Context: an optimization exercise on an open-source flow, tuned for small area, a short achievable clock period and few clock cycles. The choices shown serve that exercise and are no tape-out recipe. Where RTL was checked, it was by simulation tests only, not by an equivalence proof against the original. The series may have gaps, and a smaller design here may also do less where the tests do not look. No functional check of the RTL was part of runs 2 and 7 to 10.

==> flow/design.v <==
module FA (
  input  a,
  input  b,
  input  ci,
  output s,
  output co
);
assign s  = a ^ b ^ ci;
assign co = (a & b) | (ci & (a ^ b));
endmodule
module INV (input a, output y);
assign y = ~a;
endmodule
module NAND2 (input a, input b, output y);
assign y = ~(a & b);
endmodule
module NOR2 (input a, input b, output y);
assign y = ~(a | b);
endmodule
module XOR2 (input a, input b, output y);
assign y = a ^ b;
endmodule
module XNOR2 (input a, input b, output y);
assign y = ~(a ^ b);
endmodule
module A21OI (input a, input b, input c, output y);
assign y = ~(a & b | c);
endmodule
module O21AI (input a, input b, input c, output y);
assign y = ~((a | b) & c);
endmodule
module HAN (
  input  a,
  input  b,
  output s,
  output co
);
assign s  = ~(a ^ b);
assign co = a | b;
endmodule
module Bitblade (
  input         sel8,    
  input         op3,     
  input  [31:0] in_a,
  input  [31:0] in_b,
  input  [31:0] acc,     
  input         ldu,     
  input  [10:0] p_g,     
  input         keep,    
  output [10:0] psum,    
  output [31:0] rsp
);
wire [31:0] a8 = in_a & {32{sel8}};
wire [31:0] b8 = in_b & {32{sel8}};
wire p1;
assign p1 = ~(in_a[0] & in_b[0]);
wire p2;
assign p2 = ~(in_a[0] & in_b[1]);
wire p3;
assign p3 = ~(in_a[0] & in_b[2]);
wire p4;
assign p4 = ~(in_a[0] & in_b[3]);
wire p5;
assign p5 = ~(in_a[1] & in_b[0]);
wire p6;
assign p6 = ~(in_a[1] & in_b[1]);
wire p7;
assign p7 = ~(in_a[1] & in_b[2]);
wire p8;
assign p8 = ~(in_a[1] & in_b[3]);
wire p9;
assign p9 = ~(in_a[2] & in_b[0]);
wire p10;
assign p10 = ~(in_a[2] & in_b[1]);
wire p11;
assign p11 = ~(in_a[2] & in_b[2]);
wire p12;
assign p12 = ~(in_a[2] & in_b[3]);
wire p13;
assign p13 = ~(in_a[3] & in_b[0]);
wire p14;
assign p14 = ~(in_a[3] & in_b[1]);
wire p15;
assign p15 = ~(in_a[3] & in_b[2]);
wire p16;
assign p16 = ~(in_a[3] & in_b[3]);
wire p17;
assign p17 = ~(in_a[8] & in_b[8]);
wire p18;
assign p18 = ~(in_a[8] & in_b[9]);
wire p19;
assign p19 = ~(in_a[8] & in_b[10]);
wire p20;
assign p20 = ~(in_a[8] & in_b[11]);
wire p21;
assign p21 = ~(in_a[9] & in_b[8]);
wire p22;
assign p22 = ~(in_a[9] & in_b[9]);
wire p23;
assign p23 = ~(in_a[9] & in_b[10]);
wire p24;
assign p24 = ~(in_a[9] & in_b[11]);
wire p25;
assign p25 = ~(in_a[10] & in_b[8]);
wire p26;
assign p26 = ~(in_a[10] & in_b[9]);
wire p27;
assign p27 = ~(in_a[10] & in_b[10]);
wire p28;
assign p28 = ~(in_a[10] & in_b[11]);
wire p29;
assign p29 = ~(in_a[11] & in_b[8]);
wire p30;
assign p30 = ~(in_a[11] & in_b[9]);
wire p31;
assign p31 = ~(in_a[11] & in_b[10]);
wire p32;
assign p32 = ~(in_a[11] & in_b[11]);
wire p33;
assign p33 = ~(in_a[16] & in_b[16]);
wire p34;
assign p34 = ~(in_a[16] & in_b[17]);
wire p35;
assign p35 = ~(in_a[16] & in_b[18]);
wire p36;
assign p36 = ~(in_a[16] & in_b[19]);
wire p37;
assign p37 = ~(in_a[17] & in_b[16]);
wire p38;
assign p38 = ~(in_a[17] & in_b[17]);
wire p39;
assign p39 = ~(in_a[17] & in_b[18]);
wire p40;
assign p40 = ~(in_a[17] & in_b[19]);
wire p41;
assign p41 = ~(in_a[18] & in_b[16]);
wire p42;
assign p42 = ~(in_a[18] & in_b[17]);
wire p43;
assign p43 = ~(in_a[18] & in_b[18]);
wire p44;
assign p44 = ~(in_a[18] & in_b[19]);
wire p45;
assign p45 = ~(in_a[19] & in_b[16]);
wire p46;
assign p46 = ~(in_a[19] & in_b[17]);
wire p47;
assign p47 = ~(in_a[19] & in_b[18]);
wire p48;
assign p48 = ~(in_a[19] & in_b[19]);
wire p49;
assign p49 = ~(in_a[24] & in_b[24]);
wire p50;
assign p50 = ~(in_a[24] & in_b[25]);
wire p51;
assign p51 = ~(in_a[24] & in_b[26]);
wire p52;
assign p52 = ~(in_a[24] & in_b[27]);
wire p53;
assign p53 = ~(in_a[25] & in_b[24]);
wire p54;
assign p54 = ~(in_a[25] & in_b[25]);
wire p55;
assign p55 = ~(in_a[25] & in_b[26]);
wire p56;
assign p56 = ~(in_a[25] & in_b[27]);
wire p57;
assign p57 = ~(in_a[26] & in_b[24]);
wire p58;
assign p58 = ~(in_a[26] & in_b[25]);
wire p59;
assign p59 = ~(in_a[26] & in_b[26]);
wire p60;
assign p60 = ~(in_a[26] & in_b[27]);
wire p61;
assign p61 = ~(in_a[27] & in_b[24]);
wire p62;
assign p62 = ~(in_a[27] & in_b[25]);
wire p63;
assign p63 = ~(in_a[27] & in_b[26]);
wire p64;
assign p64 = ~(in_a[27] & in_b[27]);
wire p65;
assign p65 = ~(in_a[4] & in_b[4]);
wire p66;
assign p66 = ~(in_a[4] & in_b[5]);
wire p67;
assign p67 = ~(in_a[4] & in_b[6]);
wire p68;
assign p68 = ~(in_a[4] & in_b[7]);
wire p69;
assign p69 = ~(in_a[5] & in_b[4]);
wire p70;
assign p70 = ~(in_a[5] & in_b[5]);
wire p71;
assign p71 = ~(in_a[5] & in_b[6]);
wire p72;
assign p72 = ~(in_a[5] & in_b[7]);
wire p73;
assign p73 = ~(in_a[6] & in_b[4]);
wire p74;
assign p74 = ~(in_a[6] & in_b[5]);
wire p75;
assign p75 = ~(in_a[6] & in_b[6]);
wire p76;
assign p76 = ~(in_a[6] & in_b[7]);
wire p77;
assign p77 = ~(in_a[7] & in_b[4]);
wire p78;
assign p78 = ~(in_a[7] & in_b[5]);
wire p79;
assign p79 = ~(in_a[7] & in_b[6]);
wire p80;
assign p80 = ~(in_a[7] & in_b[7]);
wire p81;
assign p81 = ~(in_a[12] & in_b[12]);
wire p82;
assign p82 = ~(in_a[12] & in_b[13]);
wire p83;
assign p83 = ~(in_a[12] & in_b[14]);
wire p84;
assign p84 = ~(in_a[12] & in_b[15]);
wire p85;
assign p85 = ~(in_a[13] & in_b[12]);
wire p86;
assign p86 = ~(in_a[13] & in_b[13]);
wire p87;
assign p87 = ~(in_a[13] & in_b[14]);
wire p88;
assign p88 = ~(in_a[13] & in_b[15]);
wire p89;
assign p89 = ~(in_a[14] & in_b[12]);
wire p90;
assign p90 = ~(in_a[14] & in_b[13]);
wire p91;
assign p91 = ~(in_a[14] & in_b[14]);
wire p92;
assign p92 = ~(in_a[14] & in_b[15]);
wire p93;
assign p93 = ~(in_a[15] & in_b[12]);
wire p94;
assign p94 = ~(in_a[15] & in_b[13]);
wire p95;
assign p95 = ~(in_a[15] & in_b[14]);
wire p96;
assign p96 = ~(in_a[15] & in_b[15]);
wire p97;
assign p97 = ~(in_a[20] & in_b[20]);
wire p98;
assign p98 = ~(in_a[20] & in_b[21]);
wire p99;
assign p99 = ~(in_a[20] & in_b[22]);
wire p100;
assign p100 = ~(in_a[20] & in_b[23]);
wire p101;
assign p101 = ~(in_a[21] & in_b[20]);
wire p102;
assign p102 = ~(in_a[21] & in_b[21]);
wire p103;
assign p103 = ~(in_a[21] & in_b[22]);
wire p104;
assign p104 = ~(in_a[21] & in_b[23]);
wire p105;
assign p105 = ~(in_a[22] & in_b[20]);
wire p106;
assign p106 = ~(in_a[22] & in_b[21]);
wire p107;
assign p107 = ~(in_a[22] & in_b[22]);
wire p108;
assign p108 = ~(in_a[22] & in_b[23]);
wire p109;
assign p109 = ~(in_a[23] & in_b[20]);
wire p110;
assign p110 = ~(in_a[23] & in_b[21]);
wire p111;
assign p111 = ~(in_a[23] & in_b[22]);
wire p112;
assign p112 = ~(in_a[23] & in_b[23]);
wire p113;
assign p113 = ~(in_a[28] & in_b[28]);
wire p114;
assign p114 = ~(in_a[28] & in_b[29]);
wire p115;
assign p115 = ~(in_a[28] & in_b[30]);
wire p116;
assign p116 = ~(in_a[28] & in_b[31]);
wire p117;
assign p117 = ~(in_a[29] & in_b[28]);
wire p118;
assign p118 = ~(in_a[29] & in_b[29]);
wire p119;
assign p119 = ~(in_a[29] & in_b[30]);
wire p120;
assign p120 = ~(in_a[29] & in_b[31]);
wire p121;
assign p121 = ~(in_a[30] & in_b[28]);
wire p122;
assign p122 = ~(in_a[30] & in_b[29]);
wire p123;
assign p123 = ~(in_a[30] & in_b[30]);
wire p124;
assign p124 = ~(in_a[30] & in_b[31]);
wire p125;
assign p125 = ~(in_a[31] & in_b[28]);
wire p126;
assign p126 = ~(in_a[31] & in_b[29]);
wire p127;
assign p127 = ~(in_a[31] & in_b[30]);
wire p128;
assign p128 = ~(in_a[31] & in_b[31]);
wire s129;
wire c130;
FA fa130 (.a(p65), .b(p81), .ci(p97), .s(s129), .co(c130));
wire s131;
wire c132;
FA fa132 (.a(p66), .b(p69), .ci(p82), .s(s131), .co(c132));
wire s133;
wire c134;
FA fa134 (.a(p85), .b(p98), .ci(p101), .s(s133), .co(c134));
wire s135;
wire c136;
FA fa136 (.a(p114), .b(p117), .ci(c130), .s(s135), .co(c136));
wire s137;
wire c138;
HAN ha138 (.a(s131), .b(s133), .s(s137), .co(c138));
wire s139;
wire c140;
FA fa140 (.a(p67), .b(p70), .ci(p73), .s(s139), .co(c140));
wire s141;
wire c142;
FA fa142 (.a(p83), .b(p86), .ci(p89), .s(s141), .co(c142));
wire s143;
wire c144;
FA fa144 (.a(p99), .b(p102), .ci(p105), .s(s143), .co(c144));
wire s145;
wire c146;
FA fa146 (.a(p115), .b(p118), .ci(p121), .s(s145), .co(c146));
wire s147;
wire c148;
FA fa148 (.a(c132), .b(c134), .ci(s139), .s(s147), .co(c148));
wire s149;
wire c150;
FA fa150 (.a(s141), .b(s143), .ci(s145), .s(s149), .co(c150));
wire s151;
wire c152;
FA fa152 (.a(c138), .b(c136), .ci(s147), .s(s151), .co(c152));
wire s153;
wire c154;
FA fa154 (.a(p68), .b(p71), .ci(p74), .s(s153), .co(c154));
wire s155;
wire c156;
FA fa156 (.a(p77), .b(p84), .ci(p87), .s(s155), .co(c156));
wire s157;
wire c158;
FA fa158 (.a(p90), .b(p93), .ci(p100), .s(s157), .co(c158));
wire s159;
wire c160;
FA fa160 (.a(p103), .b(p106), .ci(p109), .s(s159), .co(c160));
wire s161;
wire c162;
FA fa162 (.a(p116), .b(p119), .ci(p122), .s(s161), .co(c162));
wire s163;
wire c164;
FA fa164 (.a(p125), .b(c140), .ci(c142), .s(s163), .co(c164));
wire s165;
wire c166;
FA fa166 (.a(c144), .b(c146), .ci(s153), .s(s165), .co(c166));
wire s167;
wire c168;
FA fa168 (.a(s155), .b(s157), .ci(s159), .s(s167), .co(c168));
wire s169;
wire c170;
FA fa170 (.a(s161), .b(c148), .ci(c150), .s(s169), .co(c170));
wire s171;
wire c172;
FA fa172 (.a(s163), .b(s165), .ci(s167), .s(s171), .co(c172));
wire s173;
wire c174;
FA fa174 (.a(c152), .b(s169), .ci(s171), .s(s173), .co(c174));
wire s175;
wire c176;
FA fa176 (.a(p72), .b(p75), .ci(p78), .s(s175), .co(c176));
wire s177;
wire c178;
FA fa178 (.a(p88), .b(p91), .ci(p94), .s(s177), .co(c178));
wire s179;
wire c180;
FA fa180 (.a(p104), .b(p107), .ci(p110), .s(s179), .co(c180));
wire s181;
wire c182;
FA fa182 (.a(p120), .b(p123), .ci(p126), .s(s181), .co(c182));
wire s183;
wire c184;
FA fa184 (.a(c154), .b(c156), .ci(c158), .s(s183), .co(c184));
wire s185;
wire c186;
FA fa186 (.a(c160), .b(c162), .ci(s175), .s(s185), .co(c186));
wire s187;
wire c188;
FA fa188 (.a(s177), .b(s179), .ci(s181), .s(s187), .co(c188));
wire s189;
wire c190;
FA fa190 (.a(c164), .b(c166), .ci(c168), .s(s189), .co(c190));
wire s191;
wire c192;
FA fa192 (.a(s183), .b(s185), .ci(s187), .s(s191), .co(c192));
wire s193;
wire c194;
FA fa194 (.a(c170), .b(s189), .ci(c172), .s(s193), .co(c194));
wire s195;
wire c196;
FA fa196 (.a(s191), .b(c174), .ci(s193), .s(s195), .co(c196));
wire s197;
wire c198;
FA fa198 (.a(p76), .b(p79), .ci(p92), .s(s197), .co(c198));
wire s199;
wire c200;
FA fa200 (.a(p95), .b(p108), .ci(p111), .s(s199), .co(c200));
wire s201;
wire c202;
FA fa202 (.a(p124), .b(p127), .ci(c176), .s(s201), .co(c202));
wire s203;
wire c204;
FA fa204 (.a(c178), .b(c180), .ci(c182), .s(s203), .co(c204));
wire s205;
wire c206;
FA fa206 (.a(s197), .b(s199), .ci(c184), .s(s205), .co(c206));
wire s207;
wire c208;
FA fa208 (.a(c186), .b(s201), .ci(c188), .s(s207), .co(c208));
wire s209;
wire c210;
FA fa210 (.a(s203), .b(s205), .ci(c190), .s(s209), .co(c210));
wire s211;
wire c212;
FA fa212 (.a(s207), .b(c192), .ci(s209), .s(s211), .co(c212));
wire s213;
wire c214;
FA fa214 (.a(c194), .b(s211), .ci(c196), .s(s213), .co(c214));
wire s215;
wire c216;
FA fa216 (.a(p80), .b(p96), .ci(p112), .s(s215), .co(c216));
wire s217;
wire c218;
FA fa218 (.a(p128), .b(c198), .ci(c200), .s(s217), .co(c218));
wire s219;
wire c220;
FA fa220 (.a(s215), .b(c202), .ci(c204), .s(s219), .co(c220));
wire s221;
wire c222;
FA fa222 (.a(s217), .b(c206), .ci(c208), .s(s221), .co(c222));
wire s223;
wire c224;
FA fa224 (.a(s219), .b(c210), .ci(s221), .s(s223), .co(c224));
wire s225;
wire c226;
HAN ha226 (.a(c212), .b(s223), .s(s225), .co(c226));
wire s227;
wire c228;
FA fa228 (.a(c216), .b(c218), .ci(c220), .s(s227), .co(c228));
wire s229;
wire c230;
FA fa230 (.a(c222), .b(s227), .ci(c224), .s(s229), .co(c230));
wire h231;
assign h231 = p113 | ~sel8;
wire h232;
assign h232 = p113 | sel8;
wire h233;
assign h233 = s129 | ~sel8;
wire h234;
assign h234 = s129 | sel8;
wire h235;
assign h235 = s137 | ~sel8;
wire h236;
assign h236 = s137 | sel8;
wire h237;
assign h237 = s135 | ~sel8;
wire h238;
assign h238 = s135 | sel8;
wire h239;
assign h239 = s149 | ~sel8;
wire h240;
assign h240 = s149 | sel8;
wire h241;
assign h241 = s151 | ~sel8;
wire h242;
assign h242 = s151 | sel8;
wire h243;
assign h243 = s173 | ~sel8;
wire h244;
assign h244 = s173 | sel8;
wire h245;
assign h245 = s195 | ~sel8;
wire h246;
assign h246 = s195 | sel8;
wire h247;
assign h247 = s213 | ~sel8;
wire h248;
assign h248 = s213 | sel8;
wire h249;
assign h249 = s225 | ~sel8;
wire h250;
assign h250 = s225 | sel8;
wire h251;
assign h251 = c214 | ~sel8;
wire h252;
assign h252 = c214 | sel8;
wire h253;
assign h253 = c226 | ~sel8;
wire h254;
assign h254 = c226 | sel8;
wire h255;
assign h255 = s229 | ~sel8;
wire h256;
assign h256 = s229 | sel8;
wire h257;
assign h257 = c228 | ~sel8;
wire h258;
assign h258 = c228 | sel8;
wire h259;
assign h259 = c230 | ~sel8;
wire h260;
assign h260 = c230 | sel8;
wire m261;
assign m261 = ~(in_a[28] & in_b[24] & sel8 | p_g[4]);
wire m262;
assign m262 = ~(in_a[29] & in_b[24] & sel8 | p_g[5]);
wire m263;
assign m263 = ~(in_a[30] & in_b[24] & sel8 | p_g[6]);
wire m264;
assign m264 = ~(in_a[31] & in_b[24] & sel8 | p_g[7]);
wire m265;
assign m265 = ~(in_a[31] & in_b[25] & sel8 | p_g[8]);
wire m266;
assign m266 = ~(in_a[31] & in_b[26] & sel8 | p_g[9]);
wire m267;
assign m267 = ~(in_a[31] & in_b[27] & sel8 | p_g[10]);
wire p268;
assign p268 = ~(in_a[0] & in_b[4] & sel8);
wire p269;
assign p269 = ~(in_a[4] & in_b[0] & sel8);
wire p270;
assign p270 = ~(in_a[8] & in_b[12] & sel8);
wire p271;
assign p271 = ~(in_a[12] & in_b[8] & sel8);
wire p272;
assign p272 = ~(in_a[16] & in_b[20] & sel8);
wire p273;
assign p273 = ~(in_a[20] & in_b[16] & sel8);
wire p274;
assign p274 = ~(in_a[24] & in_b[28] & sel8);
wire p275;
assign p275 = ~(in_a[0] & in_b[5] & sel8);
wire p276;
assign p276 = ~(in_a[4] & in_b[1] & sel8);
wire p277;
assign p277 = ~(in_a[1] & in_b[4] & sel8);
wire p278;
assign p278 = ~(in_a[5] & in_b[0] & sel8);
wire p279;
assign p279 = ~(in_a[8] & in_b[13] & sel8);
wire p280;
assign p280 = ~(in_a[12] & in_b[9] & sel8);
wire p281;
assign p281 = ~(in_a[9] & in_b[12] & sel8);
wire p282;
assign p282 = ~(in_a[13] & in_b[8] & sel8);
wire p283;
assign p283 = ~(in_a[16] & in_b[21] & sel8);
wire p284;
assign p284 = ~(in_a[20] & in_b[17] & sel8);
wire p285;
assign p285 = ~(in_a[17] & in_b[20] & sel8);
wire p286;
assign p286 = ~(in_a[21] & in_b[16] & sel8);
wire p287;
assign p287 = ~(in_a[24] & in_b[29] & sel8);
wire p288;
assign p288 = ~(in_a[28] & in_b[25] & sel8);
wire p289;
assign p289 = ~(in_a[25] & in_b[28] & sel8);
wire p290;
assign p290 = ~(in_a[0] & in_b[6] & sel8);
wire p291;
assign p291 = ~(in_a[4] & in_b[2] & sel8);
wire p292;
assign p292 = ~(in_a[1] & in_b[5] & sel8);
wire p293;
assign p293 = ~(in_a[5] & in_b[1] & sel8);
wire p294;
assign p294 = ~(in_a[2] & in_b[4] & sel8);
wire p295;
assign p295 = ~(in_a[6] & in_b[0] & sel8);
wire p296;
assign p296 = ~(in_a[8] & in_b[14] & sel8);
wire p297;
assign p297 = ~(in_a[12] & in_b[10] & sel8);
wire p298;
assign p298 = ~(in_a[9] & in_b[13] & sel8);
wire p299;
assign p299 = ~(in_a[13] & in_b[9] & sel8);
wire p300;
assign p300 = ~(in_a[10] & in_b[12] & sel8);
wire p301;
assign p301 = ~(in_a[14] & in_b[8] & sel8);
wire p302;
assign p302 = ~(in_a[16] & in_b[22] & sel8);
wire p303;
assign p303 = ~(in_a[20] & in_b[18] & sel8);
wire p304;
assign p304 = ~(in_a[17] & in_b[21] & sel8);
wire p305;
assign p305 = ~(in_a[21] & in_b[17] & sel8);
wire p306;
assign p306 = ~(in_a[18] & in_b[20] & sel8);
wire p307;
assign p307 = ~(in_a[22] & in_b[16] & sel8);
wire p308;
assign p308 = ~(in_a[24] & in_b[30] & sel8);
wire p309;
assign p309 = ~(in_a[28] & in_b[26] & sel8);
wire p310;
assign p310 = ~(in_a[25] & in_b[29] & sel8);
wire p311;
assign p311 = ~(in_a[29] & in_b[25] & sel8);
wire p312;
assign p312 = ~(in_a[26] & in_b[28] & sel8);
wire p313;
assign p313 = ~(in_a[0] & in_b[7] & sel8);
wire p314;
assign p314 = ~(in_a[4] & in_b[3] & sel8);
wire p315;
assign p315 = ~(in_a[1] & in_b[6] & sel8);
wire p316;
assign p316 = ~(in_a[5] & in_b[2] & sel8);
wire p317;
assign p317 = ~(in_a[2] & in_b[5] & sel8);
wire p318;
assign p318 = ~(in_a[6] & in_b[1] & sel8);
wire p319;
assign p319 = ~(in_a[3] & in_b[4] & sel8);
wire p320;
assign p320 = ~(in_a[7] & in_b[0] & sel8);
wire p321;
assign p321 = ~(in_a[8] & in_b[15] & sel8);
wire p322;
assign p322 = ~(in_a[12] & in_b[11] & sel8);
wire p323;
assign p323 = ~(in_a[9] & in_b[14] & sel8);
wire p324;
assign p324 = ~(in_a[13] & in_b[10] & sel8);
wire p325;
assign p325 = ~(in_a[10] & in_b[13] & sel8);
wire p326;
assign p326 = ~(in_a[14] & in_b[9] & sel8);
wire p327;
assign p327 = ~(in_a[11] & in_b[12] & sel8);
wire p328;
assign p328 = ~(in_a[15] & in_b[8] & sel8);
wire p329;
assign p329 = ~(in_a[16] & in_b[23] & sel8);
wire p330;
assign p330 = ~(in_a[20] & in_b[19] & sel8);
wire p331;
assign p331 = ~(in_a[17] & in_b[22] & sel8);
wire p332;
assign p332 = ~(in_a[21] & in_b[18] & sel8);
wire p333;
assign p333 = ~(in_a[18] & in_b[21] & sel8);
wire p334;
assign p334 = ~(in_a[22] & in_b[17] & sel8);
wire p335;
assign p335 = ~(in_a[19] & in_b[20] & sel8);
wire p336;
assign p336 = ~(in_a[23] & in_b[16] & sel8);
wire p337;
assign p337 = ~(in_a[24] & in_b[31] & sel8);
wire p338;
assign p338 = ~(in_a[28] & in_b[27] & sel8);
wire p339;
assign p339 = ~(in_a[25] & in_b[30] & sel8);
wire p340;
assign p340 = ~(in_a[29] & in_b[26] & sel8);
wire p341;
assign p341 = ~(in_a[26] & in_b[29] & sel8);
wire p342;
assign p342 = ~(in_a[30] & in_b[25] & sel8);
wire p343;
assign p343 = ~(in_a[27] & in_b[28] & sel8);
wire p344;
assign p344 = ~(in_a[1] & in_b[7] & sel8);
wire p345;
assign p345 = ~(in_a[5] & in_b[3] & sel8);
wire p346;
assign p346 = ~(in_a[2] & in_b[6] & sel8);
wire p347;
assign p347 = ~(in_a[6] & in_b[2] & sel8);
wire p348;
assign p348 = ~(in_a[3] & in_b[5] & sel8);
wire p349;
assign p349 = ~(in_a[7] & in_b[1] & sel8);
wire p350;
assign p350 = ~(in_a[9] & in_b[15] & sel8);
wire p351;
assign p351 = ~(in_a[13] & in_b[11] & sel8);
wire p352;
assign p352 = ~(in_a[10] & in_b[14] & sel8);
wire p353;
assign p353 = ~(in_a[14] & in_b[10] & sel8);
wire p354;
assign p354 = ~(in_a[11] & in_b[13] & sel8);
wire p355;
assign p355 = ~(in_a[15] & in_b[9] & sel8);
wire p356;
assign p356 = ~(in_a[17] & in_b[23] & sel8);
wire p357;
assign p357 = ~(in_a[21] & in_b[19] & sel8);
wire p358;
assign p358 = ~(in_a[18] & in_b[22] & sel8);
wire p359;
assign p359 = ~(in_a[22] & in_b[18] & sel8);
wire p360;
assign p360 = ~(in_a[19] & in_b[21] & sel8);
wire p361;
assign p361 = ~(in_a[23] & in_b[17] & sel8);
wire p362;
assign p362 = ~(in_a[25] & in_b[31] & sel8);
wire p363;
assign p363 = ~(in_a[29] & in_b[27] & sel8);
wire p364;
assign p364 = ~(in_a[26] & in_b[30] & sel8);
wire p365;
assign p365 = ~(in_a[30] & in_b[26] & sel8);
wire p366;
assign p366 = ~(in_a[27] & in_b[29] & sel8);
wire p367;
assign p367 = ~(in_a[2] & in_b[7] & sel8);
wire p368;
assign p368 = ~(in_a[6] & in_b[3] & sel8);
wire p369;
assign p369 = ~(in_a[3] & in_b[6] & sel8);
wire p370;
assign p370 = ~(in_a[7] & in_b[2] & sel8);
wire p371;
assign p371 = ~(in_a[10] & in_b[15] & sel8);
wire p372;
assign p372 = ~(in_a[14] & in_b[11] & sel8);
wire p373;
assign p373 = ~(in_a[11] & in_b[14] & sel8);
wire p374;
assign p374 = ~(in_a[15] & in_b[10] & sel8);
wire p375;
assign p375 = ~(in_a[18] & in_b[23] & sel8);
wire p376;
assign p376 = ~(in_a[22] & in_b[19] & sel8);
wire p377;
assign p377 = ~(in_a[19] & in_b[22] & sel8);
wire p378;
assign p378 = ~(in_a[23] & in_b[18] & sel8);
wire p379;
assign p379 = ~(in_a[26] & in_b[31] & sel8);
wire p380;
assign p380 = ~(in_a[30] & in_b[27] & sel8);
wire p381;
assign p381 = ~(in_a[27] & in_b[30] & sel8);
wire p382;
assign p382 = ~(in_a[3] & in_b[7] & sel8);
wire p383;
assign p383 = ~(in_a[7] & in_b[3] & sel8);
wire p384;
assign p384 = ~(in_a[11] & in_b[15] & sel8);
wire p385;
assign p385 = ~(in_a[15] & in_b[11] & sel8);
wire p386;
assign p386 = ~(in_a[19] & in_b[23] & sel8);
wire p387;
assign p387 = ~(in_a[23] & in_b[19] & sel8);
wire p388;
assign p388 = ~(in_a[27] & in_b[31] & sel8);
wire ag389;
assign ag389 = ~(acc[0] & ~ldu);
wire ag390;
assign ag390 = ~(acc[1] & ~ldu);
wire ag391;
assign ag391 = ~(acc[2] & ~ldu);
wire ag392;
assign ag392 = ~(acc[3] & ~ldu);
wire ag393;
assign ag393 = ~(acc[4] & ~ldu);
wire ag394;
assign ag394 = ~(acc[5] & ~ldu);
wire ag395;
assign ag395 = ~(acc[6] & ~ldu);
wire ag396;
assign ag396 = ~(acc[7] & ~ldu);
wire ag397;
assign ag397 = ~(acc[8] & ~ldu);
wire ag398;
assign ag398 = ~(acc[9] & ~ldu);
wire ag399;
assign ag399 = ~(acc[10] & ~ldu);
wire s400;
wire c401;
FA fa401 (.a(p1), .b(p17), .ci(p33), .s(s400), .co(c401));
wire s402;
wire c403;
FA fa403 (.a(p49), .b(h232), .ci(s400), .s(s402), .co(c403));
wire s404;
wire c405;
FA fa405 (.a(h234), .b(~p_g[0]), .ci(ag389), .s(s404), .co(c405));
wire s406;
wire c407;
FA fa407 (.a(p2), .b(p5), .ci(p18), .s(s406), .co(c407));
wire s408;
wire c409;
FA fa409 (.a(p21), .b(p34), .ci(p37), .s(s408), .co(c409));
wire s410;
wire c411;
FA fa411 (.a(p50), .b(p53), .ci(c401), .s(s410), .co(c411));
wire s412;
wire c413;
FA fa413 (.a(s406), .b(s408), .ci(~p_g[1]), .s(s412), .co(c413));
wire s414;
wire c415;
FA fa415 (.a(ag390), .b(c403), .ci(s410), .s(s414), .co(c415));
wire s416;
wire c417;
FA fa417 (.a(h236), .b(h238), .ci(c405), .s(s416), .co(c417));
wire s418;
wire c419;
HAN ha419 (.a(s412), .b(s414), .s(s418), .co(c419));
wire s420;
wire c421;
FA fa421 (.a(p3), .b(p6), .ci(p9), .s(s420), .co(c421));
wire s422;
wire c423;
FA fa423 (.a(p19), .b(p22), .ci(p25), .s(s422), .co(c423));
wire s424;
wire c425;
FA fa425 (.a(p35), .b(p38), .ci(p41), .s(s424), .co(c425));
wire s426;
wire c427;
FA fa427 (.a(p51), .b(p54), .ci(p57), .s(s426), .co(c427));
wire s428;
wire c429;
FA fa429 (.a(c407), .b(c409), .ci(s420), .s(s428), .co(c429));
wire s430;
wire c431;
FA fa431 (.a(s422), .b(s424), .ci(s426), .s(s430), .co(c431));
wire s432;
wire c433;
FA fa433 (.a(~p_g[2]), .b(ag391), .ci(c411), .s(s432), .co(c433));
wire s434;
wire c435;
FA fa435 (.a(s428), .b(s430), .ci(c413), .s(s434), .co(c435));
wire s436;
wire c437;
FA fa437 (.a(h240), .b(s432), .ci(c415), .s(s436), .co(c437));
wire s438;
wire c439;
FA fa439 (.a(c417), .b(h242), .ci(s434), .s(s438), .co(c439));
wire s440;
wire c441;
HAN ha441 (.a(c419), .b(s436), .s(s440), .co(c441));
wire s442;
wire c443;
FA fa443 (.a(p4), .b(p7), .ci(p10), .s(s442), .co(c443));
wire s444;
wire c445;
FA fa445 (.a(p13), .b(p20), .ci(p23), .s(s444), .co(c445));
wire s446;
wire c447;
FA fa447 (.a(p26), .b(p29), .ci(p36), .s(s446), .co(c447));
wire s448;
wire c449;
FA fa449 (.a(p39), .b(p42), .ci(p45), .s(s448), .co(c449));
wire s450;
wire c451;
FA fa451 (.a(p52), .b(p55), .ci(p58), .s(s450), .co(c451));
wire s452;
wire c453;
FA fa453 (.a(p61), .b(c421), .ci(c423), .s(s452), .co(c453));
wire s454;
wire c455;
FA fa455 (.a(c425), .b(c427), .ci(s442), .s(s454), .co(c455));
wire s456;
wire c457;
FA fa457 (.a(s444), .b(s446), .ci(s448), .s(s456), .co(c457));
wire s458;
wire c459;
FA fa459 (.a(s450), .b(~p_g[3]), .ci(ag392), .s(s458), .co(c459));
wire s460;
wire c461;
FA fa461 (.a(c429), .b(c431), .ci(s452), .s(s460), .co(c461));
wire s462;
wire c463;
FA fa463 (.a(s454), .b(s456), .ci(c433), .s(s462), .co(c463));
wire s464;
wire c465;
FA fa465 (.a(s458), .b(s460), .ci(c435), .s(s464), .co(c465));
wire s466;
wire c467;
FA fa467 (.a(s462), .b(c437), .ci(s464), .s(s466), .co(c467));
wire s468;
wire c469;
FA fa469 (.a(c439), .b(c441), .ci(h244), .s(s468), .co(c469));
wire s470;
wire c471;
FA fa471 (.a(p8), .b(p11), .ci(p14), .s(s470), .co(c471));
wire s472;
wire c473;
FA fa473 (.a(p24), .b(p27), .ci(p30), .s(s472), .co(c473));
wire s474;
wire c475;
FA fa475 (.a(p40), .b(p43), .ci(p46), .s(s474), .co(c475));
wire s476;
wire c477;
FA fa477 (.a(p56), .b(p59), .ci(p62), .s(s476), .co(c477));
wire s478;
wire c479;
FA fa479 (.a(p268), .b(p269), .ci(p270), .s(s478), .co(c479));
wire s480;
wire c481;
FA fa481 (.a(p271), .b(p272), .ci(p273), .s(s480), .co(c481));
wire s482;
wire c483;
FA fa483 (.a(p274), .b(c443), .ci(c445), .s(s482), .co(c483));
wire s484;
wire c485;
FA fa485 (.a(c447), .b(c449), .ci(c451), .s(s484), .co(c485));
wire s486;
wire c487;
FA fa487 (.a(s470), .b(s472), .ci(s474), .s(s486), .co(c487));
wire s488;
wire c489;
FA fa489 (.a(s476), .b(s478), .ci(s480), .s(s488), .co(c489));
wire s490;
wire c491;
FA fa491 (.a(ag393), .b(m261), .ci(c453), .s(s490), .co(c491));
wire s492;
wire c493;
FA fa493 (.a(c455), .b(c457), .ci(s482), .s(s492), .co(c493));
wire s494;
wire c495;
FA fa495 (.a(s484), .b(s486), .ci(s488), .s(s494), .co(c495));
wire s496;
wire c497;
FA fa497 (.a(c459), .b(s490), .ci(c461), .s(s496), .co(c497));
wire s498;
wire c499;
FA fa499 (.a(s492), .b(s494), .ci(c463), .s(s498), .co(c499));
wire s500;
wire c501;
FA fa501 (.a(s496), .b(c465), .ci(s498), .s(s500), .co(c501));
wire s502;
wire c503;
FA fa503 (.a(c467), .b(c469), .ci(h246), .s(s502), .co(c503));
wire s504;
wire c505;
FA fa505 (.a(p12), .b(p15), .ci(p28), .s(s504), .co(c505));
wire s506;
wire c507;
FA fa507 (.a(p31), .b(p44), .ci(p47), .s(s506), .co(c507));
wire s508;
wire c509;
FA fa509 (.a(p60), .b(p63), .ci(p275), .s(s508), .co(c509));
wire s510;
wire c511;
FA fa511 (.a(p276), .b(p277), .ci(p278), .s(s510), .co(c511));
wire s512;
wire c513;
FA fa513 (.a(p279), .b(p280), .ci(p281), .s(s512), .co(c513));
wire s514;
wire c515;
FA fa515 (.a(p282), .b(p283), .ci(p284), .s(s514), .co(c515));
wire s516;
wire c517;
FA fa517 (.a(p285), .b(p286), .ci(p287), .s(s516), .co(c517));
wire s518;
wire c519;
FA fa519 (.a(p288), .b(p289), .ci(c471), .s(s518), .co(c519));
wire s520;
wire c521;
FA fa521 (.a(c473), .b(c475), .ci(c477), .s(s520), .co(c521));
wire s522;
wire c523;
FA fa523 (.a(c479), .b(c481), .ci(s504), .s(s522), .co(c523));
wire s524;
wire c525;
FA fa525 (.a(s506), .b(s508), .ci(s510), .s(s524), .co(c525));
wire s526;
wire c527;
FA fa527 (.a(s512), .b(s514), .ci(s516), .s(s526), .co(c527));
wire s528;
wire c529;
FA fa529 (.a(ag394), .b(m262), .ci(c483), .s(s528), .co(c529));
wire s530;
wire c531;
FA fa531 (.a(c485), .b(s518), .ci(c487), .s(s530), .co(c531));
wire s532;
wire c533;
FA fa533 (.a(s520), .b(c489), .ci(s522), .s(s532), .co(c533));
wire s534;
wire c535;
FA fa535 (.a(s524), .b(s526), .ci(c491), .s(s534), .co(c535));
wire s536;
wire c537;
FA fa537 (.a(s528), .b(c493), .ci(s530), .s(s536), .co(c537));
wire s538;
wire c539;
FA fa539 (.a(c495), .b(s532), .ci(s534), .s(s538), .co(c539));
wire s540;
wire c541;
FA fa541 (.a(c497), .b(s536), .ci(c499), .s(s540), .co(c541));
wire s542;
wire c543;
FA fa543 (.a(s538), .b(c501), .ci(s540), .s(s542), .co(c543));
wire s544;
wire c545;
FA fa545 (.a(c503), .b(h248), .ci(s542), .s(s544), .co(c545));
wire s546;
wire c547;
FA fa547 (.a(p16), .b(p32), .ci(p48), .s(s546), .co(c547));
wire s548;
wire c549;
FA fa549 (.a(p64), .b(p290), .ci(p291), .s(s548), .co(c549));
wire s550;
wire c551;
FA fa551 (.a(p292), .b(p293), .ci(p294), .s(s550), .co(c551));
wire s552;
wire c553;
FA fa553 (.a(p295), .b(p296), .ci(p297), .s(s552), .co(c553));
wire s554;
wire c555;
FA fa555 (.a(p298), .b(p299), .ci(p300), .s(s554), .co(c555));
wire s556;
wire c557;
FA fa557 (.a(p301), .b(p302), .ci(p303), .s(s556), .co(c557));
wire s558;
wire c559;
FA fa559 (.a(p304), .b(p305), .ci(p306), .s(s558), .co(c559));
wire s560;
wire c561;
FA fa561 (.a(p307), .b(p308), .ci(p309), .s(s560), .co(c561));
wire s562;
wire c563;
FA fa563 (.a(p310), .b(p311), .ci(p312), .s(s562), .co(c563));
wire s564;
wire c565;
FA fa565 (.a(c505), .b(c507), .ci(c509), .s(s564), .co(c565));
wire s566;
wire c567;
FA fa567 (.a(c511), .b(c513), .ci(c515), .s(s566), .co(c567));
wire s568;
wire c569;
FA fa569 (.a(c517), .b(s546), .ci(s548), .s(s568), .co(c569));
wire s570;
wire c571;
FA fa571 (.a(s550), .b(s552), .ci(s554), .s(s570), .co(c571));
wire s572;
wire c573;
FA fa573 (.a(s556), .b(s558), .ci(s560), .s(s572), .co(c573));
wire s574;
wire c575;
FA fa575 (.a(s562), .b(ag395), .ci(m263), .s(s574), .co(c575));
wire s576;
wire c577;
FA fa577 (.a(c519), .b(c521), .ci(c523), .s(s576), .co(c577));
wire s578;
wire c579;
FA fa579 (.a(c525), .b(s564), .ci(c527), .s(s578), .co(c579));
wire s580;
wire c581;
FA fa581 (.a(s566), .b(s568), .ci(s570), .s(s580), .co(c581));
wire s582;
wire c583;
FA fa583 (.a(s572), .b(c529), .ci(s574), .s(s582), .co(c583));
wire s584;
wire c585;
FA fa585 (.a(c531), .b(s576), .ci(c533), .s(s584), .co(c585));
wire s586;
wire c587;
FA fa587 (.a(s578), .b(s580), .ci(c535), .s(s586), .co(c587));
wire s588;
wire c589;
FA fa589 (.a(s582), .b(c537), .ci(s584), .s(s588), .co(c589));
wire s590;
wire c591;
FA fa591 (.a(s586), .b(c539), .ci(c541), .s(s590), .co(c591));
wire s592;
wire c593;
FA fa593 (.a(s588), .b(h250), .ci(s590), .s(s592), .co(c593));
wire s594;
wire c595;
FA fa595 (.a(h252), .b(c543), .ci(s592), .s(s594), .co(c595));
wire s596;
wire c597;
FA fa597 (.a(p313), .b(p314), .ci(p315), .s(s596), .co(c597));
wire s598;
wire c599;
FA fa599 (.a(p316), .b(p317), .ci(p318), .s(s598), .co(c599));
wire s600;
wire c601;
FA fa601 (.a(p319), .b(p320), .ci(p321), .s(s600), .co(c601));
wire s602;
wire c603;
FA fa603 (.a(p322), .b(p323), .ci(p324), .s(s602), .co(c603));
wire s604;
wire c605;
FA fa605 (.a(p325), .b(p326), .ci(p327), .s(s604), .co(c605));
wire s606;
wire c607;
FA fa607 (.a(p328), .b(p329), .ci(p330), .s(s606), .co(c607));
wire s608;
wire c609;
FA fa609 (.a(p331), .b(p332), .ci(p333), .s(s608), .co(c609));
wire s610;
wire c611;
FA fa611 (.a(p334), .b(p335), .ci(p336), .s(s610), .co(c611));
wire s612;
wire c613;
FA fa613 (.a(p337), .b(p338), .ci(p339), .s(s612), .co(c613));
wire s614;
wire c615;
FA fa615 (.a(p340), .b(p341), .ci(p342), .s(s614), .co(c615));
wire s616;
wire c617;
FA fa617 (.a(p343), .b(c547), .ci(c549), .s(s616), .co(c617));
wire s618;
wire c619;
FA fa619 (.a(c551), .b(c553), .ci(c555), .s(s618), .co(c619));
wire s620;
wire c621;
FA fa621 (.a(c557), .b(c559), .ci(c561), .s(s620), .co(c621));
wire s622;
wire c623;
FA fa623 (.a(c563), .b(s596), .ci(s598), .s(s622), .co(c623));
wire s624;
wire c625;
FA fa625 (.a(s600), .b(s602), .ci(s604), .s(s624), .co(c625));
wire s626;
wire c627;
FA fa627 (.a(s606), .b(s608), .ci(s610), .s(s626), .co(c627));
wire s628;
wire c629;
FA fa629 (.a(s612), .b(s614), .ci(ag396), .s(s628), .co(c629));
wire s630;
wire c631;
FA fa631 (.a(m264), .b(c565), .ci(c567), .s(s630), .co(c631));
wire s632;
wire c633;
FA fa633 (.a(c569), .b(s616), .ci(c571), .s(s632), .co(c633));
wire s634;
wire c635;
FA fa635 (.a(c573), .b(s618), .ci(s620), .s(s634), .co(c635));
wire s636;
wire c637;
FA fa637 (.a(s622), .b(s624), .ci(s626), .s(s636), .co(c637));
wire s638;
wire c639;
FA fa639 (.a(c575), .b(s628), .ci(c577), .s(s638), .co(c639));
wire s640;
wire c641;
FA fa641 (.a(c579), .b(s630), .ci(c581), .s(s640), .co(c641));
wire s642;
wire c643;
FA fa643 (.a(s632), .b(s634), .ci(s636), .s(s642), .co(c643));
wire s644;
wire c645;
FA fa645 (.a(c583), .b(s638), .ci(c585), .s(s644), .co(c645));
wire s646;
wire c647;
FA fa647 (.a(s640), .b(c587), .ci(s642), .s(s646), .co(c647));
wire s648;
wire c649;
FA fa649 (.a(c589), .b(s644), .ci(s646), .s(s648), .co(c649));
wire s650;
wire c651;
FA fa651 (.a(h254), .b(c591), .ci(h256), .s(s650), .co(c651));
wire s652;
wire c653;
FA fa653 (.a(s648), .b(c593), .ci(s650), .s(s652), .co(c653));
wire s654;
wire c655;
FA fa655 (.a(p344), .b(p345), .ci(p346), .s(s654), .co(c655));
wire s656;
wire c657;
FA fa657 (.a(p347), .b(p348), .ci(p349), .s(s656), .co(c657));
wire s658;
wire c659;
FA fa659 (.a(p350), .b(p351), .ci(p352), .s(s658), .co(c659));
wire s660;
wire c661;
FA fa661 (.a(p353), .b(p354), .ci(p355), .s(s660), .co(c661));
wire s662;
wire c663;
FA fa663 (.a(p356), .b(p357), .ci(p358), .s(s662), .co(c663));
wire s664;
wire c665;
FA fa665 (.a(p359), .b(p360), .ci(p361), .s(s664), .co(c665));
wire s666;
wire c667;
FA fa667 (.a(p362), .b(p363), .ci(p364), .s(s666), .co(c667));
wire s668;
wire c669;
FA fa669 (.a(p365), .b(p366), .ci(h231), .s(s668), .co(c669));
wire s670;
wire c671;
FA fa671 (.a(c597), .b(c599), .ci(c601), .s(s670), .co(c671));
wire s672;
wire c673;
FA fa673 (.a(c603), .b(c605), .ci(c607), .s(s672), .co(c673));
wire s674;
wire c675;
FA fa675 (.a(c609), .b(c611), .ci(c613), .s(s674), .co(c675));
wire s676;
wire c677;
FA fa677 (.a(c615), .b(s654), .ci(s656), .s(s676), .co(c677));
wire s678;
wire c679;
FA fa679 (.a(s658), .b(s660), .ci(s662), .s(s678), .co(c679));
wire s680;
wire c681;
FA fa681 (.a(s664), .b(s666), .ci(s668), .s(s680), .co(c681));
wire s682;
wire c683;
FA fa683 (.a(h233), .b(ag397), .ci(m265), .s(s682), .co(c683));
wire s684;
wire c685;
FA fa685 (.a(c617), .b(c619), .ci(c621), .s(s684), .co(c685));
wire s686;
wire c687;
FA fa687 (.a(c623), .b(c625), .ci(c627), .s(s686), .co(c687));
wire s688;
wire c689;
FA fa689 (.a(s670), .b(s672), .ci(s674), .s(s688), .co(c689));
wire s690;
wire c691;
FA fa691 (.a(s676), .b(s678), .ci(s680), .s(s690), .co(c691));
wire s692;
wire c693;
FA fa693 (.a(c629), .b(s682), .ci(c631), .s(s692), .co(c693));
wire s694;
wire c695;
FA fa695 (.a(c633), .b(c635), .ci(s684), .s(s694), .co(c695));
wire s696;
wire c697;
FA fa697 (.a(c637), .b(s686), .ci(s688), .s(s696), .co(c697));
wire s698;
wire c699;
FA fa699 (.a(s690), .b(c639), .ci(h258), .s(s698), .co(c699));
wire s700;
wire c701;
FA fa701 (.a(s692), .b(c641), .ci(s694), .s(s700), .co(c701));
wire s702;
wire c703;
FA fa703 (.a(c643), .b(s696), .ci(c645), .s(s702), .co(c703));
wire s704;
wire c705;
FA fa705 (.a(s698), .b(s700), .ci(c647), .s(s704), .co(c705));
wire s706;
wire c707;
FA fa707 (.a(s702), .b(h260), .ci(c649), .s(s706), .co(c707));
wire s708;
wire c709;
FA fa709 (.a(s704), .b(c651), .ci(s706), .s(s708), .co(c709));
wire s710;
wire c711;
FA fa711 (.a(p367), .b(p368), .ci(p369), .s(s710), .co(c711));
wire s712;
wire c713;
FA fa713 (.a(p370), .b(p371), .ci(p372), .s(s712), .co(c713));
wire s714;
wire c715;
FA fa715 (.a(p373), .b(p374), .ci(p375), .s(s714), .co(c715));
wire s716;
wire c717;
FA fa717 (.a(p376), .b(p377), .ci(p378), .s(s716), .co(c717));
wire s718;
wire c719;
FA fa719 (.a(p379), .b(p380), .ci(p381), .s(s718), .co(c719));
wire s720;
wire c721;
FA fa721 (.a(c655), .b(c657), .ci(c659), .s(s720), .co(c721));
wire s722;
wire c723;
FA fa723 (.a(c661), .b(c663), .ci(c665), .s(s722), .co(c723));
wire s724;
wire c725;
FA fa725 (.a(c667), .b(c669), .ci(s710), .s(s724), .co(c725));
wire s726;
wire c727;
FA fa727 (.a(s712), .b(s714), .ci(s716), .s(s726), .co(c727));
wire s728;
wire c729;
FA fa729 (.a(s718), .b(ag398), .ci(m266), .s(s728), .co(c729));
wire s730;
wire c731;
FA fa731 (.a(c671), .b(c673), .ci(c675), .s(s730), .co(c731));
wire s732;
wire c733;
FA fa733 (.a(h235), .b(c677), .ci(c679), .s(s732), .co(c733));
wire s734;
wire c735;
FA fa735 (.a(c681), .b(s720), .ci(s722), .s(s734), .co(c735));
wire s736;
wire c737;
FA fa737 (.a(h237), .b(s724), .ci(s726), .s(s736), .co(c737));
wire s738;
wire c739;
FA fa739 (.a(c683), .b(s728), .ci(c685), .s(s738), .co(c739));
wire s740;
wire c741;
FA fa741 (.a(c687), .b(c689), .ci(s730), .s(s740), .co(c741));
wire s742;
wire c743;
FA fa743 (.a(c691), .b(s732), .ci(s734), .s(s742), .co(c743));
wire s744;
wire c745;
FA fa745 (.a(s736), .b(c693), .ci(s738), .s(s744), .co(c745));
wire s746;
wire c747;
FA fa747 (.a(c695), .b(c697), .ci(s740), .s(s746), .co(c747));
wire s748;
wire c749;
FA fa749 (.a(s742), .b(c699), .ci(s744), .s(s748), .co(c749));
wire s750;
wire c751;
FA fa751 (.a(c701), .b(s746), .ci(c703), .s(s750), .co(c751));
wire s752;
wire c753;
FA fa753 (.a(s748), .b(c705), .ci(s750), .s(s752), .co(c753));
wire s754;
wire c755;
HAN ha755 (.a(c707), .b(s752), .s(s754), .co(c755));
wire s756;
wire c757;
FA fa757 (.a(p382), .b(p383), .ci(p384), .s(s756), .co(c757));
wire s758;
wire c759;
FA fa759 (.a(p385), .b(p386), .ci(p387), .s(s758), .co(c759));
wire s760;
wire c761;
FA fa761 (.a(p388), .b(c711), .ci(c713), .s(s760), .co(c761));
wire s762;
wire c763;
FA fa763 (.a(c715), .b(c717), .ci(c719), .s(s762), .co(c763));
wire s764;
wire c765;
FA fa765 (.a(s756), .b(s758), .ci(ag399), .s(s764), .co(c765));
wire s766;
wire c767;
FA fa767 (.a(m267), .b(c721), .ci(c723), .s(s766), .co(c767));
wire s768;
wire c769;
FA fa769 (.a(c725), .b(c727), .ci(s760), .s(s768), .co(c769));
wire s770;
wire c771;
FA fa771 (.a(s762), .b(h239), .ci(c729), .s(s770), .co(c771));
wire s772;
wire c773;
FA fa773 (.a(s764), .b(c731), .ci(c733), .s(s772), .co(c773));
wire s774;
wire c775;
FA fa775 (.a(c735), .b(s766), .ci(c737), .s(s774), .co(c775));
wire s776;
wire c777;
FA fa777 (.a(s768), .b(h241), .ci(s770), .s(s776), .co(c777));
wire s778;
wire c779;
FA fa779 (.a(c739), .b(c741), .ci(s772), .s(s778), .co(c779));
wire s780;
wire c781;
FA fa781 (.a(c743), .b(s774), .ci(s776), .s(s780), .co(c781));
wire s782;
wire c783;
FA fa783 (.a(c745), .b(c747), .ci(s778), .s(s782), .co(c783));
wire s784;
wire c785;
FA fa785 (.a(s780), .b(c749), .ci(s782), .s(s784), .co(c785));
wire s786;
wire c787;
FA fa787 (.a(c751), .b(s784), .ci(c753), .s(s786), .co(c787));
wire s788;
wire c789;
FA fa789 (.a(~acc[11]), .b(c757), .ci(c759), .s(s788), .co(c789));
wire s790;
wire c791;
FA fa791 (.a(c761), .b(c763), .ci(s788), .s(s790), .co(c791));
wire s792;
wire c793;
FA fa793 (.a(c765), .b(c767), .ci(c769), .s(s792), .co(c793));
wire s794;
wire c795;
FA fa795 (.a(s790), .b(c771), .ci(c773), .s(s794), .co(c795));
wire s796;
wire c797;
FA fa797 (.a(c775), .b(s792), .ci(c777), .s(s796), .co(c797));
wire s798;
wire c799;
FA fa799 (.a(h243), .b(s794), .ci(c779), .s(s798), .co(c799));
wire s800;
wire c801;
FA fa801 (.a(c781), .b(s796), .ci(s798), .s(s800), .co(c801));
wire s802;
wire c803;
FA fa803 (.a(c783), .b(s800), .ci(c785), .s(s802), .co(c803));
wire s804;
wire c805;
FA fa805 (.a(~acc[12]), .b(c789), .ci(c791), .s(s804), .co(c805));
wire s806;
wire c807;
FA fa807 (.a(c793), .b(s804), .ci(c795), .s(s806), .co(c807));
wire s808;
wire c809;
FA fa809 (.a(c797), .b(h245), .ci(s806), .s(s808), .co(c809));
wire s810;
wire c811;
FA fa811 (.a(c799), .b(s808), .ci(c801), .s(s810), .co(c811));
wire s812;
wire c813;
FA fa813 (.a(~acc[13]), .b(c805), .ci(c807), .s(s812), .co(c813));
wire s814;
wire c815;
FA fa815 (.a(h247), .b(c809), .ci(s812), .s(s814), .co(c815));
wire s816;
wire c817;
FA fa817 (.a(~acc[14]), .b(h249), .ci(h251), .s(s816), .co(c817));
wire s818;
wire c819;
FA fa819 (.a(c813), .b(s816), .ci(c815), .s(s818), .co(c819));
wire s820;
wire c821;
FA fa821 (.a(~acc[15]), .b(h253), .ci(h255), .s(s820), .co(c821));
wire s822;
wire c823;
HAN ha823 (.a(c817), .b(s820), .s(s822), .co(c823));
wire s824;
wire c825;
FA fa825 (.a(~acc[16]), .b(h257), .ci(h259), .s(s824), .co(c825));
wire s826;
wire c827;
HAN ha827 (.a(c821), .b(s824), .s(s826), .co(c827));
wire s828;
wire c829;
HAN ha829 (.a(~acc[17]), .b(c825), .s(s828), .co(c829));
wire g830;
assign g830 = ~(s402 | s404);
wire q831;
assign q831 = s402 ^ s404;
wire g832;
assign g832 = ~(s416 | s418);
wire q833;
assign q833 = s416 ^ s418;
wire g834;
assign g834 = ~(s438 | s440);
wire q835;
assign q835 = s438 ^ s440;
wire g836;
assign g836 = ~(s466 | s468);
wire q837;
assign q837 = s466 ^ s468;
wire g838;
assign g838 = ~(s500 | s502);
wire q839;
assign q839 = s500 ^ s502;
wire q840;
assign q840 = ~(s544);
wire g841;
assign g841 = ~(c545 | s594);
wire q842;
assign q842 = c545 ^ s594;
wire g843;
assign g843 = ~(c595 | s652);
wire q844;
assign q844 = c595 ^ s652;
wire g845;
assign g845 = ~(c653 | s708);
wire q846;
assign q846 = c653 ^ s708;
wire g847;
assign g847 = ~(c709 | s754);
wire q848;
assign q848 = c709 ^ s754;
wire g849;
assign g849 = ~(c755 | s786);
wire q850;
assign q850 = c755 ^ s786;
wire g851;
assign g851 = ~(s802 | c787);
wire q852;
assign q852 = s802 ^ c787;
wire g853;
assign g853 = ~(s810 | c803);
wire q854;
assign q854 = s810 ^ c803;
wire g855;
assign g855 = ~(c811 | s814);
wire q856;
assign q856 = c811 ^ s814;
wire q857;
assign q857 = ~(s818);
wire g858;
assign g858 = ~(s822 | c819);
wire q859;
assign q859 = s822 ^ c819;
wire g860;
assign g860 = ~(s826 | c823);
wire q861;
assign q861 = s826 ^ c823;
wire g862;
assign g862 = ~(s828 | c827);
wire q863;
assign q863 = s828 ^ c827;
wire g864;
assign g864 = ~(~acc[18] | c829);
wire q865;
assign q865 = ~acc[18] ^ c829;
wire q866;
assign q866 = ~(~acc[19]);
wire q867;
assign q867 = ~(~acc[20]);
wire q868;
assign q868 = ~(~acc[21]);
wire q869;
assign q869 = ~(~acc[22]);
wire q870;
assign q870 = ~(~acc[23]);
wire q871;
assign q871 = ~(~acc[24]);
wire q872;
assign q872 = ~(~acc[25]);
wire q873;
assign q873 = ~(~acc[26]);
wire q874;
assign q874 = ~(~acc[27]);
wire q875;
assign q875 = ~(~acc[28]);
wire q876;
assign q876 = ~(~acc[29]);
wire q877;
assign q877 = ~(~acc[30]);
wire q878;
assign q878 = ~(~acc[31]);
wire k879;
NOR2 u879 (.a(s402), .b(s404), .y(k879));
wire k880;
NAND2 u880 (.a(s402), .b(s404), .y(k880));
wire k881;
XOR2 u881 (.a(s402), .b(s404), .y(k881));
wire k882;
NOR2 u882 (.a(s416), .b(s418), .y(k882));
wire k883;
NAND2 u883 (.a(s416), .b(s418), .y(k883));
wire k884;
XOR2 u884 (.a(s416), .b(s418), .y(k884));
wire k885;
NOR2 u885 (.a(s438), .b(s440), .y(k885));
wire k886;
NAND2 u886 (.a(s438), .b(s440), .y(k886));
wire k887;
XOR2 u887 (.a(s438), .b(s440), .y(k887));
wire k888;
NOR2 u888 (.a(s466), .b(s468), .y(k888));
wire k889;
NAND2 u889 (.a(s466), .b(s468), .y(k889));
wire k890;
XOR2 u890 (.a(s466), .b(s468), .y(k890));
wire k891;
NOR2 u891 (.a(s500), .b(s502), .y(k891));
wire k892;
NAND2 u892 (.a(s500), .b(s502), .y(k892));
wire k893;
XOR2 u893 (.a(s500), .b(s502), .y(k893));
wire k894;
NOR2 u894 (.a(c545), .b(s594), .y(k894));
wire k895;
NAND2 u895 (.a(c545), .b(s594), .y(k895));
wire k896;
XOR2 u896 (.a(c545), .b(s594), .y(k896));
wire k897;
NOR2 u897 (.a(c595), .b(s652), .y(k897));
wire k898;
NAND2 u898 (.a(c595), .b(s652), .y(k898));
wire k899;
XOR2 u899 (.a(c595), .b(s652), .y(k899));
wire k900;
NOR2 u900 (.a(c653), .b(s708), .y(k900));
wire k901;
NAND2 u901 (.a(c653), .b(s708), .y(k901));
wire k902;
XOR2 u902 (.a(c653), .b(s708), .y(k902));
wire k903;
NOR2 u903 (.a(c709), .b(s754), .y(k903));
wire k904;
NAND2 u904 (.a(c709), .b(s754), .y(k904));
wire k905;
XOR2 u905 (.a(c709), .b(s754), .y(k905));
wire k906;
NOR2 u906 (.a(c755), .b(s786), .y(k906));
wire k907;
NAND2 u907 (.a(c755), .b(s786), .y(k907));
wire k908;
XOR2 u908 (.a(c755), .b(s786), .y(k908));
wire k909;
NOR2 u909 (.a(s802), .b(c787), .y(k909));
wire k910;
NAND2 u910 (.a(s802), .b(c787), .y(k910));
wire k911;
XOR2 u911 (.a(s802), .b(c787), .y(k911));
wire k912;
NOR2 u912 (.a(s810), .b(c803), .y(k912));
wire k913;
NAND2 u913 (.a(s810), .b(c803), .y(k913));
wire k914;
XOR2 u914 (.a(s810), .b(c803), .y(k914));
wire k915;
NOR2 u915 (.a(c811), .b(s814), .y(k915));
wire k916;
NAND2 u916 (.a(c811), .b(s814), .y(k916));
wire k917;
XOR2 u917 (.a(c811), .b(s814), .y(k917));
wire k918;
NOR2 u918 (.a(s822), .b(c819), .y(k918));
wire k919;
NAND2 u919 (.a(s822), .b(c819), .y(k919));
wire k920;
XOR2 u920 (.a(s822), .b(c819), .y(k920));
wire k921;
NOR2 u921 (.a(s826), .b(c823), .y(k921));
wire k922;
NAND2 u922 (.a(s826), .b(c823), .y(k922));
wire k923;
XOR2 u923 (.a(s826), .b(c823), .y(k923));
wire k924;
NOR2 u924 (.a(s828), .b(c827), .y(k924));
wire k925;
NAND2 u925 (.a(s828), .b(c827), .y(k925));
wire k926;
XOR2 u926 (.a(s828), .b(c827), .y(k926));
wire k927;
NOR2 u927 (.a(~acc[18]), .b(c829), .y(k927));
wire k928;
NAND2 u928 (.a(~acc[18]), .b(c829), .y(k928));
wire k929;
XOR2 u929 (.a(~acc[18]), .b(c829), .y(k929));
wire k930;
A21OI u930 (.a(k883), .b(k879), .c(k882), .y(k930));
wire k931;
A21OI u931 (.a(k886), .b(k882), .c(k885), .y(k931));
wire k932;
NAND2 u932 (.a(k886), .b(k883), .y(k932));
wire k933;
A21OI u933 (.a(k889), .b(k885), .c(k888), .y(k933));
wire k934;
NAND2 u934 (.a(k889), .b(k886), .y(k934));
wire k935;
A21OI u935 (.a(k892), .b(k888), .c(k891), .y(k935));
wire k936;
NAND2 u936 (.a(k892), .b(k889), .y(k936));
wire k937;
INV u937 (.a(k891), .y(k937));
wire k938;
INV u938 (.a(k892), .y(k938));
wire k939;
NOR2 u939 (.a(s544), .b(k937), .y(k939));
wire k940;
NOR2 u940 (.a(s544), .b(k938), .y(k940));
wire k941;
INV u941 (.a(k879), .y(k941));
wire k942;
INV u942 (.a(k880), .y(k942));
wire k943;
O21AI u943 (.a(k932), .b(k941), .c(k931), .y(k943));
wire k944;
O21AI u944 (.a(k934), .b(k930), .c(k933), .y(k944));
wire k945;
O21AI u945 (.a(k936), .b(k931), .c(k935), .y(k945));
wire k946;
NOR2 u946 (.a(k936), .b(k932), .y(k946));
wire k947;
INV u947 (.a(k933), .y(k947));
wire k948;
INV u948 (.a(k934), .y(k948));
wire k949;
A21OI u949 (.a(k940), .b(k947), .c(k939), .y(k949));
wire k950;
NAND2 u950 (.a(k940), .b(k948), .y(k950));
wire k951;
A21OI u951 (.a(k946), .b(k879), .c(k945), .y(k951));
wire k952;
O21AI u952 (.a(k950), .b(k930), .c(k949), .y(k952));
wire k953;
A21OI u953 (.a(k895), .b(k952), .c(k894), .y(k953));
wire k954;
A21OI u954 (.a(k898), .b(k894), .c(k897), .y(k954));
wire k955;
NAND2 u955 (.a(k898), .b(k895), .y(k955));
wire k956;
A21OI u956 (.a(k901), .b(k897), .c(k900), .y(k956));
wire k957;
NAND2 u957 (.a(k901), .b(k898), .y(k957));
wire k958;
A21OI u958 (.a(k904), .b(k900), .c(k903), .y(k958));
wire k959;
NAND2 u959 (.a(k904), .b(k901), .y(k959));
wire k960;
A21OI u960 (.a(k907), .b(k903), .c(k906), .y(k960));
wire k961;
NAND2 u961 (.a(k907), .b(k904), .y(k961));
wire k962;
A21OI u962 (.a(k910), .b(k906), .c(k909), .y(k962));
wire k963;
NAND2 u963 (.a(k910), .b(k907), .y(k963));
wire k964;
A21OI u964 (.a(k913), .b(k909), .c(k912), .y(k964));
wire k965;
NAND2 u965 (.a(k913), .b(k910), .y(k965));
wire k966;
A21OI u966 (.a(k916), .b(k912), .c(k915), .y(k966));
wire k967;
NAND2 u967 (.a(k916), .b(k913), .y(k967));
wire k968;
INV u968 (.a(k915), .y(k968));
wire k969;
INV u969 (.a(k916), .y(k969));
wire k970;
NOR2 u970 (.a(s818), .b(k968), .y(k970));
wire k971;
NOR2 u971 (.a(s818), .b(k969), .y(k971));
wire k972;
INV u972 (.a(s818), .y(k972));
wire k973;
NAND2 u973 (.a(k919), .b(k972), .y(k973));
wire k974;
INV u974 (.a(k973), .y(k974));
wire k975;
A21OI u975 (.a(k922), .b(k918), .c(k921), .y(k975));
wire k976;
NAND2 u976 (.a(k922), .b(k919), .y(k976));
wire k977;
A21OI u977 (.a(k925), .b(k921), .c(k924), .y(k977));
wire k978;
NAND2 u978 (.a(k925), .b(k922), .y(k978));
wire k979;
A21OI u979 (.a(k928), .b(k924), .c(k927), .y(k979));
wire k980;
NAND2 u980 (.a(k928), .b(k925), .y(k980));
wire k981;
INV u981 (.a(k952), .y(k981));
wire k982;
O21AI u982 (.a(k955), .b(k981), .c(k954), .y(k982));
wire k983;
O21AI u983 (.a(k957), .b(k953), .c(k956), .y(k983));
wire k984;
O21AI u984 (.a(k959), .b(k954), .c(k958), .y(k984));
wire k985;
NOR2 u985 (.a(k959), .b(k955), .y(k985));
wire k986;
O21AI u986 (.a(k961), .b(k956), .c(k960), .y(k986));
wire k987;
NOR2 u987 (.a(k961), .b(k957), .y(k987));
wire k988;
O21AI u988 (.a(k963), .b(k958), .c(k962), .y(k988));
wire k989;
NOR2 u989 (.a(k963), .b(k959), .y(k989));
wire k990;
O21AI u990 (.a(k965), .b(k960), .c(k964), .y(k990));
wire k991;
NOR2 u991 (.a(k965), .b(k961), .y(k991));
wire k992;
O21AI u992 (.a(k967), .b(k962), .c(k966), .y(k992));
wire k993;
NOR2 u993 (.a(k967), .b(k963), .y(k993));
wire k994;
INV u994 (.a(k964), .y(k994));
wire k995;
INV u995 (.a(k965), .y(k995));
wire k996;
A21OI u996 (.a(k971), .b(k994), .c(k970), .y(k996));
wire k997;
NAND2 u997 (.a(k971), .b(k995), .y(k997));
wire k998;
INV u998 (.a(k966), .y(k998));
wire k999;
INV u999 (.a(k967), .y(k999));
wire k1000;
A21OI u1000 (.a(k974), .b(k998), .c(k918), .y(k1000));
wire k1001;
NAND2 u1001 (.a(k974), .b(k999), .y(k1001));
wire k1002;
INV u1002 (.a(k970), .y(k1002));
wire k1003;
INV u1003 (.a(k971), .y(k1003));
wire k1004;
O21AI u1004 (.a(k976), .b(k1002), .c(k975), .y(k1004));
wire k1005;
NOR2 u1005 (.a(k976), .b(k1003), .y(k1005));
wire k1006;
INV u1006 (.a(k918), .y(k1006));
wire k1007;
INV u1007 (.a(k974), .y(k1007));
wire k1008;
O21AI u1008 (.a(k978), .b(k1006), .c(k977), .y(k1008));
wire k1009;
NOR2 u1009 (.a(k978), .b(k1007), .y(k1009));
wire k1010;
O21AI u1010 (.a(k980), .b(k975), .c(k979), .y(k1010));
wire k1011;
NOR2 u1011 (.a(k980), .b(k976), .y(k1011));
wire k1012;
A21OI u1012 (.a(k985), .b(k952), .c(k984), .y(k1012));
wire k1013;
INV u1013 (.a(k953), .y(k1013));
wire k1014;
A21OI u1014 (.a(k987), .b(k1013), .c(k986), .y(k1014));
wire k1015;
A21OI u1015 (.a(k989), .b(k982), .c(k988), .y(k1015));
wire k1016;
A21OI u1016 (.a(k991), .b(k983), .c(k990), .y(k1016));
wire k1017;
A21OI u1017 (.a(k993), .b(k984), .c(k992), .y(k1017));
wire k1018;
NAND2 u1018 (.a(k993), .b(k985), .y(k1018));
wire k1019;
INV u1019 (.a(k986), .y(k1019));
wire k1020;
INV u1020 (.a(k987), .y(k1020));
wire k1021;
O21AI u1021 (.a(k997), .b(k1019), .c(k996), .y(k1021));
wire k1022;
NOR2 u1022 (.a(k997), .b(k1020), .y(k1022));
wire k1023;
INV u1023 (.a(k988), .y(k1023));
wire k1024;
INV u1024 (.a(k989), .y(k1024));
wire k1025;
O21AI u1025 (.a(k1001), .b(k1023), .c(k1000), .y(k1025));
wire k1026;
NOR2 u1026 (.a(k1001), .b(k1024), .y(k1026));
wire k1027;
A21OI u1027 (.a(k1005), .b(k990), .c(k1004), .y(k1027));
wire k1028;
NAND2 u1028 (.a(k1005), .b(k991), .y(k1028));
wire k1029;
A21OI u1029 (.a(k1009), .b(k992), .c(k1008), .y(k1029));
wire k1030;
NAND2 u1030 (.a(k1009), .b(k993), .y(k1030));
wire k1031;
INV u1031 (.a(k996), .y(k1031));
wire k1032;
INV u1032 (.a(k997), .y(k1032));
wire k1033;
A21OI u1033 (.a(k1011), .b(k1031), .c(k1010), .y(k1033));
wire k1034;
NAND2 u1034 (.a(k1011), .b(k1032), .y(k1034));
wire k1035;
INV u1035 (.a(k952), .y(k1035));
wire k1036;
O21AI u1036 (.a(k1018), .b(k1035), .c(k1017), .y(k1036));
wire k1037;
INV u1037 (.a(k953), .y(k1037));
wire k1038;
A21OI u1038 (.a(k1022), .b(k1037), .c(k1021), .y(k1038));
wire k1039;
A21OI u1039 (.a(k1026), .b(k982), .c(k1025), .y(k1039));
wire k1040;
INV u1040 (.a(k983), .y(k1040));
wire k1041;
O21AI u1041 (.a(k1028), .b(k1040), .c(k1027), .y(k1041));
wire k1042;
O21AI u1042 (.a(k1030), .b(k1012), .c(k1029), .y(k1042));
wire k1043;
O21AI u1043 (.a(k1034), .b(k1014), .c(k1033), .y(k1043));
wire S1044;
assign S1044 = k881;
wire k1045;
XOR2 u1045 (.a(k884), .b(k879), .y(k1045));
wire k1046;
XNOR2 u1046 (.a(k887), .b(k930), .y(k1046));
wire k1047;
XOR2 u1047 (.a(k890), .b(k943), .y(k1047));
wire k1048;
XOR2 u1048 (.a(k893), .b(k944), .y(k1048));
wire k1049;
XOR2 u1049 (.a(s544), .b(k951), .y(k1049));
wire k1050;
XOR2 u1050 (.a(k896), .b(k952), .y(k1050));
wire k1051;
XNOR2 u1051 (.a(k899), .b(k953), .y(k1051));
wire k1052;
XOR2 u1052 (.a(k902), .b(k982), .y(k1052));
wire k1053;
XOR2 u1053 (.a(k905), .b(k983), .y(k1053));
wire k1054;
XNOR2 u1054 (.a(k908), .b(k1012), .y(k1054));
wire k1055;
XNOR2 u1055 (.a(k911), .b(k1014), .y(k1055));
wire k1056;
XNOR2 u1056 (.a(k914), .b(k1015), .y(k1056));
wire k1057;
XNOR2 u1057 (.a(k917), .b(k1016), .y(k1057));
wire k1058;
XNOR2 u1058 (.a(s818), .b(k1036), .y(k1058));
wire k1059;
XNOR2 u1059 (.a(k920), .b(k1038), .y(k1059));
wire k1060;
XNOR2 u1060 (.a(k923), .b(k1039), .y(k1060));
wire k1061;
XOR2 u1061 (.a(k926), .b(k1041), .y(k1061));
wire k1062;
XOR2 u1062 (.a(k929), .b(k1042), .y(k1062));
wire ck1063;
assign ck1063 = k1043;
wire [18:0] lo = {k1062, k1061, k1060, k1059, k1058, k1057, k1056, k1055, k1054, k1053, k1052, k1051, k1050, k1049, k1048, k1047, k1046, k1045, S1044};
wire [12:0] inc = acc[31:19] + 1'b1;
wire [31:0] sum = {ck1063 ? inc : acc[31:19], lo};
wire [31:0] rspv = {(op3 & ck1063) ? inc : acc[31:19] & {13{keep | op3}}, lo & {19{op3}} | acc[18:0] & {19{keep}}};
assign psum = sum[10:0];
assign rsp = rspv;
endmodule
module Cfu (
  input               cmd_valid,
  output              cmd_ready,
  input      [9:0]    cmd_payload_function_id,
  input      [31:0]   cmd_payload_inputs_0,
  input      [31:0]   cmd_payload_inputs_1,
  output              rsp_valid,
  input               rsp_ready,
  output     [31:0]   rsp_payload_outputs_0,
  input               reset,
  input               clk
);
wire [2:0] opcode = cmd_payload_function_id[2:0];
wire ld_upper = opcode[1] & ~opcode[0];
reg         mode;
reg  [31:0] acc;
reg  [10:0] ups;       
reg         pending;   
reg         nib;       
wire hold = cmd_valid && opcode == 3'd2 && !mode && !nib;
wire go   = cmd_valid && !hold;
wire op0  = go && opcode == 3'd0;
wire op1  = go && opcode == 3'd1;
wire op2  = go && opcode == 3'd2;
wire op3  = go && opcode == 3'd3;
wire use_sum = op3 && !reset;
wire clr     = op1 || reset;
wire [10:0] psum;
Bitblade bitblade (
  .sel8(~mode & ~nib),
  .op3(use_sum),
  .in_a(cmd_payload_inputs_0),
  .in_b(cmd_payload_inputs_1),
  .acc(acc),
  .ldu(ld_upper),
  .p_g(ups & {11{mode & ~ld_upper}}),
  .keep(~use_sum & ~clr),
  .psum(psum),
  .rsp(rsp_payload_outputs_0)
);
assign cmd_ready = !hold;
assign rsp_valid = go | pending;
always @(posedge clk)
  acc <= rsp_payload_outputs_0;
always @(posedge clk) begin
  if (reset) begin
    mode    <= 1'b0;
    ups     <= 11'd0;
    pending <= 1'b0;
    nib     <= 1'b0;
  end else begin
    if (op0) mode <= cmd_payload_function_id[3];
    if (op2) ups <= psum;
    pending <= rsp_valid & ~rsp_ready;
    nib <= hold;
  end
end
endmodule
==> flow/flow/run.sh <==
#!/bin/bash
# Standard layout, with the port buffers made from sky130_fd_sc_hd__buf_2 cells instead of
# the delay cells the flow picks by default.  make's output goes to
# standard.log; each tool's own log is under orfs/logs/.
set -euo pipefail
export BUFFER_PORTS_ARGS="-buffer_cell sky130_fd_sc_hd__buf_2"
bash standard.sh > standard.log 2>&1
==> flow/standard.sh <==
#!/bin/bash
# synth_recipe.tcl (not shown) runs the flow's synth.tcl, then flattens the netlist and writes it again
# the make line also repeats each setting of config.mk as NAME=value (left out here)
make -C /OpenROAD-flow-scripts/flow DESIGN_CONFIG=/design/flow/config.mk WORK_HOME=/design/flow/orfs CLKGATE_MAP_FILE= SYNTH_SCRIPT=/design/flow/synth_recipe.tcl "${@:-finish}"
==> flow/config.mk <==
export PLATFORM = sky130hd
export DESIGN_NAME = Cfu
export DESIGN_NICKNAME = Cfu
export VERILOG_FILES = /design/flow/design.v
export SDC_FILE = /design/flow/constraint.sdc
export NUM_CORES = 4
export LEC_CHECK = 0
export CAP_MARGIN = 20
export CORE_MARGIN = 2
export CORE_UTILIZATION = 60
export PLACE_DENSITY = 0.75
export SETUP_SLACK_MARGIN = 1.5
export SLEW_MARGIN = 20
export SYNTH_HIERARCHICAL = 1
export SYNTH_MINIMUM_KEEP_SIZE = 0
==> flow/constraint.sdc <==
create_clock -name core_clock -period 13.5 [get_ports {clk}]
set_input_delay 2.7000 -clock core_clock [delete_from_list [all_inputs] [get_ports {clk}]]
set_output_delay 2.7000 -clock core_clock [all_outputs]
set_load 0.01 [all_outputs]
Fig. 1: run 1, metal 3
Drawn at 4 px/µm.
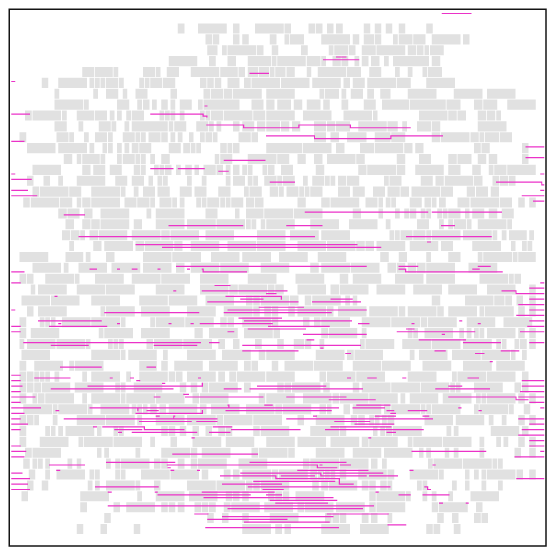
share of all routed wire: 9.9%
main direction: horizontal
wire length on this layer: 2540 µm
nets with wire on the layer: 183
longest straight run: 66.2 µm
GR Util met3: 6.01%
vias: 7749
Final Routed Wirelength: 25.6 mm

Fig. 2: run 1, metal 2
Drawn at 4 px/µm.
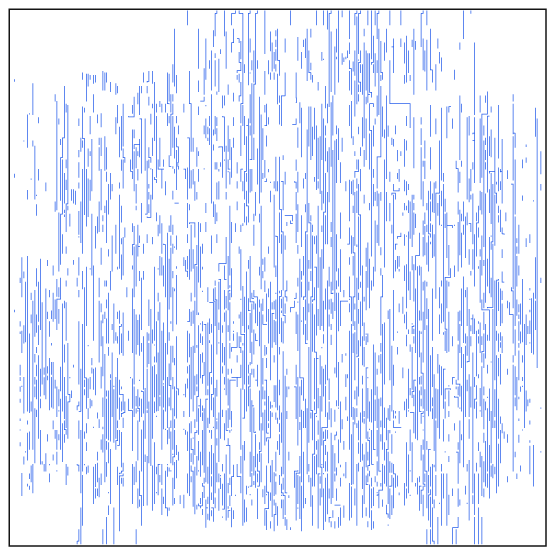
nets with wire on the layer: 1289
wire length on this layer: 12000 µm
share of all routed wire: 47%
main direction: vertical

Fig. 3: run 1, wires at chosen ports, followed through buffers
Drawn at 4 px/µm.
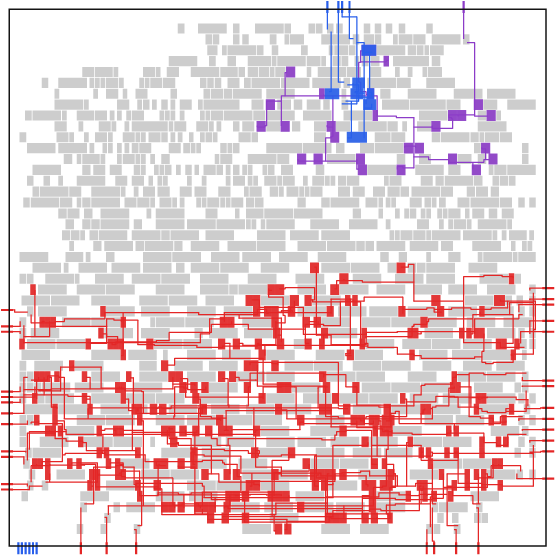
[blue] cmd_payload_function_id | bits: 10 | direction: input | edge: 6 south, 4 north | end cells: 7 | buffers: 4 | wire: 147 µm
[red] cmd_payload_inputs_1 | bits: 32 | direction: input | edge: 13 east, 12 west, 7 south | end cells: 257 | buffers: 32 | wire: 3820 µm
[purple] reset | bits: 1 | direction: input | edge: north | end cells: 27 | buffers: 1 | wire: 225 µm

Fig. 4: run 1, routed metal, one color a layer
Drawn at 4 px/µm.
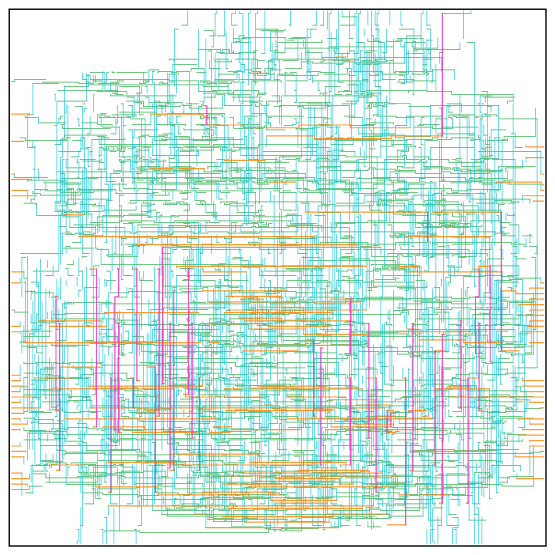
[orange] M3 | wire length: 2540 µm
[green] M1 | wire length: 10100 µm
[magenta] M4 | wire length: 995 µm
[cyan] M2 | wire length: 12000 µm

==> key figures, run 1 <==
Worst setup path
  • Max stage delay on crit path: ~0.60 ns
  • Crit path capture type: output pin
  • CP Max Fanout: 8
  • Slowest cell on crit path: fa_1
  • Critical path required time: 10.80 ns
  • R2r worst-path depth: 20
  • Crit Path Category: input pin to output pin
  • Cells along the critical path: buf_2 > nand2_1 > fa_1 > fa_1 > fa_1 > fa_1 > or2_2 > fa_1 > fa_1 > fa_1 > nor2_1 > nand2_1 > o21ai_2 > a21oi_2 > inv_1 > a21oi_2 > o21ai_2 > nand2_2 > nor3_4 > and3_1 > mux2i_1 > buf_2
  • Most frequent CP cell: fa_1
  • CP arrival: ~8.9 ns
  • Critical path startpoint category: input pin

Floorplan
  • DIE AREA: 0.0179 mm²
  • Row cnt: between 40 and 50
  • Ports: 112
  • DIE WIDTH: 134 µm
  • Core footprint: 0.0165 mm²
  • Die height: 134 µm
  • Starting Density: 61.2%

Clock tree
  • Number of buffers created by CTS: 5
  • Clk Latency, worst-skew pair: 0.29 ns
  • Clock sink count: between 40 and 50
  • H-tree levels: 2
  • # Post-CTS Setup Buffers: 0
  • CTS tree: built
  • CTS root buf: clkbuf_16
  • Clock Pin Slew Worst Setup and Hold Paths: 0.06 ns
  • Hold buffers post-CTS: 0
  • CTS Buffer Depth: 2
  • Post-CTS sizing: 0

Global route
  • GRT Total Usage: 31.2%
  • Number of global-route vias before repair: between 8000 and 9000
  • Initial antenna violation count: 0
  • Largest net degree at the start of global routing: 76
  • First-pass GRT wire length: 42.7 mm
  • Grt total ovfl: 0

Route
  • Number of DRC markers in iteration 0: 612
  • Antenna Violating Nets Remaining: 0
  • Vias/cell: 5.99
  • WL/cell: 19.8 µm
  • Residual DRC: 0
  • TritonRoute pass-1 iters: 5

STA
  • Final setup viols: 0
  • RSZ-0062 raised after global routing: no
  • Worst-Margin Slew: 1.02 ns
  • Clock skew: 0.00828 ns
  • Hold Fails Final Rpt: 0
  • Maximum clock rate: 85.9 MHz
  • Total Neg Setup Slack: 0 ns
  • Crit share post-route: between 80% and 90%
  • Slew HR: about 32%
  • Hold Slack: roughly 0.47 ns
  • Post-layout min period: 11.64 ns
  • Pins over their slew limit: 0

Place
  • Hpwl dp: 22.0 mm
  • Gpl congestion: 0.953
  • Input/output buffers: 105

Final layout
  • Layout cells sized above 1: 15.5%
  • FILL cells: 1363
  • Synth-to-Final Area Change: 5.28%
  • Ant. Diodes: 0
  • Final net count: 1418

Yosys
  • Synth async-reset ratio: 0%
  • Syn_nets: 1406
  • Commonest cells in the netlist: fa_1, nand2_1, nand3_1, clkbuf_1, inv_1
  • Synth top area cells: fa_1, dfxtp_1, nand2_1
  • Post-synth EDFFs: 0
  • Largest area contributor in the netlist: fa_1
  • Cell Area, Synth: 0.0101 mm²
  • Cell variety after synth: between 40 and 50
  • Seq cells post-synth: 46
  • Main synth FF type: dfxtp_1
  • Ys Warns: 7
  • Mean area per synthesized cell: 9.53 µm²
  • Sequential share of the synthesized area: a little under a tenth
  • Top-count cell post-synth: fa_1
  • Cells after Synth: 1061
  • Synth top area share: between 50% and 60%

Flow run
  • Max_cap viols: 0

Min path
  • Hold path depth: 2
  • Worst min path class: flop to flop

Run status
  • Status: no timing/DRC/antenna violations
Testbench counts for the RTL of run 1, summed over its fixed seeds: cycles 2,112.
==> run 1: path summary, 6_finish.rpt <==
path | start | end | slack (ns)
min reg2reg | ups[10] | ups[10] | 0.47
min | ups[10] | ups[10] | 0.47
max reg2reg | mode | acc[26] | 5.62
max | cmd_payload_inputs_0[4] | rsp_payload_outputs_0[26] | 1.86
==> run 1: area by class of cell <==
class                           instances  area, µm²  area share, %
Inverter                               73        274           2.57
Tap cell                              220        275           2.59
Multi-Input combinational cell        839       8480           79.7
Clock buffer                            6        129           1.21
Clock inverter                          2       13.8          0.129
Timing Repair Buffer                  108        548           5.15
Sequential cell                        46        921           8.65
==> run 1: through the flow <==
stage | area [µm²] | util, % | setup slack (ns) | cells
2_1_floorplan | 10100 | - | 2.30 | 1061
3_3_place_gp | 10500 | 63.5 | 1.66 | 1286
3_5_place_dp | 10500 | 63.5 | 1.52 | 1286
4_1_cts | 10600 | 64.3 | 1.54 | 1294
5_1_grt | 10600 | 64.4 | 1.54 | 1294
6_report | 10600 | 64.4 | 1.86 | 1294
==> run 1: modules after synthesis (local to each module, per instance), excerpt <==
module	flops+latches	cells inside
A21OI	0	1
Cfu	46	111
FA	0	1
HAN	0	5
INV	0	1
XNOR2	0	1
XOR2	0	1
==> run 1: placed cells by master, fill, tap and decap left out, types with 2 or more instances in the layout <==
| cell type | netlist | layout |
|---|---|---|
| nor2_1 | 35 | 34 |
| and3_1 | 13 | 13 |
| a31oi_1 | 7 | 7 |
| dfxtp_1 | 46 | 46 |
| clkbuf_16 | 0 | 5 |
| nand2_1 | 178 | 178 |
| buf_2 | 14 | 105 |
| or2_2 | 14 | 14 |
| nand2b_1 | 47 | 47 |
| xnor2_1 | 9 | 9 |
| xor2_1 | 26 | 26 |
| nand3_1 | 130 | 130 |
| inv_1 | 73 | 73 |
| mux2i_1 | 20 | 20 |
| and4_1 | 2 | 2 |
| o21ai_2 | 0 | 2 |
| a21oi_2 | 29 | 29 |
| buf_4 | 11 | 3 |
| a22o_1 | 20 | 20 |
| ha_1 | 9 | 9 |
| o21ai_1 | 23 | 21 |
| fa_1 | 258 | 258 |
==> run 1: routing by layer <==
metal | global-route usage (%) | up-vias | wire length, µm
met1 | 44.2 | 3895 | 10100
met5 | 0 | - | 0
met4 | 10.9 | 0 | 994
met2 | 49.1 | 430 | 12000
li1 | - | 3349 | -
met3 | 6.01 | 75 | 2540
==> run 1: cell families after synthesis <==
group,share of synthesized area (%)
xor gates and xnor gates,3.03
adders and majority gates,52.2
DFF,9.11
muxes,1.98
buffers and inverters,7.19
AOI/OAI and AO/OA,6.16
and+or+nand+nor,20.3
==> run 1: state kept, by name (all words and copies together), names as in the netlist <==
name,flops
acc,32
mode,1
nib,1
pending,1
ups,11
==> run 1: critical path: cells and delay by family <==
family,cells,cell delay [ns]
simple gates,7,1.36
buf+inv,3,0.46
fa+ha+maj,7,3.46
mux,1,0.21
compound gates,4,0.74
==> inputs of run 2 (changes only) <==
--- a/flow/design.v
+++ b/flow/design.v
@@ -29,14 +29,20 @@
 module O21AI (input a, input b, input c, output y);
 assign y = ~((a | b) & c);
 endmodule
-module HAN (
+module OR2 (input a, input b, output y);
+assign y = a | b;
+endmodule
+module HAP (
   input  a,
   input  b,
   output s,
   output co
 );
-assign s  = ~(a ^ b);
-assign co = a | b;
+assign s  = a ^ b;
+assign co = a & b;
+endmodule
+module MUX2 (input a, input b, input c, output y);
+assign y = c ? a : b;
 endmodule
 module Bitblade (
   input         sel8,    
@@ -322,7 +328,8 @@
 FA fa136 (.a(p114), .b(p117), .ci(c130), .s(s135), .co(c136));
 wire s137;
 wire c138;
-HAN ha138 (.a(s131), .b(s133), .s(s137), .co(c138));
+XNOR2 hx138 (.a(s131), .b(s133), .y(s137));
+OR2 ho138 (.a(s131), .b(s133), .y(c138));
 wire s139;
 wire c140;
 FA fa140 (.a(p67), .b(p70), .ci(p73), .s(s139), .co(c140));
@@ -454,7 +461,8 @@
 FA fa224 (.a(s219), .b(c210), .ci(s221), .s(s223), .co(c224));
 wire s225;
 wire c226;
-HAN ha226 (.a(c212), .b(s223), .s(s225), .co(c226));
+XNOR2 hx226 (.a(c212), .b(s223), .y(s225));
+OR2 ho226 (.a(c212), .b(s223), .y(c226));
 wire s227;
 wire c228;
 FA fa228 (.a(c216), .b(c218), .ci(c220), .s(s227), .co(c228));
@@ -828,7 +836,8 @@
 FA fa417 (.a(h236), .b(h238), .ci(c405), .s(s416), .co(c417));
 wire s418;
 wire c419;
-HAN ha419 (.a(s412), .b(s414), .s(s418), .co(c419));
+XNOR2 hx419 (.a(s412), .b(s414), .y(s418));
+OR2 ho419 (.a(s412), .b(s414), .y(c419));
 wire s420;
 wire c421;
 FA fa421 (.a(p3), .b(p6), .ci(p9), .s(s420), .co(c421));
@@ -861,7 +870,8 @@
 FA fa439 (.a(c417), .b(h242), .ci(s434), .s(s438), .co(c439));
 wire s440;
 wire c441;
-HAN ha441 (.a(c419), .b(s436), .s(s440), .co(c441));
+XNOR2 hx441 (.a(c419), .b(s436), .y(s440));
+OR2 ho441 (.a(c419), .b(s436), .y(c441));
 wire s442;
 wire c443;
 FA fa443 (.a(p4), .b(p7), .ci(p10), .s(s442), .co(c443));
@@ -1332,7 +1342,8 @@
 FA fa753 (.a(s748), .b(c705), .ci(s750), .s(s752), .co(c753));
 wire s754;
 wire c755;
-HAN ha755 (.a(c707), .b(s752), .s(s754), .co(c755));
+XNOR2 hx755 (.a(c707), .b(s752), .y(s754));
+OR2 ho755 (.a(c707), .b(s752), .y(c755));
 wire s756;
 wire c757;
 FA fa757 (.a(p382), .b(p383), .ci(p384), .s(s756), .co(c757));
@@ -1434,16 +1445,19 @@
 FA fa821 (.a(~acc[15]), .b(h253), .ci(h255), .s(s820), .co(c821));
 wire s822;
 wire c823;
-HAN ha823 (.a(c817), .b(s820), .s(s822), .co(c823));
+XNOR2 hx823 (.a(c817), .b(s820), .y(s822));
+OR2 ho823 (.a(c817), .b(s820), .y(c823));
 wire s824;
 wire c825;
 FA fa825 (.a(~acc[16]), .b(h257), .ci(h259), .s(s824), .co(c825));
 wire s826;
 wire c827;
-HAN ha827 (.a(c821), .b(s824), .s(s826), .co(c827));
+XNOR2 hx827 (.a(c821), .b(s824), .y(s826));
+OR2 ho827 (.a(c821), .b(s824), .y(c827));
 wire s828;
 wire c829;
-HAN ha829 (.a(~acc[17]), .b(c825), .s(s828), .co(c829));
+XNOR2 hx829 (.a(~acc[17]), .b(c825), .y(s828));
+OR2 ho829 (.a(~acc[17]), .b(c825), .y(c829));
 wire g830;
 assign g830 = ~(s402 | s404);
 wire q831;
@@ -1573,349 +1587,350 @@
 wire k893;
 XOR2 u893 (.a(s500), .b(s502), .y(k893));
 wire k894;
-NOR2 u894 (.a(c545), .b(s594), .y(k894));
+INV u894 (.a(s544), .y(k894));
 wire k895;
-NAND2 u895 (.a(c545), .b(s594), .y(k895));
+NOR2 u895 (.a(c545), .b(s594), .y(k895));
 wire k896;
-XOR2 u896 (.a(c545), .b(s594), .y(k896));
+NAND2 u896 (.a(c545), .b(s594), .y(k896));
 wire k897;
-NOR2 u897 (.a(c595), .b(s652), .y(k897));
+XOR2 u897 (.a(c545), .b(s594), .y(k897));
 wire k898;
-NAND2 u898 (.a(c595), .b(s652), .y(k898));
+NOR2 u898 (.a(c595), .b(s652), .y(k898));
 wire k899;
-XOR2 u899 (.a(c595), .b(s652), .y(k899));
+NAND2 u899 (.a(c595), .b(s652), .y(k899));
 wire k900;
-NOR2 u900 (.a(c653), .b(s708), .y(k900));
+XOR2 u900 (.a(c595), .b(s652), .y(k900));
 wire k901;
-NAND2 u901 (.a(c653), .b(s708), .y(k901));
+NOR2 u901 (.a(c653), .b(s708), .y(k901));
 wire k902;
-XOR2 u902 (.a(c653), .b(s708), .y(k902));
+NAND2 u902 (.a(c653), .b(s708), .y(k902));
 wire k903;
-NOR2 u903 (.a(c709), .b(s754), .y(k903));
+XOR2 u903 (.a(c653), .b(s708), .y(k903));
 wire k904;
-NAND2 u904 (.a(c709), .b(s754), .y(k904));
+NOR2 u904 (.a(c709), .b(s754), .y(k904));
 wire k905;
-XOR2 u905 (.a(c709), .b(s754), .y(k905));
+NAND2 u905 (.a(c709), .b(s754), .y(k905));
 wire k906;
-NOR2 u906 (.a(c755), .b(s786), .y(k906));
+XOR2 u906 (.a(c709), .b(s754), .y(k906));
 wire k907;
-NAND2 u907 (.a(c755), .b(s786), .y(k907));
+NOR2 u907 (.a(c755), .b(s786), .y(k907));
 wire k908;
-XOR2 u908 (.a(c755), .b(s786), .y(k908));
+NAND2 u908 (.a(c755), .b(s786), .y(k908));
 wire k909;
-NOR2 u909 (.a(s802), .b(c787), .y(k909));
+XOR2 u909 (.a(c755), .b(s786), .y(k909));
 wire k910;
-NAND2 u910 (.a(s802), .b(c787), .y(k910));
+NOR2 u910 (.a(s802), .b(c787), .y(k910));
 wire k911;
-XOR2 u911 (.a(s802), .b(c787), .y(k911));
+NAND2 u911 (.a(s802), .b(c787), .y(k911));
 wire k912;
-NOR2 u912 (.a(s810), .b(c803), .y(k912));
+XOR2 u912 (.a(s802), .b(c787), .y(k912));
 wire k913;
-NAND2 u913 (.a(s810), .b(c803), .y(k913));
+NOR2 u913 (.a(s810), .b(c803), .y(k913));
 wire k914;
-XOR2 u914 (.a(s810), .b(c803), .y(k914));
+NAND2 u914 (.a(s810), .b(c803), .y(k914));
 wire k915;
-NOR2 u915 (.a(c811), .b(s814), .y(k915));
+XOR2 u915 (.a(s810), .b(c803), .y(k915));
 wire k916;
-NAND2 u916 (.a(c811), .b(s814), .y(k916));
+NOR2 u916 (.a(c811), .b(s814), .y(k916));
 wire k917;
-XOR2 u917 (.a(c811), .b(s814), .y(k917));
+NAND2 u917 (.a(c811), .b(s814), .y(k917));
 wire k918;
-NOR2 u918 (.a(s822), .b(c819), .y(k918));
+XOR2 u918 (.a(c811), .b(s814), .y(k918));
 wire k919;
-NAND2 u919 (.a(s822), .b(c819), .y(k919));
+INV u919 (.a(s818), .y(k919));
 wire k920;
-XOR2 u920 (.a(s822), .b(c819), .y(k920));
+NOR2 u920 (.a(s822), .b(c819), .y(k920));
 wire k921;
-NOR2 u921 (.a(s826), .b(c823), .y(k921));
+NAND2 u921 (.a(s822), .b(c819), .y(k921));
 wire k922;
-NAND2 u922 (.a(s826), .b(c823), .y(k922));
+XOR2 u922 (.a(s822), .b(c819), .y(k922));
 wire k923;
-XOR2 u923 (.a(s826), .b(c823), .y(k923));
+NOR2 u923 (.a(s826), .b(c823), .y(k923));
 wire k924;
-NOR2 u924 (.a(s828), .b(c827), .y(k924));
+NAND2 u924 (.a(s826), .b(c823), .y(k924));
 wire k925;
-NAND2 u925 (.a(s828), .b(c827), .y(k925));
+XOR2 u925 (.a(s826), .b(c823), .y(k925));
 wire k926;
-XOR2 u926 (.a(s828), .b(c827), .y(k926));
+NOR2 u926 (.a(s828), .b(c827), .y(k926));
 wire k927;
-NOR2 u927 (.a(~acc[18]), .b(c829), .y(k927));
+NAND2 u927 (.a(s828), .b(c827), .y(k927));
 wire k928;
-NAND2 u928 (.a(~acc[18]), .b(c829), .y(k928));
+XOR2 u928 (.a(s828), .b(c827), .y(k928));
 wire k929;
-XOR2 u929 (.a(~acc[18]), .b(c829), .y(k929));
+NOR2 u929 (.a(~acc[18]), .b(c829), .y(k929));
 wire k930;
-A21OI u930 (.a(k883), .b(k879), .c(k882), .y(k930));
+NAND2 u930 (.a(~acc[18]), .b(c829), .y(k930));
 wire k931;
-A21OI u931 (.a(k886), .b(k882), .c(k885), .y(k931));
+XOR2 u931 (.a(~acc[18]), .b(c829), .y(k931));
 wire k932;
-NAND2 u932 (.a(k886), .b(k883), .y(k932));
+A21OI u932 (.a(k883), .b(k879), .c(k882), .y(k932));
 wire k933;
-A21OI u933 (.a(k889), .b(k885), .c(k888), .y(k933));
+A21OI u933 (.a(k886), .b(k882), .c(k885), .y(k933));
 wire k934;
-NAND2 u934 (.a(k889), .b(k886), .y(k934));
+NAND2 u934 (.a(k886), .b(k883), .y(k934));
 wire k935;
-A21OI u935 (.a(k892), .b(k888), .c(k891), .y(k935));
+A21OI u935 (.a(k889), .b(k885), .c(k888), .y(k935));
 wire k936;
-NAND2 u936 (.a(k892), .b(k889), .y(k936));
+NAND2 u936 (.a(k889), .b(k886), .y(k936));
 wire k937;
-INV u937 (.a(k891), .y(k937));
+INV u937 (.a(k879), .y(k937));
 wire k938;
-INV u938 (.a(k892), .y(k938));
+INV u938 (.a(k880), .y(k938));
 wire k939;
-NOR2 u939 (.a(s544), .b(k937), .y(k939));
+O21AI u939 (.a(k934), .b(k937), .c(k933), .y(k939));
 wire k940;
-NOR2 u940 (.a(s544), .b(k938), .y(k940));
+O21AI u940 (.a(k936), .b(k932), .c(k935), .y(k940));
 wire k941;
-INV u941 (.a(k879), .y(k941));
+A21OI u941 (.a(k892), .b(k940), .c(k891), .y(k941));
 wire k942;
-INV u942 (.a(k880), .y(k942));
+NAND2 u942 (.a(k894), .b(k891), .y(k942));
 wire k943;
-O21AI u943 (.a(k932), .b(k941), .c(k931), .y(k943));
+NAND2 u943 (.a(k894), .b(k892), .y(k943));
 wire k944;
-O21AI u944 (.a(k934), .b(k930), .c(k933), .y(k944));
+INV u944 (.a(k895), .y(k944));
 wire k945;
-O21AI u945 (.a(k936), .b(k931), .c(k935), .y(k945));
+NAND2 u945 (.a(k896), .b(k894), .y(k945));
 wire k946;
-NOR2 u946 (.a(k936), .b(k932), .y(k946));
+A21OI u946 (.a(k899), .b(k895), .c(k898), .y(k946));
 wire k947;
-INV u947 (.a(k933), .y(k947));
+NAND2 u947 (.a(k899), .b(k896), .y(k947));
 wire k948;
-INV u948 (.a(k934), .y(k948));
+A21OI u948 (.a(k902), .b(k898), .c(k901), .y(k948));
 wire k949;
-A21OI u949 (.a(k940), .b(k947), .c(k939), .y(k949));
+NAND2 u949 (.a(k902), .b(k899), .y(k949));
 wire k950;
-NAND2 u950 (.a(k940), .b(k948), .y(k950));
+A21OI u950 (.a(k905), .b(k901), .c(k904), .y(k950));
 wire k951;
-A21OI u951 (.a(k946), .b(k879), .c(k945), .y(k951));
+NAND2 u951 (.a(k905), .b(k902), .y(k951));
 wire k952;
-O21AI u952 (.a(k950), .b(k930), .c(k949), .y(k952));
+A21OI u952 (.a(k908), .b(k904), .c(k907), .y(k952));
 wire k953;
-A21OI u953 (.a(k895), .b(k952), .c(k894), .y(k953));
+NAND2 u953 (.a(k908), .b(k905), .y(k953));
 wire k954;
-A21OI u954 (.a(k898), .b(k894), .c(k897), .y(k954));
+A21OI u954 (.a(k911), .b(k907), .c(k910), .y(k954));
 wire k955;
-NAND2 u955 (.a(k898), .b(k895), .y(k955));
+NAND2 u955 (.a(k911), .b(k908), .y(k955));
 wire k956;
-A21OI u956 (.a(k901), .b(k897), .c(k900), .y(k956));
+A21OI u956 (.a(k914), .b(k910), .c(k913), .y(k956));
 wire k957;
-NAND2 u957 (.a(k901), .b(k898), .y(k957));
+NAND2 u957 (.a(k914), .b(k911), .y(k957));
 wire k958;
-A21OI u958 (.a(k904), .b(k900), .c(k903), .y(k958));
+A21OI u958 (.a(k917), .b(k913), .c(k916), .y(k958));
 wire k959;
-NAND2 u959 (.a(k904), .b(k901), .y(k959));
+NAND2 u959 (.a(k917), .b(k914), .y(k959));
 wire k960;
-A21OI u960 (.a(k907), .b(k903), .c(k906), .y(k960));
+NAND2 u960 (.a(k919), .b(k916), .y(k960));
 wire k961;
-NAND2 u961 (.a(k907), .b(k904), .y(k961));
+NAND2 u961 (.a(k919), .b(k917), .y(k961));
 wire k962;
-A21OI u962 (.a(k910), .b(k906), .c(k909), .y(k962));
+INV u962 (.a(k920), .y(k962));
 wire k963;
-NAND2 u963 (.a(k910), .b(k907), .y(k963));
+NAND2 u963 (.a(k921), .b(k919), .y(k963));
 wire k964;
-A21OI u964 (.a(k913), .b(k909), .c(k912), .y(k964));
+A21OI u964 (.a(k924), .b(k920), .c(k923), .y(k964));
 wire k965;
-NAND2 u965 (.a(k913), .b(k910), .y(k965));
+NAND2 u965 (.a(k924), .b(k921), .y(k965));
 wire k966;
-A21OI u966 (.a(k916), .b(k912), .c(k915), .y(k966));
+A21OI u966 (.a(k927), .b(k923), .c(k926), .y(k966));
 wire k967;
-NAND2 u967 (.a(k916), .b(k913), .y(k967));
+NAND2 u967 (.a(k927), .b(k924), .y(k967));
 wire k968;
-INV u968 (.a(k915), .y(k968));
+A21OI u968 (.a(k930), .b(k926), .c(k929), .y(k968));
 wire k969;
-INV u969 (.a(k916), .y(k969));
+NAND2 u969 (.a(k930), .b(k927), .y(k969));
 wire k970;
-NOR2 u970 (.a(s818), .b(k968), .y(k970));
+INV u970 (.a(k940), .y(k970));
 wire k971;
-NOR2 u971 (.a(s818), .b(k969), .y(k971));
+O21AI u971 (.a(k943), .b(k970), .c(k942), .y(k971));
 wire k972;
-INV u972 (.a(s818), .y(k972));
+O21AI u972 (.a(k945), .b(k941), .c(k944), .y(k972));
 wire k973;
-NAND2 u973 (.a(k919), .b(k972), .y(k973));
+O21AI u973 (.a(k947), .b(k942), .c(k946), .y(k973));
 wire k974;
-INV u974 (.a(k973), .y(k974));
+NOR2 u974 (.a(k947), .b(k943), .y(k974));
 wire k975;
-A21OI u975 (.a(k922), .b(k918), .c(k921), .y(k975));
+O21AI u975 (.a(k949), .b(k944), .c(k948), .y(k975));
 wire k976;
-NAND2 u976 (.a(k922), .b(k919), .y(k976));
+NOR2 u976 (.a(k949), .b(k945), .y(k976));
 wire k977;
-A21OI u977 (.a(k925), .b(k921), .c(k924), .y(k977));
+O21AI u977 (.a(k951), .b(k946), .c(k950), .y(k977));
 wire k978;
-NAND2 u978 (.a(k925), .b(k922), .y(k978));
+NOR2 u978 (.a(k951), .b(k947), .y(k978));
 wire k979;
-A21OI u979 (.a(k928), .b(k924), .c(k927), .y(k979));
+O21AI u979 (.a(k953), .b(k948), .c(k952), .y(k979));
 wire k980;
-NAND2 u980 (.a(k928), .b(k925), .y(k980));
+NOR2 u980 (.a(k953), .b(k949), .y(k980));
 wire k981;
-INV u981 (.a(k952), .y(k981));
+O21AI u981 (.a(k955), .b(k950), .c(k954), .y(k981));
 wire k982;
-O21AI u982 (.a(k955), .b(k981), .c(k954), .y(k982));
+NOR2 u982 (.a(k955), .b(k951), .y(k982));
 wire k983;
-O21AI u983 (.a(k957), .b(k953), .c(k956), .y(k983));
+O21AI u983 (.a(k957), .b(k952), .c(k956), .y(k983));
 wire k984;
-O21AI u984 (.a(k959), .b(k954), .c(k958), .y(k984));
+NOR2 u984 (.a(k957), .b(k953), .y(k984));
 wire k985;
-NOR2 u985 (.a(k959), .b(k955), .y(k985));
+O21AI u985 (.a(k959), .b(k954), .c(k958), .y(k985));
 wire k986;
-O21AI u986 (.a(k961), .b(k956), .c(k960), .y(k986));
+NOR2 u986 (.a(k959), .b(k955), .y(k986));
 wire k987;
-NOR2 u987 (.a(k961), .b(k957), .y(k987));
+O21AI u987 (.a(k961), .b(k956), .c(k960), .y(k987));
 wire k988;
-O21AI u988 (.a(k963), .b(k958), .c(k962), .y(k988));
+NOR2 u988 (.a(k961), .b(k957), .y(k988));
 wire k989;
-NOR2 u989 (.a(k963), .b(k959), .y(k989));
+O21AI u989 (.a(k963), .b(k958), .c(k962), .y(k989));
 wire k990;
-O21AI u990 (.a(k965), .b(k960), .c(k964), .y(k990));
+NOR2 u990 (.a(k963), .b(k959), .y(k990));
 wire k991;
-NOR2 u991 (.a(k965), .b(k961), .y(k991));
+O21AI u991 (.a(k965), .b(k960), .c(k964), .y(k991));
 wire k992;
-O21AI u992 (.a(k967), .b(k962), .c(k966), .y(k992));
+NOR2 u992 (.a(k965), .b(k961), .y(k992));
 wire k993;
-NOR2 u993 (.a(k967), .b(k963), .y(k993));
+O21AI u993 (.a(k967), .b(k962), .c(k966), .y(k993));
 wire k994;
-INV u994 (.a(k964), .y(k994));
+NOR2 u994 (.a(k967), .b(k963), .y(k994));
 wire k995;
-INV u995 (.a(k965), .y(k995));
+O21AI u995 (.a(k969), .b(k964), .c(k968), .y(k995));
 wire k996;
-A21OI u996 (.a(k971), .b(k994), .c(k970), .y(k996));
+NOR2 u996 (.a(k969), .b(k965), .y(k996));
 wire k997;
-NAND2 u997 (.a(k971), .b(k995), .y(k997));
+A21OI u997 (.a(k974), .b(k940), .c(k973), .y(k997));
 wire k998;
-INV u998 (.a(k966), .y(k998));
+INV u998 (.a(k941), .y(k998));
 wire k999;
-INV u999 (.a(k967), .y(k999));
+A21OI u999 (.a(k976), .b(k998), .c(k975), .y(k999));
 wire k1000;
-A21OI u1000 (.a(k974), .b(k998), .c(k918), .y(k1000));
+A21OI u1000 (.a(k978), .b(k971), .c(k977), .y(k1000));
 wire k1001;
-NAND2 u1001 (.a(k974), .b(k999), .y(k1001));
+A21OI u1001 (.a(k980), .b(k972), .c(k979), .y(k1001));
 wire k1002;
-INV u1002 (.a(k970), .y(k1002));
+A21OI u1002 (.a(k982), .b(k973), .c(k981), .y(k1002));
 wire k1003;
-INV u1003 (.a(k971), .y(k1003));
+NAND2 u1003 (.a(k982), .b(k974), .y(k1003));
 wire k1004;
-O21AI u1004 (.a(k976), .b(k1002), .c(k975), .y(k1004));
+A21OI u1004 (.a(k984), .b(k975), .c(k983), .y(k1004));
 wire k1005;
-NOR2 u1005 (.a(k976), .b(k1003), .y(k1005));
+NAND2 u1005 (.a(k984), .b(k976), .y(k1005));
 wire k1006;
-INV u1006 (.a(k918), .y(k1006));
+A21OI u1006 (.a(k986), .b(k977), .c(k985), .y(k1006));
 wire k1007;
-INV u1007 (.a(k974), .y(k1007));
+NAND2 u1007 (.a(k986), .b(k978), .y(k1007));
 wire k1008;
-O21AI u1008 (.a(k978), .b(k1006), .c(k977), .y(k1008));
+A21OI u1008 (.a(k988), .b(k979), .c(k987), .y(k1008));
 wire k1009;
-NOR2 u1009 (.a(k978), .b(k1007), .y(k1009));
+NAND2 u1009 (.a(k988), .b(k980), .y(k1009));
 wire k1010;
-O21AI u1010 (.a(k980), .b(k975), .c(k979), .y(k1010));
+A21OI u1010 (.a(k990), .b(k981), .c(k989), .y(k1010));
 wire k1011;
-NOR2 u1011 (.a(k980), .b(k976), .y(k1011));
+NAND2 u1011 (.a(k990), .b(k982), .y(k1011));
 wire k1012;
-A21OI u1012 (.a(k985), .b(k952), .c(k984), .y(k1012));
+A21OI u1012 (.a(k992), .b(k983), .c(k991), .y(k1012));
 wire k1013;
-INV u1013 (.a(k953), .y(k1013));
+NAND2 u1013 (.a(k992), .b(k984), .y(k1013));
 wire k1014;
-A21OI u1014 (.a(k987), .b(k1013), .c(k986), .y(k1014));
+A21OI u1014 (.a(k994), .b(k985), .c(k993), .y(k1014));
 wire k1015;
-A21OI u1015 (.a(k989), .b(k982), .c(k988), .y(k1015));
+NAND2 u1015 (.a(k994), .b(k986), .y(k1015));
 wire k1016;
-A21OI u1016 (.a(k991), .b(k983), .c(k990), .y(k1016));
+A21OI u1016 (.a(k996), .b(k987), .c(k995), .y(k1016));
 wire k1017;
-A21OI u1017 (.a(k993), .b(k984), .c(k992), .y(k1017));
+NAND2 u1017 (.a(k996), .b(k988), .y(k1017));
 wire k1018;
-NAND2 u1018 (.a(k993), .b(k985), .y(k1018));
+O21AI u1018 (.a(k1003), .b(k970), .c(k1002), .y(k1018));
 wire k1019;
-INV u1019 (.a(k986), .y(k1019));
+O21AI u1019 (.a(k1005), .b(k941), .c(k1004), .y(k1019));
 wire k1020;
-INV u1020 (.a(k987), .y(k1020));
+INV u1020 (.a(k971), .y(k1020));
 wire k1021;
-O21AI u1021 (.a(k997), .b(k1019), .c(k996), .y(k1021));
+O21AI u1021 (.a(k1007), .b(k1020), .c(k1006), .y(k1021));
 wire k1022;
-NOR2 u1022 (.a(k997), .b(k1020), .y(k1022));
+INV u1022 (.a(k972), .y(k1022));
 wire k1023;
-INV u1023 (.a(k988), .y(k1023));
+O21AI u1023 (.a(k1009), .b(k1022), .c(k1008), .y(k1023));
 wire k1024;
-INV u1024 (.a(k989), .y(k1024));
+O21AI u1024 (.a(k1011), .b(k997), .c(k1010), .y(k1024));
 wire k1025;
-O21AI u1025 (.a(k1001), .b(k1023), .c(k1000), .y(k1025));
+O21AI u1025 (.a(k1013), .b(k999), .c(k1012), .y(k1025));
 wire k1026;
-NOR2 u1026 (.a(k1001), .b(k1024), .y(k1026));
+O21AI u1026 (.a(k1015), .b(k1000), .c(k1014), .y(k1026));
 wire k1027;
-A21OI u1027 (.a(k1005), .b(k990), .c(k1004), .y(k1027));
-wire k1028;
-NAND2 u1028 (.a(k1005), .b(k991), .y(k1028));
+O21AI u1027 (.a(k1017), .b(k1001), .c(k1016), .y(k1027));
+wire S1028;
+assign S1028 = k881;
 wire k1029;
-A21OI u1029 (.a(k1009), .b(k992), .c(k1008), .y(k1029));
+XOR2 u1029 (.a(k884), .b(k879), .y(k1029));
 wire k1030;
-NAND2 u1030 (.a(k1009), .b(k993), .y(k1030));
+XNOR2 u1030 (.a(k887), .b(k932), .y(k1030));
 wire k1031;
-INV u1031 (.a(k996), .y(k1031));
+XOR2 u1031 (.a(k890), .b(k939), .y(k1031));
 wire k1032;
-INV u1032 (.a(k997), .y(k1032));
+XOR2 u1032 (.a(k893), .b(k940), .y(k1032));
 wire k1033;
-A21OI u1033 (.a(k1011), .b(k1031), .c(k1010), .y(k1033));
+XNOR2 u1033 (.a(k894), .b(k941), .y(k1033));
 wire k1034;
-NAND2 u1034 (.a(k1011), .b(k1032), .y(k1034));
+XOR2 u1034 (.a(k897), .b(k971), .y(k1034));
 wire k1035;
-INV u1035 (.a(k952), .y(k1035));
+XOR2 u1035 (.a(k900), .b(k972), .y(k1035));
 wire k1036;
-O21AI u1036 (.a(k1018), .b(k1035), .c(k1017), .y(k1036));
+XNOR2 u1036 (.a(k903), .b(k997), .y(k1036));
 wire k1037;
-INV u1037 (.a(k953), .y(k1037));
+XNOR2 u1037 (.a(k906), .b(k999), .y(k1037));
 wire k1038;
-A21OI u1038 (.a(k1022), .b(k1037), .c(k1021), .y(k1038));
+XNOR2 u1038 (.a(k909), .b(k1000), .y(k1038));
 wire k1039;
-A21OI u1039 (.a(k1026), .b(k982), .c(k1025), .y(k1039));
+XNOR2 u1039 (.a(k912), .b(k1001), .y(k1039));
 wire k1040;
-INV u1040 (.a(k983), .y(k1040));
+XOR2 u1040 (.a(k915), .b(k1018), .y(k1040));
 wire k1041;
-O21AI u1041 (.a(k1028), .b(k1040), .c(k1027), .y(k1041));
+XOR2 u1041 (.a(k918), .b(k1019), .y(k1041));
 wire k1042;
-O21AI u1042 (.a(k1030), .b(k1012), .c(k1029), .y(k1042));
+XOR2 u1042 (.a(k919), .b(k1021), .y(k1042));
 wire k1043;
-O21AI u1043 (.a(k1034), .b(k1014), .c(k1033), .y(k1043));
-wire S1044;
-assign S1044 = k881;
+XOR2 u1043 (.a(k922), .b(k1023), .y(k1043));
+wire k1044;
+XOR2 u1044 (.a(k925), .b(k1024), .y(k1044));
 wire k1045;
-XOR2 u1045 (.a(k884), .b(k879), .y(k1045));
+XOR2 u1045 (.a(k928), .b(k1025), .y(k1045));
 wire k1046;
-XNOR2 u1046 (.a(k887), .b(k930), .y(k1046));
-wire k1047;
-XOR2 u1047 (.a(k890), .b(k943), .y(k1047));
+XOR2 u1046 (.a(k931), .b(k1026), .y(k1046));
+wire ck1047;
+assign ck1047 = k1027;
+wire [18:0] lo = {k1046, k1045, k1044, k1043, k1042, k1041, k1040, k1039, k1038, k1037, k1036, k1035, k1034, k1033, k1032, k1031, k1030, k1029, S1028};
+wire [12:0] inc = acc[31:19] + 1'b1;
+wire [31:0] sum = {ck1047 ? inc : acc[31:19], lo};
+wire [12:0] hi1 = op3 ? inc : acc[31:19] & {13{keep}};
+wire [12:0] hi0 = acc[31:19] & {13{keep | op3}};
 wire k1048;
-XOR2 u1048 (.a(k893), .b(k944), .y(k1048));
+O21AI u1048 (.a(k1017), .b(k1001), .c(k1016), .y(k1048));
 wire k1049;
-XOR2 u1049 (.a(s544), .b(k951), .y(k1049));
+O21AI u1049 (.a(k1017), .b(k1001), .c(k1016), .y(k1049));
 wire k1050;
-XOR2 u1050 (.a(k896), .b(k952), .y(k1050));
+MUX2 u1050 (.a(hi1[0]), .b(hi0[0]), .c(k1027), .y(k1050));
 wire k1051;
-XNOR2 u1051 (.a(k899), .b(k953), .y(k1051));
+MUX2 u1051 (.a(hi1[1]), .b(hi0[1]), .c(k1027), .y(k1051));
 wire k1052;
-XOR2 u1052 (.a(k902), .b(k982), .y(k1052));
+MUX2 u1052 (.a(hi1[2]), .b(hi0[2]), .c(k1027), .y(k1052));
 wire k1053;
-XOR2 u1053 (.a(k905), .b(k983), .y(k1053));
+MUX2 u1053 (.a(hi1[3]), .b(hi0[3]), .c(k1027), .y(k1053));
 wire k1054;
-XNOR2 u1054 (.a(k908), .b(k1012), .y(k1054));
+MUX2 u1054 (.a(hi1[4]), .b(hi0[4]), .c(k1027), .y(k1054));
 wire k1055;
-XNOR2 u1055 (.a(k911), .b(k1014), .y(k1055));
+MUX2 u1055 (.a(hi1[5]), .b(hi0[5]), .c(k1048), .y(k1055));
 wire k1056;
-XNOR2 u1056 (.a(k914), .b(k1015), .y(k1056));
+MUX2 u1056 (.a(hi1[6]), .b(hi0[6]), .c(k1048), .y(k1056));
 wire k1057;
-XNOR2 u1057 (.a(k917), .b(k1016), .y(k1057));
+MUX2 u1057 (.a(hi1[7]), .b(hi0[7]), .c(k1048), .y(k1057));
 wire k1058;
-XNOR2 u1058 (.a(s818), .b(k1036), .y(k1058));
+MUX2 u1058 (.a(hi1[8]), .b(hi0[8]), .c(k1048), .y(k1058));
 wire k1059;
-XNOR2 u1059 (.a(k920), .b(k1038), .y(k1059));
+MUX2 u1059 (.a(hi1[9]), .b(hi0[9]), .c(k1049), .y(k1059));
 wire k1060;
-XNOR2 u1060 (.a(k923), .b(k1039), .y(k1060));
+MUX2 u1060 (.a(hi1[10]), .b(hi0[10]), .c(k1049), .y(k1060));
 wire k1061;
-XOR2 u1061 (.a(k926), .b(k1041), .y(k1061));
+MUX2 u1061 (.a(hi1[11]), .b(hi0[11]), .c(k1049), .y(k1061));
 wire k1062;
-XOR2 u1062 (.a(k929), .b(k1042), .y(k1062));
-wire ck1063;
-assign ck1063 = k1043;
-wire [18:0] lo = {k1062, k1061, k1060, k1059, k1058, k1057, k1056, k1055, k1054, k1053, k1052, k1051, k1050, k1049, k1048, k1047, k1046, k1045, S1044};
-wire [12:0] inc = acc[31:19] + 1'b1;
-wire [31:0] sum = {ck1063 ? inc : acc[31:19], lo};
-wire [31:0] rspv = {(op3 & ck1063) ? inc : acc[31:19] & {13{keep | op3}}, lo & {19{op3}} | acc[18:0] & {19{keep}}};
+MUX2 u1062 (.a(hi1[12]), .b(hi0[12]), .c(k1049), .y(k1062));
+wire [12:0] hi = {k1062, k1061, k1060, k1059, k1058, k1057, k1056, k1055, k1054, k1053, k1052, k1051, k1050};
+wire [31:0] rspv = {hi, lo & {19{op3}} | acc[18:0] & {19{keep}}};
 assign psum = sum[10:0];
 assign rsp = rspv;
 endmodule
--- a/flow/config.mk
+++ b/flow/config.mk
@@ -7,8 +7,7 @@
 export LEC_CHECK = 0
 export CAP_MARGIN = 20
 export CORE_MARGIN = 2
-export CORE_UTILIZATION = 60
-export PLACE_DENSITY = 0.75
+export CORE_UTILIZATION = 40
 export SETUP_SLACK_MARGIN = 1.5
 export SLEW_MARGIN = 20
 export SYNTH_HIERARCHICAL = 1
==> run 2 against run 1 <==
Still clean; setup slack improved by 0.090 ns; critical path depth shrank 4; hold slack gained 0.00089 ns; clock skew rose by 0.0039 ns; highest routed layer unchanged.
==> key figures, run 2 <==
Run status
  • Status: no timing/DRC/antenna violations

Final layout
  • Register area: 921 µm² (unchanged)
  • Commonest cells after routing, fill and taps aside: fa_1, nand2_1, nand3_1
  • Biggest register: acc
  • Synth-to-Final Area Change: 5.37% (about the same)
  • Final net count: 1398 (-1.4%)
  • Multi-input logic area: 0.00881 mm² (+3.8%)
  • FILL cells: 2457 (+80%)
  • Commonest non-fill, non-tap cell in the layout: fa_1
  • Ant. Diodes: 0 (unchanged)
  • Layout cells sized above 1: 17.3% (+1.8 points)

Clock tree
  • CTS root buf: clkbuf_16
  • CTS Buffer Depth: 2 (unchanged)
  • Clock Pin Slew Worst Setup and Hold Paths: 0.07 ns (about the same)
  • Clock sink count: 46 (unchanged)
  • Hold buffers post-CTS: 0 (unchanged)
  • CTS tree: built
  • # Post-CTS Setup Buffers: 0 (unchanged)
  • Post-CTS sizing: 0 (unchanged)
  • Number of buffers created by CTS: 5 (unchanged)
  • H-tree levels: 2 (unchanged)
  • Clk Latency, worst-skew pair: 0.29 ns (about the same)

STA
  • Post-route worst setup slack: 1.95 ns (+0.0902 ns)
  • Clock skew: 0.0122 ns (+0.00395 ns)
  • Final setup viols: 0 (unchanged)
  • Pins over their slew limit: 0 (unchanged)
  • Slew HR: 38.6% (+6.5 points)
  • RSZ-0062 raised after global routing: no
  • Hold Fails Final Rpt: 0 (unchanged)
  • Maximum clock rate: 86.6 MHz (+0.78%)
  • Total Neg Setup Slack: 0 ns (unchanged)
  • Hold Slack: 0.471 ns (+0.000892 ns)
  • Worst-Margin Slew: 0.922 ns (-0.0969 ns)
  • Post-layout min period: 11.55 ns (-0.0902 ns)

Place
  • Gpl congestion: 0.895 (-6.1%)
  • Hpwl dp: 23.7 mm (+8.2%)
  • Worst slack at placement: 1.94 ns (+0.415 ns)

Flow run
  • Max_cap viols: 0 (unchanged)

Yosys
  • Synth top area share: 49.7% (-1.4 points)
  • Post-synth EDFFs: 0 (unchanged)
  • Seq cells post-synth: 46 (unchanged)
  • Synth top area cells: fa_1, dfxtp_1, nand2_1
  • Top-count cell post-synth: fa_1
  • Cell variety after synth: 47 (+12%)
  • Syn_nets: 1400 (-0.43%)
  • Mean area per synthesized cell: 9.77 µm² (+2.6%)
  • Main synth FF type: dfxtp_1
  • Sequential share of the synthesized area: 8.86% (-0.24 points)
  • Commonest cells in the netlist: fa_1, nand2_1, nand3_1, clkbuf_1, nand2b_1
  • Cell Area, Synth: 0.0104 mm² (+2.7%)
  • Synth async-reset ratio: 0% (unchanged)
  • Cells after Synth: 1063 (+0.19%)

Floorplan
  • DIE WIDTH: 165 µm (+23%)
  • DIE AREA: 0.0273 mm² (+52%)
  • Die height: 165 µm (+23%)
  • Row cnt: 58 (+23%)
  • Starting Density: 41.0% (-20 points)
  • Core footprint: 0.0253 mm² (+53%)

Worst setup path
  • CP Max Fanout: 8 (unchanged)
  • Crit Path Category: input pin to output pin
  • Crit path capture type: output pin
  • CP arrival: 8.85 ns (-0.09 ns)
  • Critical path required time: 10.80 ns (about the same)

Global route
  • Initial antenna violation count: 0 (unchanged)
  • Largest net degree at the start of global routing: 95 (+25%)
  • Number of global-route vias before repair: 8024 (-1.9%)
  • Grt total ovfl: 0 (unchanged)

Route
  • Number of DRC markers in iteration 0: 516 (-16%)
  • TritonRoute pass-1 iters: 5 (unchanged)
  • Vias/cell: 5.45 (-9.1%)
  • Residual DRC: 0 (unchanged)

Min path
  • Worst min path class: flop to flop
-- run 2: area by class of cell --
cell class	instances	area share, %
inverters	26	0.892
well taps	330	3.77
flip-flops and latches	46	8.41
clock inverters	3	0.217
multi-input cells	873	80.5
clock buffers	5	1.14
repair buffers	109	5.07
-- run 2: per-layer routing --
layer	track usage, %	vias up	wire (µm)	part of all wire [%]
li1	-	3390	-	-
met1	31.0	3903	12300	44
met2	35.2	274	12900	46
met3	4.32	14	2220	8.0
met4	2.41	0	323	1.2
met5	0	-	0	0
-- run 2: kinds of logic after synthesis --
family | after synthesis | share of synthesized area [%]
multiplexers | 30 | 3.55
flip-flops | 46 | 8.86
XOR/XNOR | 43 | 3.63
AND/OR/NAND/NOR | 444 | 21.0
AO/OA/AOI/OAI | 97 | 6.76
buffers and inverters | 144 | 6.41
adder cells (fa/ha/maj) | 259 | 49.8
-- run 2: final timing paths --
kind | depth (start not counted) | slack, ns | startpoint | end
worst min-delay path | 2 | 0.47 | ups[10] | ups[10]
worst min register to register | 2 | 0.47 | ups[10] | ups[10]
worst max-delay path | 18 | 1.95 | cmd_payload_inputs_0[4] | rsp_payload_outputs_0[19]
worst max register to register | 19 | 5.68 | mode | acc[19]
-- run 2: critical path, stage by stage --
cell and delay, ns:
buf_2 0.21, nand2_1 0.12, fa_1 0.46, fa_1 0.44, fa_1 0.47, fa_1 0.45, fa_1 0.42, fa_1 0.48
or2_2 0.33, fa_1 0.51, fa_1 0.46, nor2_1 0.24, a21oi_2 0.10, o21ai_1 0.25, a21oi_2 0.10, o21ai_1 0.59
mux2_4 0.37, buf_2 0.14
-- run 2: Yosys stat by module (local to each module, per instance) --
| module | area, µm² | cells inside | flip-flops and latches |
|---|---|---|---|
| Bitblade | 2550 | 498 | 0 |
| Cfu | 1390 | 111 | 46 |
| FA | 20.0 | 1 | 0 |
| MUX2 | 15.0 | 1 | 0 |
| A21OI | 8.76 | 1 | 0 |
| XNOR2 | 8.76 | 1 | 0 |
| XOR2 | 8.76 | 1 | 0 |
| OR2 | 6.26 | 1 | 0 |
| O21AI | 5.00 | 1 | 0 |
| INV | 3.75 | 1 | 0 |
| NAND2 | 3.75 | 1 | 0 |
| NOR2 | 3.75 | 1 | 0 |
-- run 2: per-stage QoR --
step	instance area [µm²]	cells	util, %
CTS	10900	1392	43.2
floorplan	10400	1063	-
finish	10900	1392	43.2
global route	10900	1392	43.2
global placement	10800	1384	42.6
detailed placement	10800	1384	42.6
Fig. 5: run 2, metal 3
Drawn at 4 px/µm.
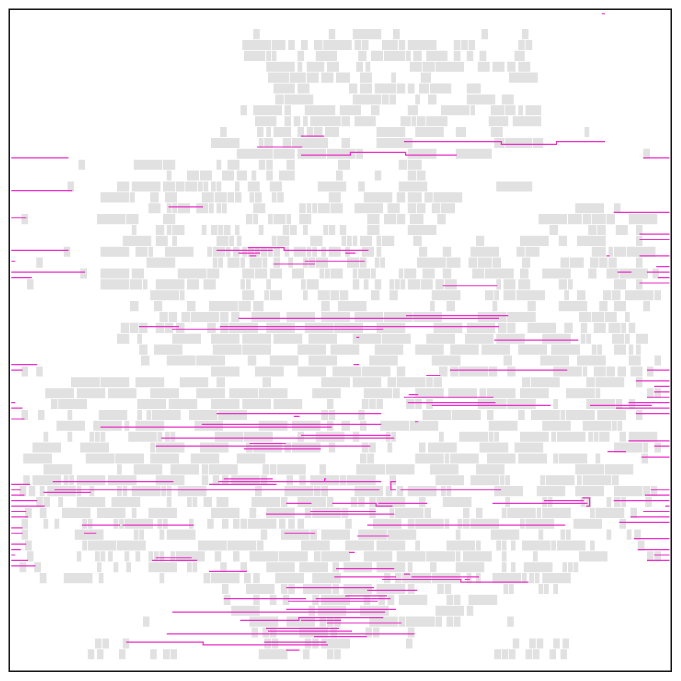
GR Util met3: 4.32%
Final Routed Wirelength: 27.7 mm
vias: 7581

Fig. 6: run 2, metal 2
Drawn at 3 px/µm.
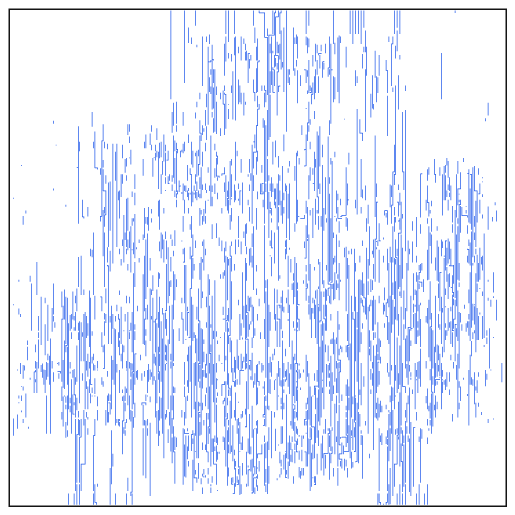
main direction: vertical
wire length on this layer: 12900 µm
longest straight run: 49.1 µm
nets with wire on the layer: 1251

Fig. 7: run 2, routed metal, one color a layer
Drawn at 3 px/µm.
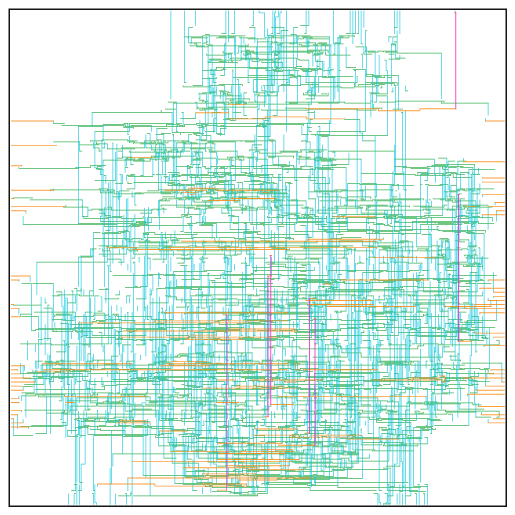
[magenta] M4 | wire length: 323 µm
[cyan] M2 | wire length: 12900 µm
[orange] M3 | wire length: 2220 µm
[green] M1 | wire length: 12300 µm
GRT Total Usage: 21.6%
WL/cell: 19.9 µm

Fig. 8: run 2, wires at chosen ports, followed through buffers
Drawn at 3 px/µm.
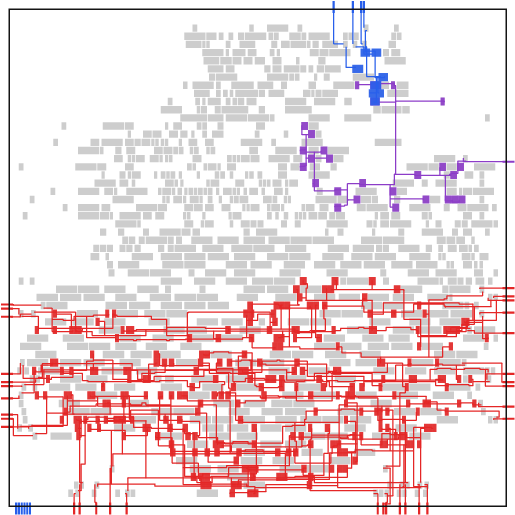
[blue] cmd_payload_function_id | bits: 10 | direction: input | edge: 6 south, 4 north | end cells: 7 | buffers: 4 | wire: 116 µm
[purple] reset | bits: 1 | direction: input | edge: east | end cells: 27 | buffers: 1 | wire: 236 µm
[red] cmd_payload_inputs_1 | bits: 32 | direction: input | edge: 12 south, 10 west, 10 east | end cells: 257 | buffers: 32 | wire: 4380 µm
input/output buffers: 105
Ports: 112

==> inputs of run 3 (changes only) <==
--- a/flow/design.v
+++ b/flow/design.v
@@ -32,18 +32,6 @@
 module OR2 (input a, input b, output y);
 assign y = a | b;
 endmodule
-module HAP (
-  input  a,
-  input  b,
-  output s,
-  output co
-);
-assign s  = a ^ b;
-assign co = a & b;
-endmodule
-module MUX2 (input a, input b, input c, output y);
-assign y = c ? a : b;
-endmodule
 module Bitblade (
   input         sel8,    
   input         op3,     
@@ -1897,40 +1885,7 @@
 wire [18:0] lo = {k1046, k1045, k1044, k1043, k1042, k1041, k1040, k1039, k1038, k1037, k1036, k1035, k1034, k1033, k1032, k1031, k1030, k1029, S1028};
 wire [12:0] inc = acc[31:19] + 1'b1;
 wire [31:0] sum = {ck1047 ? inc : acc[31:19], lo};
-wire [12:0] hi1 = op3 ? inc : acc[31:19] & {13{keep}};
-wire [12:0] hi0 = acc[31:19] & {13{keep | op3}};
-wire k1048;
-O21AI u1048 (.a(k1017), .b(k1001), .c(k1016), .y(k1048));
-wire k1049;
-O21AI u1049 (.a(k1017), .b(k1001), .c(k1016), .y(k1049));
-wire k1050;
-MUX2 u1050 (.a(hi1[0]), .b(hi0[0]), .c(k1027), .y(k1050));
-wire k1051;
-MUX2 u1051 (.a(hi1[1]), .b(hi0[1]), .c(k1027), .y(k1051));
-wire k1052;
-MUX2 u1052 (.a(hi1[2]), .b(hi0[2]), .c(k1027), .y(k1052));
-wire k1053;
-MUX2 u1053 (.a(hi1[3]), .b(hi0[3]), .c(k1027), .y(k1053));
-wire k1054;
-MUX2 u1054 (.a(hi1[4]), .b(hi0[4]), .c(k1027), .y(k1054));
-wire k1055;
-MUX2 u1055 (.a(hi1[5]), .b(hi0[5]), .c(k1048), .y(k1055));
-wire k1056;
-MUX2 u1056 (.a(hi1[6]), .b(hi0[6]), .c(k1048), .y(k1056));
-wire k1057;
-MUX2 u1057 (.a(hi1[7]), .b(hi0[7]), .c(k1048), .y(k1057));
-wire k1058;
-MUX2 u1058 (.a(hi1[8]), .b(hi0[8]), .c(k1048), .y(k1058));
-wire k1059;
-MUX2 u1059 (.a(hi1[9]), .b(hi0[9]), .c(k1049), .y(k1059));
-wire k1060;
-MUX2 u1060 (.a(hi1[10]), .b(hi0[10]), .c(k1049), .y(k1060));
-wire k1061;
-MUX2 u1061 (.a(hi1[11]), .b(hi0[11]), .c(k1049), .y(k1061));
-wire k1062;
-MUX2 u1062 (.a(hi1[12]), .b(hi0[12]), .c(k1049), .y(k1062));
-wire [12:0] hi = {k1062, k1061, k1060, k1059, k1058, k1057, k1056, k1055, k1054, k1053, k1052, k1051, k1050};
-wire [31:0] rspv = {hi, lo & {19{op3}} | acc[18:0] & {19{keep}}};
+wire [31:0] rspv = {(op3 & ck1047) ? inc : acc[31:19] & {13{keep | op3}}, lo & {19{op3}} | acc[18:0] & {19{keep}}};
 assign psum = sum[10:0];
 assign rsp = rspv;
 endmodule
--- a/flow/config.mk
+++ b/flow/config.mk
@@ -8,7 +8,7 @@
 export CAP_MARGIN = 20
 export CORE_MARGIN = 2
 export CORE_UTILIZATION = 40
-export SETUP_SLACK_MARGIN = 1.5
+export SETUP_SLACK_MARGIN = 1.75
 export SLEW_MARGIN = 20
 export SYNTH_HIERARCHICAL = 1
 export SYNTH_MINIMUM_KEEP_SIZE = 0
==> run 3 against run 2 <==
Still clean on timing, DRC and antenna; register-to-register slack better by 0.34 ns; non-clock buffer count is 1 lower; core utilization is 0.99 points higher; sequential share of layout area is 0.13 points higher; wire length is 1.6% lower; die area is 3.9% lower; clock skew is 0.0038 ns lower.
==> key figures, run 3 <==
Run status
  • Status: no timing/DRC/antenna violations

Yosys
  • Post-synth EDFFs: 0 (unchanged)
  • Top-count cell post-synth: fa_1
  • Compound-Gate Fraction of Synth Area: 6.13% (-0.62 points)
  • Cells after Synth: 1022 (-3.9%)
  • Synth async-reset ratio: 0% (unchanged)
  • Adder-cell share of the synthesized area: 51.9% (+2.0 points)
  • Ys Warns: 7
  • Post-synthesis mux area share: 2.11% (-1.4 points)
  • Mean area per synthesized cell: 9.76 µm² (about the same)
  • Synth top area cells: fa_1, dfxtp_1, nand2_1
  • Cell variety after synth: 44 (-6.4%)
  • Largest area contributor in the netlist: fa_1
  • Main combinational cell family by area after synthesis: adder cells
  • Main synth FF type: dfxtp_1
  • Syn_nets: 1359 (-2.9%)
  • Seq cells post-synth: 46 (unchanged)
  • Synth top area share: 51.8% (+2.0 points)
  • Cell Area, Synth: 0.00998 mm² (-4.0%)
  • XOR/XNOR Fraction of Synth Area: 3.77% (+0.15 points)
  • Commonest cells in the netlist: fa_1, nand2_1, nand3_1, clkbuf_1, nand2b_1
  • Sequential share of the synthesized area: 9.23% (+0.36 points)
  • Simple-gate area share of the yosys netlist: 21.4% (+0.44 points)

Clock tree
  • CTS root buf: clkbuf_16
  • Hold buffers post-CTS: 0 (unchanged)
  • Clk Latency, worst-skew pair: 0.29 ns (about the same)
  • Clock Pin Slew Worst Setup and Hold Paths: 0.06 ns (about the same)
  • H-tree levels: 2 (unchanged)
  • CTS Buffer Depth: 2 (unchanged)
  • CTS tree: built
  • Clock sink count: 46 (unchanged)
  • Number of buffers created by CTS: 5 (unchanged)

Min path
  • Hold path depth: 1 (-1)
  • Worst min path class: flop to flop
  • Min-Delay Endpoint: acc[31]
  • Startpoint of the worst hold path: acc[31]

Global route
  • Grt total ovfl: 0 (unchanged)
  • Initial antenna violation count: 0 (unchanged)
  • First-pass GRT wire length: 44.5 mm
  • Largest net degree at the start of global routing: 143 (+51%)
  • Number of global-route vias before repair: 7891 (-1.7%)

Place
  • Gpl congestion: 0.894 (-0.13%)
  • Input/output buffers: 105 (unchanged)
  • Dpl cell area: 0.0105 mm² (-2.9%)
  • Post-placement cell count: 1350 (-2.5%)
  • Worst slack at placement: 1.70 ns (-0.234 ns)
  • Hpwl dp: 23.4 mm (-1.5%)

Final layout
  • Layout Cells excl Fill: 1359 (-2.4%)
  • Biggest register: acc
  • FILL cells: 2433 (-0.98%)
  • Final net count: 1371 (-1.9%)
  • Max reg flops: 32
  • Biggest regs: acc (32), ups (11)
  • Ant. Diodes: 0 (unchanged)
  • Fin area: 0.0108 mm² (-1.5%)
  • Commonest cells after routing, fill and taps aside: fa_1, nand2_1, nand3_1
  • Commonest non-fill, non-tap cell in the layout: fa_1
  • Synth-to-Final Area Change: 8.06%
  • Layout cells sized above 1: 17.5% (+0.16 points)

Route
  • Vias/cell: 5.41 (-0.65%)
  • Number of DRC markers in iteration 0: 468 (-9.3%)
  • TritonRoute pass-1 iters: 5 (unchanged)
  • Residual DRC: 0 (unchanged)
  • Vias: 7353 (-3.0%)
  • Final Routed Wirelength: 27.3 mm (-1.6%)
  • WL/cell: 20.1 µm (+0.76%)
  • Antenna Violating Nets Remaining: 0

STA
  • Total Neg Setup Slack: 0 ns (unchanged)
  • Hold Fails Final Rpt: 0 (unchanged)
  • Clock skew: 0.00841 ns (-0.00382 ns)
  • Pins over their slew limit: 0 (unchanged)
  • Crit share post-route: 85.1%
  • Worst-Margin Slew: 1.06 ns (+0.142 ns)
  • Post-route worst setup slack: 2.02 ns (+0.0705 ns)
  • Maximum clock rate: 87.1 MHz (+0.61%)
  • Post-layout min period: 11.48 ns (-0.0705 ns)
  • RSZ-0062 raised after global routing: no
  • Slew HR: 29.1% (-9.5 points)
  • Final setup viols: 0 (unchanged)

Worst setup path
  • R2r worst-path depth: 21 (+2)
  • CP Max Fanout: 9 (+1)
  • RR Endpoint: acc[27]
  • Critical path startpoint category: input pin
  • Crit Path Category: input pin to output pin
  • Crit path capture type: output pin
  • FF-to-FF Start: mode
  • Worst setup path start: cmd_payload_inputs_0[28]
  • Max stage delay on crit path: 0.51 ns (-0.08 ns)
  • Crit path buf inv count: 2 (unchanged)
  • CP arrival: 8.78 ns (-0.07 ns)
  • Crit path max-delay family: adder cells
  • Critical path required time: 10.80 ns (about the same)
  • Most frequent CP cell: fa_1
  • Slowest cell on crit path: fa_1
  • Cells along the critical path: buf_2 > nand2_1 > fa_1 > fa_1 > fa_1 > fa_1 > fa_1 > fa_1 > or2_2 > fa_1 > fa_2 > nor2_4 > a21oi_2 > o21ai_2 > a21oi_2 > o21ai_2 > nand3_2 > nor3_4 > and4_1 > mux2i_1 > buf_2
  • Flop-to-flop setup slack: 6.02 ns (+0.34 ns)

Floorplan
  • Core footprint: 0.0244 mm² (-3.7%)
  • Ports: 112 (unchanged)
  • Die height: 162 µm (-1.9%)
  • DIE WIDTH: 162 µm (-1.9%)
  • DIE AREA: 0.0262 mm² (-3.9%)
  • Row cnt: 57 (-1.7%)
  • Starting Density: 40.9% (-0.11 points)

Flow run
  • Max_cap viols: 0 (unchanged)
Testbench counts for the RTL of run 3, summed over its fixed seeds: cycles 2,112.
run 3: worst max-delay path by stage:
stage                                end  depth (start not counted)
2_1_floorplan  rsp_payload_outputs_0[27]                         20
3_3_place_gp   rsp_payload_outputs_0[27]                         21
3_5_place_dp   rsp_payload_outputs_0[27]                         21
4_1_cts        rsp_payload_outputs_0[27]                         21
6_report       rsp_payload_outputs_0[27]                         21
5_1_grt        rsp_payload_outputs_0[27]                         21
run 3: per-layer routing:
| layer | wire length [µm] | global-route usage (%) | part of all wire, % |
|---|---|---|---|
| met1 | 11800 | 32.0 | 43 |
| met2 | 13100 | 36.6 | 48 |
| met3 | 1990 | 3.19 | 7.3 |
| met4 | 421 | 2.70 | 1.5 |
| met5 | 0 | 0 | 0 |
run 3: worst reg2reg max path, delay by kind of cell (launching register included):
family | cells | cell delay (ns)
adder cells (fa/ha/maj) | 8 | 4.01
flip-flops | 1 | 0.47
buffers and inverters | 2 | 0.60
AO/OA/AOI/OAI | 4 | 0.53
multiplexers | 1 | 0.22
AND/OR/NAND/NOR | 6 | 1.61
run 3: layout make-up:
class	count	area, µm²	area share [%]
Multi-Input combinational cell	849	8580	79.5
Sequential cell	46	921	8.54
Timing Repair Buffer	108	623	5.78
Tap cell	324	405	3.76
Clock buffer	6	129	1.20
Inverter	24	90.1	0.835
Clock inverter	2	37.5	0.348
run 3: Yosys stat by module (local to each module, per instance), a selection:
| module | cell area, µm² | copies in the design | cells |
|---|---|---|---|
| Bitblade | 2350 | 1 | 472 |
| FA | 20.0 | 258 | 1 |
| A21OI | 8.76 | 26 | 1 |
| XNOR2 | 8.76 | 14 | 1 |
| NAND2 | 3.75 | 42 | 1 |
| NOR2 | 3.75 | 29 | 1 |
| INV | 3.75 | 9 | 1 |
run 3: timing repair:
item | 4_1_cts | 5_1_grt
pin swaps | 0 | 6
buffers inserted | 0 | 1
hold endpoints to repair | 0 | 0
resized for setup | 1 | 41
setup endpoints to repair | 1 | 8
run 3: per-stage QoR:
| step | hold slack, ns | utilization (%) |
|---|---|---|
| final | 0.453 | 44.2 |
| after global routing | 0.484 | 44.2 |
| after CTS | 0.461 | 43.7 |
| after detailed placement | 0.452 | 43.0 |
| after global placement | 0.442 | 43.0 |
| after floorplan | 0.444 | - |
run 3: logic make-up (layout without fill, tap and decap cells):
logic type	Yosys count	in the layout
simple gates	442	442
mux	21	21
xor+xnor	43	43
fa+ha+maj	259	259
flops	46	46
buf+inv	127	140
compound gates	84	84
Fig. 9: run 3, routing congestion map
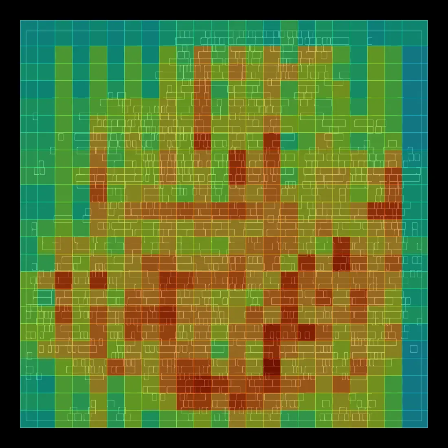
gr busiest metal: met2
met1 usage: 32.0%
Core Util, Final: 44.2%
GRT Total Usage: 22.1%

Fig. 10: run 3, metal 2
Drawn at 3 px/µm.
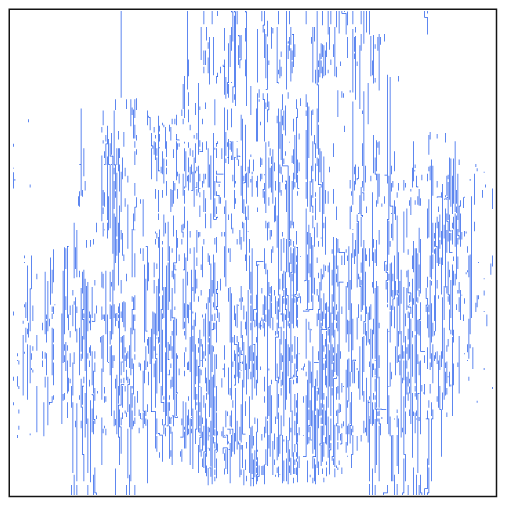
nets with wire on the layer: 1262
share of all routed wire: 48%

Fig. 11: run 3, wires at chosen ports, followed through buffers
Drawn at 4 px/µm.
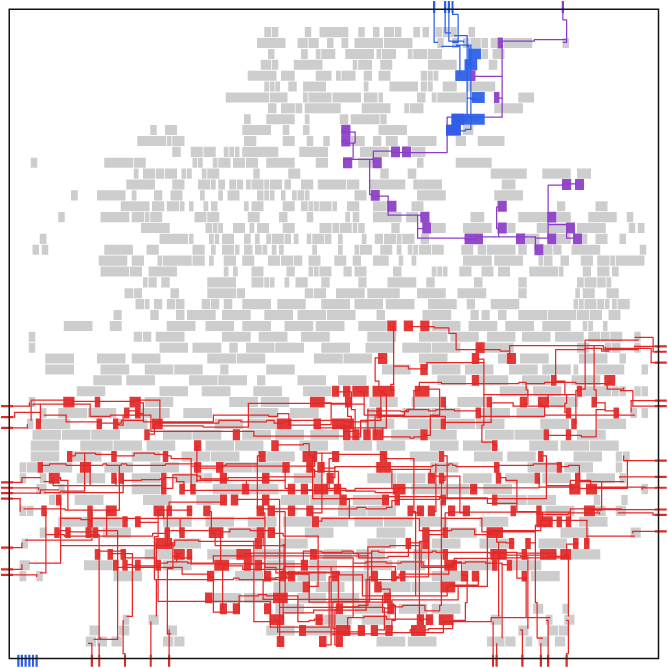
[red] cmd_payload_inputs_1 | bits: 32 | direction: input | edge: 11 south, 11 east, 10 west | end cells: 257 | buffers: 32 | wire: 4510 µm
[blue] cmd_payload_function_id | bits: 10 | direction: input | edge: 6 south, 4 north | end cells: 7 | buffers: 4 | wire: 119 µm
[purple] reset | bits: 1 | direction: input | edge: north | end cells: 27 | buffers: 1 | wire: 233 µm

Fig. 12: run 3, metal 3
Drawn at 4 px/µm.
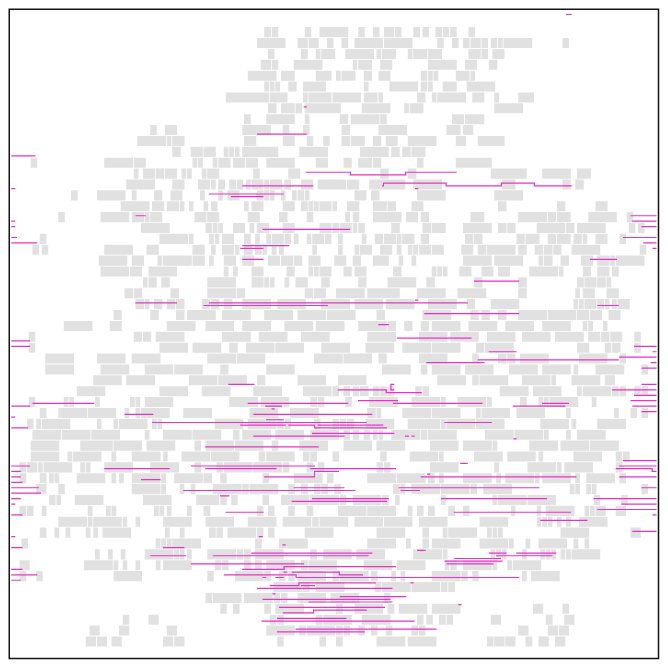
wire length on this layer: 1990 µm
main direction: horizontal
nets with wire on the layer: 129
share of all routed wire: 7.3%
longest straight run: 64.4 µm

==> inputs of run 4 (changes only) <==
--- a/flow/config.mk
+++ b/flow/config.mk
@@ -8,7 +8,7 @@
 export CAP_MARGIN = 20
 export CORE_MARGIN = 2
 export CORE_UTILIZATION = 40
-export SETUP_SLACK_MARGIN = 1.75
+export SETUP_SLACK_MARGIN = 1.25
 export SLEW_MARGIN = 20
 export SYNTH_HIERARCHICAL = 1
 export SYNTH_MINIMUM_KEEP_SIZE = 0
==> run 4 against run 3 <==
Synthesized cell count unchanged; setup slack got worse by 0.26 ns; global-route usage about the same; maximum frequency decreased by 2.2%; synthesized area unchanged; sequential share of layout area increased by 0.10 points; first-iteration DRC count increased by 6.8%; non-clock buffer count decreased by 1; wire length decreased by 0.53%.
==> key figures, run 4 <==
Yosys
  • Largest area contributor in the netlist: fa_1
  • Top-count cell post-synth: fa_1
  • Post-synth EDFFs: 0 (unchanged)
  • Sequential share of the synthesized area: 9.23% (unchanged)
  • Ys Warns: 7 (unchanged)
  • Seq cells post-synth: 46 (unchanged)
  • Commonest cells in the netlist: fa_1, nand2_1, nand3_1, clkbuf_1, nand2b_1
  • Cell Area, Synth: 0.00998 mm² (unchanged)
  • Main synth FF type: dfxtp_1
  • Syn_nets: 1359 (unchanged)
  • Main combinational cell family by area after synthesis: adder cells
  • Cells after Synth: 1022 (unchanged)
  • Synth top area cells: fa_1, dfxtp_1, nand2_1
  • Post-synthesis mux area share: 2.11% (unchanged)
  • Synth async-reset ratio: 0% (unchanged)
  • Compound-Gate Fraction of Synth Area: 6.13% (unchanged)
  • Mean area per synthesized cell: 9.76 µm² (unchanged)
  • Simple-gate area share of the yosys netlist: 21.4% (unchanged)
  • Synth top area share: 51.8% (unchanged)
  • Cell variety after synth: 44 (unchanged)
  • Adder-cell share of the synthesized area: 51.9% (unchanged)
  • XOR/XNOR Fraction of Synth Area: 3.77% (unchanged)

Clock tree
  • H-tree levels: 2 (unchanged)
  • CTS root buf: clkbuf_16
  • Number of buffers created by CTS: 5 (unchanged)
  • Hold buffers post-CTS: 0 (unchanged)
  • # Post-CTS Setup Buffers: 0 (unchanged)
  • CTS tree: built
  • Clk Latency, worst-skew pair: 0.29 ns (about the same)
  • Clock Pin Slew Worst Setup and Hold Paths: 0.06 ns (about the same)
  • Clock sink count: 46 (unchanged)
  • Post-CTS sizing: 0 (-1)
  • CTS Buffer Depth: 2 (unchanged)

Floorplan
  • Core footprint: 0.0244 mm² (unchanged)
  • Row cnt: 57 (unchanged)
  • DIE WIDTH: 162 µm (unchanged)
  • DIE AREA: 0.0262 mm² (unchanged)
  • Die height: 162 µm (unchanged)
  • Starting Density: 40.9% (unchanged)
  • Ports: 112 (unchanged)

Final layout
  • Layout Cells excl Fill: 1358 (-0.074%)
  • Multi-input logic area: 0.00852 mm² (-0.67%)
  • Synth-to-Final Area Change: 6.78%
  • Biggest register: acc
  • Ant. Diodes: 0 (unchanged)
  • Layout cells sized above 1: 15.9% (-1.6 points)
  • Biggest regs: acc (32), ups (11)
  • Final net count: 1370 (-0.073%)
  • Register area: 921 µm² (unchanged)
  • Commonest cells after routing, fill and taps aside: fa_1, nand2_1, nand3_1
  • Max reg flops: 32 (unchanged)
  • FILL cells: 2448 (+0.62%)
  • Commonest non-fill, non-tap cell in the layout: fa_1

Route
  • Residual DRC: 0 (unchanged)
  • WL/cell: 20.0 µm (-0.45%)
  • Vias/cell: 5.41 (about the same)
  • Number of DRC markers in iteration 0: 500 (+6.8%)
  • TritonRoute pass-1 iters: 5 (unchanged)
  • Antenna Violating Nets Remaining: 0 (unchanged)

STA
  • Hold Fails Final Rpt: 0 (unchanged)
  • Final setup viols: 0 (unchanged)
  • Pins over their slew limit: 0 (unchanged)
  • RSZ-0062 raised after global routing: no
  • Post-route worst setup slack: 1.76 ns (-0.260 ns)
  • Maximum clock rate: 85.2 MHz (-2.2%)
  • Crit share post-route: 87.0% (+1.9 points)
  • Total Neg Setup Slack: 0 ns (unchanged)
  • Worst-Margin Slew: 1.07 ns (+0.00980 ns)
  • Post-layout min period: 11.74 ns (+0.260 ns)
  • Clock skew: 0.00842 ns (+0.00000127 ns)
  • Hold Slack: 0.453 ns (+0.000326 ns)
  • Slew HR: 28.5% (-0.65 points)

Place
  • Worst slack at placement: 1.70 ns (unchanged)
  • Hpwl dp: 23.4 mm (unchanged)
  • Gpl congestion: 0.894 (unchanged)
  • Post-placement cell count: 1350 (unchanged)
  • Input/output buffers: 105 (unchanged)

Global route
  • Grt total ovfl: 0 (unchanged)
  • Initial antenna violation count: 0 (unchanged)
  • First-pass GRT wire length: 44.5 mm (about the same)
  • Largest net degree at the start of global routing: 143 (unchanged)
  • Number of global-route vias before repair: 7890 (-0.013%)

Worst setup path
  • FF-to-FF Start: mode
  • CP arrival: 9.04 ns (+0.26 ns)
  • Crit path capture type: output pin
  • Critical path startpoint category: input pin
  • CP Max Fanout: 8 (-1)
  • RR Endpoint: acc[27]
  • Crit Path Category: input pin to output pin
  • Critical path required time: 10.80 ns (about the same)
  • R2r worst-path depth: 20 (-4.8%)
  • Flop-to-flop setup slack: 5.90 ns (-0.12 ns)

Flow run
  • Max_cap viols: 0 (unchanged)

Run status
  • Status: no timing/DRC/antenna violations

Min path
  • Startpoint of the worst hold path: acc[31]
  • Hold path depth: 1 (unchanged)
  • Min-Delay Endpoint: acc[31]
  • Worst min path class: flop to flop
[run 4: cell count changes in the layout (fill, tap and decap cells not counted), moves of 3 or more]
cell / change
o21ai_1: +4
clkbuf_4: -25
o21ai_2: -4
fa_1: +3
nand2_1: +3
nor2_1: +4
nand2_2: -3
nor2_2: -3
fa_2: -3
buf_2: +25
[run 4: layout make-up]
class                      instances  share of cell area [%]
sequential                        46                    8.64
clock inverter                     2                   0.352
clock buffer                       6                    1.21
multi-input combinational        849                    80.0
timing repair buffer             107                    5.19
tap                              324                    3.80
inverter                          24                   0.845
[run 4: per-stage QoR]
stage                     area (µm²)
final                          10700
after detailed placement       10500
after CTS                      10700
after global placement         10500
after global routing           10700
after floorplan                 9980
[run 4: metal layers]
metal,vias up,routed length (µm),GRT usage (%)
met3,21,1940,3.19
met5,-,0,0
met2,281,13100,36.6
li1,3266,-,-
met1,3783,11700,31.9
met4,0,344,2.70
[run 4: cell families after synthesis]
group | after synthesis
flip-flops | 46
AND/OR/NAND/NOR | 442
multiplexers | 21
adder cells (fa/ha/maj) | 259
AO/OA/AOI/OAI | 84
XOR/XNOR | 43
buffers and inverters | 127
[run 4: worst max-delay path, stage by stage]
cell and delay [ns]:
buf_2 0.25, nand2_1 0.12, fa_1 0.53, fa_1 0.45
fa_1 0.40, fa_1 0.46, fa_1 0.40, fa_1 0.48
or2_2 0.34, fa_1 0.51, fa_1 0.46, nor2_1 0.22
a21oi_2 0.10, o21ai_1 0.25, a21oi_2 0.08, o21ai_1 0.25
nand3_1 0.20, nor3_4 0.22, and4_1 0.24, mux2i_1 0.21
buf_2 0.16
[run 4: Yosys stat by module, one instance, submodules excluded, excerpt]
module | flip-flops and latches | cell area, µm² | copies in the design | cells inside
FA | 0 | 20.0 | 258 | 1
Bitblade | 0 | 2350 | 1 | 472
XOR2 | 0 | 8.76 | 29 | 1
A21OI | 0 | 8.76 | 26 | 1
O21AI | 0 | 5.00 | 24 | 1
NOR2 | 0 | 3.75 | 29 | 1
Cfu | 46 | 1390 | 1 | 111
INV | 0 | 3.75 | 9 | 1
NAND2 | 0 | 3.75 | 42 | 1
XNOR2 | 0 | 8.76 | 14 | 1
[run 4: worst max path at each step]
stage,startpoint,slack (ns),cells past startpoint,endpoint
2_1_floorplan,cmd_payload_inputs_0[21],2.34,20,rsp_payload_outputs_0[27]
3_3_place_gp,cmd_payload_inputs_0[4],1.77,21,rsp_payload_outputs_0[27]
3_5_place_dp,cmd_payload_inputs_0[4],1.70,21,rsp_payload_outputs_0[27]
4_1_cts,cmd_payload_inputs_0[4],1.69,21,rsp_payload_outputs_0[27]
5_1_grt,cmd_payload_inputs_0[4],1.34,21,rsp_payload_outputs_0[27]
6_report,cmd_payload_inputs_0[13],1.76,21,rsp_payload_outputs_0[27]
Fig. 13: run 4, metal 3
Drawn at 4 px/µm.
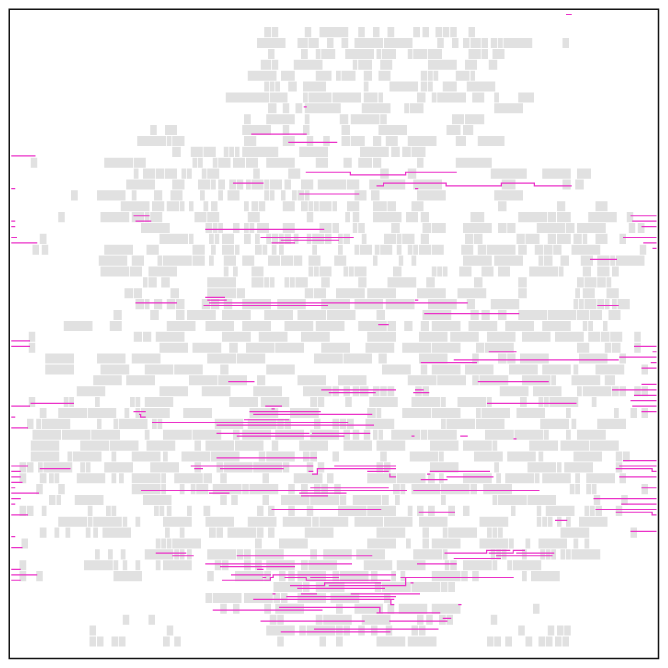
longest straight run: 66.2 µm
main direction: horizontal
nets with wire on the layer: 128
share of all routed wire: 7.1%
wire length on this layer: 1940 µm
vias: 7351
GR Util met3: 3.19%
Final Routed Wirelength: 27.1 mm

Fig. 14: run 4, wires at chosen ports, followed through buffers
Drawn at 4 px/µm.
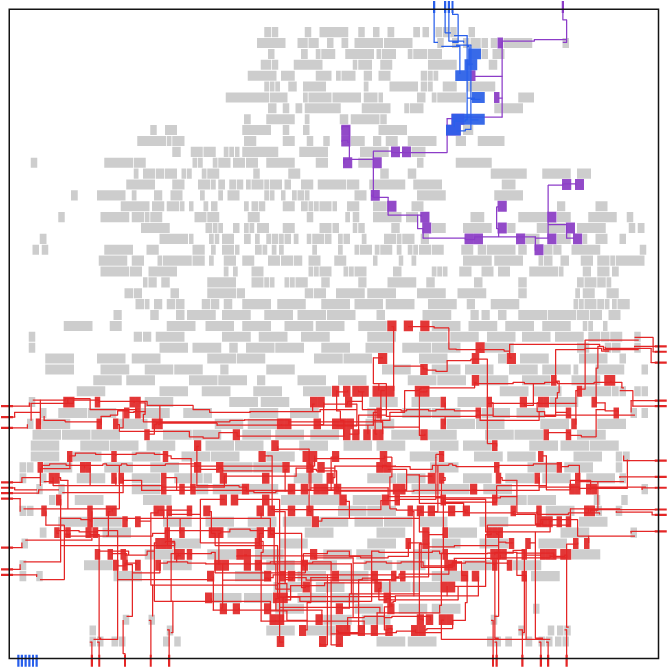
[purple] reset | bits: 1 | direction: input | edge: north | end cells: 27 | buffers: 1 | wire: 228 µm
[red] cmd_payload_inputs_1 | bits: 32 | direction: input | edge: 11 south, 11 east, 10 west | end cells: 257 | buffers: 32 | wire: 4490 µm
[blue] cmd_payload_function_id | bits: 10 | direction: input | edge: 6 south, 4 north | end cells: 7 | buffers: 4 | wire: 119 µm

Fig. 15: run 4, routing congestion map
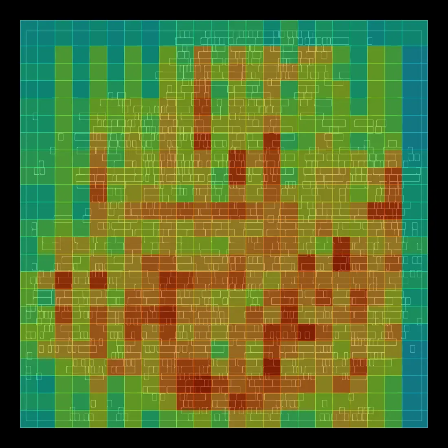
met1 usage: 31.9%
GRT Total Usage: 22.1%
Core Util, Final: 43.7%

Fig. 16: run 4, routed metal, one color a layer
Drawn at 4 px/µm.
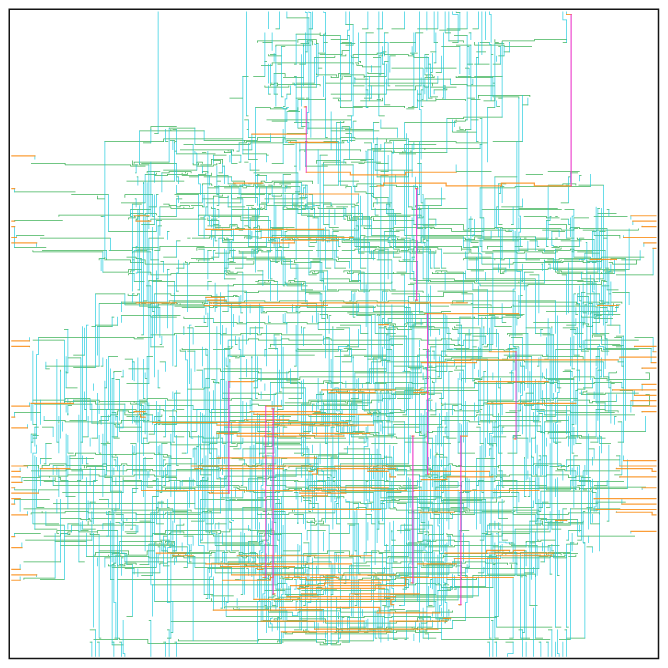
[cyan] M2 | wire length: 13100 µm
[magenta] M4 | wire length: 345 µm
[green] M1 | wire length: 11700 µm
[orange] M3 | wire length: 1940 µm

==> inputs of run 5 (changes only) <==
--- a/flow/config.mk
+++ b/flow/config.mk
@@ -8,7 +8,7 @@
 export CAP_MARGIN = 20
 export CORE_MARGIN = 2
 export CORE_UTILIZATION = 40
-export SETUP_SLACK_MARGIN = 1.25
+export SETUP_SLACK_MARGIN = 1.5
 export SLEW_MARGIN = 20
 export SYNTH_HIERARCHICAL = 1
 export SYNTH_MINIMUM_KEEP_SIZE = 0
==> run 5 against run 4 <==
Still clean; cell area about the same; via count up 0.14%; final cell count is the same; global-route usage is the same; synthesized area unchanged; clock skew about the same; flip-flop and latch count stayed put; hold slack about the same; core utilization about the same; setup slack gained 0.10 ns; largest cell class unchanged.
==> key figures, run 5 <==
Min path
  • Startpoint of the worst hold path: acc[31]
  • Worst min path class: flop to flop
  • Min-Delay Endpoint: acc[31]
  • Hold path depth: 1 (unchanged)

Yosys
  • Ys Warns: 7 (unchanged)
  • Compound-Gate Fraction of Synth Area: 6.13% (unchanged)
  • Cells after Synth: 1022 (unchanged)
  • Simple-gate area share of the yosys netlist: 21.4% (unchanged)
  • Post-synth EDFFs: 0 (unchanged)
  • XOR/XNOR Fraction of Synth Area: 3.77% (unchanged)
  • Synth async-reset ratio: 0% (unchanged)
  • Largest area contributor in the netlist: fa_1
  • Cell Area, Synth: 0.00998 mm² (unchanged)
  • Seq cells post-synth: 46 (unchanged)
  • Synth top area share: 51.8% (unchanged)
  • Mean area per synthesized cell: 9.76 µm² (unchanged)
  • Main combinational cell family by area after synthesis: adder cells
  • Commonest cells in the netlist: fa_1, nand2_1, nand3_1, clkbuf_1, nand2b_1
  • Syn_nets: 1359 (unchanged)
  • Adder-cell share of the synthesized area: 51.9% (unchanged)
  • Top-count cell post-synth: fa_1
  • Main synth FF type: dfxtp_1
  • Post-synthesis mux area share: 2.11% (unchanged)
  • Cell variety after synth: 44 (unchanged)
  • Synth top area cells: fa_1, dfxtp_1, nand2_1
  • Sequential share of the synthesized area: 9.23% (unchanged)

Global route
  • Initial antenna violation count: 0 (unchanged)
  • First-pass GRT wire length: 44.5 mm (unchanged)
  • GRT Total Usage: 22.1% (unchanged)
  • Grt total ovfl: 0 (unchanged)
  • Largest net degree at the start of global routing: 143 (unchanged)
  • Number of global-route vias before repair: 7890 (unchanged)

Flow run
  • Max_cap viols: 0 (unchanged)

Worst setup path
  • FF-to-FF Start: mode
  • CP arrival: 8.94 ns (-0.10 ns)
  • RR Endpoint: acc[27]
  • CP Max Fanout: 8 (unchanged)
  • Critical path required time: 10.80 ns (about the same)
  • Flop-to-flop setup slack: 6.02 ns (+0.12 ns)
  • R2r worst-path depth: 20 (unchanged)
  • Critical path startpoint category: input pin
  • Crit path capture type: output pin
  • Crit Path Category: input pin to output pin

Clock tree
  • H-tree levels: 2 (unchanged)
  • Hold buffers post-CTS: 0 (unchanged)
  • CTS root buf: clkbuf_16
  • Clock Pin Slew Worst Setup and Hold Paths: 0.06 ns (about the same)
  • CTS Buffer Depth: 2 (unchanged)
  • CTS tree: built
  • Number of buffers created by CTS: 5 (unchanged)
  • Clk Latency, worst-skew pair: 0.29 ns (about the same)
  • Clock sink count: 46 (unchanged)

Floorplan
  • Core footprint: 0.0244 mm² (unchanged)
  • DIE WIDTH: 162 µm (unchanged)
  • Die height: 162 µm (unchanged)
  • Ports: 112 (unchanged)
  • Row cnt: 57 (unchanged)
  • DIE AREA: 0.0262 mm² (unchanged)
  • Starting Density: 40.9% (unchanged)

Final layout
  • Commonest cells after routing, fill and taps aside: fa_1, nand2_1, nand3_1
  • Ant. Diodes: 0 (unchanged)
  • Biggest regs: acc (32), ups (11)
  • Biggest register: acc
  • Final net count: 1370 (unchanged)
  • Commonest non-fill, non-tap cell in the layout: fa_1
  • Layout Cells excl Fill: 1358 (unchanged)
  • Layout cells sized above 1: 16.2% (+0.29 points)
  • Max reg flops: 32 (unchanged)
  • Synth-to-Final Area Change: 6.87% (about the same)

Route
  • Number of DRC markers in iteration 0: 493 (-1.4%)
  • Antenna Violating Nets Remaining: 0 (unchanged)
  • Vias/cell: 5.42 (+0.14%)
  • Residual DRC: 0 (unchanged)
  • TritonRoute pass-1 iters: 4 (-1)

STA
  • Total Neg Setup Slack: 0 ns (unchanged)
  • Final setup viols: 0 (unchanged)
  • Worst-Margin Slew: 1.09 ns (+0.0169 ns)
  • Crit share post-route: 86.2% (-0.77 points)
  • Hold Fails Final Rpt: 0 (unchanged)
  • Post-layout min period: 11.64 ns (-0.104 ns)
  • Pins over their slew limit: 0 (unchanged)
  • Clock skew: 0.00835 ns (-0.0000626 ns)
  • RSZ-0062 raised after global routing: no
  • Maximum clock rate: 85.9 MHz (+0.90%)
  • Slew HR: 27.3% (-1.1 points)

Run status
  • Status: no timing/DRC/antenna violations

Place
  • Input/output buffers: 105 (unchanged)
  • Gpl congestion: 0.894 (unchanged)
  • Post-placement cell count: 1350 (unchanged)
  • Hpwl dp: 23.4 mm (unchanged)
==> run 5: cell count changes in the layout (fill, tap and decap cells not counted) <==
| cell | change |
|---|---|
| nor2_1 | -2 |
| nor2_2 | +2 |
| o21ai_1 | -1 |
| o21ai_2 | +1 |
==> run 5: kinds of logic after synthesis <==
| group | Yosys count |
|---|---|
| AOI/OAI and AO/OA | 84 |
| xor gates and xnor gates | 43 |
| adders and majority gates | 259 |
| buffers and inverters | 127 |
| DFF | 46 |
| muxes | 21 |
| and+or+nand+nor | 442 |
==> run 5: per-module statistics from Yosys (local to each module, per instance), a selection <==
module | cells | times used | area (µm²)
Bitblade | 472 | 1 | 2350
XOR2 | 1 | 29 | 8.76
NOR2 | 1 | 29 | 3.75
FA | 1 | 258 | 20.0
OR2 | 1 | 8 | 6.26
NAND2 | 1 | 42 | 3.75
O21AI | 1 | 24 | 5.00
==> run 5: metrics by stage <==
stage	cell area (µm²)	setup WS, ns	hold slack [ns]
after floorplan	9980	2.34	0.444
after global placement	10500	1.77	0.442
after detailed placement	10500	1.70	0.452
after CTS	10700	1.69	0.461
after global routing	10700	1.50	0.484
final	10700	1.86	0.453
==> run 5: routing by layer <==
| metal | track usage [%] | wire (µm) |
|---|---|---|
| met5 | 0 | 0 |
| met4 | 2.70 | 365 |
| met3 | 3.19 | 1940 |
| met2 | 36.6 | 13100 |
| met1 | 31.9 | 11700 |
==> run 5: how the worst max path moves through the flow <==
stage	from	to	slack, ns	depth (start not counted)
after global placement	cmd_payload_inputs_0[4]	rsp_payload_outputs_0[27]	1.77	21
after detailed placement	cmd_payload_inputs_0[4]	rsp_payload_outputs_0[27]	1.70	21
after global routing	cmd_payload_inputs_0[4]	rsp_payload_outputs_0[27]	1.50	21
final	cmd_payload_inputs_0[4]	rsp_payload_outputs_0[27]	1.86	21
after CTS	cmd_payload_inputs_0[4]	rsp_payload_outputs_0[27]	1.69	21
after floorplan	cmd_payload_inputs_0[21]	rsp_payload_outputs_0[27]	2.34	20
==> run 5: critical path: stages <==
cell,delay [ns]
buf_2,0.21
nand2_1,0.11
fa_1,0.47
fa_1,0.45
fa_1,0.47
fa_1,0.45
fa_1,0.43
fa_1,0.48
or2_2,0.34
fa_1,0.51
fa_1,0.47
nor2_2,0.19
a21oi_2,0.09
o21ai_1,0.24
a21oi_2,0.08
o21ai_2,0.20
nand3_1,0.18
nor3_4,0.22
and4_1,0.24
mux2i_1,0.21
buf_2,0.16
==> run 5: repair_timing <==
item,CTS,global route
resized for setup,0,3
buffers inserted,0,0
endpoints found under the setup margin,0,5
endpoints found under the hold margin,0,0
==> run 5: layout make-up <==
class	instances	area, µm²
clock buffers	6	129
clock inverters	2	37.5
fillers	2447	13700
inverters	24	90.1
multi-input cells	849	8530
flip-flops and latches	46	921
well taps	324	405
repair buffers	107	553
Fig. 17: run 5, routed metal, one color a layer
Drawn at 4 px/µm.
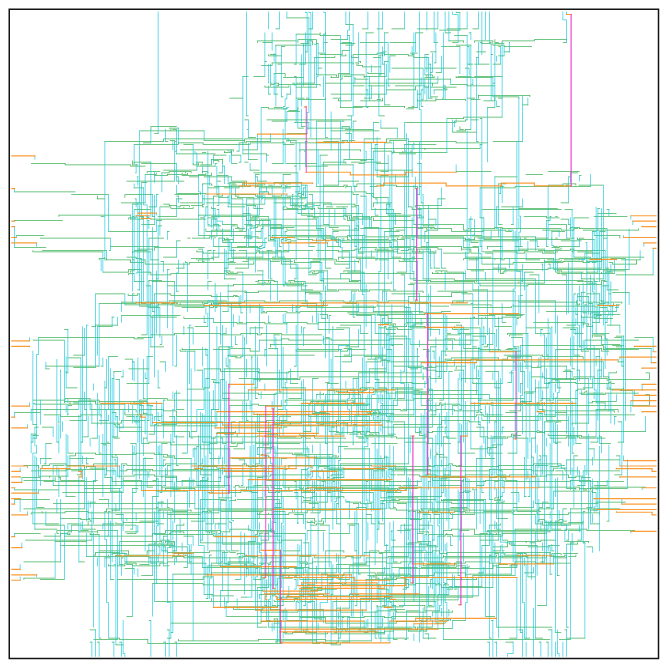
WL/cell: 20.0 µm
vias: 7361
Final Routed Wirelength: 27.2 mm

Fig. 18: run 5, routing congestion map
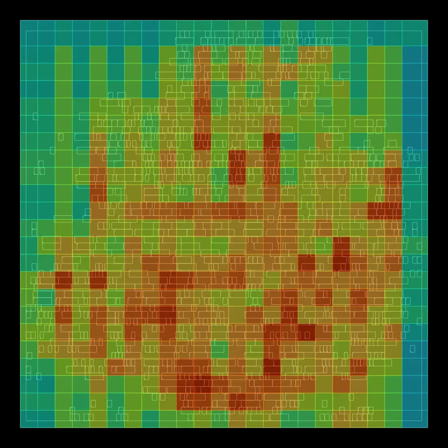
met2 track demand over resource: 36.6%
Core Util, Final: 43.7%

Fig. 19: run 5, metal 2
Drawn at 3 px/µm.
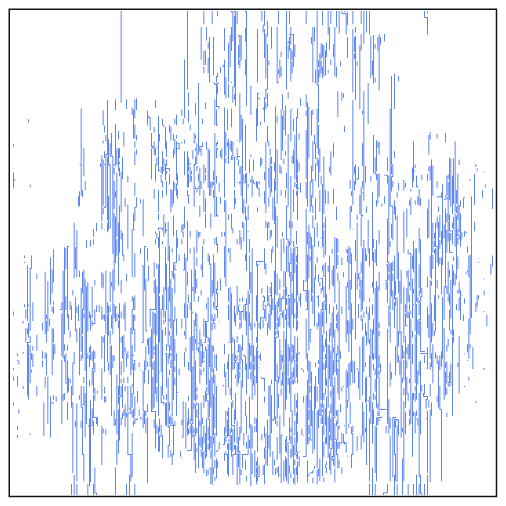
main direction: vertical
wire length on this layer: 13100 µm
nets with wire on the layer: 1262

Fig. 20: run 5, wires at chosen ports, followed through buffers
Drawn at 4 px/µm.
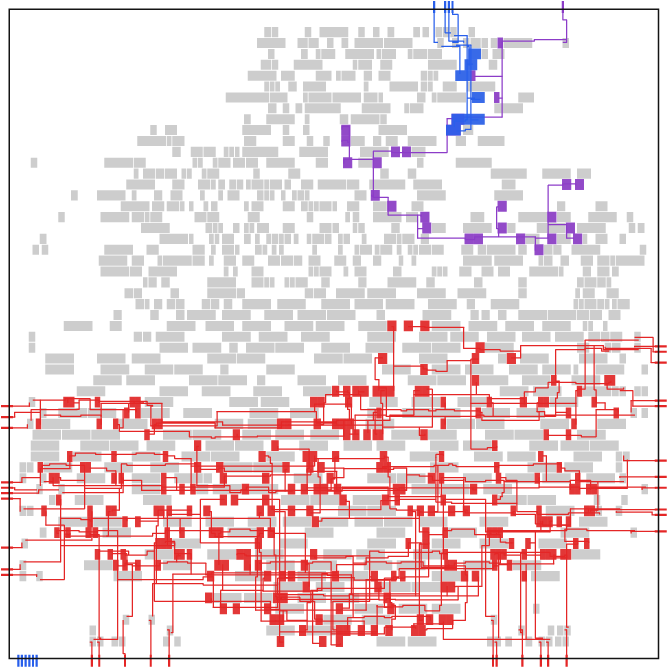

==> inputs of run 6 (changes only) <==
--- a/flow/config.mk
+++ b/flow/config.mk
@@ -5,10 +5,10 @@
 export SDC_FILE = /design/flow/constraint.sdc
 export NUM_CORES = 4
 export LEC_CHECK = 0
-export CAP_MARGIN = 20
+export CAP_MARGIN = 5
 export CORE_MARGIN = 2
 export CORE_UTILIZATION = 40
 export SETUP_SLACK_MARGIN = 1.5
-export SLEW_MARGIN = 20
+export SLEW_MARGIN = 5
 export SYNTH_HIERARCHICAL = 1
 export SYNTH_MINIMUM_KEEP_SIZE = 0
==> run 6 against run 5 <==
Global-route usage is the same; hold slack stayed put; critical path type unchanged; first-iteration DRC count did not move; setup slack stayed put; still clean on timing, DRC and antenna; flip-flop and latch count unchanged.
==> key figures, run 6 <==
Run status
  • Status: no timing/DRC/antenna violations

Yosys
  • Mean area per synthesized cell: 9.76 µm² (unchanged)
  • Cell Area, Synth: 0.00998 mm² (unchanged)
  • Main synth FF type: dfxtp_1
  • Synth async-reset ratio: 0% (unchanged)
  • Adder-cell share of the synthesized area: 51.9% (unchanged)
  • Largest area contributor in the netlist: fa_1
  • Post-synthesis mux area share: 2.11% (unchanged)
  • Syn_nets: 1359 (unchanged)
  • XOR/XNOR Fraction of Synth Area: 3.77% (unchanged)
  • Simple-gate area share of the yosys netlist: 21.4% (unchanged)
  • Compound-Gate Fraction of Synth Area: 6.13% (unchanged)
  • Ys Warns: 7 (unchanged)
  • Cell variety after synth: 44 (unchanged)
  • Sequential share of the synthesized area: 9.23% (unchanged)
  • Top-count cell post-synth: fa_1
  • Seq cells post-synth: 46 (unchanged)
  • Cells after Synth: 1022 (unchanged)
  • Main combinational cell family by area after synthesis: adder cells
  • Commonest cells in the netlist: fa_1, nand2_1, nand3_1, clkbuf_1, nand2b_1
  • Synth top area cells: fa_1, dfxtp_1, nand2_1
  • Post-synth EDFFs: 0 (unchanged)

Floorplan
  • DIE AREA: 0.0262 mm² (unchanged)
  • Starting Density: 40.9% (unchanged)
  • DIE WIDTH: 162 µm (unchanged)
  • Die height: 162 µm (unchanged)
  • Ports: 112 (unchanged)
  • Core footprint: 0.0244 mm² (unchanged)
  • Row cnt: 57 (unchanged)

STA
  • Slew HR: 27.3% (unchanged)
  • Maximum clock rate: 85.9 MHz (unchanged)
  • Total Neg Setup Slack: 0 ns (unchanged)
  • Worst-Margin Slew: 1.09 ns (unchanged)
  • Post-layout min period: 11.64 ns (unchanged)
  • Crit share post-route: 86.2% (unchanged)
  • Clock skew: 0.00835 ns (unchanged)
  • Final setup viols: 0 (unchanged)
  • Hold Fails Final Rpt: 0 (unchanged)
  • Pins over their slew limit: 0 (unchanged)
  • RSZ-0062 raised after global routing: no

Global route
  • GR Util met3: 3.19% (unchanged)
  • Met1 usage: 31.9% (unchanged)
  • Grt total ovfl: 0 (unchanged)
  • GRT Total Usage: 22.1% (unchanged)
  • Largest net degree at the start of global routing: 143 (unchanged)
  • Gr busiest metal: met2
  • Met2 track demand over resource: 36.6% (unchanged)

Worst setup path
  • Crit Path Category: input pin to output pin
  • CP Max Fanout: 8 (unchanged)
  • Critical path startpoint category: input pin
  • CP arrival: 8.94 ns (about the same)
  • Critical path required time: 10.80 ns (about the same)
  • Crit path max-delay family: adder cells
  • Flop-to-flop setup slack: 6.02 ns (about the same)
  • Worst setup path start: cmd_payload_inputs_0[4]
  • Cells along the critical path: buf_2 > nand2_1 > fa_1 > fa_1 > fa_1 > fa_1 > fa_1 > fa_1 > or2_2 > fa_1 > fa_1 > nor2_2 > a21oi_2 > o21ai_1 > a21oi_2 > o21ai_2 > nand3_1 > nor3_4 > and4_1 > mux2i_1 > buf_2
  • Max stage delay on crit path: 0.51 ns (about the same)
  • Slowest cell on crit path: fa_1
  • Crit path buf inv count: 2 (unchanged)
  • Most frequent CP cell: fa_1
  • RR Endpoint: acc[27]
  • FF-to-FF Start: mode
  • Crit path capture type: output pin

Route
  • Vias: 7361 (unchanged)
  • Number of DRC markers in iteration 0: 493 (unchanged)
  • Residual DRC: 0 (unchanged)
  • WL/cell: 20.0 µm (unchanged)
  • TritonRoute pass-1 iters: 4 (unchanged)
  • Antenna Violating Nets Remaining: 0 (unchanged)
  • Final Routed Wirelength: 27.2 mm (unchanged)
  • Vias/cell: 5.42 (unchanged)

Clock tree
  • H-tree levels: 2 (unchanged)
  • CTS Buffer Depth: 2 (unchanged)
  • Hold buffers post-CTS: 0 (unchanged)
  • CTS root buf: clkbuf_16
  • # Post-CTS Setup Buffers: 0 (unchanged)
  • Number of buffers created by CTS: 5 (unchanged)
  • Post-CTS sizing: 0 (unchanged)
  • Clock sink count: 46 (unchanged)
  • Clk Latency, worst-skew pair: 0.29 ns (about the same)
  • Clock Pin Slew Worst Setup and Hold Paths: 0.06 ns (about the same)
  • CTS tree: built

Final layout
  • Biggest regs: acc (32), ups (11)
  • Core Util, Final: 43.7% (unchanged)
  • Final net count: 1370 (unchanged)
  • Fin area: 0.0107 mm² (unchanged)
  • Biggest register: acc
  • Ant. Diodes: 0 (unchanged)
  • Commonest cells after routing, fill and taps aside: fa_1, nand2_1, nand3_1
  • Commonest non-fill, non-tap cell in the layout: fa_1
  • Synth-to-Final Area Change: 6.87% (unchanged)
  • Layout cells sized above 1: 16.2% (unchanged)
  • Max reg flops: 32 (unchanged)

Min path
  • Startpoint of the worst hold path: acc[31]
  • Hold path depth: 1 (unchanged)
  • Worst min path class: flop to flop
  • Min-Delay Endpoint: acc[31]

Flow run
  • Max_cap viols: 0 (unchanged)

Place
  • Hpwl dp: 23.4 mm (unchanged)
  • Dpl cell area: 0.0105 mm² (unchanged)
  • Gpl congestion: 0.894 (unchanged)
  • Input/output buffers: 105 (unchanged)
run 6: cell counts in the layout (fill, tap and decap cells not counted):
No cell type changed its count.
run 6: area by class of cell:
cell class	count	area (µm²)	share of cell area [%]
multi-input cells	849	8530	80.0
flip-flops and latches	46	921	8.64
repair buffers	107	553	5.19
well taps	324	405	3.80
clock buffers	6	129	1.21
inverters	24	90.1	0.845
clock inverters	2	37.5	0.352
run 6: modules after synthesis (local to each module, per instance), excerpt:
module	cell area, µm²	copies in the design	cells inside
A21OI	8.76	26	1
Cfu	1390	1	111
FA	20.0	258	1
INV	3.75	9	1
NAND2	3.75	42	1
O21AI	5.00	24	1
OR2	6.26	8	1
XNOR2	8.76	14	1
XOR2	8.76	29	1
run 6: per-layer routing:
| layer | share of wire [%] | up-vias | routed length (µm) |
|---|---|---|---|
| met4 | 1.3 | 0 | 365 |
| met2 | 48 | 275 | 13100 |
| met5 | 0 | - | 0 |
| li1 | - | 3264 | - |
| met3 | 7.1 | 23 | 1940 |
| met1 | 43 | 3799 | 11700 |
run 6: how the worst max path moves through the flow:
stage,end,slack [ns],depth (start not counted)
2_1_floorplan,rsp_payload_outputs_0[27],2.34,20
3_3_place_gp,rsp_payload_outputs_0[27],1.77,21
3_5_place_dp,rsp_payload_outputs_0[27],1.70,21
4_1_cts,rsp_payload_outputs_0[27],1.69,21
5_1_grt,rsp_payload_outputs_0[27],1.50,21
6_report,rsp_payload_outputs_0[27],1.86,21
run 6: cells by family (layout without fill, tap and decap cells):
| group | Yosys count | in the layout |
|---|---|---|
| and+or+nand+nor | 442 | 442 |
| AOI/OAI and AO/OA | 84 | 84 |
| adders and majority gates | 259 | 259 |
| muxes | 21 | 21 |
| DFF | 46 | 46 |
| xor gates and xnor gates | 43 | 43 |
| buffers and inverters | 127 | 139 |
run 6: metrics by stage:
stage | setup WS [ns] | hold slack [ns] | std cells
2_1_floorplan | 2.34 | 0.444 | 1022
6_report | 1.86 | 0.453 | 1358
3_5_place_dp | 1.70 | 0.452 | 1350
4_1_cts | 1.69 | 0.461 | 1358
3_3_place_gp | 1.77 | 0.442 | 1350
5_1_grt | 1.50 | 0.484 | 1358
Fig. 21: run 6, metal 3
Drawn at 4 px/µm.
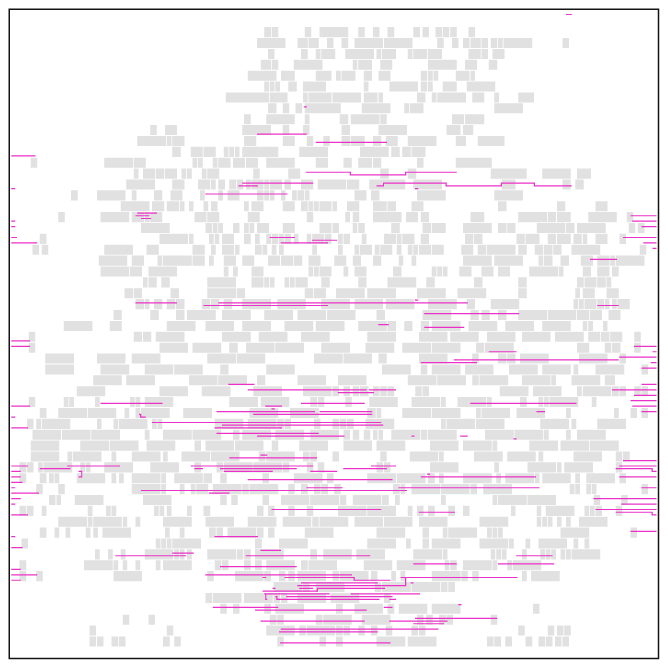
longest straight run: 66.2 µm
share of all routed wire: 7.1%
nets with wire on the layer: 129
wire length on this layer: 1940 µm
main direction: horizontal

==> inputs of run 7 (changes only) <==
--- a/flow/design.v
+++ b/flow/design.v
@@ -32,6 +32,9 @@
 module OR2 (input a, input b, output y);
 assign y = a | b;
 endmodule
+module INCR #(parameter W = 13) (input [W-1:0] a, output [W-1:0] y);
+assign y = a + 1'b1;
+endmodule
 module Bitblade (
   input         sel8,    
   input         op3,     
@@ -1883,9 +1886,12 @@
 wire ck1047;
 assign ck1047 = k1027;
 wire [18:0] lo = {k1046, k1045, k1044, k1043, k1042, k1041, k1040, k1039, k1038, k1037, k1036, k1035, k1034, k1033, k1032, k1031, k1030, k1029, S1028};
-wire [12:0] inc = acc[31:19] + 1'b1;
+wire [12:0] inc;
+INCR #(.W(13)) uinc (.a(acc[31:19]), .y(inc));
 wire [31:0] sum = {ck1047 ? inc : acc[31:19], lo};
-wire [31:0] rspv = {(op3 & ck1047) ? inc : acc[31:19] & {13{keep | op3}}, lo & {19{op3}} | acc[18:0] & {19{keep}}};
+wire [12:0] hi1 = op3 ? inc : acc[31:19] & {13{keep}};
+wire [12:0] hi0 = acc[31:19] & {13{keep | op3}};
+wire [31:0] rspv = {ck1047 ? hi1 : hi0, lo & {19{op3}} | acc[18:0] & {19{keep}}};
 assign psum = sum[10:0];
 assign rsp = rspv;
 endmodule
--- a/flow/config.mk
+++ b/flow/config.mk
@@ -5,10 +5,10 @@
 export SDC_FILE = /design/flow/constraint.sdc
 export NUM_CORES = 4
 export LEC_CHECK = 0
-export CAP_MARGIN = 5
+export CAP_MARGIN = 20
 export CORE_MARGIN = 2
 export CORE_UTILIZATION = 40
 export SETUP_SLACK_MARGIN = 1.5
-export SLEW_MARGIN = 5
+export SLEW_MARGIN = 20
 export SYNTH_HIERARCHICAL = 1
 export SYNTH_MINIMUM_KEEP_SIZE = 0
==> run 7 against run 6 <==
Still clean; hold slack improved by 0.015 ns; critical path depth down 1; core utilization is 0.47 points lower; first-iteration DRC count rose by 26%; die area is 2.2% higher; sequential share of layout area down 0.16 points; register-to-register slack better by 0.16 ns; highest routed layer unchanged.
==> key figures, run 7 <==
Yosys
  • XOR/XNOR Fraction of Synth Area: 4.64% (+0.86 points)
  • Cells after Synth: 1036 (+1.4%)
  • Seq cells post-synth: 46 (unchanged)
  • Commonest cells in the netlist: fa_1, nand2_1, nand3_1, clkbuf_1, nand2b_1
  • Adder-cell share of the synthesized area: 50.7% (-1.1 points)
  • Synth top area cells: fa_1, dfxtp_1, nand2_1
  • Mean area per synthesized cell: 9.85 µm² (+0.86%)
  • Top-count cell post-synth: fa_1
  • Sequential share of the synthesized area: 9.03% (-0.20 points)
  • Syn_nets: 1373 (+1.0%)
  • Simple-gate area share of the yosys netlist: 20.2% (-1.2 points)

Worst setup path
  • Most frequent CP cell: fa_1
  • Critical path startpoint category: input pin
  • CP Max Fanout: 13 (+5)
  • Flop-to-flop setup slack: 6.18 ns (+0.16 ns)
  • Max stage delay on crit path: 0.51 ns (about the same)
  • Crit path capture type: output pin
  • Worst setup path start: cmd_payload_inputs_0[4]
  • Slowest cell on crit path: fa_1
  • Crit path max-delay family: adder cells
  • Crit path buf inv count: 3 (+1)
  • Critical path required time: 10.80 ns (about the same)
  • Crit Path Category: input pin to output pin
  • Cells along the critical path: buf_2 > nand2_1 > fa_1 > fa_1 > fa_1 > fa_1 > fa_1 > fa_1 > or2_2 > fa_1 > fa_1 > nor2_1 > a21oi_2 > o21ai_1 > a21oi_2 > o21ai_1 > buf_4 > mux2_2 > a22o_1 > buf_2
  • RR Endpoint: acc[30]

Final layout
  • Commonest non-fill, non-tap cell in the layout: fa_1
  • Biggest regs: acc (32), ups (11)
  • Layout cells sized above 1: 16.9% (+0.75 points)
  • Ant. Diodes: 0 (unchanged)
  • Commonest cells after routing, fill and taps aside: fa_1, nand2_1, nand3_1
  • Final net count: 1383 (+0.95%)

Floorplan
  • Row cnt: 58 (+1.8%)
  • Ports: 112 (unchanged)
  • Core footprint: 0.0251 mm² (+2.9%)
  • Starting Density: 40.6% (-0.28 points)

Route
  • Vias/cell: 5.42 (about the same)
  • Number of DRC markers in iteration 0: 622 (+26%)
  • TritonRoute pass-1 iters: 5 (+1)
  • Antenna Violating Nets Remaining: 0 (unchanged)

STA
  • Crit share post-route: 86.1% (-0.14 points)
  • Pins over their slew limit: 0 (unchanged)
  • Post-route worst setup slack: 1.88 ns (+0.0183 ns)
  • Maximum clock rate: 86.1 MHz (+0.16%)
  • Final setup viols: 0 (unchanged)
  • Slew HR: 48.5% (+21 points)
  • Total Neg Setup Slack: 0 ns (unchanged)
  • RSZ-0062 raised after global routing: no
  • Worst-Margin Slew: 0.773 ns (-0.318 ns)

Place
  • Worst slack at placement: 1.84 ns (+0.140 ns)
  • Gpl congestion: 0.897 (+0.31%)
  • Input/output buffers: 105 (unchanged)

Clock tree
  • CTS Buffer Depth: 2 (unchanged)
  • H-tree levels: 2 (unchanged)
  • Number of buffers created by CTS: 5 (unchanged)
  • Clk Latency, worst-skew pair: 0.29 ns (about the same)
  • Post-CTS sizing: 0 (unchanged)

Global route
  • Grt total ovfl: 0 (unchanged)

Min path
  • Startpoint of the worst hold path: ups[0]

Flow run
  • Max_cap viols: 0 (unchanged)

Run status
  • Status: no timing/DRC/antenna violations
[run 7: how the worst max path moves through the flow]
stage | slack [ns] | to
global placement | 1.88 | rsp_payload_outputs_0[30]
global route | 1.59 | rsp_payload_outputs_0[30]
floorplan | 2.37 | rsp_payload_outputs_0[20]
CTS | 1.84 | rsp_payload_outputs_0[30]
detailed placement | 1.84 | rsp_payload_outputs_0[30]
finish | 1.88 | rsp_payload_outputs_0[30]
[run 7: logic make-up after synthesis]
family,Yosys count
AND/OR/NAND/NOR,430
adder cells (fa/ha/maj),259
buffers and inverters,130
AO/OA/AOI/OAI,92
XOR/XNOR,54
flip-flops,46
multiplexers,25
[run 7: cell type report]
class                      count  area (µm²)  area share (%)
multi-input combinational    860        8720            80.3
sequential                    46         921            8.48
clock buffer                   5         125            1.15
tap                          330         413            3.80
inverter                      24        90.1           0.830
clock inverter                 3        23.8           0.219
timing repair buffer         109         568            5.23
[run 7: worst reg2reg max path, cell delays in order, from the launching register on]
cell	delay, ns
dfxtp_1	0.47
nor2_4	0.25
buf_12	0.45
nand3_1	0.34
fa_1	0.60
fa_1	0.45
fa_1	0.60
fa_1	0.46
fa_1	0.49
fa_1	0.42
fa_1	0.51
fa_1	0.46
nor2_1	0.22
a21oi_2	0.07
o21ai_1	0.27
a21oi_2	0.08
o21ai_1	0.17
buf_4	0.27
mux2_2	0.37
a22o_1	0.24
[run 7: through the flow]
stage               hold WS, ns  std cells  instance area [µm²]
global route              0.490       1377                10900
detailed placement        0.458       1369                10700
global placement          0.455       1369                10700
floorplan                 0.444       1036                10200
finish                    0.468       1377                10900
CTS                       0.475       1377                10900
[run 7: per-module statistics from Yosys, one instance, submodules excluded, excerpt]
module	copies in the design	area, µm²
FA	258	20.0
OR2	8	6.26
Cfu	1	1390
XNOR2	14	8.76
Bitblade	1	2360
NOR2	29	3.75
XOR2	29	8.76
INV	9	3.75
A21OI	26	8.76
NAND2	42	3.75
O21AI	24	5.00
[run 7: layer usage]
metal	global-route usage [%]	up-vias	wire length (µm)
met3	3.61	22	2170
met1	32.0	3802	12000
met2	35.0	310	12900
li1	-	3335	-
met5	0	-	0
met4	2.83	0	319
Fig. 22: run 7, routed metal, one color a layer
Drawn at 3 px/µm.
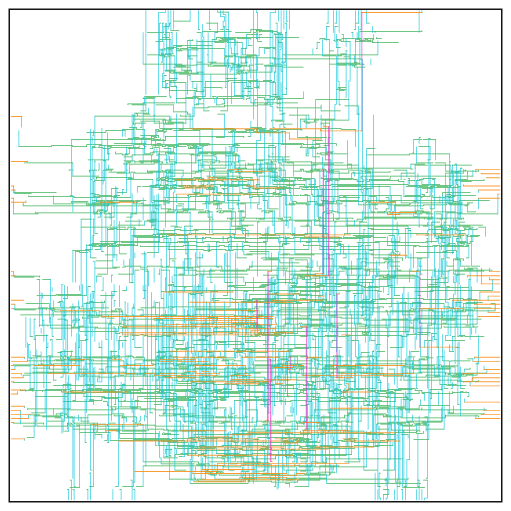
Final Routed Wirelength: 27.4 mm
GRT Total Usage: 21.8%
WL/cell: 19.9 µm
vias: 7469

Fig. 23: run 7, wires at chosen ports, followed through buffers
Drawn at 3 px/µm.
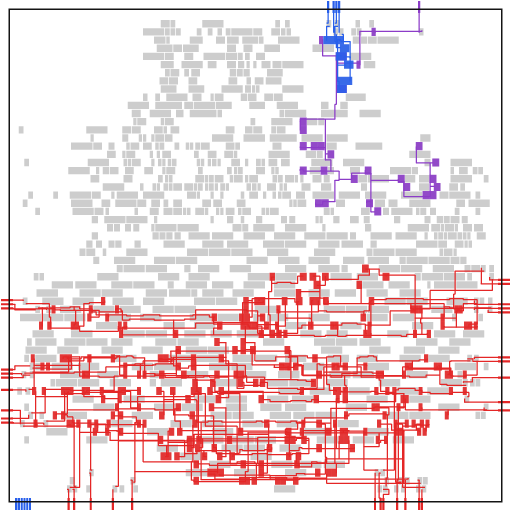
[red] cmd_payload_inputs_1 | bits: 32 | direction: input | edge: 12 south, 10 west, 10 east | end cells: 257 | buffers: 32 | wire: 4350 µm
[purple] reset | bits: 1 | direction: input | edge: north | end cells: 27 | buffers: 1 | wire: 240 µm
[blue] cmd_payload_function_id | bits: 10 | direction: input | edge: 6 south, 4 north | end cells: 7 | buffers: 4 | wire: 88.0 µm

Fig. 24: run 7, metal 3
Drawn at 4 px/µm.
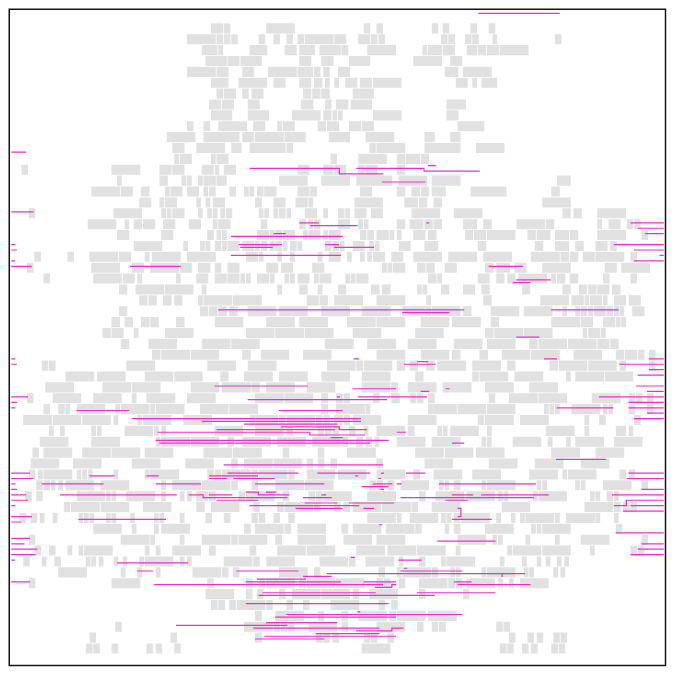
main direction: horizontal
wire length on this layer: 2170 µm
GR Util met3: 3.61%

Fig. 25: run 7, routing congestion map
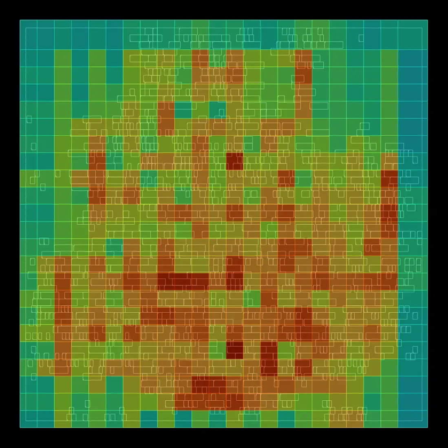
met2 track demand over resource: 35.0%
met1 usage: 32.0%
Core Util, Final: 43.2%

==> inputs of run 8 (changes only) <==
--- a/flow/design.v
+++ b/flow/design.v
@@ -32,8 +32,15 @@
 module OR2 (input a, input b, output y);
 assign y = a | b;
 endmodule
-module INCR #(parameter W = 13) (input [W-1:0] a, output [W-1:0] y);
-assign y = a + 1'b1;
+module HISEL #(parameter W = 13) (
+  input  [W-1:0] a,
+  input          op3,
+  input          keep,
+  output [W-1:0] h1,
+  output [W-1:0] h0
+);
+assign h1 = op3 ? a + 1'b1 : a & {W{keep}};
+assign h0 = a & {W{keep | op3}};
 endmodule
 module Bitblade (
   input         sel8,    
@@ -1886,11 +1893,10 @@
 wire ck1047;
 assign ck1047 = k1027;
 wire [18:0] lo = {k1046, k1045, k1044, k1043, k1042, k1041, k1040, k1039, k1038, k1037, k1036, k1035, k1034, k1033, k1032, k1031, k1030, k1029, S1028};
-wire [12:0] inc;
-INCR #(.W(13)) uinc (.a(acc[31:19]), .y(inc));
+wire [12:0] inc = acc[31:19] + 1'b1;
 wire [31:0] sum = {ck1047 ? inc : acc[31:19], lo};
-wire [12:0] hi1 = op3 ? inc : acc[31:19] & {13{keep}};
-wire [12:0] hi0 = acc[31:19] & {13{keep | op3}};
+wire [12:0] hi1, hi0;
+HISEL #(.W(13)) uhi (.a(acc[31:19]), .op3(op3), .keep(keep), .h1(hi1), .h0(hi0));
 wire [31:0] rspv = {ck1047 ? hi1 : hi0, lo & {19{op3}} | acc[18:0] & {19{keep}}};
 assign psum = sum[10:0];
 assign rsp = rspv;
==> run 8 against run 7 <==
Sequential share of layout area about the same; register-to-register slack improved by 0.36 ns; first-iteration DRC count decreased by 14%; clock skew increased by 0.0026 ns; non-clock buffer count unchanged; highest routed layer unchanged.
==> key figures, run 8 <==
Clock tree
  • Post-CTS sizing: 0 (unchanged)
  • Number of buffers created by CTS: 5 (unchanged)
  • Clk Latency, worst-skew pair: 0.30 ns (about the same)
  • CTS root buf: clkbuf_16
  • H-tree levels: 2 (unchanged)
  • CTS tree: built
  • Hold buffers post-CTS: 0
  • CTS Buffer Depth: 2 (unchanged)
  • Clock sink count: 46
  • Clock Pin Slew Worst Setup and Hold Paths: 0.06 ns
  • # Post-CTS Setup Buffers: 0

Worst setup path
  • CP arrival: slightly below 9 ns
  • Flop-to-flop setup slack: 6.54 ns (+0.36 ns)
  • Critical path required time: 10.80 ns (about the same)
  • CP Max Fanout: 13 (unchanged)
  • Max stage delay on crit path: 0.53 ns (+0.02 ns)
  • R2r worst-path depth: 18
  • Crit path capture type: output pin
  • Worst setup path start: cmd_payload_inputs_0[5]
  • Most frequent CP cell: fa_1
  • Cells along the critical path: buf_2 > nand2_1 > fa_1 > fa_1 > fa_1 > fa_1 > fa_1 > fa_1 > or2_2 > fa_1 > fa_1 > nor2_1 > a21oi_2 > o21ai_1 > a21oi_2 > o21ai_1 > buf_4 > mux2_2 > buf_2
  • Critical path startpoint category: input pin
  • Crit Path Category: input pin to output pin
  • FF-to-FF Start: mode
  • Slowest cell on crit path: fa_1
  • RR Endpoint: acc[26]

Yosys
  • Sequential share of the synthesized area: 8.99% (-0.036 points)
  • Syn_nets: 1388 (+1.1%)
  • Seq cells post-synth: 46 (unchanged)
  • Cell variety after synth: between 40 and 50
  • Post-synth EDFFs: 0
  • Cells after Synth: 1051 (+1.4%)
  • Synth top area share: 50.4%
  • Synth async-reset ratio: 0%
  • Commonest cells in the netlist: fa_1, nand2_1, nand3_1, clkbuf_1, nand2b_1
  • Largest area contributor in the netlist: fa_1
  • Cell Area, Synth: around 0.01 mm²
  • Top-count cell post-synth: fa_1
  • Ys Warns: 7
  • Main synth FF type: dfxtp_1
  • Mean area per synthesized cell: 9.75 µm² (-1.0%)
  • Synth top area cells: fa_1, dfxtp_1, nand2_1

Final layout
  • Final net count: 1398 (+1.1%)
  • Max reg flops: 32
  • Core Util, Final: 43.3% (about the same)
  • Register area: 921 µm² (unchanged)
  • Synth-to-Final Area Change: 6.39%
  • Commonest non-fill, non-tap cell in the layout: fa_1
  • Layout cells sized above 1: 17.1% (+0.23 points)
  • Biggest register: acc
  • Ant. Diodes: 0 (unchanged)
  • Biggest regs: acc (32), ups (11)
  • Layout Cells excl Fill: 1392 (+1.1%)
  • Multi-input logic area: 0.00874 mm² (+0.26%)
  • FILL cells: roughly 2500
  • Fin area: 0.0109 mm² (+0.36%)
  • Commonest cells after routing, fill and taps aside: fa_1, nand2_1, nand3_1

Floorplan
  • Core footprint: 0.0252 mm² (+0.29%)
  • Starting Density: 40.7% (+0.047 points)
  • Row cnt: 58 (unchanged)
  • DIE WIDTH: 164 µm
  • DIE AREA: about 0.027 mm²
  • Die height: 164 µm
  • Ports: 112 (unchanged)

Place
  • Worst slack at placement: 2.06 ns (+0.215 ns)
  • Post-placement cell count: 1384 (+1.1%)
  • Gpl congestion: 0.898 (+0.17%)
  • Input/output buffers: 105 (unchanged)
  • Hpwl dp: 23.8 mm
  • Dpl cell area: 0.0107 mm² (+0.32%)

Route
  • Antenna Violating Nets Remaining: 0 (unchanged)
  • Vias/cell: 5.45 (+0.50%)
  • TritonRoute pass-1 iters: 5 (unchanged)
  • Residual DRC: 0
  • Number of DRC markers in iteration 0: 537 (-14%)

Global route
  • Number of global-route vias before repair: between 8000 and 9000
  • Largest net degree at the start of global routing: 161
  • Initial antenna violation count: 0
  • First-pass GRT wire length: 45.1 mm
  • Grt total ovfl: 0 (unchanged)

Min path
  • Startpoint of the worst hold path: ups[9]
  • Min-Delay Endpoint: ups[9]
  • Worst min path class: flop to flop
  • Hold path depth: 2

STA
  • Hold Slack: 0.471 ns (+0.00260 ns)
  • Post-route worst setup slack: 2.11 ns (+0.234 ns)
  • Hold Fails Final Rpt: 0
  • Post-layout min period: 11.39 ns
  • Total Neg Setup Slack: 0 ns (unchanged)
  • Slew HR: 46.6% (-1.9 points)
  • Worst-Margin Slew: 0.801 ns (+0.0289 ns)
  • Crit share post-route: 84.3% (-1.7 points)
  • Clock skew: 0.0129 ns
  • RSZ-0062 raised after global routing: no
  • Pins over their slew limit: 0 (unchanged)
  • Final setup viols: 0 (unchanged)
  • Maximum clock rate: 87.8 MHz (+2.1%)

Run status
  • Status: no timing/DRC/antenna violations

Flow run
  • Max_cap viols: 0 (unchanged)
run 8: cell count changes in the layout (fill, tap and decap cells not counted), sizes merged, moves of 3 or more:
cell   delta
mux2      +3
a21oi     +4
nand2     +5
and2      +9
a22o     -13
xnor2     -6
inv       +4
mux2i     +3
xor2      -5
run 8: Yosys stat by module, one instance, submodules excluded, a selection:
| module | flops+latches | cell area (µm²) | cells inside | times used |
|---|---|---|---|---|
| Cfu | 46 | 1390 | 111 | 1 |
| FA | 0 | 20.0 | 1 | 258 |
| INV | 0 | 3.75 | 1 | 9 |
| NOR2 | 0 | 3.75 | 1 | 29 |
| O21AI | 0 | 5.00 | 1 | 24 |
| XNOR2 | 0 | 8.76 | 1 | 14 |
run 8: critical path, delay by kind of cell:
kind	cells	cell delay, ns
and+or+nand+nor	3	0.68
adders and majority gates	8	3.70
buffers and inverters	3	0.62
AOI/OAI and AO/OA	4	0.60
muxes	1	0.38
run 8: how the worst max path moves through the flow:
stage | to | slack (ns) | cells past startpoint
3_3_place_gp | rsp_payload_outputs_0[22] | 2.08 | 19
2_1_floorplan | rsp_payload_outputs_0[21] | 2.54 | 18
4_1_cts | rsp_payload_outputs_0[26] | 2.06 | 19
5_1_grt | rsp_payload_outputs_0[20] | 1.88 | 19
3_5_place_dp | rsp_payload_outputs_0[26] | 2.06 | 19
6_report | rsp_payload_outputs_0[26] | 2.11 | 19
run 8: logic make-up (layout without fill, tap and decap cells):
kind of cell	after synthesis	in the layout	share of synthesized area [%]
buffers and inverters	133	144	5.77
multiplexers	31	31	3.22
flip-flops	46	46	8.99
AO/OA/AOI/OAI	93	93	6.58
adder cells (fa/ha/maj)	259	259	50.5
XOR/XNOR	43	43	3.68
AND/OR/NAND/NOR	446	446	21.2
run 8: final cells by class:
type,count,share of cell area [%]
clock buffers,5,1.15
clock inverters,3,0.264
inverters,27,0.930
multi-input cells,872,80.2
flip-flops and latches,46,8.45
well taps,330,3.79
repair buffers,109,5.21
run 8: per-layer routing:
metal  part of all wire, %  global-route usage, %  routed length [µm]  vias to the layer above
li1                      -                      -                   -                     3380
met3                   8.0                   5.35                2230                       41
met5                     0                      0                   0                        -
met4                   2.1                   3.87                 577                        0
met1                    43                   30.5               11800                     3849
met2                    47                   36.4               13200                      318
Fig. 26: run 8, metal 3
Drawn at 4 px/µm.
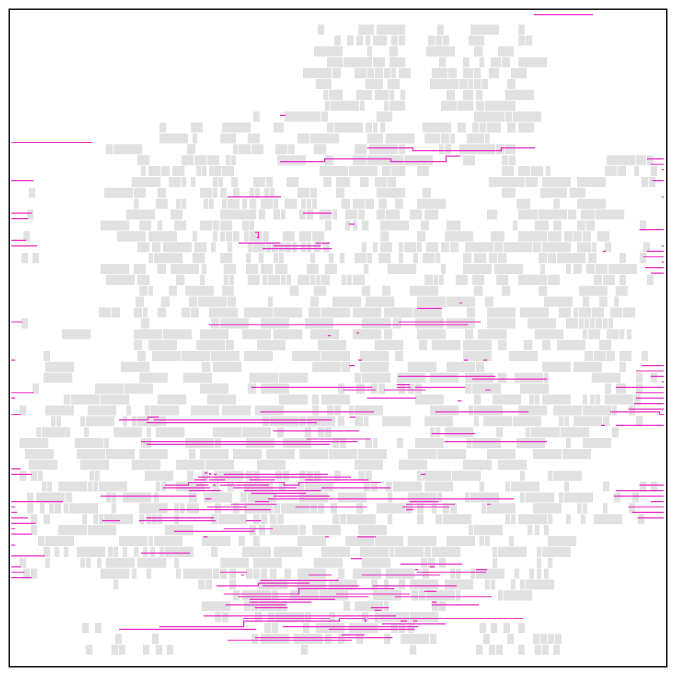
GR Util met3: 5.35%
vias: 7588
Final Routed Wirelength: 27.8 mm

Fig. 27: run 8, wires at chosen ports, followed through buffers
Drawn at 3 px/µm.
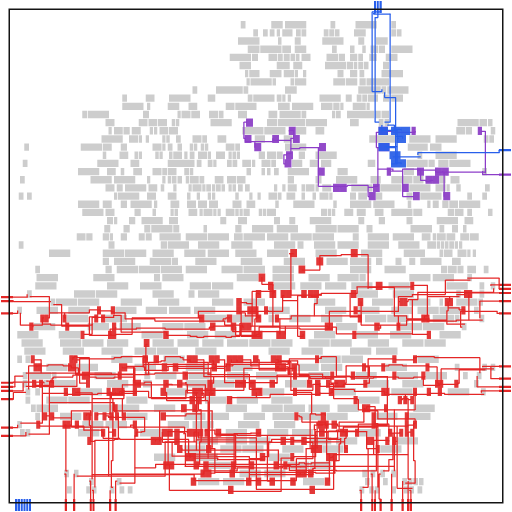
[blue] cmd_payload_function_id | bits: 10 | direction: input | edge: 6 south, 3 north, 1 east | end cells: 7 | buffers: 4 | wire: 223 µm
[red] cmd_payload_inputs_1 | bits: 32 | direction: input | edge: 14 south, 9 west, 9 east | end cells: 257 | buffers: 32 | wire: 4520 µm
[purple] reset | bits: 1 | direction: input | edge: east | end cells: 27 | buffers: 1 | wire: 216 µm

Fig. 28: run 8, metal 2
Drawn at 3 px/µm.
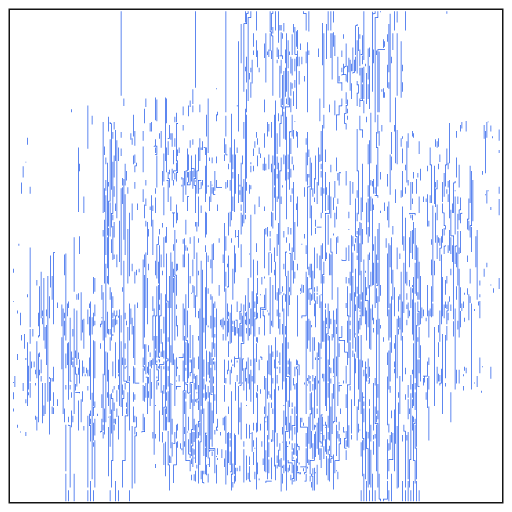
wire length on this layer: 13200 µm
nets with wire on the layer: 1267
main direction: vertical

Fig. 29: run 8, routing congestion map
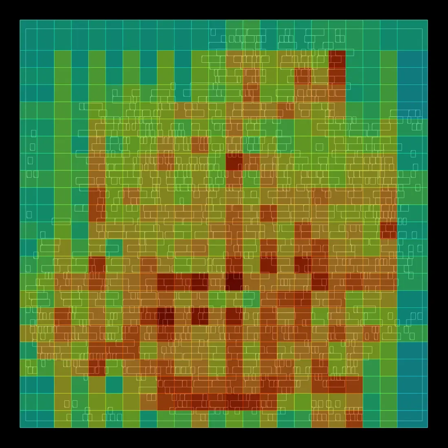
GRT Total Usage: 22.2%
WL/cell: 20.0 µm

==> inputs of run 9 (changes only) <==
--- a/flow/design.v
+++ b/flow/design.v
@@ -32,15 +32,14 @@
 module OR2 (input a, input b, output y);
 assign y = a | b;
 endmodule
-module HISEL #(parameter W = 13) (
-  input  [W-1:0] a,
-  input          op3,
-  input          keep,
-  output [W-1:0] h1,
-  output [W-1:0] h0
+module HAP (
+  input  a,
+  input  b,
+  output s,
+  output co
 );
-assign h1 = op3 ? a + 1'b1 : a & {W{keep}};
-assign h0 = a & {W{keep | op3}};
+assign s  = a ^ b;
+assign co = a & b;
 endmodule
 module Bitblade (
   input         sel8,    
@@ -185,133 +184,133 @@
 wire p64;
 assign p64 = ~(in_a[27] & in_b[27]);
 wire p65;
-assign p65 = ~(in_a[4] & in_b[4]);
+assign p65 = in_a[4] & in_b[4];
 wire p66;
-assign p66 = ~(in_a[4] & in_b[5]);
+assign p66 = in_a[4] & in_b[5];
 wire p67;
-assign p67 = ~(in_a[4] & in_b[6]);
+assign p67 = in_a[4] & in_b[6];
 wire p68;
-assign p68 = ~(in_a[4] & in_b[7]);
+assign p68 = in_a[4] & in_b[7];
 wire p69;
-assign p69 = ~(in_a[5] & in_b[4]);
+assign p69 = in_a[5] & in_b[4];
 wire p70;
-assign p70 = ~(in_a[5] & in_b[5]);
+assign p70 = in_a[5] & in_b[5];
 wire p71;
-assign p71 = ~(in_a[5] & in_b[6]);
+assign p71 = in_a[5] & in_b[6];
 wire p72;
-assign p72 = ~(in_a[5] & in_b[7]);
+assign p72 = in_a[5] & in_b[7];
 wire p73;
-assign p73 = ~(in_a[6] & in_b[4]);
+assign p73 = in_a[6] & in_b[4];
 wire p74;
-assign p74 = ~(in_a[6] & in_b[5]);
+assign p74 = in_a[6] & in_b[5];
 wire p75;
-assign p75 = ~(in_a[6] & in_b[6]);
+assign p75 = in_a[6] & in_b[6];
 wire p76;
-assign p76 = ~(in_a[6] & in_b[7]);
+assign p76 = in_a[6] & in_b[7];
 wire p77;
-assign p77 = ~(in_a[7] & in_b[4]);
+assign p77 = in_a[7] & in_b[4];
 wire p78;
-assign p78 = ~(in_a[7] & in_b[5]);
+assign p78 = in_a[7] & in_b[5];
 wire p79;
-assign p79 = ~(in_a[7] & in_b[6]);
+assign p79 = in_a[7] & in_b[6];
 wire p80;
-assign p80 = ~(in_a[7] & in_b[7]);
+assign p80 = in_a[7] & in_b[7];
 wire p81;
-assign p81 = ~(in_a[12] & in_b[12]);
+assign p81 = in_a[12] & in_b[12];
 wire p82;
-assign p82 = ~(in_a[12] & in_b[13]);
+assign p82 = in_a[12] & in_b[13];
 wire p83;
-assign p83 = ~(in_a[12] & in_b[14]);
+assign p83 = in_a[12] & in_b[14];
 wire p84;
-assign p84 = ~(in_a[12] & in_b[15]);
+assign p84 = in_a[12] & in_b[15];
 wire p85;
-assign p85 = ~(in_a[13] & in_b[12]);
+assign p85 = in_a[13] & in_b[12];
 wire p86;
-assign p86 = ~(in_a[13] & in_b[13]);
+assign p86 = in_a[13] & in_b[13];
 wire p87;
-assign p87 = ~(in_a[13] & in_b[14]);
+assign p87 = in_a[13] & in_b[14];
 wire p88;
-assign p88 = ~(in_a[13] & in_b[15]);
+assign p88 = in_a[13] & in_b[15];
 wire p89;
-assign p89 = ~(in_a[14] & in_b[12]);
+assign p89 = in_a[14] & in_b[12];
 wire p90;
-assign p90 = ~(in_a[14] & in_b[13]);
+assign p90 = in_a[14] & in_b[13];
 wire p91;
-assign p91 = ~(in_a[14] & in_b[14]);
+assign p91 = in_a[14] & in_b[14];
 wire p92;
-assign p92 = ~(in_a[14] & in_b[15]);
+assign p92 = in_a[14] & in_b[15];
 wire p93;
-assign p93 = ~(in_a[15] & in_b[12]);
+assign p93 = in_a[15] & in_b[12];
 wire p94;
-assign p94 = ~(in_a[15] & in_b[13]);
+assign p94 = in_a[15] & in_b[13];
 wire p95;
-assign p95 = ~(in_a[15] & in_b[14]);
+assign p95 = in_a[15] & in_b[14];
 wire p96;
-assign p96 = ~(in_a[15] & in_b[15]);
+assign p96 = in_a[15] & in_b[15];
 wire p97;
-assign p97 = ~(in_a[20] & in_b[20]);
+assign p97 = in_a[20] & in_b[20];
 wire p98;
-assign p98 = ~(in_a[20] & in_b[21]);
+assign p98 = in_a[20] & in_b[21];
 wire p99;
-assign p99 = ~(in_a[20] & in_b[22]);
+assign p99 = in_a[20] & in_b[22];
 wire p100;
-assign p100 = ~(in_a[20] & in_b[23]);
+assign p100 = in_a[20] & in_b[23];
 wire p101;
-assign p101 = ~(in_a[21] & in_b[20]);
+assign p101 = in_a[21] & in_b[20];
 wire p102;
-assign p102 = ~(in_a[21] & in_b[21]);
+assign p102 = in_a[21] & in_b[21];
 wire p103;
-assign p103 = ~(in_a[21] & in_b[22]);
+assign p103 = in_a[21] & in_b[22];
 wire p104;
-assign p104 = ~(in_a[21] & in_b[23]);
+assign p104 = in_a[21] & in_b[23];
 wire p105;
-assign p105 = ~(in_a[22] & in_b[20]);
+assign p105 = in_a[22] & in_b[20];
 wire p106;
-assign p106 = ~(in_a[22] & in_b[21]);
+assign p106 = in_a[22] & in_b[21];
 wire p107;
-assign p107 = ~(in_a[22] & in_b[22]);
+assign p107 = in_a[22] & in_b[22];
 wire p108;
-assign p108 = ~(in_a[22] & in_b[23]);
+assign p108 = in_a[22] & in_b[23];
 wire p109;
-assign p109 = ~(in_a[23] & in_b[20]);
+assign p109 = in_a[23] & in_b[20];
 wire p110;
-assign p110 = ~(in_a[23] & in_b[21]);
+assign p110 = in_a[23] & in_b[21];
 wire p111;
-assign p111 = ~(in_a[23] & in_b[22]);
+assign p111 = in_a[23] & in_b[22];
 wire p112;
-assign p112 = ~(in_a[23] & in_b[23]);
+assign p112 = in_a[23] & in_b[23];
 wire p113;
-assign p113 = ~(in_a[28] & in_b[28]);
+assign p113 = in_a[28] & in_b[28];
 wire p114;
-assign p114 = ~(in_a[28] & in_b[29]);
+assign p114 = in_a[28] & in_b[29];
 wire p115;
-assign p115 = ~(in_a[28] & in_b[30]);
+assign p115 = in_a[28] & in_b[30];
 wire p116;
-assign p116 = ~(in_a[28] & in_b[31]);
+assign p116 = in_a[28] & in_b[31];
 wire p117;
-assign p117 = ~(in_a[29] & in_b[28]);
+assign p117 = in_a[29] & in_b[28];
 wire p118;
-assign p118 = ~(in_a[29] & in_b[29]);
+assign p118 = in_a[29] & in_b[29];
 wire p119;
-assign p119 = ~(in_a[29] & in_b[30]);
+assign p119 = in_a[29] & in_b[30];
 wire p120;
-assign p120 = ~(in_a[29] & in_b[31]);
+assign p120 = in_a[29] & in_b[31];
 wire p121;
-assign p121 = ~(in_a[30] & in_b[28]);
+assign p121 = in_a[30] & in_b[28];
 wire p122;
-assign p122 = ~(in_a[30] & in_b[29]);
+assign p122 = in_a[30] & in_b[29];
 wire p123;
-assign p123 = ~(in_a[30] & in_b[30]);
+assign p123 = in_a[30] & in_b[30];
 wire p124;
-assign p124 = ~(in_a[30] & in_b[31]);
+assign p124 = in_a[30] & in_b[31];
 wire p125;
-assign p125 = ~(in_a[31] & in_b[28]);
+assign p125 = in_a[31] & in_b[28];
 wire p126;
-assign p126 = ~(in_a[31] & in_b[29]);
+assign p126 = in_a[31] & in_b[29];
 wire p127;
-assign p127 = ~(in_a[31] & in_b[30]);
+assign p127 = in_a[31] & in_b[30];
 wire p128;
-assign p128 = ~(in_a[31] & in_b[31]);
+assign p128 = in_a[31] & in_b[31];
 wire s129;
 wire c130;
 FA fa130 (.a(p65), .b(p81), .ci(p97), .s(s129), .co(c130));
@@ -326,8 +325,7 @@
 FA fa136 (.a(p114), .b(p117), .ci(c130), .s(s135), .co(c136));
 wire s137;
 wire c138;
-XNOR2 hx138 (.a(s131), .b(s133), .y(s137));
-OR2 ho138 (.a(s131), .b(s133), .y(c138));
+HAP ha138 (.a(s131), .b(s133), .s(s137), .co(c138));
 wire s139;
 wire c140;
 FA fa140 (.a(p67), .b(p70), .ci(p73), .s(s139), .co(c140));
@@ -435,13 +433,13 @@
 FA fa208 (.a(c186), .b(s201), .ci(c188), .s(s207), .co(c208));
 wire s209;
 wire c210;
-FA fa210 (.a(s203), .b(s205), .ci(c190), .s(s209), .co(c210));
+FA fa210 (.a(s203), .b(c190), .ci(s205), .s(s209), .co(c210));
 wire s211;
 wire c212;
-FA fa212 (.a(s207), .b(c192), .ci(s209), .s(s211), .co(c212));
+FA fa212 (.a(c192), .b(s207), .ci(c194), .s(s211), .co(c212));
 wire s213;
 wire c214;
-FA fa214 (.a(c194), .b(s211), .ci(c196), .s(s213), .co(c214));
+FA fa214 (.a(s209), .b(c196), .ci(s211), .s(s213), .co(c214));
 wire s215;
 wire c216;
 FA fa216 (.a(p80), .b(p96), .ci(p112), .s(s215), .co(c216));
@@ -459,8 +457,7 @@
 FA fa224 (.a(s219), .b(c210), .ci(s221), .s(s223), .co(c224));
 wire s225;
 wire c226;
-XNOR2 hx226 (.a(c212), .b(s223), .y(s225));
-OR2 ho226 (.a(c212), .b(s223), .y(c226));
+HAP ha226 (.a(c212), .b(s223), .s(s225), .co(c226));
 wire s227;
 wire c228;
 FA fa228 (.a(c216), .b(c218), .ci(c220), .s(s227), .co(c228));
@@ -468,65 +465,65 @@
 wire c230;
 FA fa230 (.a(c222), .b(s227), .ci(c224), .s(s229), .co(c230));
 wire h231;
-assign h231 = p113 | ~sel8;
+assign h231 = ~(p113 & sel8);
 wire h232;
-assign h232 = p113 | sel8;
+assign h232 = ~(p113 & ~sel8);
 wire h233;
-assign h233 = s129 | ~sel8;
+assign h233 = ~(s129 & sel8);
 wire h234;
-assign h234 = s129 | sel8;
+assign h234 = ~(s129 & ~sel8);
 wire h235;
-assign h235 = s137 | ~sel8;
+assign h235 = ~(s137 & sel8);
 wire h236;
-assign h236 = s137 | sel8;
+assign h236 = ~(s137 & ~sel8);
 wire h237;
-assign h237 = s135 | ~sel8;
+assign h237 = ~(s135 & sel8);
 wire h238;
-assign h238 = s135 | sel8;
+assign h238 = ~(s135 & ~sel8);
 wire h239;
-assign h239 = s149 | ~sel8;
+assign h239 = ~(s149 & sel8);
 wire h240;
-assign h240 = s149 | sel8;
+assign h240 = ~(s149 & ~sel8);
 wire h241;
-assign h241 = s151 | ~sel8;
+assign h241 = ~(s151 & sel8);
 wire h242;
-assign h242 = s151 | sel8;
+assign h242 = ~(s151 & ~sel8);
 wire h243;
-assign h243 = s173 | ~sel8;
+assign h243 = ~(s173 & sel8);
 wire h244;
-assign h244 = s173 | sel8;
+assign h244 = ~(s173 & ~sel8);
 wire h245;
-assign h245 = s195 | ~sel8;
+assign h245 = ~(s195 & sel8);
 wire h246;
-assign h246 = s195 | sel8;
+assign h246 = ~(s195 & ~sel8);
 wire h247;
-assign h247 = s213 | ~sel8;
+assign h247 = ~(s213 & sel8);
 wire h248;
-assign h248 = s213 | sel8;
+assign h248 = ~(s213 & ~sel8);
 wire h249;
-assign h249 = s225 | ~sel8;
+assign h249 = ~(s225 & sel8);
 wire h250;
-assign h250 = s225 | sel8;
+assign h250 = ~(s225 & ~sel8);
 wire h251;
-assign h251 = c214 | ~sel8;
+assign h251 = ~(c214 & sel8);
 wire h252;
-assign h252 = c214 | sel8;
+assign h252 = ~(c214 & ~sel8);
 wire h253;
-assign h253 = c226 | ~sel8;
+assign h253 = ~(c226 & sel8);
 wire h254;
-assign h254 = c226 | sel8;
+assign h254 = ~(c226 & ~sel8);
 wire h255;
-assign h255 = s229 | ~sel8;
+assign h255 = ~(s229 & sel8);
 wire h256;
-assign h256 = s229 | sel8;
+assign h256 = ~(s229 & ~sel8);
 wire h257;
-assign h257 = c228 | ~sel8;
+assign h257 = ~(c228 & sel8);
 wire h258;
-assign h258 = c228 | sel8;
+assign h258 = ~(c228 & ~sel8);
 wire h259;
-assign h259 = c230 | ~sel8;
+assign h259 = ~(c230 & sel8);
 wire h260;
-assign h260 = c230 | sel8;
+assign h260 = ~(c230 & ~sel8);
 wire m261;
 assign m261 = ~(in_a[28] & in_b[24] & sel8 | p_g[4]);
 wire m262;
@@ -865,7 +862,7 @@
 FA fa437 (.a(h240), .b(s432), .ci(c415), .s(s436), .co(c437));
 wire s438;
 wire c439;
-FA fa439 (.a(c417), .b(h242), .ci(s434), .s(s438), .co(c439));
+FA fa439 (.a(c417), .b(s434), .ci(h242), .s(s438), .co(c439));
 wire s440;
 wire c441;
 XNOR2 hx441 (.a(c419), .b(s436), .y(s440));
@@ -962,7 +959,7 @@
 FA fa501 (.a(s496), .b(c465), .ci(s498), .s(s500), .co(c501));
 wire s502;
 wire c503;
-FA fa503 (.a(c467), .b(c469), .ci(h246), .s(s502), .co(c503));
+FA fa503 (.a(c467), .b(c469), .ci(s500), .s(s502), .co(c503));
 wire s504;
 wire c505;
 FA fa505 (.a(p12), .b(p15), .ci(p28), .s(s504), .co(c505));
@@ -1025,7 +1022,7 @@
 FA fa543 (.a(s538), .b(c501), .ci(s540), .s(s542), .co(c543));
 wire s544;
 wire c545;
-FA fa545 (.a(c503), .b(h248), .ci(s542), .s(s544), .co(c545));
+FA fa545 (.a(c503), .b(s542), .ci(h248), .s(s544), .co(c545));
 wire s546;
 wire c547;
 FA fa547 (.a(p16), .b(p32), .ci(p48), .s(s546), .co(c547));
@@ -1100,7 +1097,7 @@
 FA fa593 (.a(s588), .b(h250), .ci(s590), .s(s592), .co(c593));
 wire s594;
 wire c595;
-FA fa595 (.a(h252), .b(c543), .ci(s592), .s(s594), .co(c595));
+FA fa595 (.a(c543), .b(h252), .ci(s592), .s(s594), .co(c595));
 wire s596;
 wire c597;
 FA fa597 (.a(p313), .b(p314), .ci(p315), .s(s596), .co(c597));
@@ -1256,10 +1253,10 @@
 FA fa697 (.a(c637), .b(s686), .ci(s688), .s(s696), .co(c697));
 wire s698;
 wire c699;
-FA fa699 (.a(s690), .b(c639), .ci(h258), .s(s698), .co(c699));
+FA fa699 (.a(s690), .b(c639), .ci(s692), .s(s698), .co(c699));
 wire s700;
 wire c701;
-FA fa701 (.a(s692), .b(c641), .ci(s694), .s(s700), .co(c701));
+FA fa701 (.a(h258), .b(c641), .ci(s694), .s(s700), .co(c701));
 wire s702;
 wire c703;
 FA fa703 (.a(c643), .b(s696), .ci(c645), .s(s702), .co(c703));
@@ -1307,7 +1304,7 @@
 FA fa731 (.a(c671), .b(c673), .ci(c675), .s(s730), .co(c731));
 wire s732;
 wire c733;
-FA fa733 (.a(h235), .b(c677), .ci(c679), .s(s732), .co(c733));
+FA fa733 (.a(c677), .b(c679), .ci(h235), .s(s732), .co(c733));
 wire s734;
 wire c735;
 FA fa735 (.a(c681), .b(s720), .ci(s722), .s(s734), .co(c735));
@@ -1365,7 +1362,7 @@
 FA fa769 (.a(c725), .b(c727), .ci(s760), .s(s768), .co(c769));
 wire s770;
 wire c771;
-FA fa771 (.a(s762), .b(h239), .ci(c729), .s(s770), .co(c771));
+FA fa771 (.a(s762), .b(c729), .ci(h239), .s(s770), .co(c771));
 wire s772;
 wire c773;
 FA fa773 (.a(s764), .b(c731), .ci(c733), .s(s772), .co(c773));
@@ -1473,9 +1470,9 @@
 wire q837;
 assign q837 = s466 ^ s468;
 wire g838;
-assign g838 = ~(s500 | s502);
+assign g838 = ~(h246 | s502);
 wire q839;
-assign q839 = s500 ^ s502;
+assign q839 = h246 ^ s502;
 wire q840;
 assign q840 = ~(s544);
 wire g841;
@@ -1579,11 +1576,11 @@
 wire k890;
 XOR2 u890 (.a(s466), .b(s468), .y(k890));
 wire k891;
-NOR2 u891 (.a(s500), .b(s502), .y(k891));
+NOR2 u891 (.a(h246), .b(s502), .y(k891));
 wire k892;
-NAND2 u892 (.a(s500), .b(s502), .y(k892));
+NAND2 u892 (.a(h246), .b(s502), .y(k892));
 wire k893;
-XOR2 u893 (.a(s500), .b(s502), .y(k893));
+XOR2 u893 (.a(h246), .b(s502), .y(k893));
 wire k894;
 INV u894 (.a(s544), .y(k894));
 wire k895;
@@ -1895,9 +1892,7 @@
 wire [18:0] lo = {k1046, k1045, k1044, k1043, k1042, k1041, k1040, k1039, k1038, k1037, k1036, k1035, k1034, k1033, k1032, k1031, k1030, k1029, S1028};
 wire [12:0] inc = acc[31:19] + 1'b1;
 wire [31:0] sum = {ck1047 ? inc : acc[31:19], lo};
-wire [12:0] hi1, hi0;
-HISEL #(.W(13)) uhi (.a(acc[31:19]), .op3(op3), .keep(keep), .h1(hi1), .h0(hi0));
-wire [31:0] rspv = {ck1047 ? hi1 : hi0, lo & {19{op3}} | acc[18:0] & {19{keep}}};
+wire [31:0] rspv = {(op3 & ck1047) ? inc : acc[31:19] & {13{keep | op3}}, lo & {19{op3}} | acc[18:0] & {19{keep}}};
 assign psum = sum[10:0];
 assign rsp = rspv;
 endmodule
==> run 9 against run 8 <==
Maximum frequency down 2.4%; still clean; sequential share of layout area grew 0.13 points; final cell count shrank 2.5%; die area shrank 2.8%; non-clock buffer count did not move; synthesized cell count is 5.8% lower; clock skew is 0.0024 ns lower.
==> key figures, run 9 <==
Clock tree
  • Clock sink count: 46 (unchanged)
  • CTS Buffer Depth: 2 (unchanged)
  • H-tree levels: 2 (unchanged)
  • # Post-CTS Setup Buffers: 0 (unchanged)
  • CTS tree: built
  • Number of buffers created by CTS: 5 (unchanged)
  • Clk Latency, worst-skew pair: 0.29 ns (about the same)
  • CTS root buf: clkbuf_16
  • Hold buffers post-CTS: 0 (unchanged)
  • Clock Pin Slew Worst Setup and Hold Paths: 0.07 ns (about the same)

Floorplan
  • Ports: 112 (unchanged)
  • DIE AREA: 0.0261 mm² (-2.8%)
  • Die height: 162 µm (-1.4%)
  • Row cnt: 57 (-1.7%)
  • DIE WIDTH: 162 µm (-1.4%)
  • Starting Density: 40.8% (+0.11 points)

Run status
  • Status: no timing/DRC/antenna violations

Route
  • TritonRoute pass-1 iters: 8 (+3)
  • Antenna Violating Nets Remaining: 0 (unchanged)
  • Residual DRC: 0 (unchanged)

Worst setup path
  • Cells along the critical path: buf_2 > nand3_1 > fa_1 > fa_1 > fa_1 > fa_1 > fa_1 > fa_1 > fa_1 > fa_1 > nor2_2 > a21oi_2 > o21ai_1 > a21oi_2 > o21ai_2 > nand2_2 > nor3_4 > and3_1 > mux2i_1 > buf_2
  • CP Max Fanout: 8 (-5)
  • Crit Path Category: input pin to output pin
  • Max stage delay on crit path: 0.60 ns (+0.07 ns)
  • Most frequent CP cell: fa_1
  • Critical path startpoint category: input pin
  • R2r worst-path depth: 20 (+2)
  • Crit path max-delay family: adder cells
  • CP arrival: 8.97 ns (+0.28 ns)
  • Levels on crit path: 20 (+1)
  • Critical path required time: 10.80 ns (about the same)
  • Slowest cell on crit path: fa_1
  • Crit path buf inv count: 2 (-1)
  • Worst setup path start: cmd_payload_inputs_1[20]
  • Crit path capture type: output pin

Yosys
  • Cell Area, Synth: 0.00995 mm² (-2.9%)
  • Synth top area share: 51.9% (+1.5 points)
  • Commonest cells in the netlist: fa_1, nand2_1, nand3_1, and2_1, clkbuf_1
  • Syn_nets: 1329 (-4.3%)
  • Synth async-reset ratio: 0% (unchanged)
  • Largest area contributor in the netlist: fa_1
  • Synth top area cells: fa_1, dfxtp_1, nand3_1
  • Post-synth EDFFs: 0 (unchanged)
  • Cell variety after synth: 41 (-13%)
  • Main synth FF type: dfxtp_1
  • Cells after Synth: 990 (-5.8%)
  • Top-count cell post-synth: fa_1
  • Mean area per synthesized cell: 10.0 µm² (+3.1%)
  • Ys Warns: 7 (unchanged)
  • Seq cells post-synth: 46 (unchanged)

Place
  • Input/output buffers: 105 (unchanged)
  • Gpl congestion: 0.923 (+2.7%)
  • Hpwl dp: 23.6 mm (-1.1%)

Final layout
  • Max reg flops: 32 (unchanged)
  • Commonest non-fill, non-tap cell in the layout: fa_1
  • FILL cells: 2382 (-4.1%)
  • Biggest regs: acc (32), ups (11)
  • Layout cells sized above 1: 14.6% (-2.5 points)
  • Ant. Diodes: 0 (unchanged)
  • Biggest register: acc
  • Commonest cells after routing, fill and taps aside: fa_1, nand2_1, nand3_1
  • Final net count: 1371 (-1.9%)
  • Synth-to-Final Area Change: 7.86%

STA
  • Maximum clock rate: 85.7 MHz (-2.4%)
  • Final setup viols: 0 (unchanged)
  • Clock skew: 0.0105 ns (-0.00237 ns)
  • Pins over their slew limit: 0 (unchanged)
  • Hold Fails Final Rpt: 0 (unchanged)
  • Crit share post-route: 86.4% (+2.1 points)
  • Slew HR: 35.6% (-11 points)
  • Worst-Margin Slew: 0.966 ns (+0.165 ns)
  • Total Neg Setup Slack: 0 ns (unchanged)
  • Post-layout min period: 11.67 ns (+0.281 ns)

Min path
  • Hold path depth: 1 (-1)
  • Worst min path class: flop to flop

Global route
  • Grt total ovfl: 0 (unchanged)
  • Largest net degree at the start of global routing: 107 (-34%)
  • First-pass GRT wire length: 44.9 mm (-0.38%)
  • Number of global-route vias before repair: 7889 (-3.0%)
  • Initial antenna violation count: 1 (+1)

Flow run
  • Max_cap viols: 0 (unchanged)
-- run 9: final cells by class --
cell class / count / area (µm²) / area share [%]
Multi-Input combinational cell: 848 / 8620 / 80.4
Sequential cell: 46 / 921 / 8.58
Timing Repair Buffer: 109 / 556 / 5.18
Tap cell: 324 / 405 / 3.78
Clock buffer: 6 / 129 / 1.20
Inverter: 22 / 82.6 / 0.770
Clock inverter: 2 / 13.8 / 0.128
-- run 9: path summary, 6_finish.rpt --
| path | to | slack (ns) |
|---|---|---|
| max | rsp_payload_outputs_0[26] | 1.83 |
| min | acc[31] | 0.47 |
| max reg2reg | acc[26] | 5.95 |
| min reg2reg | acc[31] | 0.47 |
-- run 9: cells by family after synthesis --
logic type               synth area share, %
AO/OA/AOI/OAI                           6.20
XOR/XNOR                                3.61
adder cells (fa/ha/maj)                 52.3
buffers and inverters                   4.28
flip-flops                              9.26
multiplexers                            2.01
AND/OR/NAND/NOR                         22.3
-- run 9: layer usage --
layer,global-route usage (%),vias to the layer above,part of all wire [%]
li1,-,3273,-
met1,31.4,3740,41
met3,4.62,40,8.3
met2,37.8,309,49
met4,3.74,4,2.0
met5,0,-,0.10
-- run 9: per-stage QoR --
stage	cell area [µm²]	hold slack (ns)	std cells	setup WS [ns]
floorplan	9950	0.444	990	2.31
global route	10700	0.491	1357	1.52
detailed placement	10600	0.450	1349	1.63
finish	10700	0.471	1357	1.83
CTS	10700	0.467	1357	1.63
global placement	10600	0.445	1349	1.71
-- run 9: worst register-to-register path, stage by stage (launching register included) --
cell and delay (ns):
dfxtp_1 0.47, nor2_4 0.25, buf_4 0.75, nand3_1 0.27
fa_1 0.53, fa_1 0.53, fa_1 0.58, fa_1 0.46
fa_1 0.49, fa_1 0.42, fa_1 0.52, fa_1 0.49
nor2_2 0.19, a21oi_2 0.06, o21ai_1 0.25, a21oi_2 0.08
o21ai_2 0.26, nand2_2 0.15, nor3_4 0.27, and3_1 0.21
mux2i_1 0.23
-- run 9: modules after synthesis, one instance, submodules excluded --
| module | times used | cell area (µm²) | cells |
|---|---|---|---|
| Bitblade | 1 | 2320 | 442 |
| Cfu | 1 | 1390 | 111 |
| FA | 258 | 20.0 | 1 |
| HAP | 2 | 12.5 | 1 |
| A21OI | 26 | 8.76 | 1 |
| XNOR2 | 12 | 8.76 | 1 |
| XOR2 | 29 | 8.76 | 1 |
| OR2 | 6 | 6.26 | 1 |
| O21AI | 24 | 5.00 | 1 |
| INV | 9 | 3.75 | 1 |
| NAND2 | 42 | 3.75 | 1 |
| NOR2 | 29 | 3.75 | 1 |
Fig. 30: run 9, routing congestion map
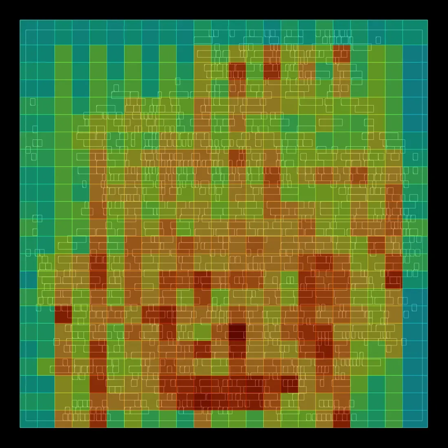
met1 usage: 31.4%
Core Util, Final: 44.0%

Fig. 31: run 9, routed metal, one color a layer
Drawn at 4 px/µm.
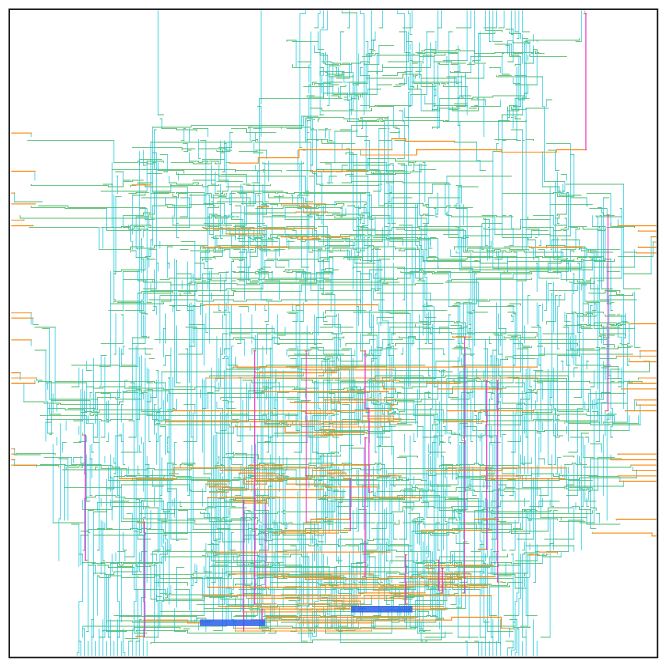
GRT Total Usage: 22.7%
WL/cell: 20.6 µm

Fig. 32: run 9, metal 3
Drawn at 4 px/µm.
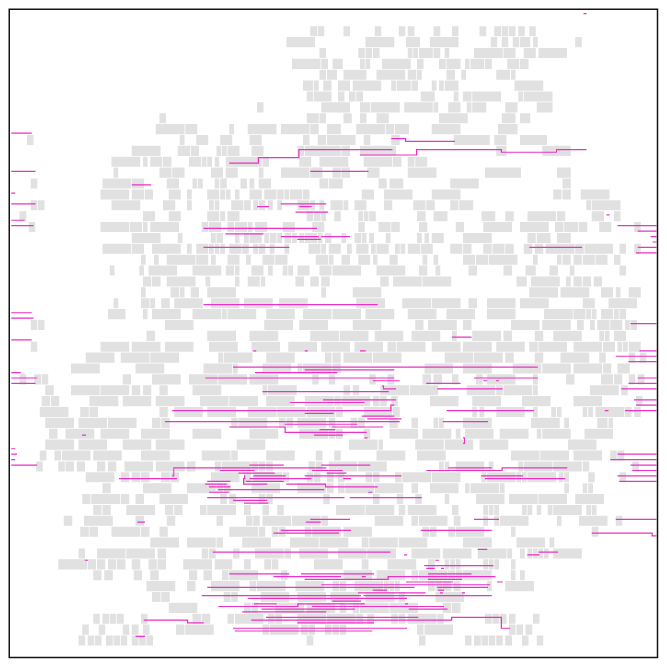
Final Routed Wirelength: 28.0 mm
vias: 7366
GR Util met3: 4.62%

Fig. 33: run 9, metal 2
Drawn at 3 px/µm.
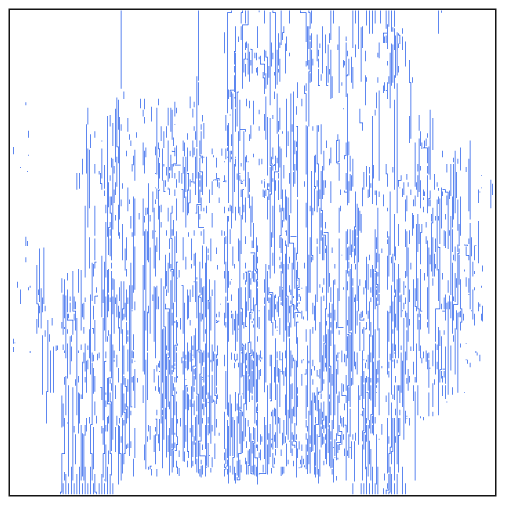
main direction: vertical
wire length on this layer: 13600 µm
longest straight run: 64.6 µm

==> inputs of run 10 (changes only) <==
--- a/flow/design.v
+++ b/flow/design.v
@@ -1660,239 +1660,179 @@
 wire k932;
 A21OI u932 (.a(k883), .b(k879), .c(k882), .y(k932));
 wire k933;
-A21OI u933 (.a(k886), .b(k882), .c(k885), .y(k933));
+A21OI u933 (.a(k889), .b(k885), .c(k888), .y(k933));
 wire k934;
-NAND2 u934 (.a(k886), .b(k883), .y(k934));
+NAND2 u934 (.a(k889), .b(k886), .y(k934));
 wire k935;
-A21OI u935 (.a(k889), .b(k885), .c(k888), .y(k935));
+INV u935 (.a(k932), .y(k935));
 wire k936;
-NAND2 u936 (.a(k889), .b(k886), .y(k936));
+A21OI u936 (.a(k886), .b(k935), .c(k885), .y(k936));
 wire k937;
-INV u937 (.a(k879), .y(k937));
+O21AI u937 (.a(k934), .b(k932), .c(k933), .y(k937));
 wire k938;
-INV u938 (.a(k880), .y(k938));
+A21OI u938 (.a(k892), .b(k937), .c(k891), .y(k938));
 wire k939;
-O21AI u939 (.a(k934), .b(k937), .c(k933), .y(k939));
+INV u939 (.a(k895), .y(k939));
 wire k940;
-O21AI u940 (.a(k936), .b(k932), .c(k935), .y(k940));
+NAND2 u940 (.a(k896), .b(k894), .y(k940));
 wire k941;
-A21OI u941 (.a(k892), .b(k940), .c(k891), .y(k941));
+A21OI u941 (.a(k902), .b(k898), .c(k901), .y(k941));
 wire k942;
-NAND2 u942 (.a(k894), .b(k891), .y(k942));
+NAND2 u942 (.a(k902), .b(k899), .y(k942));
 wire k943;
-NAND2 u943 (.a(k894), .b(k892), .y(k943));
+A21OI u943 (.a(k908), .b(k904), .c(k907), .y(k943));
 wire k944;
-INV u944 (.a(k895), .y(k944));
+NAND2 u944 (.a(k908), .b(k905), .y(k944));
 wire k945;
-NAND2 u945 (.a(k896), .b(k894), .y(k945));
+A21OI u945 (.a(k914), .b(k910), .c(k913), .y(k945));
 wire k946;
-A21OI u946 (.a(k899), .b(k895), .c(k898), .y(k946));
+NAND2 u946 (.a(k914), .b(k911), .y(k946));
 wire k947;
-NAND2 u947 (.a(k899), .b(k896), .y(k947));
+NAND2 u947 (.a(k919), .b(k916), .y(k947));
 wire k948;
-A21OI u948 (.a(k902), .b(k898), .c(k901), .y(k948));
+NAND2 u948 (.a(k919), .b(k917), .y(k948));
 wire k949;
-NAND2 u949 (.a(k902), .b(k899), .y(k949));
+A21OI u949 (.a(k924), .b(k920), .c(k923), .y(k949));
 wire k950;
-A21OI u950 (.a(k905), .b(k901), .c(k904), .y(k950));
+NAND2 u950 (.a(k924), .b(k921), .y(k950));
 wire k951;
-NAND2 u951 (.a(k905), .b(k902), .y(k951));
+A21OI u951 (.a(k930), .b(k926), .c(k929), .y(k951));
 wire k952;
-A21OI u952 (.a(k908), .b(k904), .c(k907), .y(k952));
+NAND2 u952 (.a(k930), .b(k927), .y(k952));
 wire k953;
-NAND2 u953 (.a(k908), .b(k905), .y(k953));
+INV u953 (.a(k938), .y(k953));
 wire k954;
-A21OI u954 (.a(k911), .b(k907), .c(k910), .y(k954));
+NAND2 u954 (.a(k894), .b(k953), .y(k954));
 wire k955;
-NAND2 u955 (.a(k911), .b(k908), .y(k955));
+O21AI u955 (.a(k940), .b(k938), .c(k939), .y(k955));
 wire k956;
-A21OI u956 (.a(k914), .b(k910), .c(k913), .y(k956));
+INV u956 (.a(k941), .y(k956));
 wire k957;
-NAND2 u957 (.a(k914), .b(k911), .y(k957));
+INV u957 (.a(k942), .y(k957));
 wire k958;
-A21OI u958 (.a(k917), .b(k913), .c(k916), .y(k958));
+A21OI u958 (.a(k905), .b(k956), .c(k904), .y(k958));
 wire k959;
-NAND2 u959 (.a(k917), .b(k914), .y(k959));
+NAND2 u959 (.a(k905), .b(k957), .y(k959));
 wire k960;
-NAND2 u960 (.a(k919), .b(k916), .y(k960));
+O21AI u960 (.a(k944), .b(k941), .c(k943), .y(k960));
 wire k961;
-NAND2 u961 (.a(k919), .b(k917), .y(k961));
+NOR2 u961 (.a(k944), .b(k942), .y(k961));
 wire k962;
-INV u962 (.a(k920), .y(k962));
+INV u962 (.a(k945), .y(k962));
 wire k963;
-NAND2 u963 (.a(k921), .b(k919), .y(k963));
+INV u963 (.a(k946), .y(k963));
 wire k964;
-A21OI u964 (.a(k924), .b(k920), .c(k923), .y(k964));
+A21OI u964 (.a(k917), .b(k962), .c(k916), .y(k964));
 wire k965;
-NAND2 u965 (.a(k924), .b(k921), .y(k965));
+NAND2 u965 (.a(k917), .b(k963), .y(k965));
 wire k966;
-A21OI u966 (.a(k927), .b(k923), .c(k926), .y(k966));
+O21AI u966 (.a(k948), .b(k945), .c(k947), .y(k966));
 wire k967;
-NAND2 u967 (.a(k927), .b(k924), .y(k967));
+NOR2 u967 (.a(k948), .b(k946), .y(k967));
 wire k968;
-A21OI u968 (.a(k930), .b(k926), .c(k929), .y(k968));
+INV u968 (.a(k949), .y(k968));
 wire k969;
-NAND2 u969 (.a(k930), .b(k927), .y(k969));
+INV u969 (.a(k950), .y(k969));
 wire k970;
-INV u970 (.a(k940), .y(k970));
+A21OI u970 (.a(k927), .b(k968), .c(k926), .y(k970));
 wire k971;
-O21AI u971 (.a(k943), .b(k970), .c(k942), .y(k971));
+NAND2 u971 (.a(k927), .b(k969), .y(k971));
 wire k972;
-O21AI u972 (.a(k945), .b(k941), .c(k944), .y(k972));
+O21AI u972 (.a(k952), .b(k949), .c(k951), .y(k972));
 wire k973;
-O21AI u973 (.a(k947), .b(k942), .c(k946), .y(k973));
+NOR2 u973 (.a(k952), .b(k950), .y(k973));
 wire k974;
-NOR2 u974 (.a(k947), .b(k943), .y(k974));
+A21OI u974 (.a(k899), .b(k955), .c(k898), .y(k974));
 wire k975;
-O21AI u975 (.a(k949), .b(k944), .c(k948), .y(k975));
+INV u975 (.a(k955), .y(k975));
 wire k976;
-NOR2 u976 (.a(k949), .b(k945), .y(k976));
+O21AI u976 (.a(k942), .b(k975), .c(k941), .y(k976));
 wire k977;
-O21AI u977 (.a(k951), .b(k946), .c(k950), .y(k977));
+O21AI u977 (.a(k959), .b(k975), .c(k958), .y(k977));
 wire k978;
-NOR2 u978 (.a(k951), .b(k947), .y(k978));
+A21OI u978 (.a(k961), .b(k955), .c(k960), .y(k978));
 wire k979;
-O21AI u979 (.a(k953), .b(k948), .c(k952), .y(k979));
+A21OI u979 (.a(k921), .b(k966), .c(k920), .y(k979));
 wire k980;
-NOR2 u980 (.a(k953), .b(k949), .y(k980));
+NAND2 u980 (.a(k921), .b(k967), .y(k980));
 wire k981;
-O21AI u981 (.a(k955), .b(k950), .c(k954), .y(k981));
+INV u981 (.a(k966), .y(k981));
 wire k982;
-NOR2 u982 (.a(k955), .b(k951), .y(k982));
+INV u982 (.a(k967), .y(k982));
 wire k983;
-O21AI u983 (.a(k957), .b(k952), .c(k956), .y(k983));
+O21AI u983 (.a(k950), .b(k981), .c(k949), .y(k983));
 wire k984;
-NOR2 u984 (.a(k957), .b(k953), .y(k984));
+NOR2 u984 (.a(k950), .b(k982), .y(k984));
 wire k985;
-O21AI u985 (.a(k959), .b(k954), .c(k958), .y(k985));
+O21AI u985 (.a(k971), .b(k981), .c(k970), .y(k985));
 wire k986;
-NOR2 u986 (.a(k959), .b(k955), .y(k986));
+NOR2 u986 (.a(k971), .b(k982), .y(k986));
 wire k987;
-O21AI u987 (.a(k961), .b(k956), .c(k960), .y(k987));
+A21OI u987 (.a(k973), .b(k966), .c(k972), .y(k987));
 wire k988;
-NOR2 u988 (.a(k961), .b(k957), .y(k988));
+NAND2 u988 (.a(k973), .b(k967), .y(k988));
 wire k989;
-O21AI u989 (.a(k963), .b(k958), .c(k962), .y(k989));
+INV u989 (.a(k978), .y(k989));
 wire k990;
-NOR2 u990 (.a(k963), .b(k959), .y(k990));
+A21OI u990 (.a(k911), .b(k989), .c(k910), .y(k990));
 wire k991;
-O21AI u991 (.a(k965), .b(k960), .c(k964), .y(k991));
+O21AI u991 (.a(k946), .b(k978), .c(k945), .y(k991));
 wire k992;
-NOR2 u992 (.a(k965), .b(k961), .y(k992));
+O21AI u992 (.a(k965), .b(k978), .c(k964), .y(k992));
 wire k993;
-O21AI u993 (.a(k967), .b(k962), .c(k966), .y(k993));
+A21OI u993 (.a(k967), .b(k989), .c(k966), .y(k993));
 wire k994;
-NOR2 u994 (.a(k967), .b(k963), .y(k994));
+O21AI u994 (.a(k980), .b(k978), .c(k979), .y(k994));
 wire k995;
-O21AI u995 (.a(k969), .b(k964), .c(k968), .y(k995));
+A21OI u995 (.a(k984), .b(k989), .c(k983), .y(k995));
 wire k996;
-NOR2 u996 (.a(k969), .b(k965), .y(k996));
+A21OI u996 (.a(k986), .b(k989), .c(k985), .y(k996));
 wire k997;
-A21OI u997 (.a(k974), .b(k940), .c(k973), .y(k997));
-wire k998;
-INV u998 (.a(k941), .y(k998));
+O21AI u997 (.a(k988), .b(k978), .c(k987), .y(k997));
+wire S998;
+assign S998 = k881;
 wire k999;
-A21OI u999 (.a(k976), .b(k998), .c(k975), .y(k999));
+XOR2 u999 (.a(k884), .b(k879), .y(k999));
 wire k1000;
-A21OI u1000 (.a(k978), .b(k971), .c(k977), .y(k1000));
+XNOR2 u1000 (.a(k887), .b(k932), .y(k1000));
 wire k1001;
-A21OI u1001 (.a(k980), .b(k972), .c(k979), .y(k1001));
+XNOR2 u1001 (.a(k890), .b(k936), .y(k1001));
 wire k1002;
-A21OI u1002 (.a(k982), .b(k973), .c(k981), .y(k1002));
+XOR2 u1002 (.a(k893), .b(k937), .y(k1002));
 wire k1003;
-NAND2 u1003 (.a(k982), .b(k974), .y(k1003));
+XNOR2 u1003 (.a(k894), .b(k938), .y(k1003));
 wire k1004;
-A21OI u1004 (.a(k984), .b(k975), .c(k983), .y(k1004));
+XNOR2 u1004 (.a(k897), .b(k954), .y(k1004));
 wire k1005;
-NAND2 u1005 (.a(k984), .b(k976), .y(k1005));
+XOR2 u1005 (.a(k900), .b(k955), .y(k1005));
 wire k1006;
-A21OI u1006 (.a(k986), .b(k977), .c(k985), .y(k1006));
+XNOR2 u1006 (.a(k903), .b(k974), .y(k1006));
 wire k1007;
-NAND2 u1007 (.a(k986), .b(k978), .y(k1007));
+XOR2 u1007 (.a(k906), .b(k976), .y(k1007));
 wire k1008;
-A21OI u1008 (.a(k988), .b(k979), .c(k987), .y(k1008));
+XOR2 u1008 (.a(k909), .b(k977), .y(k1008));
 wire k1009;
-NAND2 u1009 (.a(k988), .b(k980), .y(k1009));
+XNOR2 u1009 (.a(k912), .b(k978), .y(k1009));
 wire k1010;
-A21OI u1010 (.a(k990), .b(k981), .c(k989), .y(k1010));
+XNOR2 u1010 (.a(k915), .b(k990), .y(k1010));
 wire k1011;
-NAND2 u1011 (.a(k990), .b(k982), .y(k1011));
+XOR2 u1011 (.a(k918), .b(k991), .y(k1011));
 wire k1012;
-A21OI u1012 (.a(k992), .b(k983), .c(k991), .y(k1012));
+XOR2 u1012 (.a(k919), .b(k992), .y(k1012));
 wire k1013;
-NAND2 u1013 (.a(k992), .b(k984), .y(k1013));
+XNOR2 u1013 (.a(k922), .b(k993), .y(k1013));
 wire k1014;
-A21OI u1014 (.a(k994), .b(k985), .c(k993), .y(k1014));
+XOR2 u1014 (.a(k925), .b(k994), .y(k1014));
 wire k1015;
-NAND2 u1015 (.a(k994), .b(k986), .y(k1015));
+XNOR2 u1015 (.a(k928), .b(k995), .y(k1015));
 wire k1016;
-A21OI u1016 (.a(k996), .b(k987), .c(k995), .y(k1016));
-wire k1017;
-NAND2 u1017 (.a(k996), .b(k988), .y(k1017));
-wire k1018;
-O21AI u1018 (.a(k1003), .b(k970), .c(k1002), .y(k1018));
-wire k1019;
-O21AI u1019 (.a(k1005), .b(k941), .c(k1004), .y(k1019));
-wire k1020;
-INV u1020 (.a(k971), .y(k1020));
-wire k1021;
-O21AI u1021 (.a(k1007), .b(k1020), .c(k1006), .y(k1021));
-wire k1022;
-INV u1022 (.a(k972), .y(k1022));
-wire k1023;
-O21AI u1023 (.a(k1009), .b(k1022), .c(k1008), .y(k1023));
-wire k1024;
-O21AI u1024 (.a(k1011), .b(k997), .c(k1010), .y(k1024));
-wire k1025;
-O21AI u1025 (.a(k1013), .b(k999), .c(k1012), .y(k1025));
-wire k1026;
-O21AI u1026 (.a(k1015), .b(k1000), .c(k1014), .y(k1026));
-wire k1027;
-O21AI u1027 (.a(k1017), .b(k1001), .c(k1016), .y(k1027));
-wire S1028;
-assign S1028 = k881;
-wire k1029;
-XOR2 u1029 (.a(k884), .b(k879), .y(k1029));
-wire k1030;
-XNOR2 u1030 (.a(k887), .b(k932), .y(k1030));
-wire k1031;
-XOR2 u1031 (.a(k890), .b(k939), .y(k1031));
-wire k1032;
-XOR2 u1032 (.a(k893), .b(k940), .y(k1032));
-wire k1033;
-XNOR2 u1033 (.a(k894), .b(k941), .y(k1033));
-wire k1034;
-XOR2 u1034 (.a(k897), .b(k971), .y(k1034));
-wire k1035;
-XOR2 u1035 (.a(k900), .b(k972), .y(k1035));
-wire k1036;
-XNOR2 u1036 (.a(k903), .b(k997), .y(k1036));
-wire k1037;
-XNOR2 u1037 (.a(k906), .b(k999), .y(k1037));
-wire k1038;
-XNOR2 u1038 (.a(k909), .b(k1000), .y(k1038));
-wire k1039;
-XNOR2 u1039 (.a(k912), .b(k1001), .y(k1039));
-wire k1040;
-XOR2 u1040 (.a(k915), .b(k1018), .y(k1040));
-wire k1041;
-XOR2 u1041 (.a(k918), .b(k1019), .y(k1041));
-wire k1042;
-XOR2 u1042 (.a(k919), .b(k1021), .y(k1042));
-wire k1043;
-XOR2 u1043 (.a(k922), .b(k1023), .y(k1043));
-wire k1044;
-XOR2 u1044 (.a(k925), .b(k1024), .y(k1044));
-wire k1045;
-XOR2 u1045 (.a(k928), .b(k1025), .y(k1045));
-wire k1046;
-XOR2 u1046 (.a(k931), .b(k1026), .y(k1046));
-wire ck1047;
-assign ck1047 = k1027;
-wire [18:0] lo = {k1046, k1045, k1044, k1043, k1042, k1041, k1040, k1039, k1038, k1037, k1036, k1035, k1034, k1033, k1032, k1031, k1030, k1029, S1028};
+XNOR2 u1016 (.a(k931), .b(k996), .y(k1016));
+wire ck1017;
+assign ck1017 = k997;
+wire [18:0] lo = {k1016, k1015, k1014, k1013, k1012, k1011, k1010, k1009, k1008, k1007, k1006, k1005, k1004, k1003, k1002, k1001, k1000, k999, S998};
 wire [12:0] inc = acc[31:19] + 1'b1;
-wire [31:0] sum = {ck1047 ? inc : acc[31:19], lo};
-wire [31:0] rspv = {(op3 & ck1047) ? inc : acc[31:19] & {13{keep | op3}}, lo & {19{op3}} | acc[18:0] & {19{keep}}};
+wire [31:0] sum = {ck1017 ? inc : acc[31:19], lo};
+wire [31:0] rspv = {(op3 & ck1017) ? inc : acc[31:19] & {13{keep | op3}}, lo & {19{op3}} | acc[18:0] & {19{keep}}};
 assign psum = sum[10:0];
 assign rsp = rspv;
 endmodule
--- a/flow/config.mk
+++ b/flow/config.mk
@@ -8,6 +8,8 @@
 export CAP_MARGIN = 20
 export CORE_MARGIN = 2
 export CORE_UTILIZATION = 40
+export CTS_BUF_LIST = sky130_fd_sc_hd__clkbuf_2 sky130_fd_sc_hd__clkbuf_4 sky130_fd_sc_hd__clkbuf_8
+export CTS_CLUSTER_SIZE = 30
 export SETUP_SLACK_MARGIN = 1.5
 export SLEW_MARGIN = 20
 export SYNTH_HIERARCHICAL = 1
==> run 10 against run 9 <==
Still clean; register-to-register slack worse by 0.18 ns; maximum frequency down 0.21%; first-iteration DRC count up 0.19%; critical path depth up 1; cell area down 1.2%; core utilization down 0.15 points; non-clock buffer count down 1; critical path type unchanged.
==> key figures, run 10 <==
STA
  • Total Neg Setup Slack: 0 ns (unchanged)
  • Pins over their slew limit: 0 (unchanged)
  • RSZ-0062 raised after global routing: no
  • Maximum clock rate: 85.5 MHz (-0.21%)
  • Clock skew: 0.0159 ns (+0.00534 ns)
  • Worst-Margin Slew: 1.04 ns (+0.0787 ns)
  • Post-layout min period: 11.69 ns (+0.0246 ns)
  • Crit share post-route: 86.6% (+0.18 points)
  • Hold Slack: 0.468 ns (-0.00259 ns)
  • Slew HR: 30.2% (-5.4 points)
  • Final setup viols: 0 (unchanged)
  • Hold Fails Final Rpt: 0 (unchanged)

Worst setup path
  • Crit Path Category: input pin to output pin
  • Crit path capture type: output pin
  • Flop-to-flop setup slack: 5.77 ns (-0.18 ns)
  • Critical path required time: 10.80 ns (about the same)
  • FF-to-FF Start: mode
  • CP arrival: 8.99 ns (+0.02 ns)
  • RR Endpoint: acc[27]
  • CP Max Fanout: 8 (unchanged)
  • Critical path startpoint category: input pin
  • R2r worst-path depth: 20 (unchanged)

Global route
  • Number of global-route vias before repair: 8026 (+1.7%)
  • Initial antenna violation count: 0 (-1)
  • Grt total ovfl: 0 (unchanged)
  • First-pass GRT wire length: 44.3 mm (-1.3%)
  • Largest net degree at the start of global routing: 98 (-8.4%)
  • GRT Total Usage: 22.4% (-0.24 points)

Min path
  • Hold path depth: 1 (unchanged)
  • Startpoint of the worst hold path: acc[31]
  • Min-Delay Endpoint: acc[31]
  • Worst min path class: flop to flop

Floorplan
  • Starting Density: 40.5% (-0.27 points)
  • DIE AREA: 0.0258 mm² (-1.5%)
  • Ports: 112 (unchanged)
  • Row cnt: 57 (unchanged)
  • DIE WIDTH: 160 µm (-0.75%)
  • Core footprint: 0.0242 mm²
  • Die height: 160 µm (-0.75%)

Clock tree
  • Clock sink count: 46 (unchanged)
  • CTS tree: built
  • Clock Pin Slew Worst Setup and Hold Paths: 0.08 ns (about the same)
  • Number of buffers created by CTS: 5 (unchanged)
  • H-tree levels: 2 (unchanged)
  • Clk Latency, worst-skew pair: 0.31 ns (+0.02 ns)
  • CTS root buf: clkbuf_8
  • CTS Buffer Depth: 2 (unchanged)

Yosys
  • Ys Warns: 7 (unchanged)
  • Seq cells post-synth: 46 (unchanged)
  • Largest area contributor in the netlist: fa_1
  • Main synth FF type: dfxtp_1
  • Cell Area, Synth: 0.00980 mm² (-1.5%)
  • Cells after Synth: 961 (-2.9%)
  • Post-synth EDFFs: 0 (unchanged)
  • Synth top area share: 52.7% (+0.81 points)
  • Synth async-reset ratio: 0% (unchanged)
  • Sequential share of the synthesized area: 9.40%
  • Mean area per synthesized cell: 10.2 µm² (+1.4%)
  • Synth top area cells: fa_1, dfxtp_1, nand3_1
  • Commonest cells in the netlist: fa_1, nand3_1, nand2_1, and2_1, clkbuf_1
  • Cell variety after synth: 41 (unchanged)
  • Top-count cell post-synth: fa_1
  • Syn_nets: 1300 (-2.2%)

Flow run
  • Max_cap viols: 0 (unchanged)

Final layout
  • Max reg flops: 32 (unchanged)
  • FILL cells: 2321 (-2.6%)
  • Register area: 921 µm² (unchanged)
  • Biggest register: acc
  • Commonest non-fill, non-tap cell in the layout: fa_1
  • Synth-to-Final Area Change: 8.20%
  • Layout cells sized above 1: 14.5% (-0.16 points)
  • Layout Cells excl Fill: 1327 (-2.2%)
  • Biggest regs: acc (32), ups (11)
  • Commonest cells after routing, fill and taps aside: fa_1, nand3_1, nand2_1
  • Ant. Diodes: 0 (unchanged)
  • Multi-input logic area: 0.00846 mm² (-1.8%)
  • Final net count: 1341 (-2.2%)

Place
  • Hpwl dp: 22.8 mm (-3.4%)
  • Input/output buffers: 105 (unchanged)
  • Post-placement cell count: 1318 (-2.3%)
  • Gpl congestion: 0.908 (-1.5%)

Route
  • Antenna Violating Nets Remaining: 0 (unchanged)
  • Residual DRC: 0 (unchanged)
  • Number of DRC markers in iteration 0: 518
  • Vias/cell: 5.44
  • TritonRoute pass-1 iters: 7 (-1)

Run status
  • Status: no timing/DRC/antenna violations
==> run 10: cell types whose count changed in the layout (fill, tap and decap cells not counted), sizes merged <==
cell,change
a21oi,-6
xor2,-4
bufinv,+2
clkinv,-2
inv,+6
buf,-1
nand2,-11
xnor2,+4
o21ai,-11
nor2,-7
==> run 10: per-stage QoR <==
step / util (%) / worst slack [ns] / area (µm²)
CTS: 43.7 / 1.61 / 10600
global route: 43.8 / 1.50 / 10600
floorplan: - / 2.28 / 9800
global placement: 43.1 / 1.67 / 10400
detailed placement: 43.1 / 1.64 / 10400
finish: 43.8 / 1.81 / 10600
==> run 10: Yosys stat by module, one instance, submodules excluded <==
| module | copies in the design | area (µm²) | flops+latches | cells |
|---|---|---|---|---|
| Bitblade | 1 | 2320 | 0 | 442 |
| Cfu | 1 | 1390 | 46 | 111 |
| FA | 258 | 20.0 | 0 | 1 |
| HAP | 2 | 12.5 | 0 | 1 |
| A21OI | 20 | 8.76 | 0 | 1 |
| XNOR2 | 16 | 8.76 | 0 | 1 |
| XOR2 | 25 | 8.76 | 0 | 1 |
| OR2 | 6 | 6.26 | 0 | 1 |
| O21AI | 13 | 5.00 | 0 | 1 |
| INV | 15 | 3.75 | 0 | 1 |
| NAND2 | 31 | 3.75 | 0 | 1 |
| NOR2 | 22 | 3.75 | 0 | 1 |
==> run 10: cell type report <==
type	count	share of cell area, %
repair buffers	108	5.29
clock buffers	6	0.779
inverters	28	0.992
well taps	324	3.82
clock inverters	2	0.567
multi-input cells	813	79.9
flip-flops and latches	46	8.69
==> run 10: cell families after synthesis <==
group           Yosys count  share of synthesized area (%)
flops                    46                           9.40
xor+xnor                 41                           3.67
simple gates            423                           22.0
buf+inv                 102                           4.57
mux                      20                           2.04
compound gates           68                           5.20
fa+ha+maj               261                           53.1
==> run 10: what timing repair did <==
action / CTS / global route
gates resized for setup: 0 / 4
setup endpoints to repair: 0 / 8
setup buffers: 0 / 1
hold buffers: 0 / 0
==> run 10: per-layer routing <==
metal | wire length, µm | track usage, % | vias to the layer above
li1 | - | - | 3147
met4 | 773 | 5.69 | 0
met3 | 1830 | 3.31 | 49
met2 | 13400 | 38.3 | 286
met1 | 11100 | 30.2 | 3742
met5 | 0 | 0 | -
==> run 10: worst max-delay path: stages <==
cell      delay, ns
buf_2          0.16
and2_1         0.19
fa_1           0.53
fa_1           0.41
fa_1           0.45
fa_1           0.45
fa_1           0.39
fa_1           0.54
nand2b_1       0.15
fa_1           0.53
fa_1           0.46
nor2_1         0.22
a21oi_2        0.11
o21ai_1        0.23
a21oi_4        0.09
o21ai_1        0.33
and4_1         0.29
and2b_1        0.23
nand4_1        0.13
mux2i_1        0.21
buf_2          0.17
==> run 10: worst max path at each step <==
| stage | start | to | slack (ns) | cells past startpoint |
|---|---|---|---|---|
| 2_1_floorplan | cmd_payload_inputs_1[11] | rsp_payload_outputs_0[26] | 2.28 | 20 |
| 3_3_place_gp | cmd_payload_inputs_1[0] | rsp_payload_outputs_0[26] | 1.67 | 21 |
| 3_5_place_dp | cmd_payload_inputs_1[0] | rsp_payload_outputs_0[26] | 1.64 | 21 |
| 4_1_cts | cmd_payload_inputs_1[0] | rsp_payload_outputs_0[26] | 1.61 | 21 |
| 5_1_grt | cmd_payload_inputs_0[9] | rsp_payload_outputs_0[27] | 1.50 | 21 |
| 6_report | cmd_payload_inputs_0[5] | rsp_payload_outputs_0[27] | 1.81 | 21 |
Fig. 34: run 10, wires at chosen ports, followed through buffers
Drawn at 4 px/µm.
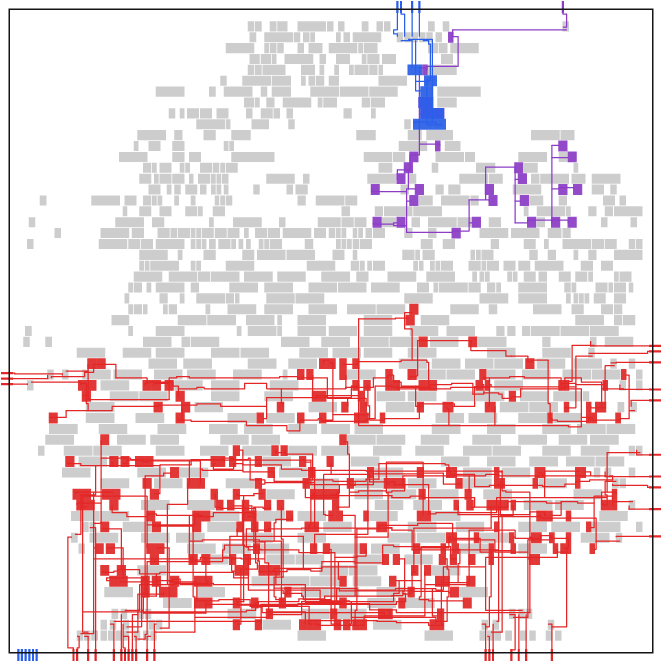
[blue] cmd_payload_function_id | bits: 10 | direction: input | edge: 6 south, 4 north | end cells: 7 | buffers: 4 | wire: 117 µm
[purple] reset | bits: 1 | direction: input | edge: north | end cells: 27 | buffers: 1 | wire: 243 µm
[red] cmd_payload_inputs_1 | bits: 32 | direction: input | edge: 19 south, 10 east, 3 west | end cells: 257 | buffers: 32 | wire: 4770 µm

Fig. 35: run 10, routing congestion map
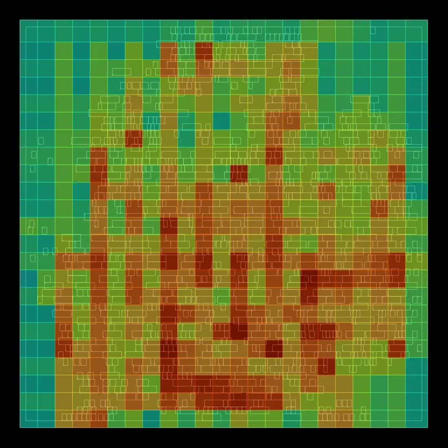
GR Util met3: 3.31%
WL/cell: 20.4 µm
Core Util, Final: 43.8%
met2 track demand over resource: 38.3%

Fig. 36: run 10, metal 3
Drawn at 4 px/µm.
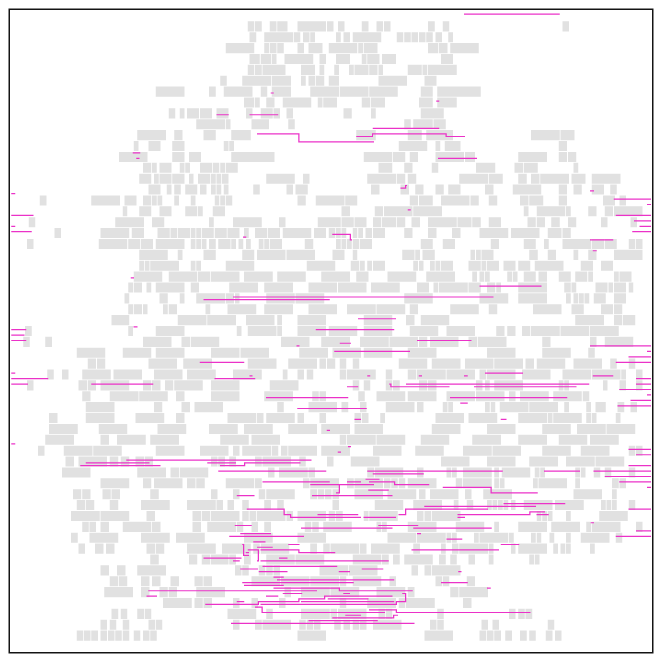
share of all routed wire: 6.7%
wire length on this layer: 1830 µm
longest straight run: 64.9 µm

Fig. 37: run 10, metal 2
Drawn at 3 px/µm.
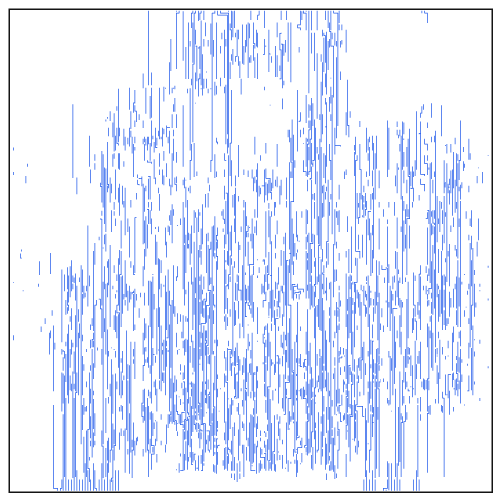
Final Routed Wirelength: 27.1 mm
vias: 7224

==> what the ideal ports hide <==
The flow's constraints put no driver on any port. The routed layouts listed below were extracted and timed again, unchanged, in two steps. Step 1, drivers: a clkbuf_16 drives clk and a buf_2 each remaining input, both assumed. Step 2 times the ports against the registers' clock, not the clock port: input delays grow and output delays shrink by t, the midpoint of the rising clock arrivals with the driver on. Slacks: ideal ports / drivers / drivers and shift; pairs: ideal ports / drivers.
run	shift t [ns]	setup slack, ns	clock arrival spread, ns	worst slew at a driven data input, ns
run 1	0.322	1.857 / 1.836 / 1.836	0.009 / 0.008	0.04
run 2	0.321	1.947 / 1.926 / 1.926	0.012 / 0.012	0.03
run 3	0.320	2.017 / 1.997 / 1.997	0.008 / 0.009	0.03
run 4	0.320	1.758 / 1.737 / 1.737	0.009 / 0.009	0.04
run 5	0.320	1.862 / 1.842 / 1.842	0.008 / 0.009	0.04
run 6	0.320	1.862 / 1.842 / 1.842	0.008 / 0.009	0.04
run 7	0.322	1.881 / 1.860 / 1.860	0.010 / 0.010	0.04
run 8	0.329	2.115 / 2.094 / 2.094	0.013 / 0.012	0.05
run 9	0.319	1.834 / 1.811 / 1.811	0.010 / 0.010	0.04
run 10	0.332	1.809 / 1.790 / 1.790	0.016 / 0.016	0.05
After both steps setup and hold are still met in every run listed. The setup slack of run 9, which loses most, moves by -0.023 ns with the drivers and by -0.023 ns with both steps.
